This design comes from an exercise in tuning for small area, a short achievable clock period and few clock cycles on the open sky130 flow, not from production work.
Only simulation tests tie the RTL to the original design; equivalence was not proved.

## design/flow/design.v

```verilog
module GG #(
	parameter R_LEN  = 12,
	parameter R_FRAC = 2
)(
	input 						nop,
	input 	signed	[R_LEN-1:0]	xi,
	input 	signed	[R_LEN-1:0]	yi,
	input			[3:0]		iter,
	output			[1:0]		d1,
	output			[1:0]		d2,
	output			[1:0]		d3,
	output			[1:0]		d4,
	output						neg,
	output	signed 	[R_LEN-1:0]	xo,
	output	signed 	[R_LEN-1:0]	yo
);
wire signed [R_LEN-1:0]	xi_0 = neg ? -xi : xi;
wire signed [R_LEN-1:0]	yi_0 = neg ? -yi : yi;
wire signed [R_LEN-1:0]	xo_1;
wire signed [R_LEN-1:0]	yo_1;
wire signed [R_LEN-1:0]	xo_2;
wire signed [R_LEN-1:0]	yo_2;
wire signed [R_LEN-1:0]	xo_3;
wire signed [R_LEN-1:0]	yo_3;
wire signed [R_LEN-1:0]	xo_4;
wire signed [R_LEN-1:0]	yo_4;
wire [3:0] iter_1 = iter;
wire [3:0] iter_2 = iter + 4'd1;
wire [3:0] iter_3 = iter + 4'd2;
wire [3:0] iter_4 = iter + 4'd3;
assign neg = xi[R_LEN-1];
assign xo = nop ? xi : xo_4;
assign yo = nop ? yi : yo_4;
GG_one_iter GG_one_iter_1(
	.xi		(xi_0),
	.yi     (yi_0),
	.iter   (iter_1),
	.d      (d1),
	.xo     (xo_1),
	.yo     (yo_1)
);
GG_one_iter GG_one_iter_2(
	.xi		(xo_1),
	.yi     (yo_1),
	.iter   (iter_2),
	.d      (d2),
	.xo     (xo_2),
	.yo     (yo_2)
);
GG_one_iter GG_one_iter_3(
	.xi		(xo_2),
	.yi     (yo_2),
	.iter   (iter_3),
	.d      (d3),
	.xo     (xo_3),
	.yo     (yo_3)
);
GG_one_iter GG_one_iter_4(
	.xi		(xo_3),
	.yi     (yo_3),
	.iter   (iter_4),
	.d      (d4),
	.xo     (xo_4),
	.yo     (yo_4)
);
endmodule
module GG_one_iter #(
	parameter R_LEN  = 12,
	parameter R_FRAC = 2
)(
	input        signed [R_LEN-1:0]		xi,
	input        signed [R_LEN-1:0]		yi,
	input				[3:0]			iter,
	output				[1:0]			d,
	output  reg  signed [R_LEN-1:0]     xo,
	output  reg  signed [R_LEN-1:0]     yo
);
assign d = (yi == 'd0) ? 2'd2 : xi[R_LEN-1] ^ yi[R_LEN-1];
always @(*) begin
	if(d == 2'd2) begin
        xo = xi;
		yo = yi;
    end
	else if(d == 2'd1) begin
		xo = xi - (yi >>> iter);
		yo = yi + (xi >>> iter);
	end
	else begin
		xo = xi + (yi >>> iter);
		yo = yi - (xi >>> iter);
	end
end
endmodule
module GR #(
	parameter R_LEN  = 12,
	parameter R_FRAC = 2
)(	
	input						nop,
	input	signed 	[R_LEN-1:0] xi,
	input	signed 	[R_LEN-1:0] yi,
	input			[3:0] 		iter,
	input			[1:0] 		d1,
	input			[1:0] 		d2,
	input			[1:0] 		d3,
	input			[1:0] 		d4,
	input						neg,
	output	signed 	[R_LEN-1:0]	xo,
	output	signed 	[R_LEN-1:0]	yo
);
wire signed [R_LEN-1:0]	xi_0 = neg ? -xi : xi;
wire signed [R_LEN-1:0]	yi_0 = neg ? -yi : yi;
wire signed [R_LEN-1:0]	xo_1;
wire signed [R_LEN-1:0]	yo_1;
wire signed [R_LEN-1:0]	xo_2;
wire signed [R_LEN-1:0]	yo_2;
wire signed [R_LEN-1:0]	xo_3;
wire signed [R_LEN-1:0]	yo_3;
wire signed [R_LEN-1:0]	xo_4;
wire signed [R_LEN-1:0]	yo_4;
wire [3:0] iter_1 = iter;
wire [3:0] iter_2 = iter + 4'd1;
wire [3:0] iter_3 = iter + 4'd2;
wire [3:0] iter_4 = iter + 4'd3;
assign xo = nop ? xi : xo_4;
assign yo = nop ? yi : yo_4;
GR_one_iter GR_one_iter_inst_1(	
	.xi		(xi_0	),
	.yi  	(yi_0	),
	.iter	(iter_1	),
	.d   	(d1		),
	.xo  	(xo_1	),
	.yo  	(yo_1	)
);
GR_one_iter GR_one_iter_inst_2(	
	.xi		(xo_1	),
	.yi  	(yo_1	),
	.iter	(iter_2	),
	.d   	(d2		),
	.xo  	(xo_2	),
	.yo  	(yo_2	)
);
GR_one_iter GR_one_iter_inst_3(	
	.xi		(xo_2	),
	.yi  	(yo_2	),
	.iter	(iter_3	),
	.d   	(d3		),
	.xo  	(xo_3	),
	.yo  	(yo_3	)
);
GR_one_iter GR_one_iter_inst_4(	
	.xi		(xo_3	),
	.yi  	(yo_3	),
	.iter	(iter_4	),
	.d   	(d4		),
	.xo  	(xo_4	),
	.yo  	(yo_4	)
);
endmodule
module GR_one_iter #(
	parameter R_LEN  = 12,
	parameter R_FRAC = 2
)
(	input        signed [R_LEN-1:0] 	xi,
	input        signed [R_LEN-1:0] 	yi,
	input				[3:0] 			iter,
	input				[1:0] 			d,
	output  reg  signed [R_LEN-1:0]		xo,
	output  reg  signed [R_LEN-1:0]		yo
);
always @(*) begin
	if(d == 2'd2) begin
        xo = xi;
		yo = yi;
    end
	else if(d == 2'd1) begin
		xo = xi - (yi >>> iter);
		yo = yi + (xi >>> iter);
	end
	else begin
		xo = xi + (yi >>> iter);
		yo = yi - (xi >>> iter);
	end
end
endmodule
module Q #(
	parameter Q_LEN  = 12,
	parameter R_FRAC = 2
)(	
	input						nop,
	input	signed 	[Q_LEN-1:0] xi,
	input	signed 	[Q_LEN-1:0] yi,
	input			[3:0] 		iter,
	input			[1:0] 		d1,
	input			[1:0] 		d2,
	input			[1:0] 		d3,
	input			[1:0] 		d4,
	input						neg,
	output	signed 	[Q_LEN-1:0]	xo,
	output	signed 	[Q_LEN-1:0]	yo
);
wire signed [Q_LEN-1:0]	xi_0 = neg ? -xi : xi;
wire signed [Q_LEN-1:0]	yi_0 = neg ? -yi : yi;
wire signed [Q_LEN-1:0]	xo_1;
wire signed [Q_LEN-1:0]	yo_1;
wire signed [Q_LEN-1:0]	xo_2;
wire signed [Q_LEN-1:0]	yo_2;
wire signed [Q_LEN-1:0]	xo_3;
wire signed [Q_LEN-1:0]	yo_3;
wire signed [Q_LEN-1:0]	xo_4;
wire signed [Q_LEN-1:0]	yo_4;
wire [3:0] iter_1 = iter;
wire [3:0] iter_2 = iter + 4'd1;
wire [3:0] iter_3 = iter + 4'd2;
wire [3:0] iter_4 = iter + 4'd3;
assign xo = nop ? xi : xo_4;
assign yo = nop ? yi : yo_4;
Q_one_iter Q_one_iter_inst_1(	
	.xi		(xi_0	),
	.yi  	(yi_0	),
	.iter	(iter_1	),
	.d   	(d1		),
	.xo  	(xo_1	),
	.yo  	(yo_1	)
);
Q_one_iter Q_one_iter_inst_2(	
	.xi		(xo_1	),
	.yi  	(yo_1	),
	.iter	(iter_2	),
	.d   	(d2		),
	.xo  	(xo_2	),
	.yo  	(yo_2	)
);
Q_one_iter Q_one_iter_inst_3(	
	.xi		(xo_2	),
	.yi  	(yo_2	),
	.iter	(iter_3	),
	.d   	(d3		),
	.xo  	(xo_3	),
	.yo  	(yo_3	)
);
Q_one_iter Q_one_iter_inst_4(	
	.xi		(xo_3	),
	.yi  	(yo_3	),
	.iter	(iter_4	),
	.d   	(d4		),
	.xo  	(xo_4	),
	.yo  	(yo_4	)
);
endmodule
module Q_one_iter #(
	parameter Q_LEN  = 12,
	parameter R_FRAC = 2
)
(	input        signed [Q_LEN-1:0] 	xi,
	input        signed [Q_LEN-1:0] 	yi,
	input				[3:0] 			iter,
	input				[1:0] 			d,
	output  reg  signed [Q_LEN-1:0]		xo,
	output  reg  signed [Q_LEN-1:0]		yo
);
always @(*) begin
	if(d == 2'd2) begin
        xo = xi;
		yo = yi;
    end
	else if(d == 2'd1) begin
		xo = xi - (yi >>> iter);
		yo = yi + (xi >>> iter);
	end
	else begin
		xo = xi + (yi >>> iter);
		yo = yi - (xi >>> iter);
	end
end
endmodule
module MK #(
	parameter R_LEN  = 12,
	parameter R_FRAC = 2,
	parameter K_LEN  = 10,
	parameter K_FRAC = 9
)(
	input        signed [R_LEN-1:0]        xi,
	input        signed [R_LEN-1:0]        yi,
	output       signed [R_LEN-1:0]        xo,
	output       signed [R_LEN-1:0]        yo
);
localparam signed [K_LEN-1:0] K = 10'b0_100110111;  
wire signed [R_LEN+K_LEN-1:0] xo_0 = xi * K;
wire signed [R_LEN+K_LEN-1:0] yo_0 = yi * K;
assign xo = xo_0[R_LEN+K_FRAC-1:K_FRAC];
assign yo = yo_0[R_LEN+K_FRAC-1:K_FRAC];
endmodule
module qr_cordic #(
	parameter A_WID 	= 8, 	parameter A_FRAC 	= 0,
	parameter R_WID 	= 12, 	parameter R_FRAC 	= 2,
	parameter Q_WID 	= 12,	parameter Q_FRAC 	= 10,
	parameter K_WID 	= 10,	parameter K_FRAC 	= 9,
	parameter ROW_WID_R	= 3,	parameter COL_WID_R	= 2,
	parameter ROW_WID_Q	= 3,	parameter COL_WID_Q	= 3,
	parameter ROW_NUM_R = 8,	parameter COL_NUM_R = 4,
	parameter ROW_NUM_Q = 8,	parameter COL_NUM_Q = 8,
	parameter ITER_NUM 	= 8,	parameter ITER_K 	= 9, 	parameter ITER_ONE_CYCLE = 4,
	parameter ITER_WID 	= 4
)
(	input 	   	      	                     clk,
	input 	   	      	                     rst,
	input 	   	      	                     en,
	output	   	      	                    rd_A,
	input 	   	signed	[A_WID-1:0]        	rd_A_data,
	output	reg	      	[ROW_WID_R-1:0]    	rd_A_row_addr,
	output	reg	      	[COL_WID_R-1:0]    	rd_A_col_addr,
	output	reg	      	                   	wr_R,
	output	reg	signed	[R_WID-1:0]        	wr_R_data,
	output	reg	      	[ROW_WID_R-1:0]    	wr_R_row_addr,
	output	reg	      	[COL_WID_R-1:0]    	wr_R_col_addr,
	output           	                	wr_Q_1, wr_Q_2, wr_Q_3, wr_Q_4, wr_Q_5, wr_Q_6, wr_Q_7, wr_Q_8, 
	output 	   	signed	[Q_WID-1:0]        	wr_Q_data_1, wr_Q_data_2, wr_Q_data_3, wr_Q_data_4, wr_Q_data_5, wr_Q_data_6, wr_Q_data_7, wr_Q_data_8, 
	output 	reg	       	[COL_WID_Q-1:0]    	wr_Q_addr_1, wr_Q_addr_2, wr_Q_addr_3, wr_Q_addr_4, wr_Q_addr_5, wr_Q_addr_6, wr_Q_addr_7, wr_Q_addr_8, 
	output 	                              	done
);
wire [R_WID-1:0] rd_A_data_ext = {rd_A_data[7], rd_A_data[7], rd_A_data, 2'b00};
reg		signed 	[R_WID-1:0]         xi_gg1;
reg		signed 	[R_WID-1:0]         yi_gg1;
reg 	       	[ITER_WID-1:0]      iter_gg1;
wire	       	[1:0]               d1_gg1;
wire	       	[1:0]				d2_gg1;
wire	       	[1:0]				d3_gg1;
wire	       	[1:0]				d4_gg1;
wire	       	                    neg_gg1;
wire	signed 	[R_WID-1:0]         xo_gg1;
wire	signed 	[R_WID-1:0]         yo_gg1;
reg 	                            nop_gr11;
reg 	signed	[R_WID-1:0]         xi_gr11;
reg 	signed	[R_WID-1:0]         yi_gr11;
reg 	      	[ITER_WID-1:0]      iter_gr11;
reg 	      	[1:0]               d1_gr11;
reg 	      	[1:0]				d2_gr11;
reg 	      	[1:0]				d3_gr11;
reg 	      	[1:0]				d4_gr11;
reg 	                            neg_gr11;
wire	signed 	[R_WID-1:0]         xo_gr11;
wire	signed 	[R_WID-1:0]         yo_gr11;
reg 	                            nop_gr12;
reg 	signed	[R_WID-1:0]         xi_gr12;
reg 	signed	[R_WID-1:0]         yi_gr12;
reg 	      	[ITER_WID-1:0]      iter_gr12;
reg 	      	[1:0]               d1_gr12;
reg 	      	[1:0]				d2_gr12;
reg 	      	[1:0]				d3_gr12;
reg 	      	[1:0]				d4_gr12;
reg 	                           	neg_gr12;
wire	signed 	[R_WID-1:0]         xo_gr12;
wire	signed 	[R_WID-1:0]         yo_gr12;
reg  	                          	nop_gr13;
reg 	signed	[R_WID-1:0]         xi_gr13;
reg 	signed	[R_WID-1:0]         yi_gr13;
reg 	      	[ITER_WID-1:0]      iter_gr13;
reg 	      	[1:0]               d1_gr13;
reg 	      	[1:0]				d2_gr13;
reg 	      	[1:0]				d3_gr13;
reg 	      	[1:0]				d4_gr13;
reg 	                            neg_gr13;
wire	signed 	[R_WID-1:0]         xo_gr13;
wire	signed 	[R_WID-1:0]         yo_gr13;
reg     signed 	[R_WID-1:0]         xi_gg2;
reg     signed 	[R_WID-1:0]         yi_gg2;
reg            	[ITER_WID-1:0]      iter_gg2;
wire           	[1:0]               d1_gg2;
wire           	[1:0]				d2_gg2;
wire           	[1:0]				d3_gg2;
wire           	[1:0]				d4_gg2;
wire           	                    neg_gg2;
wire    signed 	[R_WID-1:0]         xo_gg2;
wire    signed 	[R_WID-1:0]         yo_gg2;
reg                                 nop_gr21;
reg     signed	[R_WID-1:0]         xi_gr21;
reg     signed	[R_WID-1:0]         yi_gr21;
reg           	[ITER_WID-1:0]      iter_gr21;
reg           	[1:0]               d1_gr21;
reg           	[1:0]				d2_gr21;
reg           	[1:0]				d3_gr21;
reg           	[1:0]				d4_gr21;
reg                                 neg_gr21;
wire    signed 	[R_WID-1:0]         xo_gr21;
wire    signed 	[R_WID-1:0]         yo_gr21;
reg                                 nop_gr22;
reg     signed 	[R_WID-1:0]         xi_gr22;
reg     signed 	[R_WID-1:0]         yi_gr22;
reg            	[ITER_WID-1:0]      iter_gr22;
reg            	[1:0]               d1_gr22;
reg            	[1:0]				d2_gr22;
reg           	[1:0]				d3_gr22;
reg           	[1:0]				d4_gr22;
reg            	                    neg_gr22;
wire    signed 	[R_WID-1:0]         xo_gr22;
wire    signed 	[R_WID-1:0]         yo_gr22;
reg     signed 	[R_WID-1:0]         xi_gg3;
reg     signed 	[R_WID-1:0]         yi_gg3;
reg            	[ITER_WID-1:0]      iter_gg3;
wire           	[1:0]               d1_gg3;
wire           	[1:0]				d2_gg3;
wire           	[1:0]				d3_gg3;
wire           	[1:0]				d4_gg3;
wire           	                    neg_gg3;
wire    signed 	[R_WID-1:0]         xo_gg3;
wire    signed 	[R_WID-1:0]         yo_gg3;
reg                                 nop_gr31;
reg     signed 	[R_WID-1:0]         xi_gr31;
reg     signed 	[R_WID-1:0]         yi_gr31;
reg            	[ITER_WID-1:0]      iter_gr31;
reg            	[1:0]               d1_gr31;
reg            	[1:0]				d2_gr31;
reg           	[1:0]				d3_gr31;
reg           	[1:0]				d4_gr31;
reg            	                    neg_gr31;
wire    signed 	[R_WID-1:0]         xo_gr31;
wire    signed 	[R_WID-1:0]         yo_gr31;
reg     signed 	[R_WID-1:0]         xi_gg4;
reg     signed 	[R_WID-1:0]         yi_gg4;
reg            	[ITER_WID-1:0]      iter_gg4;
wire           	[1:0]               d1_gg4;
wire           	[1:0]				d2_gg4;
wire           	[1:0]				d3_gg4;
wire           	[1:0]				d4_gg4;
wire           	                    neg_gg4;
wire    signed 	[R_WID-1:0]         xo_gg4;
wire    signed 	[R_WID-1:0]         yo_gg4;
reg                                 nop_q11;
reg     signed 	[Q_WID-1:0]         xi_q11;
reg     signed 	[Q_WID-1:0]         yi_q11;
reg            	[ITER_WID-1:0]      iter_q11;
reg            	[1:0]               d1_q11;
reg            	[1:0]				d2_q11;
reg           	[1:0]				d3_q11;
reg           	[1:0]				d4_q11;
reg            	                    neg_q11;
wire    signed 	[Q_WID-1:0]         xo_q11;
wire    signed 	[Q_WID-1:0]         yo_q11;
reg                                 nop_q12;
reg     signed 	[Q_WID-1:0]         xi_q12;
reg     signed 	[Q_WID-1:0]         yi_q12;
reg            	[ITER_WID-1:0]      iter_q12;
reg            	[1:0]               d1_q12;
reg            	[1:0]				d2_q12;
reg           	[1:0]				d3_q12;
reg           	[1:0]				d4_q12;
reg            	                    neg_q12;
wire    signed 	[Q_WID-1:0]         xo_q12;
wire    signed 	[Q_WID-1:0]         yo_q12;
reg                                 nop_q13;
reg     signed 	[Q_WID-1:0]         xi_q13;
reg     signed 	[Q_WID-1:0]         yi_q13;
reg            	[ITER_WID-1:0]      iter_q13;
reg            	[1:0]               d1_q13;
reg            	[1:0]				d2_q13;
reg           	[1:0]				d3_q13;
reg           	[1:0]				d4_q13;
reg            	                    neg_q13;
wire    signed 	[Q_WID-1:0]         xo_q13;
wire    signed 	[Q_WID-1:0]         yo_q13;
reg                                 nop_q14;
reg     signed 	[Q_WID-1:0]         xi_q14;
reg     signed 	[Q_WID-1:0]         yi_q14;
reg            	[ITER_WID-1:0]      iter_q14;
reg            	[1:0]               d1_q14;
reg            	[1:0]				d2_q14;
reg           	[1:0]				d3_q14;
reg           	[1:0]				d4_q14;
reg            	                    neg_q14;
wire    signed 	[Q_WID-1:0]         xo_q14;
wire    signed 	[Q_WID-1:0]         yo_q14;
reg                                 nop_q15;
reg     signed 	[Q_WID-1:0]         xi_q15;
reg     signed 	[Q_WID-1:0]         yi_q15;
reg            	[ITER_WID-1:0]      iter_q15;
reg            	[1:0]               d1_q15;
reg            	[1:0]				d2_q15;
reg           	[1:0]				d3_q15;
reg           	[1:0]				d4_q15;
reg            	                    neg_q15;
wire    signed 	[Q_WID-1:0]         xo_q15;
wire    signed 	[Q_WID-1:0]         yo_q15;
reg                                 nop_q16;
reg     signed 	[Q_WID-1:0]         xi_q16;
reg     signed 	[Q_WID-1:0]         yi_q16;
reg            	[ITER_WID-1:0]      iter_q16;
reg            	[1:0]               d1_q16;
reg            	[1:0]				d2_q16;
reg           	[1:0]				d3_q16;
reg           	[1:0]				d4_q16;
reg            	                    neg_q16;
wire    signed 	[Q_WID-1:0]         xo_q16;
wire    signed 	[Q_WID-1:0]         yo_q16;
reg                                 nop_q17;
reg     signed 	[Q_WID-1:0]         xi_q17;
reg     signed 	[Q_WID-1:0]         yi_q17;
reg            	[ITER_WID-1:0]      iter_q17;
reg            	[1:0]               d1_q17;
reg            	[1:0]				d2_q17;
reg           	[1:0]				d3_q17;
reg           	[1:0]				d4_q17;
reg            	                    neg_q17;
wire    signed 	[Q_WID-1:0]         xo_q17;
wire    signed 	[Q_WID-1:0]         yo_q17;
reg                                 nop_q18;
reg     signed 	[Q_WID-1:0]         xi_q18;
reg     signed 	[Q_WID-1:0]         yi_q18;
reg            	[ITER_WID-1:0]      iter_q18;
reg            	[1:0]               d1_q18;
reg            	[1:0]				d2_q18;
reg           	[1:0]				d3_q18;
reg           	[1:0]				d4_q18;
reg            	                    neg_q18;
wire    signed 	[Q_WID-1:0]         xo_q18;
wire    signed 	[Q_WID-1:0]         yo_q18;
reg                                 nop_q21;
reg     signed 	[Q_WID-1:0]         xi_q21;
reg     signed 	[Q_WID-1:0]         yi_q21;
reg            	[ITER_WID-1:0]      iter_q21;
reg            	[1:0]               d1_q21;
reg           	[1:0]				d2_q21;
reg           	[1:0]				d3_q21;
reg           	[1:0]				d4_q21;
reg            	                    neg_q21;
wire    signed 	[Q_WID-1:0]         xo_q21;
wire    signed 	[Q_WID-1:0]         yo_q21;
reg                                 nop_q22;
reg     signed 	[Q_WID-1:0]         xi_q22;
reg     signed 	[Q_WID-1:0]         yi_q22;
reg            	[ITER_WID-1:0]      iter_q22;
reg            	[1:0]               d1_q22;
reg            	[1:0]				d2_q22;
reg           	[1:0]				d3_q22;
reg           	[1:0]				d4_q22;
reg            	                    neg_q22;
wire    signed 	[Q_WID-1:0]         xo_q22;
wire    signed 	[Q_WID-1:0]         yo_q22;
reg                                 nop_q23;
reg     signed 	[Q_WID-1:0]         xi_q23;
reg     signed 	[Q_WID-1:0]         yi_q23;
reg            	[ITER_WID-1:0]      iter_q23;
reg            	[1:0]               d1_q23;
reg            	[1:0]				d2_q23;
reg           	[1:0]				d3_q23;
reg           	[1:0]				d4_q23;
reg            	                    neg_q23;
wire    signed 	[Q_WID-1:0]         xo_q23;
wire    signed 	[Q_WID-1:0]         yo_q23;
reg                                 nop_q24;
reg     signed 	[Q_WID-1:0]         xi_q24;
reg     signed 	[Q_WID-1:0]         yi_q24;
reg            	[ITER_WID-1:0]      iter_q24;
reg            	[1:0]               d1_q24;
reg            	[1:0]				d2_q24;
reg           	[1:0]				d3_q24;
reg           	[1:0]				d4_q24;
reg            	                    neg_q24;
wire    signed 	[Q_WID-1:0]         xo_q24;
wire    signed 	[Q_WID-1:0]         yo_q24;
reg                                 nop_q25;
reg     signed 	[Q_WID-1:0]         xi_q25;
reg     signed 	[Q_WID-1:0]         yi_q25;
reg            	[ITER_WID-1:0]      iter_q25;
reg            	[1:0]               d1_q25;
reg            	[1:0]				d2_q25;
reg           	[1:0]				d3_q25;
reg           	[1:0]				d4_q25;
reg            	                    neg_q25;
wire    signed 	[Q_WID-1:0]         xo_q25;
wire    signed 	[Q_WID-1:0]         yo_q25;
reg                                 nop_q26;
reg     signed 	[Q_WID-1:0]         xi_q26;
reg     signed 	[Q_WID-1:0]         yi_q26;
reg            	[ITER_WID-1:0]      iter_q26;
reg            	[1:0]               d1_q26;
reg            	[1:0]				d2_q26;
reg           	[1:0]				d3_q26;
reg           	[1:0]				d4_q26;
reg            	                    neg_q26;
wire    signed 	[Q_WID-1:0]         xo_q26;
wire    signed 	[Q_WID-1:0]         yo_q26;
reg                                 nop_q27;
reg     signed 	[Q_WID-1:0]         xi_q27;
reg     signed 	[Q_WID-1:0]         yi_q27;
reg            	[ITER_WID-1:0]      iter_q27;
reg            	[1:0]               d1_q27;
reg            	[1:0]				d2_q27;
reg           	[1:0]				d3_q27;
reg           	[1:0]				d4_q27;
reg            	                    neg_q27;
wire    signed 	[Q_WID-1:0]         xo_q27;
wire    signed 	[Q_WID-1:0]         yo_q27;
reg                                 nop_q28;
reg     signed 	[Q_WID-1:0]         xi_q28;
reg     signed 	[Q_WID-1:0]         yi_q28;
reg            	[ITER_WID-1:0]      iter_q28;
reg            	[1:0]               d1_q28;
reg            	[1:0]				d2_q28;
reg           	[1:0]				d3_q28;
reg           	[1:0]				d4_q28;
reg            	                    neg_q28;
wire    signed 	[Q_WID-1:0]         xo_q28;
wire    signed 	[Q_WID-1:0]         yo_q28;
reg                                 nop_q31;
reg     signed 	[Q_WID-1:0]         xi_q31;
reg     signed 	[Q_WID-1:0]         yi_q31;
reg            	[ITER_WID-1:0]      iter_q31;
reg            	[1:0]               d1_q31;
reg            	[1:0]				d2_q31;
reg           	[1:0]				d3_q31;
reg           	[1:0]				d4_q31;
reg            	                    neg_q31;
wire    signed 	[Q_WID-1:0]         xo_q31;
wire    signed 	[Q_WID-1:0]         yo_q31;
reg                                 nop_q32;
reg     signed 	[Q_WID-1:0]         xi_q32;
reg     signed 	[Q_WID-1:0]         yi_q32;
reg            	[ITER_WID-1:0]      iter_q32;
reg            	[1:0]               d1_q32;
reg            	[1:0]				d2_q32;
reg           	[1:0]				d3_q32;
reg           	[1:0]				d4_q32;
reg            	                    neg_q32;
wire    signed 	[Q_WID-1:0]         xo_q32;
wire    signed 	[Q_WID-1:0]         yo_q32;
reg                                 nop_q33;
reg     signed 	[Q_WID-1:0]         xi_q33;
reg     signed 	[Q_WID-1:0]         yi_q33;
reg            	[ITER_WID-1:0]      iter_q33;
reg            	[1:0]               d1_q33;
reg            	[1:0]				d2_q33;
reg           	[1:0]				d3_q33;
reg           	[1:0]				d4_q33;
reg            	                    neg_q33;
wire    signed 	[Q_WID-1:0]         xo_q33;
wire    signed 	[Q_WID-1:0]         yo_q33;
reg                                 nop_q34;
reg     signed 	[Q_WID-1:0]         xi_q34;
reg     signed 	[Q_WID-1:0]         yi_q34;
reg            	[ITER_WID-1:0]      iter_q34;
reg            	[1:0]               d1_q34;
reg            	[1:0]				d2_q34;
reg           	[1:0]				d3_q34;
reg           	[1:0]				d4_q34;
reg            	                    neg_q34;
wire    signed 	[Q_WID-1:0]         xo_q34;
wire    signed 	[Q_WID-1:0]         yo_q34;
reg                                 nop_q35;
reg     signed 	[Q_WID-1:0]         xi_q35;
reg     signed 	[Q_WID-1:0]         yi_q35;
reg            	[ITER_WID-1:0]      iter_q35;
reg            	[1:0]               d1_q35;
reg            	[1:0]				d2_q35;
reg           	[1:0]				d3_q35;
reg           	[1:0]				d4_q35;
reg            	                    neg_q35;
wire    signed 	[Q_WID-1:0]         xo_q35;
wire    signed 	[Q_WID-1:0]         yo_q35;
reg                                 nop_q36;
reg     signed 	[Q_WID-1:0]         xi_q36;
reg     signed 	[Q_WID-1:0]         yi_q36;
reg            	[ITER_WID-1:0]      iter_q36;
reg            	[1:0]               d1_q36;
reg            	[1:0]				d2_q36;
reg           	[1:0]				d3_q36;
reg           	[1:0]				d4_q36;
reg            	                    neg_q36;
wire    signed 	[Q_WID-1:0]         xo_q36;
wire    signed 	[Q_WID-1:0]         yo_q36;
reg                                 nop_q37;
reg     signed 	[Q_WID-1:0]         xi_q37;
reg     signed 	[Q_WID-1:0]         yi_q37;
reg            	[ITER_WID-1:0]      iter_q37;
reg            	[1:0]               d1_q37;
reg            	[1:0]				d2_q37;
reg           	[1:0]				d3_q37;
reg           	[1:0]				d4_q37;
reg            	                    neg_q37;
wire    signed 	[Q_WID-1:0]         xo_q37;
wire    signed 	[Q_WID-1:0]         yo_q37;
reg                                 nop_q38;
reg     signed 	[Q_WID-1:0]         xi_q38;
reg     signed 	[Q_WID-1:0]         yi_q38;
reg            	[ITER_WID-1:0]      iter_q38;
reg            	[1:0]               d1_q38;
reg            	[1:0]				d2_q38;
reg           	[1:0]				d3_q38;
reg           	[1:0]				d4_q38;
reg            	                    neg_q38;
wire    signed 	[Q_WID-1:0]         xo_q38;
wire    signed 	[Q_WID-1:0]         yo_q38;
reg                                 nop_q41;
reg     signed 	[Q_WID-1:0]         xi_q41;
reg     signed 	[Q_WID-1:0]         yi_q41;
reg            	[ITER_WID-1:0]      iter_q41;
reg            	[1:0]               d1_q41;
reg            	[1:0]				d2_q41;
reg           	[1:0]				d3_q41;
reg           	[1:0]				d4_q41;
reg            	                    neg_q41;
wire    signed 	[Q_WID-1:0]         xo_q41;
wire    signed 	[Q_WID-1:0]         yo_q41;
reg                                 nop_q42;
reg     signed 	[Q_WID-1:0]         xi_q42;
reg     signed 	[Q_WID-1:0]         yi_q42;
reg            	[ITER_WID-1:0]      iter_q42;
reg            	[1:0]               d1_q42;
reg            	[1:0]				d2_q42;
reg           	[1:0]				d3_q42;
reg           	[1:0]				d4_q42;
reg            	                    neg_q42;
wire    signed 	[Q_WID-1:0]         xo_q42;
wire    signed 	[Q_WID-1:0]         yo_q42;
reg                                 nop_q43;
reg     signed 	[Q_WID-1:0]         xi_q43;
reg     signed 	[Q_WID-1:0]         yi_q43;
reg            	[ITER_WID-1:0]      iter_q43;
reg            	[1:0]               d1_q43;
reg            	[1:0]				d2_q43;
reg           	[1:0]				d3_q43;
reg           	[1:0]				d4_q43;
reg            	                    neg_q43;
wire    signed 	[Q_WID-1:0]         xo_q43;
wire    signed 	[Q_WID-1:0]         yo_q43;
reg                                 nop_q44;
reg     signed 	[Q_WID-1:0]         xi_q44;
reg     signed 	[Q_WID-1:0]         yi_q44;
reg            	[ITER_WID-1:0]      iter_q44;
reg            	[1:0]               d1_q44;
reg            	[1:0]				d2_q44;
reg           	[1:0]				d3_q44;
reg           	[1:0]				d4_q44;
reg            	                    neg_q44;
wire    signed 	[Q_WID-1:0]         xo_q44;
wire    signed 	[Q_WID-1:0]         yo_q44;
reg                                 nop_q45;
reg     signed 	[Q_WID-1:0]         xi_q45;
reg     signed 	[Q_WID-1:0]         yi_q45;
reg            	[ITER_WID-1:0]      iter_q45;
reg            	[1:0]               d1_q45;
reg            	[1:0]				d2_q45;
reg           	[1:0]				d3_q45;
reg           	[1:0]				d4_q45;
reg            	                    neg_q45;
wire    signed 	[Q_WID-1:0]         xo_q45;
wire    signed 	[Q_WID-1:0]         yo_q45;
reg                                 nop_q46;
reg     signed 	[Q_WID-1:0]         xi_q46;
reg     signed 	[Q_WID-1:0]         yi_q46;
reg            	[ITER_WID-1:0]      iter_q46;
reg            	[1:0]               d1_q46;
reg            	[1:0]				d2_q46;
reg           	[1:0]				d3_q46;
reg           	[1:0]				d4_q46;
reg            	                    neg_q46;
wire    signed 	[Q_WID-1:0]         xo_q46;
wire    signed 	[Q_WID-1:0]         yo_q46;
reg                                 nop_q47;
reg     signed 	[Q_WID-1:0]         xi_q47;
reg     signed 	[Q_WID-1:0]         yi_q47;
reg            	[ITER_WID-1:0]      iter_q47;
reg            	[1:0]               d1_q47;
reg            	[1:0]				d2_q47;
reg           	[1:0]				d3_q47;
reg           	[1:0]				d4_q47;
reg            	                    neg_q47;
wire    signed 	[Q_WID-1:0]         xo_q47;
wire    signed 	[Q_WID-1:0]         yo_q47;
reg                                 nop_q48;
reg     signed 	[Q_WID-1:0]         xi_q48;
reg     signed 	[Q_WID-1:0]         yi_q48;
reg            	[ITER_WID-1:0]      iter_q48;
reg            	[1:0]               d1_q48;
reg            	[1:0]				d2_q48;
reg           	[1:0]				d3_q48;
reg           	[1:0]				d4_q48;
reg            	                    neg_q48;
wire    signed 	[Q_WID-1:0]         xo_q48;
wire    signed 	[Q_WID-1:0]         yo_q48;
reg     signed	[R_WID-1:0]         xi_mk1;
reg     signed	[R_WID-1:0]         yi_mk1;
wire    signed	[R_WID-1:0]         xo_mk1;
wire    signed	[R_WID-1:0]         yo_mk1;
reg     signed	[R_WID-1:0]         xi_mk2;
reg     signed	[R_WID-1:0]         yi_mk2;
wire    signed	[R_WID-1:0]         xo_mk2;
wire    signed	[R_WID-1:0]         yo_mk2;
reg     signed	[R_WID-1:0]         xi_mk3;
reg     signed	[R_WID-1:0]         yi_mk3;
wire    signed	[R_WID-1:0]         xo_mk3;
wire    signed	[R_WID-1:0]         yo_mk3;
reg     signed	[R_WID-1:0]         xi_mk4;
reg     signed	[R_WID-1:0]         yi_mk4;
wire    signed	[R_WID-1:0]         xo_mk4;
wire    signed	[R_WID-1:0]         yo_mk4;
reg     signed	[Q_WID-1:0]         xi_mk1_q;
reg     signed	[Q_WID-1:0]         yi_mk1_q;
wire    signed	[Q_WID-1:0]         xo_mk1_q;
wire    signed	[Q_WID-1:0]         yo_mk1_q;
reg     signed	[Q_WID-1:0]         xi_mk2_q;
reg      signed	[Q_WID-1:0]         yi_mk2_q;
wire     signed	[Q_WID-1:0]         xo_mk2_q;
wire     signed	[Q_WID-1:0]         yo_mk2_q;
reg      signed	[Q_WID-1:0]         xi_mk3_q;
reg      signed	[Q_WID-1:0]         yi_mk3_q;
wire     signed	[Q_WID-1:0]         xo_mk3_q;
wire     signed	[Q_WID-1:0]         yo_mk3_q;
reg      signed	[Q_WID-1:0]         xi_mk4_q;
reg      signed	[Q_WID-1:0]         yi_mk4_q;
wire     signed	[Q_WID-1:0]         xo_mk4_q;
wire     signed	[Q_WID-1:0]         yo_mk4_q;
reg      signed	[Q_WID-1:0]         xi_mk5_q;
reg      signed	[Q_WID-1:0]         yi_mk5_q;
wire     signed	[Q_WID-1:0]         xo_mk5_q;
wire     signed	[Q_WID-1:0]         yo_mk5_q;
reg      signed	[Q_WID-1:0]         xi_mk6_q;
reg      signed	[Q_WID-1:0]         yi_mk6_q;
wire     signed	[Q_WID-1:0]         xo_mk6_q;
wire     signed	[Q_WID-1:0]         yo_mk6_q;
reg      signed	[Q_WID-1:0]         xi_mk7_q;
reg      signed	[Q_WID-1:0]         yi_mk7_q;
wire     signed	[Q_WID-1:0]         xo_mk7_q;
wire     signed	[Q_WID-1:0]         yo_mk7_q;
reg      signed	[Q_WID-1:0]         xi_mk8_q;
reg      signed	[Q_WID-1:0]         yi_mk8_q;
wire     signed	[Q_WID-1:0]         xo_mk8_q;
wire     signed	[Q_WID-1:0]         yo_mk8_q;
localparam IDLE		= 2'd0;
localparam ROT		= 2'd1;
localparam MUL_K	= 2'd2;
localparam DONE		= 2'd3;
reg	[1:0]	state, next_state;
reg	[2:0]	mk_count_gg1;
reg	[2:0]	mk_count_gr11;
reg	[2:0]	mk_count_gr12;
reg	[2:0]	mk_count_gr13;
reg	[2:0]	mk_count_gg2;
reg	[2:0]	mk_count_gr21;
reg	[2:0]	mk_count_gr22;
reg	[2:0]	mk_count_gg3;
reg	[2:0]	mk_count_gr31;
reg	[2:0]	mk_count_gg4;
reg	[2:0]	mk_count_q11;
reg	[2:0]	mk_count_q12;
reg	[2:0]	mk_count_q13;
reg	[2:0]	mk_count_q14;
reg	[2:0]	mk_count_q15;
reg	[2:0]	mk_count_q16;
reg	[2:0]	mk_count_q17;
reg	[2:0]	mk_count_q18;
reg	[2:0]	mk_count_q21;
reg	[2:0]	mk_count_q22;
reg	[2:0]	mk_count_q23;
reg	[2:0]	mk_count_q24;
reg	[2:0]	mk_count_q25;
reg	[2:0]	mk_count_q26;
reg	[2:0]	mk_count_q27;
reg	[2:0]	mk_count_q28;
reg	[2:0]	mk_count_q31;
reg	[2:0]	mk_count_q32;
reg	[2:0]	mk_count_q33;
reg	[2:0]	mk_count_q34;
reg	[2:0]	mk_count_q35;
reg	[2:0]	mk_count_q36;
reg	[2:0]	mk_count_q37;
reg	[2:0]	mk_count_q38;
reg	[2:0]	mk_count_q41;
reg	[2:0]	mk_count_q42;
reg	[2:0]	mk_count_q43;
reg	[2:0]	mk_count_q44;
reg	[2:0]	mk_count_q45;
reg	[2:0]	mk_count_q46;
reg	[2:0]	mk_count_q47;
reg	[2:0]	mk_count_q48;
reg start_gr11_reg;
reg start_gr12_reg;
reg start_gr13_reg;
reg start_gr21_reg;
reg start_gr22_reg;
reg start_gr31_reg;
reg start_q11_reg;
reg start_q12_reg;
reg start_q13_reg;
reg start_q14_reg;
reg start_q15_reg;
reg start_q16_reg;
reg start_q17_reg;
reg start_q18_reg;
reg start_q21_reg;
reg start_q22_reg;
reg start_q23_reg;
reg start_q24_reg;
reg start_q25_reg;
reg start_q26_reg;
reg start_q27_reg;
reg start_q28_reg;
reg start_q31_reg;
reg start_q32_reg;
reg start_q33_reg;
reg start_q34_reg;
reg start_q35_reg;
reg start_q36_reg;
reg start_q37_reg;
reg start_q38_reg;
reg start_q41_reg;
reg start_q42_reg;
reg start_q43_reg;
reg start_q44_reg;
reg start_q45_reg;
reg start_q46_reg;
reg start_q47_reg;
reg start_q48_reg;
reg last_multk_gg1_reg;
reg last_multk_gr11_reg; 
reg last_multk_gr12_reg; 
reg last_multk_gr13_reg; 
reg last_multk_gg2_reg; 
reg last_multk_gr21_reg; 
reg last_multk_gr22_reg; 
reg last_multk_gg3_reg; 
reg last_multk_gr31_reg; 
reg last_multk_gg4_reg; 
reg last_multk_q11_reg;
reg last_multk_q12_reg;
reg last_multk_q13_reg;
reg last_multk_q14_reg;
reg last_multk_q15_reg;
reg last_multk_q16_reg;
reg last_multk_q17_reg;
reg last_multk_q18_reg;
reg last_multk_q21_reg;
reg last_multk_q22_reg;
reg last_multk_q23_reg;
reg last_multk_q24_reg;
reg last_multk_q25_reg;
reg last_multk_q26_reg;
reg last_multk_q27_reg;
reg last_multk_q28_reg;
reg last_multk_q31_reg;
reg last_multk_q32_reg;
reg last_multk_q33_reg;
reg last_multk_q34_reg;
reg last_multk_q35_reg;
reg last_multk_q36_reg;
reg last_multk_q37_reg;
reg last_multk_q38_reg;
reg last_multk_q41_reg;
reg last_multk_q42_reg;
reg last_multk_q43_reg;
reg last_multk_q44_reg;
reg last_multk_q45_reg;
reg last_multk_q46_reg;
reg last_multk_q47_reg;
reg last_multk_q48_reg;
reg last_multk_gr31_dly1;
reg last_multk_gg4_dly1;
reg last_multk_gg4_dly2;
reg last_multk_gg4_dly3;
reg signed [Q_WID-1:0] Q_ROM [0:ROW_NUM_Q-1][0:COL_NUM_Q-1];
reg [2:0] q_col_1, q_col_2, q_col_3, q_col_4, q_col_5, q_col_6, q_col_7, q_col_8;
reg wr_Q_1_end, wr_Q_2_end, wr_Q_3_end, wr_Q_4_end, wr_Q_5_end, wr_Q_6_end, wr_Q_7_end, wr_Q_8_end;
wire IDLE_wire 	= state == IDLE;      
wire ROT_wire 	= state == ROT;
wire MUL_K_wire = state == MUL_K;  
wire DONE_wire 	= state == DONE;
wire initial_read 	= rd_A_row_addr == 'd7 || (rd_A_row_addr == 'd6 && rd_A_col_addr == 'd0);	 
wire rd_A_col_end 	= rd_A_col_addr == 'd3;
wire rd_A_end		= rd_A_row_addr == 'd0 && rd_A_col_end && mk_count_gg1 >= 'd6;
wire start_gg1		= rd_A_row_addr == 'd7 && rd_A_col_addr == 'd0;
wire start_gg2  	= rd_A_row_addr == 'd5 && rd_A_col_addr == 'd1;
wire start_gg3  	= rd_A_row_addr == 'd3 && rd_A_col_addr == 'd2;
wire start_gg4  	= rd_A_row_addr == 'd1 && rd_A_col_addr == 'd3;
wire iter_last_gg1  = iter_gg1  == ITER_NUM;
wire iter_last_gr11 = iter_gr11 == ITER_NUM;
wire iter_last_gr12 = iter_gr12 == ITER_NUM;
wire iter_last_gr13 = iter_gr13 == ITER_NUM;
wire iter_last_gg2  = iter_gg2  == ITER_NUM;
wire iter_last_gr21 = iter_gr21 == ITER_NUM;
wire iter_last_gr22 = iter_gr22 == ITER_NUM;
wire iter_last_gg3  = iter_gg3  == ITER_NUM;
wire iter_last_gr31 = iter_gr31 == ITER_NUM;
wire iter_last_gg4	= iter_gg4  == ITER_NUM;
wire iter_last_q11	= iter_q11  == ITER_NUM;
wire iter_last_q12	= iter_q12  == ITER_NUM;
wire iter_last_q13	= iter_q13  == ITER_NUM;
wire iter_last_q14	= iter_q14  == ITER_NUM;
wire iter_last_q15	= iter_q15  == ITER_NUM;
wire iter_last_q16	= iter_q16  == ITER_NUM;
wire iter_last_q17	= iter_q17  == ITER_NUM;
wire iter_last_q18	= iter_q18  == ITER_NUM;
wire iter_last_q21	= iter_q21  == ITER_NUM;
wire iter_last_q22	= iter_q22  == ITER_NUM;
wire iter_last_q23	= iter_q23  == ITER_NUM;
wire iter_last_q24	= iter_q24  == ITER_NUM;
wire iter_last_q25	= iter_q25  == ITER_NUM;
wire iter_last_q26	= iter_q26  == ITER_NUM;
wire iter_last_q27	= iter_q27  == ITER_NUM;
wire iter_last_q28	= iter_q28  == ITER_NUM;
wire iter_last_q31	= iter_q31  == ITER_NUM;
wire iter_last_q32	= iter_q32  == ITER_NUM;
wire iter_last_q33	= iter_q33  == ITER_NUM;
wire iter_last_q34	= iter_q34  == ITER_NUM;
wire iter_last_q35	= iter_q35  == ITER_NUM;
wire iter_last_q36	= iter_q36  == ITER_NUM;
wire iter_last_q37	= iter_q37  == ITER_NUM;
wire iter_last_q38	= iter_q38  == ITER_NUM;
wire iter_last_q41	= iter_q41  == ITER_NUM;
wire iter_last_q42	= iter_q42  == ITER_NUM;
wire iter_last_q43	= iter_q43  == ITER_NUM;
wire iter_last_q44	= iter_q44  == ITER_NUM;
wire iter_last_q45	= iter_q45  == ITER_NUM;
wire iter_last_q46	= iter_q46  == ITER_NUM;
wire iter_last_q47	= iter_q47  == ITER_NUM;
wire iter_last_q48	= iter_q48  == ITER_NUM;
wire multk_gg1		= iter_gg1  == ITER_K;
wire multk_gr11 	= iter_gr11 == ITER_K;
wire multk_gr12 	= iter_gr12 == ITER_K;
wire multk_gr13 	= iter_gr13 == ITER_K;
wire multk_gg2  	= iter_gg2  == ITER_K;
wire multk_gr21 	= iter_gr21 == ITER_K;
wire multk_gr22 	= iter_gr22 == ITER_K;
wire multk_gg3  	= iter_gg3  == ITER_K;
wire multk_gr31 	= iter_gr31 == ITER_K;
wire multk_gg4  	= iter_gg4  == ITER_K;
wire multk_q11		= iter_q11  == ITER_K;
wire multk_q12		= iter_q12  == ITER_K;
wire multk_q13		= iter_q13  == ITER_K;
wire multk_q14		= iter_q14  == ITER_K;
wire multk_q15		= iter_q15  == ITER_K;
wire multk_q16		= iter_q16  == ITER_K;
wire multk_q17		= iter_q17  == ITER_K;
wire multk_q18		= iter_q18  == ITER_K;
wire multk_q21		= iter_q21  == ITER_K;
wire multk_q22		= iter_q22  == ITER_K;
wire multk_q23		= iter_q23  == ITER_K;
wire multk_q24		= iter_q24  == ITER_K;
wire multk_q25		= iter_q25  == ITER_K;
wire multk_q26		= iter_q26  == ITER_K;
wire multk_q27		= iter_q27  == ITER_K;
wire multk_q28		= iter_q28  == ITER_K;
wire multk_q31		= iter_q31  == ITER_K;
wire multk_q32		= iter_q32  == ITER_K;
wire multk_q33		= iter_q33  == ITER_K;
wire multk_q34		= iter_q34  == ITER_K;
wire multk_q35		= iter_q35  == ITER_K;
wire multk_q36		= iter_q36  == ITER_K;
wire multk_q37		= iter_q37  == ITER_K;
wire multk_q38		= iter_q38  == ITER_K;
wire multk_q41		= iter_q41  == ITER_K;
wire multk_q42		= iter_q42  == ITER_K;
wire multk_q43		= iter_q43  == ITER_K;
wire multk_q44		= iter_q44  == ITER_K;
wire multk_q45		= iter_q45  == ITER_K;
wire multk_q46		= iter_q46  == ITER_K;
wire multk_q47		= iter_q47  == ITER_K;
wire multk_q48		= iter_q48  == ITER_K;
wire last_multk_gg1	= mk_count_gg1  == 'd6 && multk_gg1;
wire last_multk_gr11= mk_count_gr11 == 'd6 && multk_gr11;
wire last_multk_gr12= mk_count_gr12 == 'd6 && multk_gr12;
wire last_multk_gr13= mk_count_gr13 == 'd6 && multk_gr13;
wire last_multk_gg2 = mk_count_gg2  == 'd5 && multk_gg2;
wire last_multk_gr21= mk_count_gr21 == 'd5 && multk_gr21;
wire last_multk_gr22= mk_count_gr22 == 'd5 && multk_gr22;
wire last_multk_gg3 = mk_count_gg3  == 'd4 && multk_gg3;
wire last_multk_gr31= mk_count_gr31 == 'd4 && multk_gr31;
wire last_multk_gg4 = mk_count_gg4  == 'd3 && multk_gg4;
wire last_multk_q11	= mk_count_q11  == 'd6 && multk_q11;
wire last_multk_q12	= mk_count_q12  == 'd6 && multk_q12;
wire last_multk_q13	= mk_count_q13  == 'd6 && multk_q13;
wire last_multk_q14	= mk_count_q14  == 'd6 && multk_q14;
wire last_multk_q15	= mk_count_q15  == 'd6 && multk_q15;
wire last_multk_q16	= mk_count_q16  == 'd6 && multk_q16;
wire last_multk_q17	= mk_count_q17  == 'd6 && multk_q17;
wire last_multk_q18	= mk_count_q18  == 'd6 && multk_q18;
wire last_multk_q21	= mk_count_q21  == 'd5 && multk_q21;
wire last_multk_q22	= mk_count_q22  == 'd5 && multk_q22;
wire last_multk_q23	= mk_count_q23  == 'd5 && multk_q23;
wire last_multk_q24	= mk_count_q24  == 'd5 && multk_q24;
wire last_multk_q25	= mk_count_q25  == 'd5 && multk_q25;
wire last_multk_q26	= mk_count_q26  == 'd5 && multk_q26;
wire last_multk_q27	= mk_count_q27  == 'd5 && multk_q27;
wire last_multk_q28	= mk_count_q28  == 'd5 && multk_q28;
wire last_multk_q31	= mk_count_q31  == 'd4 && multk_q31;
wire last_multk_q32	= mk_count_q32  == 'd4 && multk_q32;
wire last_multk_q33	= mk_count_q33  == 'd4 && multk_q33;
wire last_multk_q34	= mk_count_q34  == 'd4 && multk_q34;
wire last_multk_q35	= mk_count_q35  == 'd4 && multk_q35;
wire last_multk_q36	= mk_count_q36  == 'd4 && multk_q36;
wire last_multk_q37	= mk_count_q37  == 'd4 && multk_q37;
wire last_multk_q38	= mk_count_q38  == 'd4 && multk_q38;
wire last_multk_q41	= mk_count_q41  == 'd3 && multk_q41;
wire last_multk_q42	= mk_count_q42  == 'd3 && multk_q42;
wire last_multk_q43	= mk_count_q43  == 'd3 && multk_q43;
wire last_multk_q44	= mk_count_q44  == 'd3 && multk_q44;
wire last_multk_q45	= mk_count_q45  == 'd3 && multk_q45;
wire last_multk_q46	= mk_count_q46  == 'd3 && multk_q46;
wire last_multk_q47	= mk_count_q47  == 'd3 && multk_q47;
wire last_multk_q48	= mk_count_q48  == 'd3 && multk_q48;
wire finish_gg1		= last_multk_gg1  || last_multk_gg1_reg;
wire finish_gr11	= last_multk_gr11 || last_multk_gr11_reg;
wire finish_gr12	= last_multk_gr12 || last_multk_gr12_reg;
wire finish_gr13	= last_multk_gr13 || last_multk_gr13_reg;
wire finish_gg2 	= last_multk_gg2  || last_multk_gg2_reg; 
wire finish_gr21	= last_multk_gr21 || last_multk_gr21_reg;
wire finish_gr22	= last_multk_gr22 || last_multk_gr22_reg;
wire finish_gg3 	= last_multk_gg3  || last_multk_gg3_reg; 
wire finish_gr31	= last_multk_gr31 || last_multk_gr31_reg;
wire finish_gg4 	= last_multk_gg4  || last_multk_gg4_reg; 
wire finish_q11		= last_multk_q11  || last_multk_q11_reg;
wire finish_q12		= last_multk_q12  || last_multk_q12_reg;
wire finish_q13		= last_multk_q13  || last_multk_q13_reg;
wire finish_q14		= last_multk_q14  || last_multk_q14_reg;
wire finish_q15		= last_multk_q15  || last_multk_q15_reg;
wire finish_q16		= last_multk_q16  || last_multk_q16_reg;
wire finish_q17		= last_multk_q17  || last_multk_q17_reg;
wire finish_q18		= last_multk_q18  || last_multk_q18_reg;
wire finish_q21		= last_multk_q21  || last_multk_q21_reg;
wire finish_q22		= last_multk_q22  || last_multk_q22_reg;
wire finish_q23		= last_multk_q23  || last_multk_q23_reg;
wire finish_q24		= last_multk_q24  || last_multk_q24_reg;
wire finish_q25		= last_multk_q25  || last_multk_q25_reg;
wire finish_q26		= last_multk_q26  || last_multk_q26_reg;
wire finish_q27		= last_multk_q27  || last_multk_q27_reg;
wire finish_q28		= last_multk_q28  || last_multk_q28_reg;
wire finish_q31		= last_multk_q31  || last_multk_q31_reg;
wire finish_q32		= last_multk_q32  || last_multk_q32_reg;
wire finish_q33		= last_multk_q33  || last_multk_q33_reg;
wire finish_q34		= last_multk_q34  || last_multk_q34_reg;
wire finish_q35		= last_multk_q35  || last_multk_q35_reg;
wire finish_q36		= last_multk_q36  || last_multk_q36_reg;
wire finish_q37		= last_multk_q37  || last_multk_q37_reg;
wire finish_q38		= last_multk_q38  || last_multk_q38_reg;
wire finish_q41		= last_multk_q41  || last_multk_q41_reg;
wire finish_q42		= last_multk_q42  || last_multk_q42_reg;
wire finish_q43		= last_multk_q43  || last_multk_q43_reg;
wire finish_q44		= last_multk_q44  || last_multk_q44_reg;
wire finish_q45		= last_multk_q45  || last_multk_q45_reg;
wire finish_q46		= last_multk_q46  || last_multk_q46_reg;
wire finish_q47		= last_multk_q47  || last_multk_q47_reg;
wire finish_q48		= last_multk_q48  || last_multk_q48_reg;
wire nop_gg1 		= initial_read 		| finish_gg1;
wire nop_gg2 		= mk_count_gr11 <= 'd1 | finish_gg2 | multk_gg2;
wire nop_gg3 		= mk_count_gr21 <= 'd1 | finish_gg3 | multk_gg3;
wire nop_gg4 		= mk_count_gr31 <= 'd1 | finish_gg4 | multk_gg4;
wire qr_finish		= last_multk_q48;
assign rd_A 		= en;
assign wr_Q_1 		= finish_q11 & (!wr_Q_1_end);
assign wr_Q_2 		= finish_q21 & (!wr_Q_2_end);
assign wr_Q_3 		= finish_q31 & (!wr_Q_3_end);
assign wr_Q_4 		= finish_q41 & (!wr_Q_4_end);
assign wr_Q_5 		= finish_q41 & (!wr_Q_5_end);
assign wr_Q_6 		= finish_q31 & (!wr_Q_6_end);
assign wr_Q_7 		= finish_q21 & (!wr_Q_7_end);
assign wr_Q_8 		= finish_q11 & (!wr_Q_8_end);
assign wr_Q_data_1 	= (wr_Q_addr_1 >= 'd4) ? xo_mk1_q : xo_mk2_q;
assign wr_Q_data_2 	= (wr_Q_addr_2 >= 'd4) ? xo_mk3_q : xo_mk4_q;
assign wr_Q_data_3 	= (wr_Q_addr_3 >= 'd4) ? xo_mk5_q : xo_mk6_q;
assign wr_Q_data_4 	= (wr_Q_addr_4 >= 'd4) ? xo_mk7_q : xo_mk8_q;
assign wr_Q_data_5 	= (wr_Q_addr_5 >= 'd4) ? yo_mk7_q : yo_mk8_q;
assign wr_Q_data_6 	= (wr_Q_addr_6 >= 'd4) ? yo_mk7_q : yo_mk8_q;
assign wr_Q_data_7 	= (wr_Q_addr_7 >= 'd4) ? yo_mk7_q : yo_mk8_q;
assign wr_Q_data_8 	= (wr_Q_addr_8 >= 'd4) ? yo_mk7_q : yo_mk8_q;
assign done 		= DONE_wire;
always @(*) begin
	case(state)
		IDLE 	: next_state = en 		 ? ROT : IDLE;
		ROT 	: next_state = qr_finish ? DONE : iter_last_gg1 ? MUL_K : ROT;
		MUL_K	: next_state = ROT;
		DONE	: next_state = IDLE;
		default	: next_state = IDLE;
	endcase
end
always @(posedge clk or posedge rst) begin
	if (rst) begin
		state <= IDLE;
	end
	else begin
		state <= next_state;
	end
end
always @(posedge clk or posedge rst) begin
	if (rst) begin
		rd_A_row_addr <= 'd0;
		rd_A_col_addr <= 'd3;	 
	end
	else if(rd_A & ~rd_A_end) begin
		if(rd_A_col_end) begin
			rd_A_row_addr <= rd_A_row_addr - 'd1;
			rd_A_col_addr <= 'd0;
		end
		else begin
			rd_A_row_addr <= rd_A_row_addr;
			rd_A_col_addr <= rd_A_col_addr + 'd1;
		end
	end
end
always @(posedge clk or posedge rst) begin
	if (rst) begin
		wr_R_row_addr <= 'd0;
		wr_R_col_addr <= 'd0;
	end
	else if(ROT_wire) begin
		if(last_multk_gg2 || last_multk_gg3 || last_multk_gg4) begin
			wr_R_row_addr <= wr_R_col_addr + 'd1;
			wr_R_col_addr <= wr_R_col_addr + 'd1;
		end
		else if(wr_R_row_addr != 0) begin
			wr_R_row_addr <= wr_R_row_addr - 'd1;
			wr_R_col_addr <= wr_R_col_addr;
		end
	end
	else begin
		wr_R_row_addr <= 'd0;
		wr_R_col_addr <= 'd0;
	end
end
always @(posedge clk or posedge rst) begin
	if (rst) begin
		wr_R_data <= 'd0;
	end
	else begin
		case(1)
			last_multk_gg1 		: wr_R_data <= xo_mk1;
			last_multk_gg2 		: wr_R_data <= xo_mk2;
			last_multk_gr21 	: wr_R_data <= xo_gg2;
			last_multk_gg3 		: wr_R_data <= xo_mk3;
			last_multk_gr31 	: wr_R_data <= xo_gg3;
			last_multk_gr31_dly1: wr_R_data <= yo_gg3;
			last_multk_gg4 		: wr_R_data <= xo_mk4;
			last_multk_gg4_dly1 : wr_R_data <= xo_gg4;
			last_multk_gg4_dly2 : wr_R_data <= yo_gg4;
			last_multk_gg4_dly3 : wr_R_data <= yo_gg4;
			default 			: wr_R_data <= 'd0;
		endcase
	end
end
always @(posedge clk or posedge rst) begin
	if (rst) begin
		wr_R <= 'd0;
	end
	else begin
		wr_R <= last_multk_gg1 | 
				last_multk_gg2 | last_multk_gr21 | 
				last_multk_gg3 | last_multk_gr31 | last_multk_gr31_dly1 | 
				last_multk_gg4 | last_multk_gg4_dly1 | last_multk_gg4_dly2 | last_multk_gg4_dly3;
	end
end
always @(posedge clk or posedge rst) begin
	if (rst) begin
		last_multk_gr31_dly1 	<= 1'b0;
		last_multk_gg4_dly1		<= 1'b0;
		last_multk_gg4_dly2		<= 1'b0;
		last_multk_gg4_dly3		<= 1'b0;
	end
	else begin
		last_multk_gr31_dly1 	<= last_multk_gr31;
		last_multk_gg4_dly1		<= last_multk_gg4;
		last_multk_gg4_dly2		<= last_multk_gg4_dly1;
		last_multk_gg4_dly3		<= last_multk_gg4_dly2;
	end
end
always @(posedge clk or posedge rst) begin
	if (rst) begin
		wr_Q_addr_1 <= 'd7;
		wr_Q_addr_2 <= 'd7;
		wr_Q_addr_3 <= 'd7;
		wr_Q_addr_4 <= 'd7;
		wr_Q_addr_5 <= 'd7;
		wr_Q_addr_6 <= 'd7;
		wr_Q_addr_7 <= 'd7;
		wr_Q_addr_8 <= 'd7;
	end
	else begin
		wr_Q_addr_1 <= wr_Q_1 ? (wr_Q_addr_1 - 1) : wr_Q_addr_1;
		wr_Q_addr_2 <= wr_Q_2 ? (wr_Q_addr_2 - 1) : wr_Q_addr_2;
		wr_Q_addr_3 <= wr_Q_3 ? (wr_Q_addr_3 - 1) : wr_Q_addr_3;
		wr_Q_addr_4 <= wr_Q_4 ? (wr_Q_addr_4 - 1) : wr_Q_addr_4;
		wr_Q_addr_5 <= wr_Q_5 ? (wr_Q_addr_5 - 1) : wr_Q_addr_5;
		wr_Q_addr_6 <= wr_Q_6 ? (wr_Q_addr_6 - 1) : wr_Q_addr_6;
		wr_Q_addr_7 <= wr_Q_7 ? (wr_Q_addr_7 - 1) : wr_Q_addr_7;
		wr_Q_addr_8 <= wr_Q_8 ? (wr_Q_addr_8 - 1) : wr_Q_addr_8;
	end
end
always @(posedge clk or posedge rst) begin
	if (rst) begin
		wr_Q_1_end <= 'd0;
		wr_Q_2_end <= 'd0;
		wr_Q_3_end <= 'd0;
		wr_Q_4_end <= 'd0;
		wr_Q_5_end <= 'd0;
		wr_Q_6_end <= 'd0;
		wr_Q_7_end <= 'd0;
		wr_Q_8_end <= 'd0;
	end
	else begin
		wr_Q_1_end <= (wr_Q_addr_1 == 'd0) ? 'd1 : wr_Q_1_end;
		wr_Q_2_end <= (wr_Q_addr_2 == 'd0) ? 'd1 : wr_Q_2_end;
		wr_Q_3_end <= (wr_Q_addr_3 == 'd0) ? 'd1 : wr_Q_3_end;
		wr_Q_4_end <= (wr_Q_addr_4 == 'd0) ? 'd1 : wr_Q_4_end;
		wr_Q_5_end <= (wr_Q_addr_5 == 'd0) ? 'd1 : wr_Q_5_end;
		wr_Q_6_end <= (wr_Q_addr_6 == 'd0) ? 'd1 : wr_Q_6_end;
		wr_Q_7_end <= (wr_Q_addr_7 == 'd0) ? 'd1 : wr_Q_7_end;
		wr_Q_8_end <= (wr_Q_addr_8 == 'd0) ? 'd1 : wr_Q_8_end;
	end
end
integer i, j;
always @(posedge clk or posedge rst) begin
	if(rst) begin
		for (i=0; i<8; i=i+1) begin
			for (j=0; j<8; j=j+1) begin
				Q_ROM[i][j] <= 12'd0;
			end
		end
		Q_ROM[0][0] <= 12'b0100_0000_0000;
		Q_ROM[1][1] <= 12'b0100_0000_0000;
		Q_ROM[2][2] <= 12'b0100_0000_0000;
		Q_ROM[3][3] <= 12'b0100_0000_0000;
		Q_ROM[4][4] <= 12'b0100_0000_0000;
		Q_ROM[5][5] <= 12'b0100_0000_0000;
		Q_ROM[6][6] <= 12'b0100_0000_0000;
		Q_ROM[7][7] <= 12'b0100_0000_0000;
	end
end
always @(posedge clk or posedge rst) begin
	if (rst) begin
		start_gr11_reg	<= 1'b0;
		start_gr12_reg	<= 1'b0;
		start_gr13_reg	<= 1'b0;
		start_q11_reg	<= 1'b0;
		start_q12_reg	<= 1'b0;
		start_q13_reg	<= 1'b0;
		start_q14_reg	<= 1'b0;
		start_q15_reg	<= 1'b0;
		start_q16_reg	<= 1'b0;
		start_q17_reg	<= 1'b0;
		start_q18_reg	<= 1'b0;
	end
	else begin
		start_gr11_reg	<= start_gg1;
		start_gr12_reg	<= start_gr11_reg;
		start_gr13_reg	<= start_gr12_reg;
		start_q11_reg	<= start_gr13_reg;
		start_q12_reg	<= start_q11_reg;
		start_q13_reg	<= start_q12_reg;
		start_q14_reg	<= start_q13_reg;
		start_q15_reg	<= start_q14_reg;
		start_q16_reg	<= start_q15_reg;
		start_q17_reg	<= start_q16_reg;
		start_q18_reg	<= start_q17_reg;
	end
end
always @(posedge clk or posedge rst) begin
	if (rst) begin
		start_gr21_reg	<= 1'b0;
		start_gr22_reg	<= 1'b0;
		start_q21_reg	<= 1'b0;
		start_q22_reg	<= 1'b0;
		start_q23_reg	<= 1'b0;
		start_q24_reg	<= 1'b0;
		start_q25_reg	<= 1'b0;
		start_q26_reg	<= 1'b0;
		start_q27_reg	<= 1'b0;
		start_q28_reg	<= 1'b0;
	end
	else begin
		start_gr21_reg 	<= start_gg2;
		start_gr22_reg 	<= start_gr21_reg;
		start_q21_reg	<= start_gr22_reg;
		start_q22_reg	<= start_q21_reg;
		start_q23_reg	<= start_q22_reg;
		start_q24_reg	<= start_q23_reg;
		start_q25_reg	<= start_q24_reg;
		start_q26_reg	<= start_q25_reg;
		start_q27_reg	<= start_q26_reg;
		start_q28_reg	<= start_q27_reg;
	end
end
always @(posedge clk or posedge rst) begin
	if (rst) begin
		start_gr31_reg	<= 1'b0;
		start_q31_reg	<= 1'b0;
		start_q32_reg	<= 1'b0;
		start_q33_reg	<= 1'b0;
		start_q34_reg	<= 1'b0;
		start_q35_reg	<= 1'b0;
		start_q36_reg	<= 1'b0;
		start_q37_reg	<= 1'b0;
		start_q38_reg	<= 1'b0;
	end 
	else begin
		start_gr31_reg 	<= start_gg3;
		start_q31_reg	<= start_gr31_reg;
		start_q32_reg	<= start_q31_reg;
		start_q33_reg	<= start_q32_reg;
		start_q34_reg	<= start_q33_reg;
		start_q35_reg	<= start_q34_reg;
		start_q36_reg	<= start_q35_reg;
		start_q37_reg	<= start_q36_reg;
		start_q38_reg	<= start_q37_reg;
	end
end
always @(posedge clk or posedge rst) begin
	if (rst) begin
		start_q41_reg	<= 1'b0;
		start_q42_reg	<= 1'b0;
		start_q43_reg	<= 1'b0;
		start_q44_reg	<= 1'b0;
		start_q45_reg	<= 1'b0;
		start_q46_reg	<= 1'b0;
		start_q47_reg	<= 1'b0;
		start_q48_reg	<= 1'b0;
	end
	else begin
		start_q41_reg	<= start_gg4;
		start_q42_reg	<= start_q41_reg;
		start_q43_reg	<= start_q42_reg;
		start_q44_reg	<= start_q43_reg;
		start_q45_reg	<= start_q44_reg;
		start_q46_reg	<= start_q45_reg;
		start_q47_reg	<= start_q46_reg;
		start_q48_reg	<= start_q47_reg;
	end
end
always @(posedge clk or posedge rst) begin
	if (rst) begin
		last_multk_gg1_reg	<= 1'b0;
		last_multk_gr11_reg <= 1'b0;
		last_multk_gr12_reg <= 1'b0;
		last_multk_gr13_reg <= 1'b0;
		last_multk_gg2_reg  <= 1'b0;
		last_multk_gr21_reg <= 1'b0;
		last_multk_gr22_reg <= 1'b0;
		last_multk_gg3_reg  <= 1'b0;
		last_multk_gr31_reg <= 1'b0;
		last_multk_gg4_reg  <= 1'b0;
		last_multk_q11_reg	<= 1'b0;
		last_multk_q12_reg	<= 1'b0;
		last_multk_q13_reg	<= 1'b0;
		last_multk_q14_reg	<= 1'b0;
		last_multk_q15_reg	<= 1'b0;
		last_multk_q16_reg	<= 1'b0;
		last_multk_q17_reg	<= 1'b0;
		last_multk_q18_reg	<= 1'b0;
		last_multk_q21_reg	<= 1'b0;
		last_multk_q22_reg	<= 1'b0;
		last_multk_q23_reg	<= 1'b0;
		last_multk_q24_reg	<= 1'b0;
		last_multk_q25_reg	<= 1'b0;
		last_multk_q26_reg	<= 1'b0;
		last_multk_q27_reg	<= 1'b0;
		last_multk_q28_reg	<= 1'b0;
		last_multk_q31_reg	<= 1'b0;
		last_multk_q32_reg	<= 1'b0;
		last_multk_q33_reg	<= 1'b0;
		last_multk_q34_reg	<= 1'b0;
		last_multk_q35_reg	<= 1'b0;
		last_multk_q36_reg	<= 1'b0;
		last_multk_q37_reg	<= 1'b0;
		last_multk_q38_reg	<= 1'b0;
		last_multk_q41_reg	<= 1'b0;
		last_multk_q42_reg	<= 1'b0;
		last_multk_q43_reg	<= 1'b0;
		last_multk_q44_reg	<= 1'b0;
		last_multk_q45_reg	<= 1'b0;
		last_multk_q46_reg	<= 1'b0;
		last_multk_q47_reg	<= 1'b0;
		last_multk_q48_reg	<= 1'b0;
	end
	else begin
		last_multk_gg1_reg	<= finish_gg1;
		last_multk_gr11_reg <= finish_gr11;
		last_multk_gr12_reg <= finish_gr12;
		last_multk_gr13_reg <= finish_gr13;
		last_multk_gg2_reg  <= finish_gg2;
		last_multk_gr21_reg <= finish_gr21;
		last_multk_gr22_reg <= finish_gr22;
		last_multk_gg3_reg  <= finish_gg3;
		last_multk_gr31_reg <= finish_gr31;
		last_multk_gg4_reg  <= finish_gg4;
		last_multk_q11_reg	<= finish_q11;
		last_multk_q12_reg	<= finish_q12;
		last_multk_q13_reg	<= finish_q13;
		last_multk_q14_reg	<= finish_q14;
		last_multk_q15_reg	<= finish_q15;
		last_multk_q16_reg	<= finish_q16;
		last_multk_q17_reg	<= finish_q17;
		last_multk_q18_reg	<= finish_q18;
		last_multk_q21_reg	<= finish_q21;
		last_multk_q22_reg	<= finish_q22;
		last_multk_q23_reg	<= finish_q23;
		last_multk_q24_reg	<= finish_q24;
		last_multk_q25_reg	<= finish_q25;
		last_multk_q26_reg	<= finish_q26;
		last_multk_q27_reg	<= finish_q27;
		last_multk_q28_reg	<= finish_q28;
		last_multk_q31_reg	<= finish_q31;
		last_multk_q32_reg	<= finish_q32;
		last_multk_q33_reg	<= finish_q33;
		last_multk_q34_reg	<= finish_q34;
		last_multk_q35_reg	<= finish_q35;
		last_multk_q36_reg	<= finish_q36;
		last_multk_q37_reg	<= finish_q37;
		last_multk_q38_reg	<= finish_q38;
		last_multk_q41_reg	<= finish_q41;
		last_multk_q42_reg	<= finish_q42;
		last_multk_q43_reg	<= finish_q43;
		last_multk_q44_reg	<= finish_q44;
		last_multk_q45_reg	<= finish_q45;
		last_multk_q46_reg	<= finish_q46;
		last_multk_q47_reg	<= finish_q47;
		last_multk_q48_reg	<= finish_q48;
	end
end
always @(posedge clk or posedge rst) begin
	if (rst) begin
		iter_gg1 <= 'd0;
	end
	else if(ROT_wire) begin
		if(nop_gg1) begin
			iter_gg1 <= 'd0;
		end
		else if(iter_last_gg1) begin
			iter_gg1 <= iter_gg1 + 'd1;
		end
		else begin
			iter_gg1 <= iter_gg1 + ITER_ONE_CYCLE;
		end
	end
	else begin
		iter_gg1 <= 'd0;
	end
end
always @(posedge clk or posedge rst) begin
	if (rst) begin
		xi_gg1 <= 'd0;
		yi_gg1 <= 'd0;
	end
	else begin
		case(iter_gg1)
			0: begin
				if(start_gg1) begin
					xi_gg1 <= 'd0;
					yi_gg1 <= rd_A_data_ext;
				end
				else if(nop_gg1 && !finish_gg1) begin
					xi_gg1 <= rd_A_data_ext;
					yi_gg1 <= yo_gg1;
				end
				else begin
					xi_gg1 <= xo_gg1;
					yi_gg1 <= yo_gg1;
				end
			end
			ITER_K: begin
				if(finish_gg1) begin
					xi_gg1 <= xo_gg1;
					yi_gg1 <= yo_gg1;
				end
				else begin
					xi_gg1 <= rd_A_data_ext;
					yi_gg1 <= xo_mk1;
				end
			end
			default: begin
				xi_gg1 <= xo_gg1;
				yi_gg1 <= yo_gg1;
			end
		endcase
	end
end
always @(posedge clk or posedge rst) begin
	if (rst) begin
		mk_count_gg1 <= 'd0;
	end
	else if(multk_gg1) begin
		mk_count_gg1 <= mk_count_gg1 + 'd1;
	end
end
always @(posedge clk or posedge rst) begin
	if (rst) begin
		iter_gr11 	<= 'd0;	
		nop_gr11 	<= 'd0;
		d1_gr11 	<= 'd0;
		d2_gr11 	<= 'd0;
		d3_gr11 	<= 'd0;
		d4_gr11 	<= 'd0;
		neg_gr11 	<= 'd0;
		mk_count_gr11 <= 'd0;
	end
	else begin
		iter_gr11 	<= iter_gg1;
		nop_gr11 	<= nop_gg1;
		d1_gr11 	<= d1_gg1;
		d2_gr11 	<= d2_gg1;
		d3_gr11 	<= d3_gg1;
		d4_gr11 	<= d4_gg1;
		neg_gr11 	<= neg_gg1;
		mk_count_gr11 <= mk_count_gg1;
	end
end
always @(posedge clk or posedge rst) begin
	if (rst) begin
		xi_gr11 <= 'd0;
		yi_gr11 <= 'd0;
	end
	else begin
		case(iter_gr11)
			0: begin
				if(start_gr11_reg) begin
					xi_gr11 <= 'd0;
					yi_gr11 <= rd_A_data_ext;
				end
				else if(nop_gr11 && !finish_gr11) begin
					xi_gr11 <= rd_A_data_ext;
					yi_gr11 <= yo_gr11;
				end
				else begin
					xi_gr11 <= xo_gr11;
					yi_gr11 <= yo_gr11;
				end
			end
			ITER_K: begin
				if(finish_gr11) begin
					xi_gr11 <= xo_mk1;
					yi_gr11 <= yo_mk1;
				end
				else begin
					xi_gr11 <= rd_A_data_ext;
					yi_gr11 <= xo_mk1;
				end
			end
			default: begin
				xi_gr11 <= xo_gr11;
				yi_gr11 <= yo_gr11;
			end
		endcase
	end
end
always @(posedge clk or posedge rst) begin
	if (rst) begin
		iter_gr12 	<= 'd0;	
		nop_gr12 	<= 'd0;
		d1_gr12 	<= 'd0;
		d2_gr12 	<= 'd0;
		d3_gr12 	<= 'd0;
		d4_gr12 	<= 'd0;
		neg_gr12 	<= 'd0;
		mk_count_gr12 <= 'd0;
	end
	else begin
		iter_gr12 	<= iter_gr11;
		nop_gr12 	<= nop_gr11;
		d1_gr12 	<= d1_gr11;
		d2_gr12 	<= d2_gr11;
		d3_gr12 	<= d3_gr11;
		d4_gr12 	<= d4_gr11;
		neg_gr12 	<= neg_gr11;
		mk_count_gr12 <= mk_count_gr11;
	end
end
always @(posedge clk or posedge rst) begin
	if (rst) begin
		xi_gr12 <= 'd0;
		yi_gr12 <= 'd0;
	end
	else begin
		case(iter_gr12)
			0: begin
				if(start_gr12_reg) begin
					xi_gr12 <= 'd0;
					yi_gr12 <= rd_A_data_ext;
				end
				else if(nop_gr12 && !finish_gr12) begin
					xi_gr12 <= rd_A_data_ext;
					yi_gr12 <= yo_gr12;
				end
				else begin
					xi_gr12 <= xo_gr12;
					yi_gr12 <= yo_gr12;
				end
			end
			ITER_K: begin
				if(finish_gr12) begin
					xi_gr12 <= xo_mk1;
					yi_gr12 <= yo_mk1;
				end
				else begin
					xi_gr12 <= rd_A_data_ext;
					yi_gr12 <= xo_mk1;
				end
			end
			default: begin
				xi_gr12 <= xo_gr12;
				yi_gr12 <= yo_gr12;
			end
		endcase
	end
end
always @(posedge clk or posedge rst) begin
	if (rst) begin
		iter_gr13 	<= 'd0;	
		nop_gr13 	<= 'd0;
		d1_gr13 	<= 'd0;
		d2_gr13 	<= 'd0;
		d3_gr13 	<= 'd0;
		d4_gr13 	<= 'd0;
		neg_gr13 	<= 'd0;
		mk_count_gr13 <= 'd0;
	end
	else begin
		iter_gr13 	<= iter_gr12;
		nop_gr13 	<= nop_gr12;
		d1_gr13 	<= d1_gr12;
		d2_gr13 	<= d2_gr12;
		d3_gr13 	<= d3_gr12;
		d4_gr13 	<= d4_gr12;
		neg_gr13 	<= neg_gr12;
		mk_count_gr13 <= mk_count_gr12;
	end
end
always @(posedge clk or posedge rst) begin
	if (rst) begin
		xi_gr13 <= 'd0;
		yi_gr13 <= 'd0;
	end
	else begin
		case(iter_gr13)
			0: begin
				if(start_gr13_reg) begin
					xi_gr13 <= 'd0;
					yi_gr13 <= rd_A_data_ext;
				end
				else if(nop_gr13 && !finish_gr13) begin
					xi_gr13 <= rd_A_data_ext;
					yi_gr13 <= yo_gr13;
				end
				else begin
					xi_gr13 <= xo_gr13;
					yi_gr13 <= yo_gr13;
				end
			end
			ITER_K: begin
				if(finish_gr13) begin
					xi_gr13 <= xo_mk1;
					yi_gr13 <= yo_mk1;
				end
				else begin
					xi_gr13 <= rd_A_data_ext;
					yi_gr13 <= xo_mk1;
				end
			end
			default: begin
				xi_gr13 <= xo_gr13;
				yi_gr13 <= yo_gr13;
			end
		endcase
	end
end
always @(posedge clk or posedge rst) begin
	if (rst) begin
		iter_gg2 <= 'd0;
	end
	else begin
		if(nop_gg2) begin
			iter_gg2 <= 'd0;
		end
		else if(iter_last_gg2) begin
			iter_gg2 <= iter_gg2 + 'd1;
		end
		else begin
			iter_gg2 <= iter_gg2 + ITER_ONE_CYCLE;
		end
	end
end
always @(posedge clk or posedge rst) begin
	if (rst) begin
		xi_gg2 <= 'd0;
		yi_gg2 <= 'd0;
	end
	else begin
		case(iter_gg2)
			0: begin
				if(start_gg2) begin
					xi_gg2 <= 'd0;
					yi_gg2 <= yo_mk1;
				end
				else if(nop_gg2 && !finish_gg2) begin
					xi_gg2 <= yo_mk1;
					yi_gg2 <= yo_gg2;
				end
				else begin
					xi_gg2 <= xo_gg2;
					yi_gg2 <= yo_gg2;
				end
			end
			ITER_K: begin
				if(finish_gg2) begin
					xi_gg2 <= xo_gr11;
					yi_gg2 <= yo_gr11;
				end
				else begin
					xi_gg2 <= yo_mk1;
					yi_gg2 <= xo_mk2;
				end
			end
			default: begin
				xi_gg2 <= xo_gg2;
				yi_gg2 <= yo_gg2;
			end
		endcase
	end
end
always @(posedge clk or posedge rst) begin
	if (rst) begin
		mk_count_gg2 <= 'd0;
	end
	else if(multk_gg2) begin
		mk_count_gg2 <= mk_count_gg2 + 'd1;
	end
end
always @(posedge clk or posedge rst) begin
	if (rst) begin
		iter_gr21 	<= 'd0;	
		nop_gr21 	<= 'd0;
		d1_gr21 	<= 'd0;
		d2_gr21 	<= 'd0;
		d3_gr21 	<= 'd0;
		d4_gr21 	<= 'd0;
		neg_gr21 	<= 'd0;
		mk_count_gr21 <= 'd0;
	end
	else begin
		iter_gr21 	<= iter_gg2;
		nop_gr21 	<= nop_gg2;
		d1_gr21 	<= d1_gg2;
		d2_gr21 	<= d2_gg2;
		d3_gr21 	<= d3_gg2;
		d4_gr21 	<= d4_gg2;
		neg_gr21 	<= neg_gg2;
		mk_count_gr21 <= mk_count_gg2;
	end
end
always @(posedge clk or posedge rst) begin
	if (rst) begin
		xi_gr21 <= 'd0;
		yi_gr21 <= 'd0;
	end
	else begin
		case(iter_gr21)
			0: begin
				if(start_gr21_reg) begin
					xi_gr21 <= 'd0;
					yi_gr21 <= yo_mk1;
				end
				else if(nop_gr21 && !finish_gr21) begin
					xi_gr21 <= yo_mk1;
					yi_gr21 <= yo_gr21;
				end
				else begin
					xi_gr21 <= xo_gr21;
					yi_gr21 <= yo_gr21;
				end
			end
			ITER_K: begin
				if(finish_gr21) begin
					xi_gr21 <= xo_mk2;
					yi_gr21 <= xo_gr12;
				end
				else begin
					xi_gr21 <= yo_mk1;
					yi_gr21 <= xo_mk2;
				end
			end
			default: begin
				xi_gr21 <= xo_gr21;
				yi_gr21 <= yo_gr21;
			end
		endcase
	end
end
always @(posedge clk or posedge rst) begin
    if (rst) begin
        iter_gr22 	<= 'd0;
        nop_gr22 	<= 'd0;
        d1_gr22 	<= 'd0;
        d2_gr22 	<= 'd0;
		d3_gr22 	<= 'd0;
		d4_gr22 	<= 'd0;
        neg_gr22 	<= 'd0;
        mk_count_gr22 <= 'd0;
    end
    else begin
        iter_gr22 	<= iter_gr21;
        nop_gr22 	<= nop_gr21;
        d1_gr22 	<= d1_gr21;
        d2_gr22 	<= d2_gr21;
		d3_gr22 	<= d3_gr21;
		d4_gr22 	<= d4_gr21;
        neg_gr22 	<= neg_gr21;
        mk_count_gr22 <= mk_count_gr21;
    end
end
always @(posedge clk or posedge rst) begin
	if (rst) begin
		xi_gr22 <= 'd0;
		yi_gr22 <= 'd0;
	end
	else begin
		case(iter_gr22)
			0: begin
				if(start_gr22_reg) begin
					xi_gr22 <= 'd0;
					yi_gr22 <= yo_mk1;
				end
				else if(nop_gr22 && !finish_gr22) begin
					xi_gr22 <= yo_mk1;
					yi_gr22 <= yo_gr22;
				end
				else begin
					xi_gr22 <= xo_gr22;
					yi_gr22 <= yo_gr22;
				end
			end
			ITER_K: begin
				if(finish_gr22) begin
					xi_gr22 <= xo_mk2;
					yi_gr22 <= xo_gr13;
				end
				else begin
					xi_gr22 <= yo_mk1;
					yi_gr22 <= xo_mk2;
				end
			end
			default: begin
				xi_gr22 <= xo_gr22;
				yi_gr22 <= yo_gr22;
			end
		endcase
	end
end
always @(posedge clk or posedge rst) begin
	if (rst) begin
		iter_gg3 <= 'd0;
	end
	else begin
		if(nop_gg3) begin
			iter_gg3 <= 'd0;
		end
		else if(iter_last_gg3) begin
			iter_gg3 <= iter_gg3 + 'd1;
		end
		else begin
			iter_gg3 <= iter_gg3 + ITER_ONE_CYCLE;
		end
	end
end
always @(posedge clk or posedge rst) begin
	if (rst) begin
		xi_gg3 <= 'd0;
		yi_gg3 <= 'd0;
	end
	else begin
		case(iter_gg3)
			0: begin
				if(start_gg3) begin
					xi_gg3 <= 'd0;
					yi_gg3 <= yo_mk2;
				end
				else if(nop_gg3 && !finish_gg3) begin
					xi_gg3 <= yo_mk2;
					yi_gg3 <= yo_gg3;
				end
				else begin
					xi_gg3 <= xo_gg3;
					yi_gg3 <= yo_gg3;
				end
			end
			ITER_K: begin
				if(finish_gg3) begin
					xi_gg3 <= xo_gr21;
					yi_gg3 <= yo_gr21;
				end
				else begin
					xi_gg3 <= yo_mk2;
					yi_gg3 <= xo_mk3;
				end
			end
			default: begin
				xi_gg3 <= xo_gg3;
				yi_gg3 <= yo_gg3;
			end
		endcase
	end
end
always @(posedge clk or posedge rst) begin
	if (rst) begin
		mk_count_gg3 <= 'd0;
	end
	else if(multk_gg3) begin
		mk_count_gg3 <= mk_count_gg3 + 'd1;
	end
end
always @(posedge clk or posedge rst) begin
    if (rst) begin
        iter_gr31 	<= 'd0;
        nop_gr31 	<= 'd0;
        d1_gr31 	<= 'd0;
        d2_gr31 	<= 'd0;
		d3_gr31 	<= 'd0;
		d4_gr31 	<= 'd0;
        neg_gr31 	<= 'd0;
        mk_count_gr31 <= 'd0;
    end
    else begin
        iter_gr31 	<= iter_gg3;
        nop_gr31 	<= nop_gg3;
        d1_gr31 	<= d1_gg3;
        d2_gr31 	<= d2_gg3;
		d3_gr31 	<= d3_gg3;
		d4_gr31 	<= d4_gg3;
        neg_gr31 	<= neg_gg3;
        mk_count_gr31 <= mk_count_gg3;
    end
end
always @(posedge clk or posedge rst) begin
	if (rst) begin
		xi_gr31 <= 'd0;
		yi_gr31 <= 'd0;
	end
	else begin
		case(iter_gr31)
			0: begin
				if(start_gr31_reg) begin
					xi_gr31 <= 'd0;
					yi_gr31 <= yo_mk2;
				end
				else if(nop_gr31 && !finish_gr31) begin
					xi_gr31 <= yo_mk2;
					yi_gr31 <= yo_gr31;
				end
				else if(finish_gg4) begin
					xi_gr31 <= xo_gr31; 
					yi_gr31 <= yo_gr22;
				end
				else begin
					xi_gr31 <= xo_gr31;
					yi_gr31 <= yo_gr31;
				end
			end
			ITER_K: begin
				if(finish_gr31) begin
					xi_gr31 <= xo_mk3;
					yi_gr31 <= xo_gr22;
				end
				else begin
					xi_gr31 <= yo_mk2;
					yi_gr31 <= xo_mk3;
				end
			end
			default: begin
				xi_gr31 <= xo_gr31;
				yi_gr31 <= yo_gr31;
			end
		endcase
	end
end
always @(posedge clk or posedge rst) begin
	if (rst) begin
		iter_gg4 <= 'd0;
	end
	else begin
		if(nop_gg4 && !finish_gg4) begin
			iter_gg4 <= 'd0;
		end
		else if(nop_gg4 || iter_last_gg4) begin
			iter_gg4 <= (iter_gg4 == ITER_K) ? 0 :iter_gg4 + 'd1;
		end
		else begin
			iter_gg4 <= iter_gg4 + ITER_ONE_CYCLE;
		end
	end
end
always @(posedge clk or posedge rst) begin
	if (rst) begin
		xi_gg4 <= 'd0;
		yi_gg4 <= 'd0;
	end
	else begin
		case(iter_gg4)
			0: begin
				if(start_gg4) begin
					xi_gg4 <= 'd0;
					yi_gg4 <= yo_mk3;
				end
				else if(nop_gg4 && !finish_gg4) begin
					xi_gg4 <= yo_mk3;
					yi_gg4 <= yo_gg4;
				end
				else begin
					xi_gg4 <= xo_gg4;
					yi_gg4 <= yo_gg4;
				end
			end
			1: begin
					xi_gg4 <= xo_gg4;
					yi_gg4 <= yo_gr31;
				end
			ITER_K: begin
				if(finish_gg4) begin
					xi_gg4 <= xo_gr31;
					yi_gg4 <= yo_gr31;
				end
				else begin
					xi_gg4 <= yo_mk3;
					yi_gg4 <= xo_mk4;
				end
			end
			default: begin
				xi_gg4 <= xo_gg4;
				yi_gg4 <= yo_gg4;
			end
		endcase
	end
end
always @(posedge clk or posedge rst) begin
	if (rst) begin
		mk_count_gg4 <= 'd0;
	end
	else if(multk_gg4) begin
		mk_count_gg4 <= mk_count_gg4 + 'd1;
	end
end
always @(posedge clk or posedge rst) begin
	if (rst) begin
		xi_mk1 <= 'd0;
		yi_mk1 <= 'd0;
	end
	else begin
		case(1)
			iter_last_gg1: begin
				xi_mk1 <= xo_gg1;
				yi_mk1 <= yo_gg1;
			end
			iter_last_gr11: begin
				xi_mk1 <= xo_gr11;
				yi_mk1 <= yo_gr11;
			end
			iter_last_gr12: begin
				xi_mk1 <= xo_gr12;
				yi_mk1 <= yo_gr12;
			end
			iter_last_gr13: begin
				xi_mk1 <= xo_gr13;
				yi_mk1 <= yo_gr13;
			end
			default: begin
				xi_mk1 <= 'd0;
				yi_mk1 <= 'd0;
			end
		endcase
	end
end
always @(posedge clk or posedge rst) begin
	if (rst) begin
		xi_mk2 <= 'd0;
		yi_mk2 <= 'd0;
	end
	else begin
		case(1)
			iter_last_gg2: begin
				xi_mk2 <= xo_gg2;
				yi_mk2 <= yo_gg2;
			end
			iter_last_gr21: begin
				xi_mk2 <= xo_gr21;
				yi_mk2 <= yo_gr21;
			end
			iter_last_gr22: begin
				xi_mk2 <= xo_gr22;
				yi_mk2 <= yo_gr22;
			end
			default: begin
				xi_mk2 <= 'd0;
				yi_mk2 <= 'd0;
			end
		endcase
	end
end
always @(posedge clk or posedge rst) begin
	if (rst) begin
		xi_mk3 <= 'd0;
		yi_mk3 <= 'd0;
	end
	else begin
		case(1)
			iter_last_gg3: begin
				xi_mk3 <= xo_gg3;
				yi_mk3 <= yo_gg3;
			end
			iter_last_gr31: begin
				xi_mk3 <= xo_gr31;
				yi_mk3 <= yo_gr31;
			end
			default: begin
				xi_mk3 <= 'd0;
				yi_mk3 <= 'd0;
			end
		endcase
	end
end
always @(posedge clk or posedge rst) begin
	if (rst) begin
		xi_mk4 <= 'd0;
		yi_mk4 <= 'd0;
	end
	else begin
		case(1)
			iter_last_gg4: begin
				xi_mk4 <= xo_gg4;
				yi_mk4 <= yo_gg4;
			end
			default: begin
				xi_mk4 <= 'd0;
				yi_mk4 <= 'd0;
			end
		endcase
	end
end
always @(posedge clk or posedge rst) begin
	if (rst) begin
		iter_q11 	<= 'd0;	
		nop_q11 	<= 'd0;
		d1_q11 		<= 'd0;
		d2_q11 		<= 'd0;
		d3_q11 		<= 'd0;
		d4_q11 		<= 'd0;
		neg_q11 	<= 'd0;
		mk_count_q11<= 'd0;
	end
	else begin
		iter_q11 	<= iter_gr13;
		nop_q11 	<= nop_gr13;
		d1_q11 		<= d1_gr13;
		d2_q11 		<= d2_gr13;
		d3_q11 		<= d3_gr13;
		d4_q11 		<= d4_gr13;
		neg_q11 	<= neg_gr13;
		mk_count_q11<= mk_count_gr13;
	end
end
always @(posedge clk or posedge rst) begin
	if (rst) begin
		xi_q11	<= 'd0;
		yi_q11	<= 'd0;
		q_col_1 <= 'd0;
	end
	else begin
		case(iter_q11)
			0: begin
				if(start_q11_reg) begin
					xi_q11 <= 'd0;
					yi_q11 <= Q_ROM[q_col_1][0];
				end
				else if(nop_q11 && !finish_q11) begin
					xi_q11 <= Q_ROM[q_col_1+1][0];
					yi_q11 <= yo_q11;
				end
				else begin
					xi_q11 <= xo_q11;
					yi_q11 <= yo_q11;
				end
			end
			ITER_NUM: q_col_1 <= q_col_1 + 'd1;
			ITER_K: begin
				if(finish_q11) begin
					xi_q11 <= 'd0;
					yi_q11 <= 'd0;
				end
				else begin
					xi_q11 <= Q_ROM[q_col_1+1][0];
					yi_q11 <= xo_mk1_q;
				end
			end
			default: begin
				xi_q11 <= xo_q11;
				yi_q11 <= yo_q11;
			end
		endcase
	end
end
always @(posedge clk or posedge rst) begin
	if (rst) begin
		iter_q12 	<= 'd0;	
		nop_q12 	<= 'd0;
		d1_q12 		<= 'd0;
		d2_q12 		<= 'd0;
		d3_q12 		<= 'd0;
		d4_q12 		<= 'd0;
		neg_q12 	<= 'd0;
		mk_count_q12<= 'd0;
	end
	else begin
		iter_q12 	<= iter_q11;
		nop_q12 	<= nop_q11;
		d1_q12 		<= d1_q11;
		d2_q12 		<= d2_q11;
		d3_q12 		<= d3_q11;
		d4_q12 		<= d4_q11;
		neg_q12 	<= neg_q11;
		mk_count_q12<= mk_count_q11;
	end
end
always @(posedge clk or posedge rst) begin
	if (rst) begin
		xi_q12 	<= 'd0;
		yi_q12 	<= 'd0;
		q_col_2	<= 'd0;
	end
	else begin
		case(iter_q12)
			0: begin
				if(start_q12_reg) begin
					xi_q12 <= 'd0;
					yi_q12 <= Q_ROM[q_col_2][1];
				end
				else if(nop_q12 && !finish_q12) begin
					xi_q12 <= Q_ROM[q_col_2+1][1];
					yi_q12 <= yo_q12;
				end
				else begin
					xi_q12 <= xo_q12;
					yi_q12 <= yo_q12;
				end
			end
			ITER_NUM: q_col_2 <= q_col_2 + 'd1;
			ITER_K: begin
				if(finish_q12) begin
					xi_q12 <= 'd0;
					yi_q12 <= 'd0;
				end
				else begin
					xi_q12 <= Q_ROM[q_col_2+1][1];
					yi_q12 <= xo_mk1_q;
				end
			end
			default: begin
				xi_q12 <= xo_q12;
				yi_q12 <= yo_q12;
			end
		endcase
	end
end
always @(posedge clk or posedge rst) begin
	if (rst) begin
		iter_q13 	<= 'd0;	
		nop_q13 	<= 'd0;
		d1_q13 		<= 'd0;
		d2_q13 		<= 'd0;
		d3_q13 		<= 'd0;
		d4_q13 		<= 'd0;
		neg_q13 	<= 'd0;
		mk_count_q13<= 'd0;
	end
	else begin
		iter_q13 	<= iter_q12;
		nop_q13 	<= nop_q12;
		d1_q13 		<= d1_q12;
		d2_q13 		<= d2_q12;
		d3_q13 		<= d3_q12;
		d4_q13 		<= d4_q12;
		neg_q13 	<= neg_q12;
		mk_count_q13<= mk_count_q12;
	end
end
always @(posedge clk or posedge rst) begin
	if (rst) begin
		xi_q13 	<= 'd0;
		yi_q13 	<= 'd0;
		q_col_3	<= 'd0;
	end
	else begin
		case(iter_q13)
			0: begin
				if(start_q13_reg) begin
					xi_q13 <= 'd0;
					yi_q13 <= Q_ROM[q_col_3][2];
				end
				else if(nop_q13 && !finish_q13) begin
					xi_q13 <= Q_ROM[q_col_3+1][2];
					yi_q13 <= yo_q13;
				end
				else begin
					xi_q13 <= xo_q13;
					yi_q13 <= yo_q13;
				end
			end
			ITER_NUM: q_col_3 <= q_col_3 + 'd1;
			ITER_K: begin
				if(finish_q13) begin
					xi_q13 <= 'd0;
					yi_q13 <= 'd0;
				end
				else begin
					xi_q13 <= Q_ROM[q_col_3+1][2];
					yi_q13 <= xo_mk1_q;
				end
			end
			default: begin
				xi_q13 <= xo_q13;
				yi_q13 <= yo_q13;
			end
		endcase
	end
end
always @(posedge clk or posedge rst) begin
	if (rst) begin
		iter_q14 	<= 'd0;	
		nop_q14 	<= 'd0;
		d1_q14 		<= 'd0;
		d2_q14 		<= 'd0;
		d3_q14 		<= 'd0;
		d4_q14 		<= 'd0;
		neg_q14 	<= 'd0;
		mk_count_q14<= 'd0;
	end
	else begin
		iter_q14 	<= iter_q13;
		nop_q14 	<= nop_q13;
		d1_q14 		<= d1_q13;
		d2_q14 		<= d2_q13;
		d3_q14 		<= d3_q13;
		d4_q14 		<= d4_q13;
		neg_q14 	<= neg_q13;
		mk_count_q14<= mk_count_q13;
	end
end
always @(posedge clk or posedge rst) begin
	if (rst) begin
		xi_q14 	<= 'd0;
		yi_q14 	<= 'd0;
		q_col_4	<= 'd0;
	end
	else begin
		case(iter_q14)
			0: begin
				if(start_q14_reg) begin
					xi_q14 <= 'd0;
					yi_q14 <= Q_ROM[q_col_4][3];
				end
				else if(nop_q14 && !finish_q14) begin
					xi_q14 <= Q_ROM[q_col_4+1][3];
					yi_q14 <= yo_q14;
				end
				else begin
					xi_q14 <= xo_q14;
					yi_q14 <= yo_q14;
				end
			end
			ITER_NUM: q_col_4 <= q_col_4 + 'd1;
			ITER_K: begin
				if(finish_q14) begin
					xi_q14 <= 'd0;
					yi_q14 <= 'd0;
				end
				else begin
					xi_q14 <= Q_ROM[q_col_4+1][3];
					yi_q14 <= xo_mk1_q;
				end
			end
			default: begin
				xi_q14 <= xo_q14;
				yi_q14 <= yo_q14;
			end
		endcase
	end
end
always @(posedge clk or posedge rst) begin
	if (rst) begin
		iter_q15 	<= 'd0;	
		nop_q15 	<= 'd0;
		d1_q15 		<= 'd0;
		d2_q15 		<= 'd0;
		d3_q15 		<= 'd0;
		d4_q15 		<= 'd0;
		neg_q15 	<= 'd0;
		mk_count_q15<= 'd0;
	end
	else begin
		iter_q15 	<= iter_q14;
		nop_q15 	<= nop_q14;
		d1_q15 		<= d1_q14;
		d2_q15 		<= d2_q14;
		d3_q15 		<= d3_q14;
		d4_q15 		<= d4_q14;
		neg_q15 	<= neg_q14;
		mk_count_q15<= mk_count_q14;
	end
end
always @(posedge clk or posedge rst) begin
	if (rst) begin
		xi_q15 	<= 'd0;
		yi_q15 	<= 'd0;
		q_col_5	<= 'd0;
	end
	else begin
		case(iter_q15)
			0: begin
				if(start_q15_reg) begin
					xi_q15 <= 'd0;
					yi_q15 <= Q_ROM[q_col_5][4];
				end
				else if(nop_q15 && !finish_q15) begin
					xi_q15 <= Q_ROM[q_col_5+1][4];
					yi_q15 <= yo_q15;
				end
				else begin
					xi_q15 <= xo_q15;
					yi_q15 <= yo_q15;
				end
			end
			ITER_NUM: q_col_5 <= q_col_5 + 'd1;
			ITER_K: begin
				if(finish_q15) begin
					xi_q15 <= 'd0;
					yi_q15 <= 'd0;
				end
				else begin
					xi_q15 <= Q_ROM[q_col_5+1][4];
					yi_q15 <= xo_mk2_q;
				end
			end
			default: begin
				xi_q15 <= xo_q15;
				yi_q15 <= yo_q15;
			end
		endcase
	end
end
always @(posedge clk or posedge rst) begin
	if (rst) begin
		iter_q16 	<= 'd0;	
		nop_q16 	<= 'd0;
		d1_q16 		<= 'd0;
		d2_q16 		<= 'd0;
		d3_q16 		<= 'd0;
		d4_q16 		<= 'd0;
		neg_q16 	<= 'd0;
		mk_count_q16<= 'd0;
	end
	else begin
		iter_q16 	<= iter_q15;
		nop_q16 	<= nop_q15;
		d1_q16 		<= d1_q15;
		d2_q16 		<= d2_q15;
		d3_q16 		<= d3_q15;
		d4_q16 		<= d4_q15;
		neg_q16 	<= neg_q15;
		mk_count_q16<= mk_count_q15;
	end
end
always @(posedge clk or posedge rst) begin
	if (rst) begin
		xi_q16 	<= 'd0;
		yi_q16 	<= 'd0;
		q_col_6	<= 'd0;
	end
	else begin
		case(iter_q16)
			0: begin
				if(start_q16_reg) begin
					xi_q16 <= 'd0;
					yi_q16 <= Q_ROM[q_col_6][5];
				end
				else if(nop_q16 && !finish_q16) begin
					xi_q16 <= Q_ROM[q_col_6+1][5];
					yi_q16 <= yo_q16;
				end
				else begin
					xi_q16 <= xo_q16;
					yi_q16 <= yo_q16;
				end
			end
			ITER_NUM: q_col_6 <= q_col_6 + 'd1;
			ITER_K: begin
				if(finish_q16) begin
					xi_q16 <= 'd0;
					yi_q16 <= 'd0;
				end
				else begin
					xi_q16 <= Q_ROM[q_col_6+1][5];
					yi_q16 <= xo_mk2_q;
				end
			end
			default: begin
				xi_q16 <= xo_q16;
				yi_q16 <= yo_q16;
			end
		endcase
	end
end
always @(posedge clk or posedge rst) begin
	if (rst) begin
		iter_q17 	<= 'd0;	
		nop_q17 	<= 'd0;
		d1_q17 		<= 'd0;
		d2_q17 		<= 'd0;
		d3_q17 		<= 'd0;
		d4_q17 		<= 'd0;
		neg_q17 	<= 'd0;
		mk_count_q17<= 'd0;
	end
	else begin
		iter_q17 	<= iter_q16;
		nop_q17 	<= nop_q16;
		d1_q17 		<= d1_q16;
		d2_q17 		<= d2_q16;
		d3_q17 		<= d3_q16;
		d4_q17 		<= d4_q16;
		neg_q17 	<= neg_q16;
		mk_count_q17<= mk_count_q16;
	end
end
always @(posedge clk or posedge rst) begin
	if (rst) begin
		xi_q17 	<= 'd0;
		yi_q17 	<= 'd0;
		q_col_7	<= 'd0;
	end
	else begin
		case(iter_q17)
			0: begin
				if(start_q17_reg) begin
					xi_q17 <= 'd0;
					yi_q17 <= Q_ROM[q_col_7][6];
				end
				else if(nop_q17 && !finish_q17) begin
					xi_q17 <= Q_ROM[q_col_7+1][6];
					yi_q17 <= yo_q17;
				end
				else begin
					xi_q17 <= xo_q17;
					yi_q17 <= yo_q17;
				end
			end
			ITER_NUM: q_col_7 <= q_col_7 + 'd1;
			ITER_K: begin
				if(finish_q17) begin
					xi_q17 <= 'd0;
					yi_q17 <= 'd0;
				end
				else begin
					xi_q17 <= Q_ROM[q_col_7+1][6];
					yi_q17 <= xo_mk2_q;
				end
			end
			default: begin
				xi_q17 <= xo_q17;
				yi_q17 <= yo_q17;
			end
		endcase
	end
end
always @(posedge clk or posedge rst) begin
	if (rst) begin
		iter_q18 	<= 'd0;	
		nop_q18 	<= 'd0;
		d1_q18 		<= 'd0;
		d2_q18 		<= 'd0;
		d3_q18 		<= 'd0;
		d4_q18 		<= 'd0;
		neg_q18 	<= 'd0;
		mk_count_q18<= 'd0;
	end
	else begin
		iter_q18 	<= iter_q17;
		nop_q18 	<= nop_q17;
		d1_q18 		<= d1_q17;
		d2_q18 		<= d2_q17;
		d3_q18 		<= d3_q17;
		d4_q18 		<= d4_q17;
		neg_q18 	<= neg_q17;
		mk_count_q18<= mk_count_q17;
	end
end
always @(posedge clk or posedge rst) begin
	if (rst) begin
		xi_q18 	<= 'd0;
		yi_q18 	<= 'd0;
		q_col_8	<= 'd0;
	end
	else begin
		case(iter_q18)
			0: begin
				if(start_q18_reg) begin
					xi_q18 <= 'd0;
					yi_q18 <= Q_ROM[q_col_8][7];
				end
				else if(nop_q18 && !finish_q18) begin
					xi_q18 <= Q_ROM[q_col_8+1][7];
					yi_q18 <= yo_q18;
				end
				else begin
					xi_q18 <= xo_q18;
					yi_q18 <= yo_q18;
				end
			end
			ITER_NUM: q_col_8 <= q_col_8 + 'd1;
			ITER_K: begin
				if(finish_q18) begin
					xi_q18 <= 'd0;
					yi_q18 <= 'd0;
				end
				else begin
					xi_q18 <= Q_ROM[q_col_8+1][7];
					yi_q18 <= xo_mk2_q;
				end
			end
			default: begin
				xi_q18 <= xo_q18;
				yi_q18 <= yo_q18;
			end
		endcase
	end
end
always @(posedge clk or posedge rst) begin
	if (rst) begin
		iter_q21 	<= 'd0;	
		nop_q21 	<= 'd0;
		d1_q21 		<= 'd0;
		d2_q21 		<= 'd0;
		d3_q21 		<= 'd0;
		d4_q21 		<= 'd0;
		neg_q21 	<= 'd0;
		mk_count_q21<= 'd0;
	end
	else begin
		iter_q21 	<= iter_gr22;
		nop_q21 	<= nop_gr22;
		d1_q21 		<= d1_gr22;
		d2_q21 		<= d2_gr22;
		d3_q21 		<= d3_gr22;
		d4_q21 		<= d4_gr22;
		neg_q21 	<= neg_gr22;
		mk_count_q21<= mk_count_gr22;
	end
end
always @(posedge clk or posedge rst) begin
	if (rst) begin
		xi_q21 <= 'd0;
		yi_q21 <= 'd0;
	end
	else begin
		case(iter_q21)
			0: begin
				if(start_q21_reg) begin
					xi_q21 <= 'd0;
					yi_q21 <= yo_mk1_q;
				end
				else if(nop_q21 && !finish_q21) begin
					xi_q21 <= yo_mk1_q;
					yi_q21 <= yo_q21;
				end
				else begin
					xi_q21 <= xo_q21;
					yi_q21 <= yo_q21;
				end
			end
			ITER_K: begin
				if(finish_q21) begin
					xi_q21 <= 'd0;
					yi_q21 <= 'd0;
				end
				else begin
					xi_q21 <= yo_mk1_q;
					yi_q21 <= xo_mk3_q;
				end
			end
			default: begin
				xi_q21 <= xo_q21;
				yi_q21 <= yo_q21;
			end
		endcase
	end
end
always @(posedge clk or posedge rst) begin
	if (rst) begin
		iter_q22 	<= 'd0;	
		nop_q22 	<= 'd0;
		d1_q22 		<= 'd0;
		d2_q22 		<= 'd0;
		d3_q22 		<= 'd0;
		d4_q22 		<= 'd0;
		neg_q22 	<= 'd0;
		mk_count_q22<= 'd0;
	end
	else begin
		iter_q22 	<= iter_q21;
		nop_q22 	<= nop_q21;
		d1_q22 		<= d1_q21;
		d2_q22 		<= d2_q21;
		d3_q22 		<= d3_q21;
		d4_q22 		<= d4_q21;
		neg_q22 	<= neg_q21;
		mk_count_q22<= mk_count_q21;
	end
end
always @(posedge clk or posedge rst) begin
	if (rst) begin
		xi_q22 <= 'd0;
		yi_q22 <= 'd0;
	end
	else begin
		case(iter_q22)
			0: begin
				if(start_q22_reg) begin
					xi_q22 <= 'd0;
					yi_q22 <= yo_mk1_q;
				end
				else if(nop_q22 && !finish_q22) begin
					xi_q22 <= yo_mk1_q;
					yi_q22 <= yo_q22;
				end
				else begin
					xi_q22 <= xo_q22;
					yi_q22 <= yo_q22;
				end
			end
			ITER_K: begin
				if(finish_q22) begin
					xi_q22 <= 'd0;
					yi_q22 <= 'd0;
				end
				else begin
					xi_q22 <= yo_mk1_q;
					yi_q22 <= xo_mk3_q;
				end
			end
			default: begin
				xi_q22 <= xo_q22;
				yi_q22 <= yo_q22;
			end
		endcase
	end
end
always @(posedge clk or posedge rst) begin
	if (rst) begin
		iter_q23 	<= 'd0;	
		nop_q23 	<= 'd0;
		d1_q23 		<= 'd0;
		d2_q23 		<= 'd0;
		d3_q23 		<= 'd0;
		d4_q23 		<= 'd0;
		neg_q23 	<= 'd0;
		mk_count_q23<= 'd0;
	end
	else begin
		iter_q23 	<= iter_q22;
		nop_q23 	<= nop_q22;
		d1_q23 		<= d1_q22;
		d2_q23 		<= d2_q22;
		d3_q23 		<= d3_q22;
		d4_q23 		<= d4_q22;
		neg_q23 	<= neg_q22;
		mk_count_q23<= mk_count_q22;
	end
end
always @(posedge clk or posedge rst) begin
	if (rst) begin
		xi_q23 <= 'd0;
		yi_q23 <= 'd0;
	end
	else begin
		case(iter_q23)
			0: begin
				if(start_q23_reg) begin
					xi_q23 <= 'd0;
					yi_q23 <= yo_mk1_q;
				end
				else if(nop_q23 && !finish_q23) begin
					xi_q23 <= yo_mk1_q;
					yi_q23 <= yo_q23;
				end
				else begin
					xi_q23 <= xo_q23;
					yi_q23 <= yo_q23;
				end
			end
			ITER_K: begin
				if(finish_q23) begin
					xi_q23 <= 'd0;
					yi_q23 <= 'd0;
				end
				else begin
					xi_q23 <= yo_mk1_q;
					yi_q23 <= xo_mk3_q;
				end
			end
			default: begin
				xi_q23 <= xo_q23;
				yi_q23 <= yo_q23;
			end
		endcase
	end
end
always @(posedge clk or posedge rst) begin
	if (rst) begin
		iter_q24 	<= 'd0;	
		nop_q24 	<= 'd0;
		d1_q24 		<= 'd0;
		d2_q24 		<= 'd0;
		d3_q24 		<= 'd0;
		d4_q24 		<= 'd0;
		neg_q24 	<= 'd0;
		mk_count_q24<= 'd0;
	end
	else begin
		iter_q24 	<= iter_q23;
		nop_q24 	<= nop_q23;
		d1_q24 		<= d1_q23;
		d2_q24 		<= d2_q23;
		d3_q24 		<= d3_q23;
		d4_q24 		<= d4_q23;
		neg_q24 	<= neg_q23;
		mk_count_q24<= mk_count_q23;
	end
end
always @(posedge clk or posedge rst) begin
	if (rst) begin
		xi_q24 <= 'd0;
		yi_q24 <= 'd0;
	end
	else begin
		case(iter_q24)
			0: begin
				if(start_q24_reg) begin
					xi_q24 <= 'd0;
					yi_q24 <= yo_mk1_q;
				end
				else if(nop_q24 && !finish_q24) begin
					xi_q24 <= yo_mk1_q;
					yi_q24 <= yo_q24;
				end
				else begin
					xi_q24 <= xo_q24;
					yi_q24 <= yo_q24;
				end
			end
			ITER_K: begin
				if(finish_q24) begin
					xi_q24 <= 'd0;
					yi_q24 <= 'd0;
				end
				else begin
					xi_q24 <= yo_mk1_q;
					yi_q24 <= xo_mk3_q;
				end
			end
			default: begin
				xi_q24 <= xo_q24;
				yi_q24 <= yo_q24;
			end
		endcase
	end
end
always @(posedge clk or posedge rst) begin
	if (rst) begin
		iter_q25 	<= 'd0;	
		nop_q25 	<= 'd0;
		d1_q25 		<= 'd0;
		d2_q25 		<= 'd0;
		d3_q25 		<= 'd0;
		d4_q25 		<= 'd0;
		neg_q25 	<= 'd0;
		mk_count_q25<= 'd0;
	end
	else begin
		iter_q25 	<= iter_q24;
		nop_q25 	<= nop_q24;
		d1_q25 		<= d1_q24;
		d2_q25 		<= d2_q24;
		d3_q25 		<= d3_q24;
		d4_q25 		<= d4_q24;
		neg_q25 	<= neg_q24;
		mk_count_q25<= mk_count_q24;
	end
end
always @(posedge clk or posedge rst) begin
	if (rst) begin
		xi_q25 <= 'd0;
		yi_q25 <= 'd0;
	end
	else begin
		case(iter_q25)
			0: begin
				if(start_q25_reg) begin
					xi_q25 <= 'd0;
					yi_q25 <= yo_mk2_q;
				end
				else if(nop_q25 && !finish_q25) begin
					xi_q25 <= yo_mk2_q;
					yi_q25 <= yo_q25;
				end
				else begin
					xi_q25 <= xo_q25;
					yi_q25 <= yo_q25;
				end
			end
			ITER_K: begin
				if(finish_q25) begin
					xi_q25 <= 'd0;
					yi_q25 <= 'd0;
				end
				else begin
					xi_q25 <= yo_mk2_q;
					yi_q25 <= xo_mk4_q;
				end
			end
			default: begin
				xi_q25 <= xo_q25;
				yi_q25 <= yo_q25;
			end
		endcase
	end
end
always @(posedge clk or posedge rst) begin
	if (rst) begin
		iter_q26 	<= 'd0;	
		nop_q26 	<= 'd0;
		d1_q26 		<= 'd0;
		d2_q26 		<= 'd0;
		d3_q26 		<= 'd0;
		d4_q26 		<= 'd0;
		neg_q26 	<= 'd0;
		mk_count_q26<= 'd0;
	end
	else begin
		iter_q26 	<= iter_q25;
		nop_q26 	<= nop_q25;
		d1_q26 		<= d1_q25;
		d2_q26 		<= d2_q25;
		d3_q26 		<= d3_q25;
		d4_q26 		<= d4_q25;
		neg_q26 	<= neg_q25;
		mk_count_q26<= mk_count_q25;
	end
end
always @(posedge clk or posedge rst) begin
	if (rst) begin
		xi_q26 <= 'd0;
		yi_q26 <= 'd0;
	end
	else begin
		case(iter_q26)
			0: begin
				if(start_q26_reg) begin
					xi_q26 <= 'd0;
					yi_q26 <= yo_mk2_q;
				end
				else if(nop_q26 && !finish_q26) begin
					xi_q26 <= yo_mk2_q;
					yi_q26 <= yo_q26;
				end
				else begin
					xi_q26 <= xo_q26;
					yi_q26 <= yo_q26;
				end
			end
			ITER_K: begin
				if(finish_q26) begin
					xi_q26 <= 'd0;
					yi_q26 <= 'd0;
				end
				else begin
					xi_q26 <= yo_mk2_q;
					yi_q26 <= xo_mk4_q;
				end
			end
			default: begin
				xi_q26 <= xo_q26;
				yi_q26 <= yo_q26;
			end
		endcase
	end
end
always @(posedge clk or posedge rst) begin
	if (rst) begin
		iter_q27 	<= 'd0;	
		nop_q27 	<= 'd0;
		d1_q27 		<= 'd0;
		d2_q27 		<= 'd0;
		d3_q27 		<= 'd0;
		d4_q27 		<= 'd0;
		neg_q27 	<= 'd0;
		mk_count_q27<= 'd0;
	end
	else begin
		iter_q27 	<= iter_q26;
		nop_q27 	<= nop_q26;
		d1_q27 		<= d1_q26;
		d2_q27 		<= d2_q26;
		d3_q27 		<= d3_q26;
		d4_q27 		<= d4_q26;
		neg_q27 	<= neg_q26;
		mk_count_q27<= mk_count_q26;
	end
end
always @(posedge clk or posedge rst) begin
	if (rst) begin
		xi_q27 <= 'd0;
		yi_q27 <= 'd0;
	end
	else begin
		case(iter_q27)
			0: begin
				if(start_q27_reg) begin
					xi_q27 <= 'd0;
					yi_q27 <= yo_mk2_q;
				end
				else if(nop_q27 && !finish_q27) begin
					xi_q27 <= yo_mk2_q;
					yi_q27 <= yo_q27;
				end
				else begin
					xi_q27 <= xo_q27;
					yi_q27 <= yo_q27;
				end
			end
			ITER_K: begin
				if(finish_q27) begin
					xi_q27 <= 'd0;
					yi_q27 <= 'd0;
				end
				else begin
					xi_q27 <= yo_mk2_q;
					yi_q27 <= xo_mk4_q;
				end
			end
			default: begin
				xi_q27 <= xo_q27;
				yi_q27 <= yo_q27;
			end
		endcase
	end
end
always @(posedge clk or posedge rst) begin
	if (rst) begin
		iter_q28 	<= 'd0;	
		nop_q28 	<= 'd0;
		d1_q28 		<= 'd0;
		d2_q28 		<= 'd0;
		d3_q28 		<= 'd0;
		d4_q28 		<= 'd0;
		neg_q28 	<= 'd0;
		mk_count_q28<= 'd0;
	end
	else begin
		iter_q28 	<= iter_q27;
		nop_q28 	<= nop_q27;
		d1_q28 		<= d1_q27;
		d2_q28 		<= d2_q27;
		d3_q28 		<= d3_q27;
		d4_q28 		<= d4_q27;
		neg_q28 	<= neg_q27;
		mk_count_q28<= mk_count_q27;
	end
end
always @(posedge clk or posedge rst) begin
	if (rst) begin
		xi_q28 <= 'd0;
		yi_q28 <= 'd0;
	end
	else begin
		case(iter_q28)
			0: begin
				if(start_q28_reg) begin
					xi_q28 <= 'd0;
					yi_q28 <= yo_mk2_q;
				end
				else if(nop_q28 && !finish_q28) begin
					xi_q28 <= yo_mk2_q;
					yi_q28 <= yo_q28;
				end
				else begin
					xi_q28 <= xo_q28;
					yi_q28 <= yo_q28;
				end
			end
			ITER_K: begin
				if(finish_q28) begin
					xi_q28 <= 'd0;
					yi_q28 <= 'd0;
				end
				else begin
					xi_q28 <= yo_mk2_q;
					yi_q28 <= xo_mk4_q;
				end
			end
			default: begin
				xi_q28 <= xo_q28;
				yi_q28 <= yo_q28;
			end
		endcase
	end
end
always @(posedge clk or posedge rst) begin
	if (rst) begin
		iter_q31 	<= 'd0;	
		nop_q31 	<= 'd0;
		d1_q31 		<= 'd0;
		d2_q31 		<= 'd0;
		d3_q31 		<= 'd0;
		d4_q31 		<= 'd0;
		neg_q31 	<= 'd0;
		mk_count_q31<= 'd0;
	end
	else begin
		iter_q31 	<= iter_gr31;
		nop_q31 	<= nop_gr31;
		d1_q31 		<= d1_gr31;
		d2_q31 		<= d2_gr31;
		d3_q31 		<= d3_gr31;
		d4_q31 		<= d4_gr31;
		neg_q31 	<= neg_gr31;
		mk_count_q31<= mk_count_gr31;
	end
end
always @(posedge clk or posedge rst) begin
	if (rst) begin
		xi_q31 <= 'd0;
		yi_q31 <= 'd0;
	end
	else begin
		case(iter_q31)
			0: begin
				if(start_q31_reg) begin
					xi_q31 <= 'd0;
					yi_q31 <= yo_mk3_q;
				end
				else if(nop_q31 && !finish_q31) begin
					xi_q31 <= yo_mk3_q;
					yi_q31 <= yo_q31;
				end
				else begin
					xi_q31 <= xo_q31;
					yi_q31 <= yo_q31;
				end
			end
			ITER_K: begin
				if(finish_q31) begin
					xi_q31 <= 'd0;
					yi_q31 <= 'd0;
				end
				else begin
					xi_q31 <= yo_mk3_q;
					yi_q31 <= xo_mk5_q;
				end
			end
			default: begin
				xi_q31 <= xo_q31;
				yi_q31 <= yo_q31;
			end
		endcase
	end
end
always @(posedge clk or posedge rst) begin
	if (rst) begin
		iter_q32 	<= 'd0;	
		nop_q32 	<= 'd0;
		d1_q32 		<= 'd0;
		d2_q32 		<= 'd0;
		d3_q32 		<= 'd0;
		d4_q32 		<= 'd0;
		neg_q32 	<= 'd0;
		mk_count_q32<= 'd0;
	end
	else begin
		iter_q32 	<= iter_q31; 	
		nop_q32 	<= nop_q31; 	
		d1_q32 		<= d1_q31;		
		d2_q32 		<= d2_q31;		
		d3_q32 		<= d3_q31;		
		d4_q32 		<= d4_q31; 		
		neg_q32 	<= neg_q31; 	
		mk_count_q32<= mk_count_q31; 	
	end
end
always @(posedge clk or posedge rst) begin
	if (rst) begin
		xi_q32 <= 'd0;
		yi_q32 <= 'd0;
	end
	else begin
		case(iter_q32)
			0: begin
				if(start_q32_reg) begin
					xi_q32 <= 'd0;
					yi_q32 <= yo_mk3_q;
				end
				else if(nop_q32 && !finish_q32) begin
					xi_q32 <= yo_mk3_q;
					yi_q32 <= yo_q32;
				end
				else begin
					xi_q32 <= xo_q32;
					yi_q32 <= yo_q32;
				end
			end
			ITER_K: begin
				if(finish_q32) begin
					xi_q32 <= 'd0;
					yi_q32 <= 'd0;
				end
				else begin
					xi_q32 <= yo_mk3_q;
					yi_q32 <= xo_mk5_q;
				end
			end
			default: begin
				xi_q32 <= xo_q32;
				yi_q32 <= yo_q32;
			end
		endcase
	end
end
always @(posedge clk or posedge rst) begin
	if (rst) begin
		iter_q33 	<= 'd0;	
		nop_q33 	<= 'd0;
		d1_q33 		<= 'd0;
		d2_q33 		<= 'd0;
		d3_q33 		<= 'd0;
		d4_q33 		<= 'd0;
		neg_q33 	<= 'd0;
		mk_count_q33<= 'd0;
	end
	else begin
		iter_q33 	<= iter_q32; 	
		nop_q33 	<= nop_q32; 	
		d1_q33 		<= d1_q32;		
		d2_q33 		<= d2_q32;		
		d3_q33 		<= d3_q32;		
		d4_q33 		<= d4_q32; 		
		neg_q33 	<= neg_q32; 	
		mk_count_q33<= mk_count_q32; 	
	end
end
always @(posedge clk or posedge rst) begin
	if (rst) begin
		xi_q33 <= 'd0;
		yi_q33 <= 'd0;
	end
	else begin
		case(iter_q33)
			0: begin
				if(start_q33_reg) begin
					xi_q33 <= 'd0;
					yi_q33 <= yo_mk3_q;
				end
				else if(nop_q33 && !finish_q33) begin
					xi_q33 <= yo_mk3_q;
					yi_q33 <= yo_q33;
				end
				else begin
					xi_q33 <= xo_q33;
					yi_q33 <= yo_q33;
				end
			end
			ITER_K: begin
				if(finish_q33) begin
					xi_q33 <= 'd0;
					yi_q33 <= 'd0;
				end
				else begin
					xi_q33 <= yo_mk3_q;
					yi_q33 <= xo_mk5_q;
				end
			end
			default: begin
				xi_q33 <= xo_q33;
				yi_q33 <= yo_q33;
			end
		endcase
	end
end
always @(posedge clk or posedge rst) begin
	if (rst) begin
		iter_q34 	<= 'd0;	
		nop_q34 	<= 'd0;
		d1_q34 		<= 'd0;
		d2_q34 		<= 'd0;
		d3_q34 		<= 'd0;
		d4_q34 		<= 'd0;
		neg_q34 	<= 'd0;
		mk_count_q34<= 'd0;
	end
	else begin
		iter_q34 	<= iter_q33; 	
		nop_q34 	<= nop_q33; 	
		d1_q34 		<= d1_q33;		
		d2_q34 		<= d2_q33;		
		d3_q34 		<= d3_q33;		
		d4_q34 		<= d4_q33; 		
		neg_q34 	<= neg_q33; 	
		mk_count_q34<= mk_count_q33; 	
	end
end
always @(posedge clk or posedge rst) begin
	if (rst) begin
		xi_q34 <= 'd0;
		yi_q34 <= 'd0;
	end
	else begin
		case(iter_q34)
			0: begin
				if(start_q34_reg) begin
					xi_q34 <= 'd0;
					yi_q34 <= yo_mk3_q;
				end
				else if(nop_q34 && !finish_q34) begin
					xi_q34 <= yo_mk3_q;
					yi_q34 <= yo_q34;
				end
				else begin
					xi_q34 <= xo_q34;
					yi_q34 <= yo_q34;
				end
			end
			ITER_K: begin
				if(finish_q34) begin
					xi_q34 <= 'd0;
					yi_q34 <= 'd0;
				end
				else begin
					xi_q34 <= yo_mk3_q;
					yi_q34 <= xo_mk5_q;
				end
			end
			default: begin
				xi_q34 <= xo_q34;
				yi_q34 <= yo_q34;
			end
		endcase
	end
end
always @(posedge clk or posedge rst) begin
	if (rst) begin
		iter_q35 	<= 'd0;	
		nop_q35 	<= 'd0;
		d1_q35 		<= 'd0;
		d2_q35 		<= 'd0;
		d3_q35 		<= 'd0;
		d4_q35 		<= 'd0;
		neg_q35 	<= 'd0;
		mk_count_q35<= 'd0;
	end
	else begin
		iter_q35 	<= iter_q34; 	
		nop_q35 	<= nop_q34; 	
		d1_q35 		<= d1_q34;		
		d2_q35 		<= d2_q34;		
		d3_q35 		<= d3_q34;		
		d4_q35 		<= d4_q34; 		
		neg_q35 	<= neg_q34; 	
		mk_count_q35<= mk_count_q34; 	
	end
end
always @(posedge clk or posedge rst) begin
	if (rst) begin
		xi_q35 <= 'd0;
		yi_q35 <= 'd0;
	end
	else begin
		case(iter_q35)
			0: begin
				if(start_q35_reg) begin
					xi_q35 <= 'd0;
					yi_q35 <= yo_mk4_q;
				end
				else if(nop_q35 && !finish_q35) begin
					xi_q35 <= yo_mk4_q;
					yi_q35 <= yo_q35;
				end
				else begin
					xi_q35 <= xo_q35;
					yi_q35 <= yo_q35;
				end
			end
			ITER_K: begin
				if(finish_q35) begin
					xi_q35 <= 'd0;
					yi_q35 <= 'd0;
				end
				else begin
					xi_q35 <= yo_mk4_q;
					yi_q35 <= xo_mk6_q;
				end
			end
			default: begin
				xi_q35 <= xo_q35;
				yi_q35 <= yo_q35;
			end
		endcase
	end
end
always @(posedge clk or posedge rst) begin
	if (rst) begin
		iter_q36 	<= 'd0;	
		nop_q36 	<= 'd0;
		d1_q36 		<= 'd0;
		d2_q36 		<= 'd0;
		d3_q36 		<= 'd0;
		d4_q36 		<= 'd0;
		neg_q36 	<= 'd0;
		mk_count_q36<= 'd0;
	end
	else begin
		iter_q36 	<= iter_q35; 	
		nop_q36 	<= nop_q35; 	
		d1_q36 		<= d1_q35;		
		d2_q36 		<= d2_q35;		
		d3_q36 		<= d3_q35;		
		d4_q36 		<= d4_q35; 		
		neg_q36 	<= neg_q35; 	
		mk_count_q36<= mk_count_q35; 	
	end
end
always @(posedge clk or posedge rst) begin
	if (rst) begin
		xi_q36 <= 'd0;
		yi_q36 <= 'd0;
	end
	else begin
		case(iter_q36)
			0: begin
				if(start_q36_reg) begin
					xi_q36 <= 'd0;
					yi_q36 <= yo_mk4_q;
				end
				else if(nop_q36 && !finish_q36) begin
					xi_q36 <= yo_mk4_q;
					yi_q36 <= yo_q36;
				end
				else begin
					xi_q36 <= xo_q36;
					yi_q36 <= yo_q36;
				end
			end
			ITER_K: begin
				if(finish_q36) begin
					xi_q36 <= 'd0;
					yi_q36 <= 'd0;
				end
				else begin
					xi_q36 <= yo_mk4_q;
					yi_q36 <= xo_mk6_q;
				end
			end
			default: begin
				xi_q36 <= xo_q36;
				yi_q36 <= yo_q36;
			end
		endcase
	end
end
always @(posedge clk or posedge rst) begin
	if (rst) begin
		iter_q37 	<= 'd0;	
		nop_q37 	<= 'd0;
		d1_q37 		<= 'd0;
		d2_q37 		<= 'd0;
		d3_q37 		<= 'd0;
		d4_q37 		<= 'd0;
		neg_q37 	<= 'd0;
		mk_count_q37<= 'd0;
	end
	else begin
		iter_q37 	<= iter_q36; 	
		nop_q37 	<= nop_q36; 	
		d1_q37 		<= d1_q36;		
		d2_q37 		<= d2_q36;		
		d3_q37 		<= d3_q36;		
		d4_q37 		<= d4_q36; 		
		neg_q37 	<= neg_q36; 	
		mk_count_q37<= mk_count_q36; 	
	end
end
always @(posedge clk or posedge rst) begin
	if (rst) begin
		xi_q37 <= 'd0;
		yi_q37 <= 'd0;
	end
	else begin
		case(iter_q37)
			0: begin
				if(start_q37_reg) begin
					xi_q37 <= 'd0;
					yi_q37 <= yo_mk4_q;
				end
				else if(nop_q37 && !finish_q37) begin
					xi_q37 <= yo_mk4_q;
					yi_q37 <= yo_q37;
				end
				else begin
					xi_q37 <= xo_q37;
					yi_q37 <= yo_q37;
				end
			end
			ITER_K: begin
				if(finish_q37) begin
					xi_q37 <= 'd0;
					yi_q37 <= 'd0;
				end
				else begin
					xi_q37 <= yo_mk4_q;
					yi_q37 <= xo_mk6_q;
				end
			end
			default: begin
				xi_q37 <= xo_q37;
				yi_q37 <= yo_q37;
			end
		endcase
	end
end
always @(posedge clk or posedge rst) begin
	if (rst) begin
		iter_q38 	<= 'd0;	
		nop_q38 	<= 'd0;
		d1_q38 		<= 'd0;
		d2_q38 		<= 'd0;
		d3_q38 		<= 'd0;
		d4_q38 		<= 'd0;
		neg_q38 	<= 'd0;
		mk_count_q38<= 'd0;
	end
	else begin
		iter_q38 	<= iter_q37; 	
		nop_q38 	<= nop_q37; 	
		d1_q38 		<= d1_q37;		
		d2_q38 		<= d2_q37;		
		d3_q38 		<= d3_q37;		
		d4_q38 		<= d4_q37; 		
		neg_q38 	<= neg_q37; 	
		mk_count_q38<= mk_count_q37; 	
	end
end
always @(posedge clk or posedge rst) begin
	if (rst) begin
		xi_q38 <= 'd0;
		yi_q38 <= 'd0;
	end
	else begin
		case(iter_q38)
			0: begin
				if(start_q38_reg) begin
					xi_q38 <= 'd0;
					yi_q38 <= yo_mk4_q;
				end
				else if(nop_q38 && !finish_q38) begin
					xi_q38 <= yo_mk4_q;
					yi_q38 <= yo_q38;
				end
				else begin
					xi_q38 <= xo_q38;
					yi_q38 <= yo_q38;
				end
			end
			ITER_K: begin
				if(finish_q38) begin
					xi_q38 <= 'd0;
					yi_q38 <= 'd0;
				end
				else begin
					xi_q38 <= yo_mk4_q;
					yi_q38 <= xo_mk6_q;
				end
			end
			default: begin
				xi_q38 <= xo_q38;
				yi_q38 <= yo_q38;
			end
		endcase
	end
end
always @(posedge clk or posedge rst) begin
	if (rst) begin
		iter_q41 	<= 'd0;	
		nop_q41 	<= 'd0;
		d1_q41 		<= 'd0;
		d2_q41 		<= 'd0;
		d3_q41 		<= 'd0;
		d4_q41 		<= 'd0;
		neg_q41 	<= 'd0;
		mk_count_q41<= 'd0;
	end
	else begin
		iter_q41 	<= iter_gg4;
		nop_q41 	<= nop_gg4;
		d1_q41 		<= d1_gg4;
		d2_q41 		<= d2_gg4;
		d3_q41 		<= d3_gg4;
		d4_q41 		<= d4_gg4;
		neg_q41 	<= neg_gg4;
		mk_count_q41<= mk_count_gg4;
	end
end
always @(posedge clk or posedge rst) begin
	if (rst) begin
		xi_q41 <= 'd0;
		yi_q41 <= 'd0;
	end
	else begin
		case(iter_q41)
			0: begin
				if(start_q41_reg) begin
					xi_q41 <= 'd0;
					yi_q41 <= yo_mk5_q;
				end
				else if(nop_q41 && !finish_q41) begin
					xi_q41 <= yo_mk5_q;
					yi_q41 <= yo_q41;
				end
				else begin
					xi_q41 <= xo_q41;
					yi_q41 <= yo_q41;
				end
			end
			ITER_K: begin
				if(finish_q41) begin
					xi_q41 <= 'd0;
					yi_q41 <= 'd0;
				end
				else begin
					xi_q41 <= yo_mk5_q;
					yi_q41 <= xo_mk7_q;
				end
			end
			default: begin
				xi_q41 <= xo_q41;
				yi_q41 <= yo_q41;
			end
		endcase
	end
end
always @(posedge clk or posedge rst) begin
	if (rst) begin
		iter_q42 	<= 'd0;	
		nop_q42 	<= 'd0;
		d1_q42 		<= 'd0;
		d2_q42 		<= 'd0;
		d3_q42 		<= 'd0;
		d4_q42 		<= 'd0;
		neg_q42 	<= 'd0;
		mk_count_q42<= 'd0;
	end
	else begin
		iter_q42 	<= iter_q41;
		nop_q42 	<= nop_q41;
		d1_q42 		<= d1_q41;
		d2_q42 		<= d2_q41;
		d3_q42 		<= d3_q41;
		d4_q42 		<= d4_q41;
		neg_q42 	<= neg_q41;
		mk_count_q42<= mk_count_q41;
	end
end
always @(posedge clk or posedge rst) begin
	if (rst) begin
		xi_q42 <= 'd0;
		yi_q42 <= 'd0;
	end
	else begin
		case(iter_q42)
			0: begin
				if(start_q42_reg) begin
					xi_q42 <= 'd0;
					yi_q42 <= yo_mk5_q;
				end
				else if(nop_q42 && !finish_q42) begin
					xi_q42 <= yo_mk5_q;
					yi_q42 <= yo_q42;
				end
				else begin
					xi_q42 <= xo_q42;
					yi_q42 <= yo_q42;
				end
			end
			ITER_K: begin
				if(finish_q42) begin
					xi_q42 <= 'd0;
					yi_q42 <= 'd0;
				end
				else begin
					xi_q42 <= yo_mk5_q;
					yi_q42 <= xo_mk7_q;
				end
			end
			default: begin
				xi_q42 <= xo_q42;
				yi_q42 <= yo_q42;
			end
		endcase
	end
end
always @(posedge clk or posedge rst) begin
	if (rst) begin
		iter_q43 	<= 'd0;	
		nop_q43 	<= 'd0;
		d1_q43 		<= 'd0;
		d2_q43 		<= 'd0;
		d3_q43 		<= 'd0;
		d4_q43 		<= 'd0;
		neg_q43 	<= 'd0;
		mk_count_q43<= 'd0;
	end
	else begin
		iter_q43 	<= iter_q42;
		nop_q43 	<= nop_q42;
		d1_q43 		<= d1_q42;
		d2_q43 		<= d2_q42;
		d3_q43 		<= d3_q42;
		d4_q43 		<= d4_q42;
		neg_q43 	<= neg_q42;
		mk_count_q43<= mk_count_q42;
	end
end
always @(posedge clk or posedge rst) begin
	if (rst) begin
		xi_q43 <= 'd0;
		yi_q43 <= 'd0;
	end
	else begin
		case(iter_q43)
			0: begin
				if(start_q43_reg) begin
					xi_q43 <= 'd0;
					yi_q43 <= yo_mk5_q;
				end
				else if(nop_q43 && !finish_q43) begin
					xi_q43 <= yo_mk5_q;
					yi_q43 <= yo_q43;
				end
				else begin
					xi_q43 <= xo_q43;
					yi_q43 <= yo_q43;
				end
			end
			ITER_K: begin
				if(finish_q43) begin
					xi_q43 <= 'd0;
					yi_q43 <= 'd0;
				end
				else begin
					xi_q43 <= yo_mk5_q;
					yi_q43 <= xo_mk7_q;
				end
			end
			default: begin
				xi_q43 <= xo_q43;
				yi_q43 <= yo_q43;
			end
		endcase
	end
end
always @(posedge clk or posedge rst) begin
	if (rst) begin
		iter_q44 	<= 'd0;	
		nop_q44 	<= 'd0;
		d1_q44 		<= 'd0;
		d2_q44 		<= 'd0;
		d3_q44 		<= 'd0;
		d4_q44 		<= 'd0;
		neg_q44 	<= 'd0;
		mk_count_q44<= 'd0;
	end
	else begin
		iter_q44 	<= iter_q43;
		nop_q44 	<= nop_q43;
		d1_q44 		<= d1_q43;
		d2_q44 		<= d2_q43;
		d3_q44 		<= d3_q43;
		d4_q44 		<= d4_q43;
		neg_q44 	<= neg_q43;
		mk_count_q44<= mk_count_q43;
	end
end
always @(posedge clk or posedge rst) begin
	if (rst) begin
		xi_q44 <= 'd0;
		yi_q44 <= 'd0;
	end
	else begin
		case(iter_q44)
			0: begin
				if(start_q44_reg) begin
					xi_q44 <= 'd0;
					yi_q44 <= yo_mk5_q;
				end
				else if(nop_q44 && !finish_q44) begin
					xi_q44 <= yo_mk5_q;
					yi_q44 <= yo_q44;
				end
				else begin
					xi_q44 <= xo_q44;
					yi_q44 <= yo_q44;
				end
			end
			ITER_K: begin
				if(finish_q44) begin
					xi_q44 <= 'd0;
					yi_q44 <= 'd0;
				end
				else begin
					xi_q44 <= yo_mk5_q;
					yi_q44 <= xo_mk7_q;
				end
			end
			default: begin
				xi_q44 <= xo_q44;
				yi_q44 <= yo_q44;
			end
		endcase
	end
end
always @(posedge clk or posedge rst) begin
	if (rst) begin
		iter_q45 	<= 'd0;	
		nop_q45 	<= 'd0;
		d1_q45 		<= 'd0;
		d2_q45 		<= 'd0;
		d3_q45 		<= 'd0;
		d4_q45 		<= 'd0;
		neg_q45 	<= 'd0;
		mk_count_q45<= 'd0;
	end
	else begin
		iter_q45 	<= iter_q44;
		nop_q45 	<= nop_q44;
		d1_q45 		<= d1_q44;
		d2_q45 		<= d2_q44;
		d3_q45 		<= d3_q44;
		d4_q45 		<= d4_q44;
		neg_q45 	<= neg_q44;
		mk_count_q45<= mk_count_q44;
	end
end
always @(posedge clk or posedge rst) begin
	if (rst) begin
		xi_q45 <= 'd0;
		yi_q45 <= 'd0;
	end
	else begin
		case(iter_q45)
			0: begin
				if(start_q45_reg) begin
					xi_q45 <= 'd0;
					yi_q45 <= yo_mk6_q;
				end
				else if(nop_q45 && !finish_q45) begin
					xi_q45 <= yo_mk6_q;
					yi_q45 <= yo_q45;
				end
				else begin
					xi_q45 <= xo_q45;
					yi_q45 <= yo_q45;
				end
			end
			ITER_K: begin
				if(finish_q45) begin
					xi_q45 <= 'd0;
					yi_q45 <= 'd0;
				end
				else begin
					xi_q45 <= yo_mk6_q;
					yi_q45 <= xo_mk8_q;
				end
			end
			default: begin
				xi_q45 <= xo_q45;
				yi_q45 <= yo_q45;
			end
		endcase
	end
end
always @(posedge clk or posedge rst) begin
	if (rst) begin
		iter_q46 	<= 'd0;	
		nop_q46 	<= 'd0;
		d1_q46 		<= 'd0;
		d2_q46 		<= 'd0;
		d3_q46 		<= 'd0;
		d4_q46 		<= 'd0;
		neg_q46 	<= 'd0;
		mk_count_q46<= 'd0;
	end
	else begin
		iter_q46 	<= iter_q45;
		nop_q46 	<= nop_q45;
		d1_q46 		<= d1_q45;
		d2_q46 		<= d2_q45;
		d3_q46 		<= d3_q45;
		d4_q46 		<= d4_q45;
		neg_q46 	<= neg_q45;
		mk_count_q46<= mk_count_q45;
	end
end
always @(posedge clk or posedge rst) begin
	if (rst) begin
		xi_q46 <= 'd0;
		yi_q46 <= 'd0;
	end
	else begin
		case(iter_q46)
			0: begin
				if(start_q46_reg) begin
					xi_q46 <= 'd0;
					yi_q46 <= yo_mk6_q;
				end
				else if(nop_q46 && !finish_q46) begin
					xi_q46 <= yo_mk6_q;
					yi_q46 <= yo_q46;
				end
				else begin
					xi_q46 <= xo_q46;
					yi_q46 <= yo_q46;
				end
			end
			ITER_K: begin
				if(finish_q46) begin
					xi_q46 <= 'd0;
					yi_q46 <= 'd0;
				end
				else begin
					xi_q46 <= yo_mk6_q;
					yi_q46 <= xo_mk8_q;
				end
			end
			default: begin
				xi_q46 <= xo_q46;
				yi_q46 <= yo_q46;
			end
		endcase
	end
end
always @(posedge clk or posedge rst) begin
	if (rst) begin
		iter_q47 	<= 'd0;	
		nop_q47 	<= 'd0;
		d1_q47 		<= 'd0;
		d2_q47 		<= 'd0;
		d3_q47 		<= 'd0;
		d4_q47 		<= 'd0;
		neg_q47 	<= 'd0;
		mk_count_q47<= 'd0;
	end
	else begin
		iter_q47 	<= iter_q46;
		nop_q47 	<= nop_q46;
		d1_q47 		<= d1_q46;
		d2_q47 		<= d2_q46;
		d3_q47 		<= d3_q46;
		d4_q47 		<= d4_q46;
		neg_q47 	<= neg_q46;
		mk_count_q47<= mk_count_q46;
	end
end
always @(posedge clk or posedge rst) begin
	if (rst) begin
		xi_q47 <= 'd0;
		yi_q47 <= 'd0;
	end
	else begin
		case(iter_q47)
			0: begin
				if(start_q47_reg) begin
					xi_q47 <= 'd0;
					yi_q47 <= yo_mk6_q;
				end
				else if(nop_q47 && !finish_q47) begin
					xi_q47 <= yo_mk6_q;
					yi_q47 <= yo_q47;
				end
				else begin
					xi_q47 <= xo_q47;
					yi_q47 <= yo_q47;
				end
			end
			ITER_K: begin
				if(finish_q47) begin
					xi_q47 <= 'd0;
					yi_q47 <= 'd0;
				end
				else begin
					xi_q47 <= yo_mk6_q;
					yi_q47 <= xo_mk8_q;
				end
			end
			default: begin
				xi_q47 <= xo_q47;
				yi_q47 <= yo_q47;
			end
		endcase
	end
end
always @(posedge clk or posedge rst) begin
	if (rst) begin
		iter_q48 	<= 'd0;	
		nop_q48 	<= 'd0;
		d1_q48 		<= 'd0;
		d2_q48 		<= 'd0;
		d3_q48 		<= 'd0;
		d4_q48 		<= 'd0;
		neg_q48 	<= 'd0;
		mk_count_q48<= 'd0;
	end
	else begin
		iter_q48 	<= iter_q47;
		nop_q48 	<= nop_q47;
		d1_q48 		<= d1_q47;
		d2_q48 		<= d2_q47;
		d3_q48 		<= d3_q47;
		d4_q48 		<= d4_q47;
		neg_q48 	<= neg_q47;
		mk_count_q48<= mk_count_q47;
	end
end
always @(posedge clk or posedge rst) begin
	if (rst) begin
		xi_q48 <= 'd0;
		yi_q48 <= 'd0;
	end
	else begin
		case(iter_q48)
			0: begin
				if(start_q48_reg) begin
					xi_q48 <= 'd0;
					yi_q48 <= yo_mk6_q;
				end
				else if(nop_q48 && !finish_q48) begin
					xi_q48 <= yo_mk6_q;
					yi_q48 <= yo_q48;
				end
				else begin
					xi_q48 <= xo_q48;
					yi_q48 <= yo_q48;
				end
			end
			ITER_K: begin
				if(finish_q48) begin
					xi_q48 <= 'd0;
					yi_q48 <= 'd0;
				end
				else begin
					xi_q48 <= yo_mk6_q;
					yi_q48 <= xo_mk8_q;
				end
			end
			default: begin
				xi_q48 <= xo_q48;
				yi_q48 <= yo_q48;
			end
		endcase
	end
end
always @(posedge clk or posedge rst) begin
	if (rst) begin
		xi_mk1_q <= 'd0;
		yi_mk1_q <= 'd0;
	end
	else begin
		case(1)
			iter_last_q11: begin
				xi_mk1_q <= xo_q11;
				yi_mk1_q <= yo_q11;
			end
			iter_last_q12: begin
				xi_mk1_q <= xo_q12;
				yi_mk1_q <= yo_q12;
			end
			iter_last_q13: begin
				xi_mk1_q <= xo_q13;
				yi_mk1_q <= yo_q13;
			end
			iter_last_q14: begin
				xi_mk1_q <= xo_q14;
				yi_mk1_q <= yo_q14;
			end
			default: begin
				xi_mk1_q <= 'd0;
				yi_mk1_q <= 'd0;
			end
		endcase
	end
end
always @(posedge clk or posedge rst) begin
	if (rst) begin
		xi_mk2_q <= 'd0;
		yi_mk2_q <= 'd0;
	end
	else begin
		case(1)
			iter_last_q15: begin
				xi_mk2_q <= xo_q15;
				yi_mk2_q <= yo_q15;
			end
			iter_last_q16: begin
				xi_mk2_q <= xo_q16;
				yi_mk2_q <= yo_q16;
			end
			iter_last_q17: begin
				xi_mk2_q <= xo_q17;
				yi_mk2_q <= yo_q17;
			end
			iter_last_q18: begin
				xi_mk2_q <= xo_q18;
				yi_mk2_q <= yo_q18;
			end
			default: begin
				xi_mk2_q <= 'd0;
				yi_mk2_q <= 'd0;
			end
		endcase
	end
end
always @(posedge clk or posedge rst) begin
	if (rst) begin
		xi_mk3_q <= 'd0;
		yi_mk3_q <= 'd0;
	end
	else begin
		case(1)
			iter_last_q21: begin
				xi_mk3_q <= xo_q21;
				yi_mk3_q <= yo_q21;
			end
			iter_last_q22: begin
				xi_mk3_q <= xo_q22;
				yi_mk3_q <= yo_q22;
			end
			iter_last_q23: begin
				xi_mk3_q <= xo_q23;
				yi_mk3_q <= yo_q23;
			end
			iter_last_q24: begin
				xi_mk3_q <= xo_q24;
				yi_mk3_q <= yo_q24;
			end
			default: begin
				xi_mk3_q <= 'd0;
				yi_mk3_q <= 'd0;
			end
		endcase
	end
end
always @(posedge clk or posedge rst) begin
	if (rst) begin
		xi_mk4_q <= 'd0;
		yi_mk4_q <= 'd0;
	end
	else begin
		case(1)
			iter_last_q25: begin
				xi_mk4_q <= xo_q25;
				yi_mk4_q <= yo_q25;
			end
			iter_last_q26: begin
				xi_mk4_q <= xo_q26;
				yi_mk4_q <= yo_q26;
			end
			iter_last_q27: begin
				xi_mk4_q <= xo_q27;
				yi_mk4_q <= yo_q27;
			end
			iter_last_q28: begin
				xi_mk4_q <= xo_q28;
				yi_mk4_q <= yo_q28;
			end
			default: begin
				xi_mk4_q <= 'd0;
				yi_mk4_q <= 'd0;
			end
		endcase
	end
end
always @(posedge clk or posedge rst) begin
	if (rst) begin
		xi_mk5_q <= 'd0;
		yi_mk5_q <= 'd0;
	end
	else begin
		case(1)
			iter_last_q31: begin
				xi_mk5_q <= xo_q31;
				yi_mk5_q <= yo_q31;
			end
			iter_last_q32: begin
				xi_mk5_q <= xo_q32;
				yi_mk5_q <= yo_q32;
			end
			iter_last_q33: begin
				xi_mk5_q <= xo_q33;
				yi_mk5_q <= yo_q33;
			end
			iter_last_q34: begin
				xi_mk5_q <= xo_q34;
				yi_mk5_q <= yo_q34;
			end
			default: begin
				xi_mk5_q <= 'd0;
				yi_mk5_q <= 'd0;
			end
		endcase
	end
end
always @(posedge clk or posedge rst) begin
	if (rst) begin
		xi_mk6_q <= 'd0;
		yi_mk6_q <= 'd0;
	end
	else begin
		case(1)
			iter_last_q35: begin
				xi_mk6_q <= xo_q35;
				yi_mk6_q <= yo_q35;
			end
			iter_last_q36: begin
				xi_mk6_q <= xo_q36;
				yi_mk6_q <= yo_q36;
			end
			iter_last_q37: begin
				xi_mk6_q <= xo_q37;
				yi_mk6_q <= yo_q37;
			end
			iter_last_q38: begin
				xi_mk6_q <= xo_q38;
				yi_mk6_q <= yo_q38;
			end
			default: begin
				xi_mk6_q <= 'd0;
				yi_mk6_q <= 'd0;
			end
		endcase
	end
end
always @(posedge clk or posedge rst) begin
	if (rst) begin
		xi_mk7_q <= 'd0;
		yi_mk7_q <= 'd0;
	end
	else begin
		case(1)
			iter_last_q41: begin
				xi_mk7_q <= xo_q41;
				yi_mk7_q <= yo_q41;
			end
			iter_last_q42: begin
				xi_mk7_q <= xo_q42;
				yi_mk7_q <= yo_q42;
			end
			iter_last_q43: begin
				xi_mk7_q <= xo_q43;
				yi_mk7_q <= yo_q43;
			end
			iter_last_q44: begin
				xi_mk7_q <= xo_q44;
				yi_mk7_q <= yo_q44;
			end
		endcase
	end
end
always @(posedge clk or posedge rst) begin
	if (rst) begin
		xi_mk8_q <= 'd0;
		yi_mk8_q <= 'd0;
	end
	else begin
		case(1)
			iter_last_q45: begin
				xi_mk8_q <= xo_q45;
				yi_mk8_q <= yo_q45;
			end
			iter_last_q46: begin
				xi_mk8_q <= xo_q46;
				yi_mk8_q <= yo_q46;
			end
			iter_last_q47: begin
				xi_mk8_q <= xo_q47;
				yi_mk8_q <= yo_q47;
			end
			iter_last_q48: begin
				xi_mk8_q <= xo_q48;
				yi_mk8_q <= yo_q48;
			end
			default: begin
				xi_mk8_q <= 'd0;
				yi_mk8_q <= 'd0;
			end
		endcase
	end
end
GG GG1_inst (
	.nop  (nop_gg1),
	.xi   (xi_gg1),
	.yi   (yi_gg1),
	.iter (iter_gg1),
	.d1   (d1_gg1),
	.d2   (d2_gg1),
	.d3   (d3_gg1),
	.d4   (d4_gg1),
	.neg  (neg_gg1),
	.xo   (xo_gg1),
	.yo   (yo_gg1)
);
GR GR11_inst (
	.nop  (nop_gr11),
	.xi   (xi_gr11),
	.yi   (yi_gr11),
	.iter (iter_gr11),
	.d1   (d1_gr11),
	.d2   (d2_gr11),
	.d3   (d3_gr11),
	.d4   (d4_gr11),
	.neg  (neg_gr11),
	.xo   (xo_gr11),
	.yo   (yo_gr11)
);
GR GR12_inst (
	.nop  (nop_gr12),
	.xi   (xi_gr12),
	.yi   (yi_gr12),
	.iter (iter_gr12),
	.d1   (d1_gr12),
	.d2   (d2_gr12),
	.d3   (d3_gr12),
	.d4   (d4_gr12),
	.neg  (neg_gr12),
	.xo   (xo_gr12),
	.yo   (yo_gr12)
);
GR GR13_inst (
	.nop  (nop_gr13),
	.xi   (xi_gr13),
	.yi   (yi_gr13),
	.iter (iter_gr13),
	.d1   (d1_gr13),
	.d2   (d2_gr13),
	.d3   (d3_gr13),
	.d4   (d4_gr13),
	.neg  (neg_gr13),
	.xo   (xo_gr13),
	.yo   (yo_gr13)
);
GG GG2_inst (
	.nop  (nop_gg2),
	.xi   (xi_gg2),
	.yi   (yi_gg2),
	.iter (iter_gg2),
	.d1   (d1_gg2),
	.d2   (d2_gg2),
	.d3   (d3_gg2),
	.d4   (d4_gg2),
	.neg  (neg_gg2),
	.xo   (xo_gg2),
	.yo   (yo_gg2)
);
GR GR21_inst (
	.nop  (nop_gr21),
	.xi   (xi_gr21),
	.yi   (yi_gr21),
	.iter (iter_gr21),
	.d1   (d1_gr21),
	.d2   (d2_gr21),
	.d3   (d3_gr21),
	.d4   (d4_gr21),
	.neg  (neg_gr21),
	.xo   (xo_gr21),
	.yo   (yo_gr21)
);
GR GR22_inst (
	.nop  (nop_gr22),
	.xi   (xi_gr22),
	.yi   (yi_gr22),
	.iter (iter_gr22),
	.d1   (d1_gr22),
	.d2   (d2_gr22),
	.d3   (d3_gr22),
	.d4   (d4_gr22),
	.neg  (neg_gr22),
	.xo   (xo_gr22),
	.yo   (yo_gr22)
);
GG GG3_inst (
	.nop  (nop_gg3),
	.xi   (xi_gg3),
	.yi   (yi_gg3),
	.iter (iter_gg3),
	.d1   (d1_gg3),
	.d2   (d2_gg3),
	.d3   (d3_gg3),
	.d4   (d4_gg3),
	.neg  (neg_gg3),
	.xo   (xo_gg3),
	.yo   (yo_gg3)
);
GR GR31_inst (
	.nop  (nop_gr31),
	.xi   (xi_gr31),
	.yi   (yi_gr31),
	.iter (iter_gr31),
	.d1   (d1_gr31),
	.d2   (d2_gr31),
	.d3   (d3_gr31),
	.d4   (d4_gr31),
	.neg  (neg_gr31),
	.xo   (xo_gr31),
	.yo   (yo_gr31)
);
GG GG4_inst (
	.nop  (nop_gg4),
	.xi   (xi_gg4),
	.yi   (yi_gg4),
	.iter (iter_gg4),
	.d1   (d1_gg4),
	.d2   (d2_gg4),
	.d3   (d3_gg4),
	.d4   (d4_gg4),
	.neg  (neg_gg4),
	.xo   (xo_gg4),
	.yo   (yo_gg4)
);
MK MK1_inst (
	.xi (xi_mk1),
	.yi (yi_mk1),
	.xo (xo_mk1),
	.yo (yo_mk1)
);
MK MK2_inst (
	.xi (xi_mk2),
	.yi (yi_mk2),
	.xo (xo_mk2),
	.yo (yo_mk2)
);
MK MK3_inst (
	.xi (xi_mk3),
	.yi (yi_mk3),
	.xo (xo_mk3),
	.yo (yo_mk3)
);
MK MK4_inst (
	.xi (xi_mk4),
	.yi (yi_mk4),
	.xo (xo_mk4),
	.yo (yo_mk4)
);
Q Q11_inst (
	.nop  (nop_q11),
	.xi   (xi_q11),
	.yi   (yi_q11),
	.iter (iter_q11),
	.d1   (d1_q11),
	.d2   (d2_q11),
	.d3   (d3_q11),
	.d4   (d4_q11),
	.neg  (neg_q11),
	.xo   (xo_q11),
	.yo   (yo_q11)
);
Q Q12_inst (
	.nop  (nop_q12),
	.xi   (xi_q12),
	.yi   (yi_q12),
	.iter (iter_q12),
	.d1   (d1_q12),
	.d2   (d2_q12),
	.d3   (d3_q12),
	.d4   (d4_q12),
	.neg  (neg_q12),
	.xo   (xo_q12),
	.yo   (yo_q12)
);
Q Q13_inst (
	.nop  (nop_q13),
	.xi   (xi_q13),
	.yi   (yi_q13),
	.iter (iter_q13),
	.d1   (d1_q13),
	.d2   (d2_q13),
	.d3   (d3_q13),
	.d4   (d4_q13),
	.neg  (neg_q13),
	.xo   (xo_q13),
	.yo   (yo_q13)
);
Q Q14_inst (
	.nop  (nop_q14),
	.xi   (xi_q14),
	.yi   (yi_q14),
	.iter (iter_q14),
	.d1   (d1_q14),
	.d2   (d2_q14),
	.d3   (d3_q14),
	.d4   (d4_q14),
	.neg  (neg_q14),
	.xo   (xo_q14),
	.yo   (yo_q14)
);
Q Q15_inst (
	.nop  (nop_q15),
	.xi   (xi_q15),
	.yi   (yi_q15),
	.iter (iter_q15),
	.d1   (d1_q15),
	.d2   (d2_q15),
	.d3   (d3_q15),
	.d4   (d4_q15),
	.neg  (neg_q15),
	.xo   (xo_q15),
	.yo   (yo_q15)
);
Q Q16_inst (
	.nop  (nop_q16),
	.xi   (xi_q16),
	.yi   (yi_q16),
	.iter (iter_q16),
	.d1   (d1_q16),
	.d2   (d2_q16),
	.d3   (d3_q16),
	.d4   (d4_q16),
	.neg  (neg_q16),
	.xo   (xo_q16),
	.yo   (yo_q16)
);
Q Q17_inst (
	.nop  (nop_q17),
	.xi   (xi_q17),
	.yi   (yi_q17),
	.iter (iter_q17),
	.d1   (d1_q17),
	.d2   (d2_q17),
	.d3   (d3_q17),
	.d4   (d4_q17),
	.neg  (neg_q17),
	.xo   (xo_q17),
	.yo   (yo_q17)
);
Q Q18_inst (
	.nop  (nop_q18),
	.xi   (xi_q18),
	.yi   (yi_q18),
	.iter (iter_q18),
	.d1   (d1_q18),
	.d2   (d2_q18),
	.d3   (d3_q18),
	.d4   (d4_q18),
	.neg  (neg_q18),
	.xo   (xo_q18),
	.yo   (yo_q18)
);
Q Q21_inst (
	.nop  (nop_q21),
	.xi   (xi_q21),
	.yi   (yi_q21),
	.iter (iter_q21),
	.d1   (d1_q21),
	.d2   (d2_q21),
	.d3   (d3_q21),
	.d4   (d4_q21),
	.neg  (neg_q21),
	.xo   (xo_q21),
	.yo   (yo_q21)
);
Q Q22_inst (
	.nop  (nop_q22),
	.xi   (xi_q22),
	.yi   (yi_q22),
	.iter (iter_q22),
	.d1   (d1_q22),
	.d2   (d2_q22),
	.d3   (d3_q22),
	.d4   (d4_q22),
	.neg  (neg_q22),
	.xo   (xo_q22),
	.yo   (yo_q22)
);
Q Q23_inst (
	.nop  (nop_q23),
	.xi   (xi_q23),
	.yi   (yi_q23),
	.iter (iter_q23),
	.d1   (d1_q23),
	.d2   (d2_q23),
	.d3   (d3_q23),
	.d4   (d4_q23),
	.neg  (neg_q23),
	.xo   (xo_q23),
	.yo   (yo_q23)
);
Q Q24_inst (
	.nop  (nop_q24),
	.xi   (xi_q24),
	.yi   (yi_q24),
	.iter (iter_q24),
	.d1   (d1_q24),
	.d2   (d2_q24),
	.d3   (d3_q24),
	.d4   (d4_q24),
	.neg  (neg_q24),
	.xo   (xo_q24),
	.yo   (yo_q24)
);
Q Q25_inst (
	.nop  (nop_q25),
	.xi   (xi_q25),
	.yi   (yi_q25),
	.iter (iter_q25),
	.d1   (d1_q25),
	.d2   (d2_q25),
	.d3   (d3_q25),
	.d4   (d4_q25),
	.neg  (neg_q25),
	.xo   (xo_q25),
	.yo   (yo_q25)
);
Q Q26_inst (
	.nop  (nop_q26),
	.xi   (xi_q26),
	.yi   (yi_q26),
	.iter (iter_q26),
	.d1   (d1_q26),
	.d2   (d2_q26),
	.d3   (d3_q26),
	.d4   (d4_q26),
	.neg  (neg_q26),
	.xo   (xo_q26),
	.yo   (yo_q26)
);
Q Q27_inst (
	.nop  (nop_q27),
	.xi   (xi_q27),
	.yi   (yi_q27),
	.iter (iter_q27),
	.d1   (d1_q27),
	.d2   (d2_q27),
	.d3   (d3_q27),
	.d4   (d4_q27),
	.neg  (neg_q27),
	.xo   (xo_q27),
	.yo   (yo_q27)
);
Q Q28_inst (
	.nop  (nop_q28),
	.xi   (xi_q28),
	.yi   (yi_q28),
	.iter (iter_q28),
	.d1   (d1_q28),
	.d2   (d2_q28),
	.d3   (d3_q28),
	.d4   (d4_q28),
	.neg  (1'b0),
	.xo   (xo_q28),
	.yo   (yo_q28)
);
Q Q31_inst (
	.nop  (nop_q31),
	.xi   (xi_q31),
	.yi   (yi_q31),
	.iter (iter_q31),
	.d1   (d1_q31),
	.d2   (d2_q31),
	.d3   (d3_q31),
	.d4   (d4_q31),
	.neg  (neg_q31),
	.xo   (xo_q31),
	.yo   (yo_q31)
);
Q Q32_inst (
	.nop  (nop_q32),
	.xi   (xi_q32),
	.yi   (yi_q32),
	.iter (iter_q32),
	.d1   (d1_q32),
	.d2   (d2_q32),
	.d3   (d3_q32),
	.d4   (d4_q32),
	.neg  (neg_q32),
	.xo   (xo_q32),
	.yo   (yo_q32)
);
Q Q33_inst (
	.nop  (nop_q33),
	.xi   (xi_q33),
	.yi   (yi_q33),
	.iter (iter_q33),
	.d1   (d1_q33),
	.d2   (d2_q33),
	.d3   (d3_q33),
	.d4   (d4_q33),
	.neg  (neg_q33),
	.xo   (xo_q33),
	.yo   (yo_q33)
);
Q Q34_inst (
	.nop  (nop_q34),
	.xi   (xi_q34),
	.yi   (yi_q34),
	.iter (iter_q34),
	.d1   (d1_q34),
	.d2   (d2_q34),
	.d3   (d3_q34),
	.d4   (d4_q34),
	.neg  (neg_q34),
	.xo   (xo_q34),
	.yo   (yo_q34)
);
Q Q35_inst (
	.nop  (nop_q35),
	.xi   (xi_q35),
	.yi   (yi_q35),
	.iter (iter_q35),
	.d1   (d1_q35),
	.d2   (d2_q35),
	.d3   (d3_q35),
	.d4   (d4_q35),
	.neg  (neg_q35),
	.xo   (xo_q35),
	.yo   (yo_q35)
);
Q Q36_inst (
	.nop  (nop_q36),
	.xi   (xi_q36),
	.yi   (yi_q36),
	.iter (iter_q36),
	.d1   (d1_q36),
	.d2   (d2_q36),
	.d3   (d3_q36),
	.d4   (d4_q36),
	.neg  (neg_q36),
	.xo   (xo_q36),
	.yo   (yo_q36)
);
Q Q37_inst (
	.nop  (nop_q37),
	.xi   (xi_q37),
	.yi   (yi_q37),
	.iter (iter_q37),
	.d1   (d1_q37),
	.d2   (d2_q37),
	.d3   (d3_q37),
	.d4   (d4_q37),
	.neg  (1'b0),
	.xo   (xo_q37),
	.yo   (yo_q37)
);
Q Q38_inst (
	.nop  (nop_q38),
	.xi   (xi_q38),
	.yi   (yi_q38),
	.iter (iter_q38),
	.d1   (d1_q38),
	.d2   (d2_q38),
	.d3   (d3_q38),
	.d4   (d4_q38),
	.neg  (1'b0),
	.xo   (xo_q38),
	.yo   (yo_q38)
);
Q Q41_inst (
	.nop  (nop_q41),
	.xi   (xi_q41),
	.yi   (yi_q41),
	.iter (iter_q41),
	.d1   (d1_q41),
	.d2   (d2_q41),
	.d3   (d3_q41),
	.d4   (d4_q41),
	.neg  (neg_q41),
	.xo   (xo_q41),
	.yo   (yo_q41)
);
Q Q42_inst (
	.nop  (nop_q42),
	.xi   (xi_q42),
	.yi   (yi_q42),
	.iter (iter_q42),
	.d1   (d1_q42),
	.d2   (d2_q42),
	.d3   (d3_q42),
	.d4   (d4_q42),
	.neg  (neg_q42),
	.xo   (xo_q42),
	.yo   (yo_q42)
);
Q Q43_inst (
	.nop  (nop_q43),
	.xi   (xi_q43),
	.yi   (yi_q43),
	.iter (iter_q43),
	.d1   (d1_q43),
	.d2   (d2_q43),
	.d3   (d3_q43),
	.d4   (d4_q43),
	.neg  (neg_q43),
	.xo   (xo_q43),
	.yo   (yo_q43)
);
Q Q44_inst (
	.nop  (nop_q44),
	.xi   (xi_q44),
	.yi   (yi_q44),
	.iter (iter_q44),
	.d1   (d1_q44),
	.d2   (d2_q44),
	.d3   (d3_q44),
	.d4   (d4_q44),
	.neg  (neg_q44),
	.xo   (xo_q44),
	.yo   (yo_q44)
);
Q Q45_inst (
	.nop  (nop_q45),
	.xi   (xi_q45),
	.yi   (yi_q45),
	.iter (iter_q45),
	.d1   (d1_q45),
	.d2   (d2_q45),
	.d3   (d3_q45),
	.d4   (d4_q45),
	.neg  (neg_q45),
	.xo   (xo_q45),
	.yo   (yo_q45)
);
Q Q46_inst (
	.nop  (nop_q46),
	.xi   (xi_q46),
	.yi   (yi_q46),
	.iter (iter_q46),
	.d1   (d1_q46),
	.d2   (d2_q46),
	.d3   (d3_q46),
	.d4   (d4_q46),
	.neg  (1'b0),
	.xo   (xo_q46),
	.yo   (yo_q46)
);
Q Q47_inst (
	.nop  (nop_q47),
	.xi   (xi_q47),
	.yi   (yi_q47),
	.iter (iter_q47),
	.d1   (d1_q47),
	.d2   (d2_q47),
	.d3   (d3_q47),
	.d4   (d4_q47),
	.neg  (1'b0),
	.xo   (xo_q47),
	.yo   (yo_q47)
);
Q Q48_inst (
	.nop  (nop_q48),
	.xi   (xi_q48),
	.yi   (yi_q48),
	.iter (iter_q48),
	.d1   (d1_q48),
	.d2   (d2_q48),
	.d3   (d3_q48),
	.d4   (d4_q48),
	.neg  (1'b0),
	.xo   (xo_q48),
	.yo   (yo_q48)
);
MK MK1_Q_inst (
	.xi (xi_mk1_q),
	.yi (yi_mk1_q),
	.xo (xo_mk1_q),
	.yo (yo_mk1_q)
);
MK MK2_Q_inst (
	.xi (xi_mk2_q),
	.yi (yi_mk2_q),
	.xo (xo_mk2_q),
	.yo (yo_mk2_q)
);
MK MK3_Q_inst (
	.xi (xi_mk3_q),
	.yi (yi_mk3_q),
	.xo (xo_mk3_q),
	.yo (yo_mk3_q)
);
MK MK4_Q_inst (
	.xi (xi_mk4_q),
	.yi (yi_mk4_q),
	.xo (xo_mk4_q),
	.yo (yo_mk4_q)
);
MK MK5_Q_inst (
	.xi (xi_mk5_q),
	.yi (yi_mk5_q),
	.xo (xo_mk5_q),
	.yo (yo_mk5_q)
);
MK MK6_Q_inst (
	.xi (xi_mk6_q),
	.yi (yi_mk6_q),
	.xo (xo_mk6_q),
	.yo (yo_mk6_q)
);
MK MK7_Q_inst (
	.xi (xi_mk7_q),
	.yi (yi_mk7_q),
	.xo (xo_mk7_q),
	.yo (yo_mk7_q)
);
MK MK8_Q_inst (
	.xi (xi_mk8_q),
	.yi (yi_mk8_q),
	.xo (xo_mk8_q),
	.yo (yo_mk8_q)
);
endmodule
```

## design/flow/run.sh

```bash
#!/bin/bash
# synth_recipe.tcl (not shown) runs the flow's synth.tcl, then flattens the netlist and writes it again
# the make line also repeats each setting of config.mk as NAME=value (left out here)
make -C /OpenROAD-flow-scripts/flow DESIGN_CONFIG=/design/flow/config.mk WORK_HOME=/design/flow/orfs CLKGATE_MAP_FILE= SYNTH_SCRIPT=/design/flow/synth_recipe.tcl finish
```

## design/flow/config.mk

```make
export PLATFORM = sky130hd
export DESIGN_NAME = qr_cordic
export DESIGN_NICKNAME = qr_cordic
export VERILOG_FILES = /design/flow/design.v
export SDC_FILE = /design/flow/constraint.sdc
export NUM_CORES = 8
export LEC_CHECK = 0
export CAP_MARGIN = 20
export CORE_MARGIN = 2
export CORE_UTILIZATION = 40
export SLEW_MARGIN = 20
export SYNTH_HIERARCHICAL = 1
```

## design/flow/constraint.sdc

```tcl
create_clock -name core_clock -period 18.0 [get_ports {clk}]
set_input_delay 3.6000 -clock core_clock [delete_from_list [all_inputs] [get_ports {clk}]]
set_output_delay 3.6000 -clock core_clock [all_outputs]
set_load 0.01 [all_outputs]
```

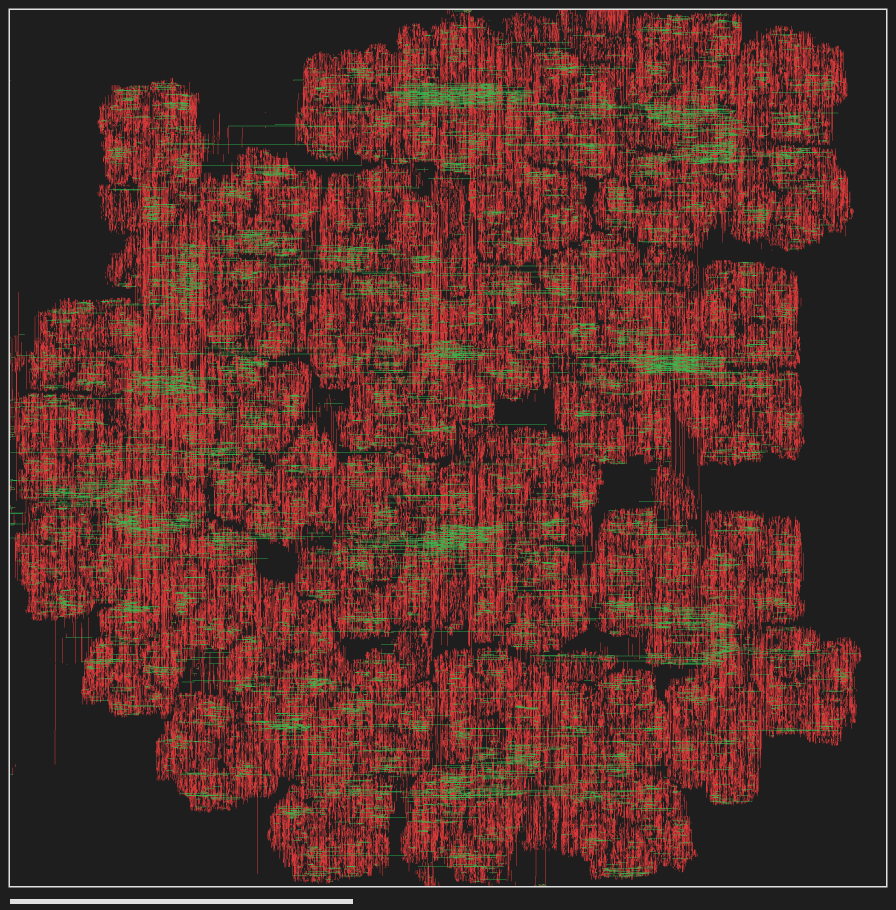
(images/metal_stack.png)
The bar under the picture is 500 um long. Only two layers are drawn.
met2: marked red, wire length 974 mm. met3: marked green, wire length 150 mm.
vias post-DR: 613k
routed len/inst: 22.1 um
GRT Util Overall: 25.2%

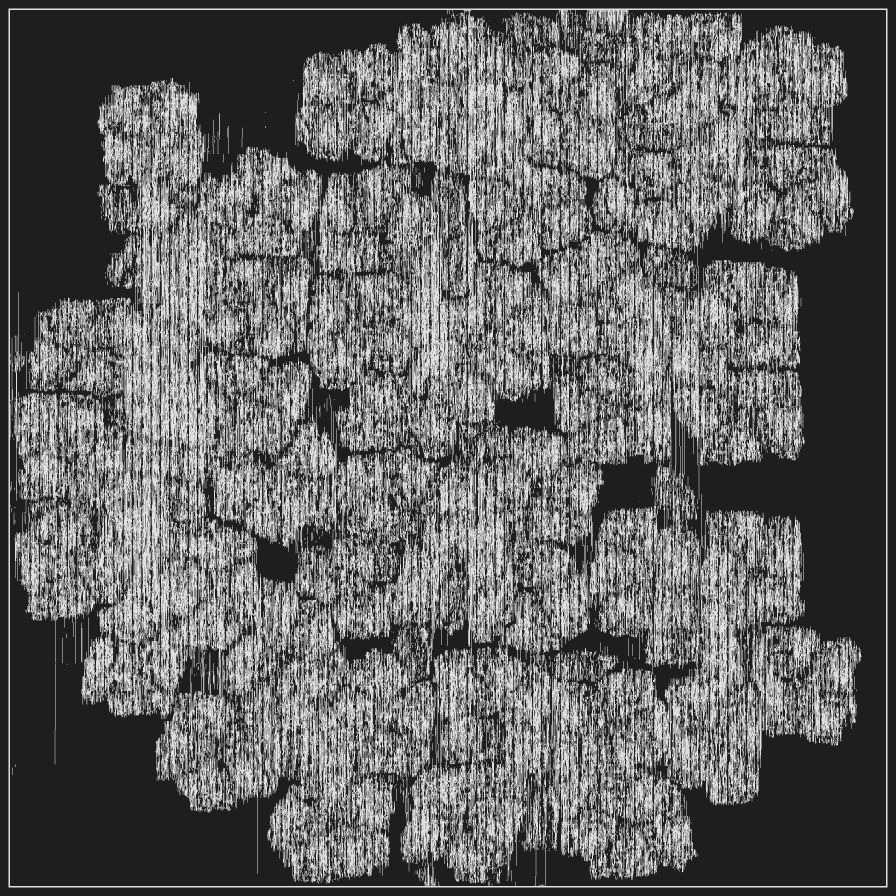
(images/met2.png)
The wires run mostly vertical. The longest straight run is 190 um. The layer carries 974 mm of wire.
Total Wirelength: 2180000 um
met2 Usage GRT: 39.9%

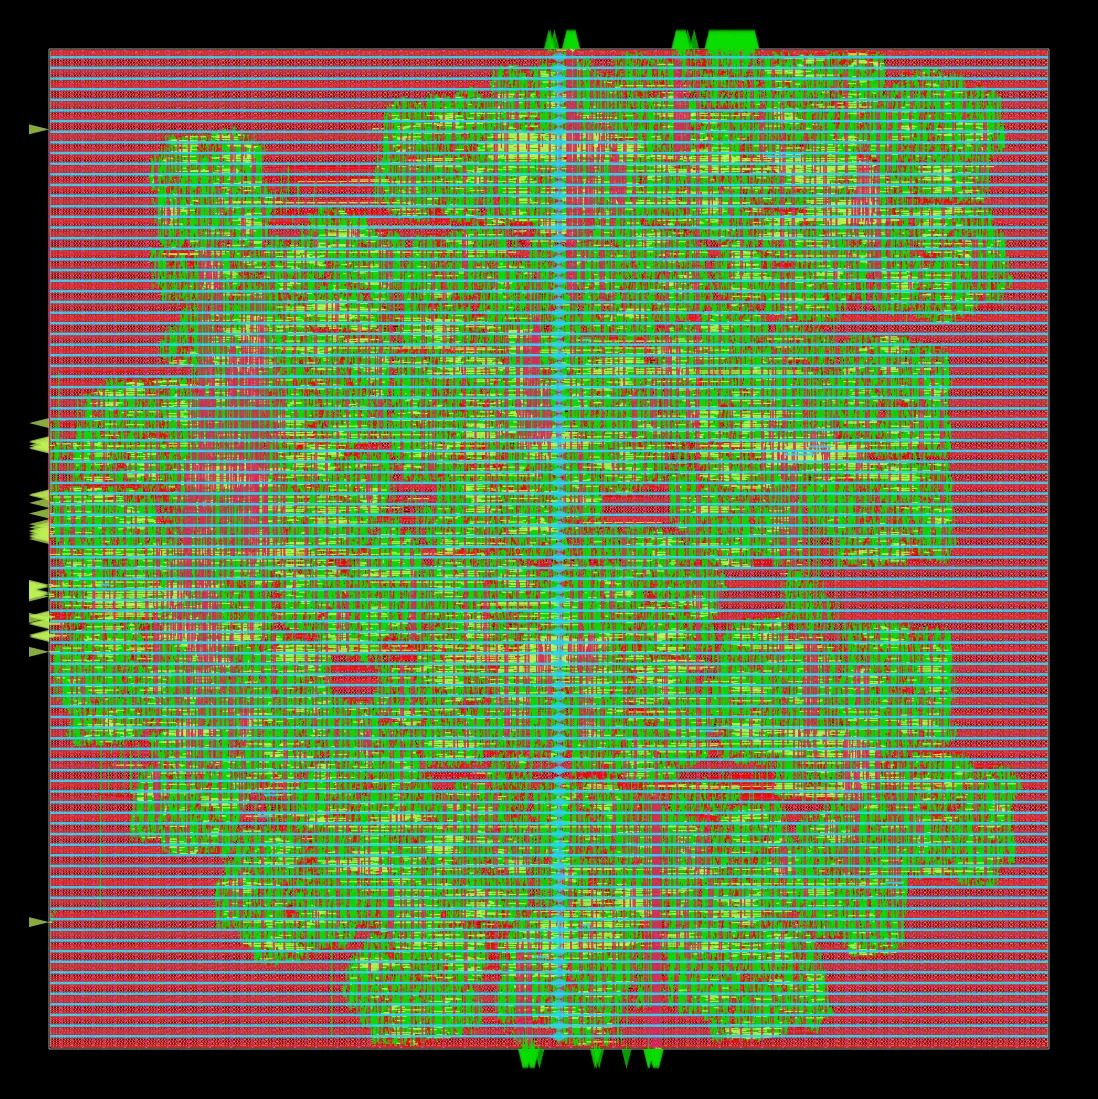
(images/final_all.png)
final instance area: 693000 um2
Non-Filler Instances: 99.0k
die area: 1630000 um2

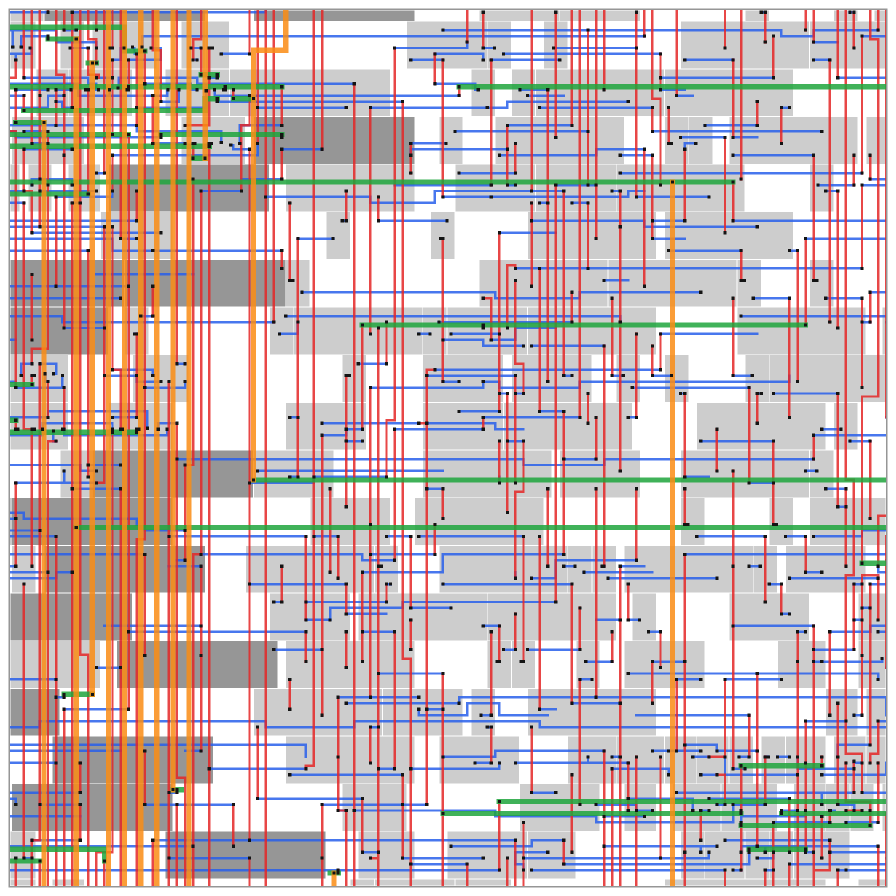
(images/zoom.png)
Region (614, 870) to (664, 920) um. Cells in gray, sequential cells in the stronger gray; small squares are vias.
met2: marked red. met3: marked green. met1: marked blue. met4: marked orange.
145 logic cells have their middle in the window. Sequential cells in the window: 13. Most frequent: inv_1 (38), fa_1 (30), ha_1 (20). Netlist names of flops here include xi_mk5_q (8), yi_q31 (3), yi_mk5_q (2).

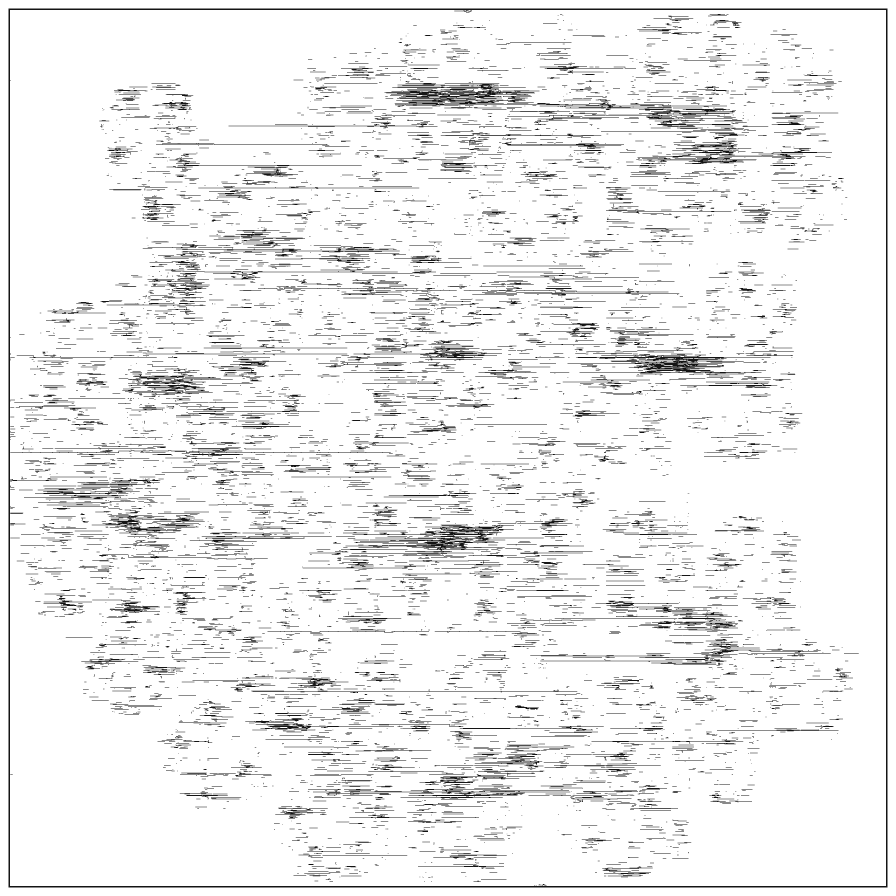
(images/met3.png)
The wires run mostly horizontal. The longest straight run is 474 um. The layer holds 6.9% of the routed length.
GR met3 Demand/Resource: 3.04%

==> worst max-delay path: cells and delay by family (launching register included) <==
kind | cells | cell delay [ps]
simple gates | 19 | 3500
flops | 1 | 420
fa+ha+maj | 7 | 1790
mux | 11 | 3730
buf+inv | 4 | 580
compound gates | 26 | 5400
xor+xnor | 8 | 1600
==> area by class of cell <==
class / count / area share, %
clock buffer: 372 / 1.19
clock inverter: 172 / 0.296
inverter: 5379 / 2.91
timing repair buffer: 2815 / 3.18
sequential: 2117 / 7.67
antenna: 55 / 0.0198
multi-input combinational: 66500 / 80.8
tap: 21600 / 3.90
==> repair_timing <==
action,in CTS,in global routing
buffers inserted,0,121
resized for setup,2,1379
pin swaps,0,129
hold buffers,0,0
setup endpoints to repair,3,545
==> metrics by stage <==
step / setup TNS [ps] / utilization (%) / instances
2_1_floorplan: - / - / 78000
3_3_place_gp: 0 / 41.5 / 98200
3_5_place_dp: -148 / 41.5 / 98200
4_1_cts: 0 / 42.2 / 98800
5_1_grt: -1930 / 42.8 / 99000
6_report: 0 / 42.8 / 99000
==> worst paths after layout <==
path / to / slack, ps / depth (start not counted)
max in group asynchronous: iter_gr31[0]$_DFF_PP0_ / 11520 / 6
setup reg to reg: xi_mk5_q[11]$_DFF_PP0_ / 700 / 75
setup / recovery: xi_mk5_q[11]$_DFF_PP0_ / 700 / 75
hold / removal: mk_count_q33[0]$_DFF_PP0_ / 340 / 0
hold reg to reg: mk_count_q33[0]$_DFF_PP0_ / 340 / 0
min in group asynchronous: d3_gr12[1]$_DFF_PP0_ / 2900 / 2
==> per-layer routing <==
layer	GRT usage (%)	wire, um	vias to the layer above
met5	0	214	-
met1	35.4	975000	299000
met4	8.45	84200	24
met3	3.04	150000	3348
li1	-	-	289000
met2	39.9	974000	22100
==> metrics.yaml <==
seq_area_um2: 53200
place.gp.congestion: 0.964
grt_pass1_vias: 569000
port-buffer-count: 163
setup_viol: 0
firstDrtPassIters: 14
routed_via_density: 6.19
min_period_over_period_pct: 96.1
postSynthCellCount: 78000
dieWidth_um: 1280
fin_nets: 84400
post-dp-hpwl_um: 1720000
path_class: "reg2reg"
skew_ps: 170
cts_made_buffers: 303
num_rows: 468
endpoint_kind: "flip-flop"
worst_slack_ps: 696
cp.required_ps: 18940
layout_common_cells: "6613 x nor2_1, 6382 x nand2_1, 6141 x a21oi_1"
worstHoldStart: "mk_count_q32[0]$_DFF_PP0_"
nFillCells: 161000
period_needed_ps: 17300
clkTransAtPathRegs_ps: 60
avgSynthCellArea_um2: 8.33
cpPeakStageDelay_ps: 610
drt.antenna.violating_nets: 0
yosysWarnings: 11
slowest_stage: "or4_4"
clk-insertion-delay-late_ps: 1180
initial_core_util_pct: 40.0
drt_iter0_drc: 60800
holdWs_ps: 342
max-slew-margin-rel_pct: 12.8
cts.sinks: 2117
syn_area_um2: 649000
status: "no timing/DRC/antenna violations"
grt_setup_unrepaired: "true"
cp_data_arrival_time_ps: 18240
rr_startpoint: "xi_q33[6]$_DFF_PP0_"
antenna_found_initial: 86
final_common_cell: "nor2_1"
io_pins: 164
htreeDepth: 5
clock_path_buffers: 5
worstSetupStartpoint: "xi_q33[6]$_DFF_PP0_"
fmax_ghz: 0.0578
hold_path.class: "reg2reg"
cts_root_buffer: "clkbuf_16"
cap_violations: 0
worst-path-max-fanout: 14
critPathMostFrequentCell: "ha_1"
grt_max_degree: 155
drc: 0
grt_pass1_wl_um: 3370000
grt_overflow_total: 0
dp_slack_ps: -67.5
die_y_um: 1280
Testbench counts, summed over its fixed seeds: cycles 18,560.

## what the ideal ports hide
In the flow no input, the clock included, has a driving cell. The finished layout below was timed again as built, in two steps. Step 1 sets driving cells, clkbuf_16 on the clock port and buf_2 on the other inputs (assumed; they add their load-dependent delay and slew). Step 2, shift: input delay + t, output delay - t, t = (earliest + latest rising clock arrival at the registers) / 2. This alone moves slack from input paths to output paths. Slacks: ideal ports / drivers / drivers and shift; pairs: ideal ports / drivers.
shift t [ns]: 1.264
slack for setup (ns): 0.696 / 0.696 / 0.696
hold slack, ns: 0.342 / 0.342 / 0.342
latest minus earliest clock arrival (ns): 0.174 / 0.174
worst register clock-pin slew, ns: 0.09 / 0.09
After both steps setup and hold are still met in this run. The setup slack of this run moves by 0.000 ns with the drivers and by 0.000 ns with both steps.
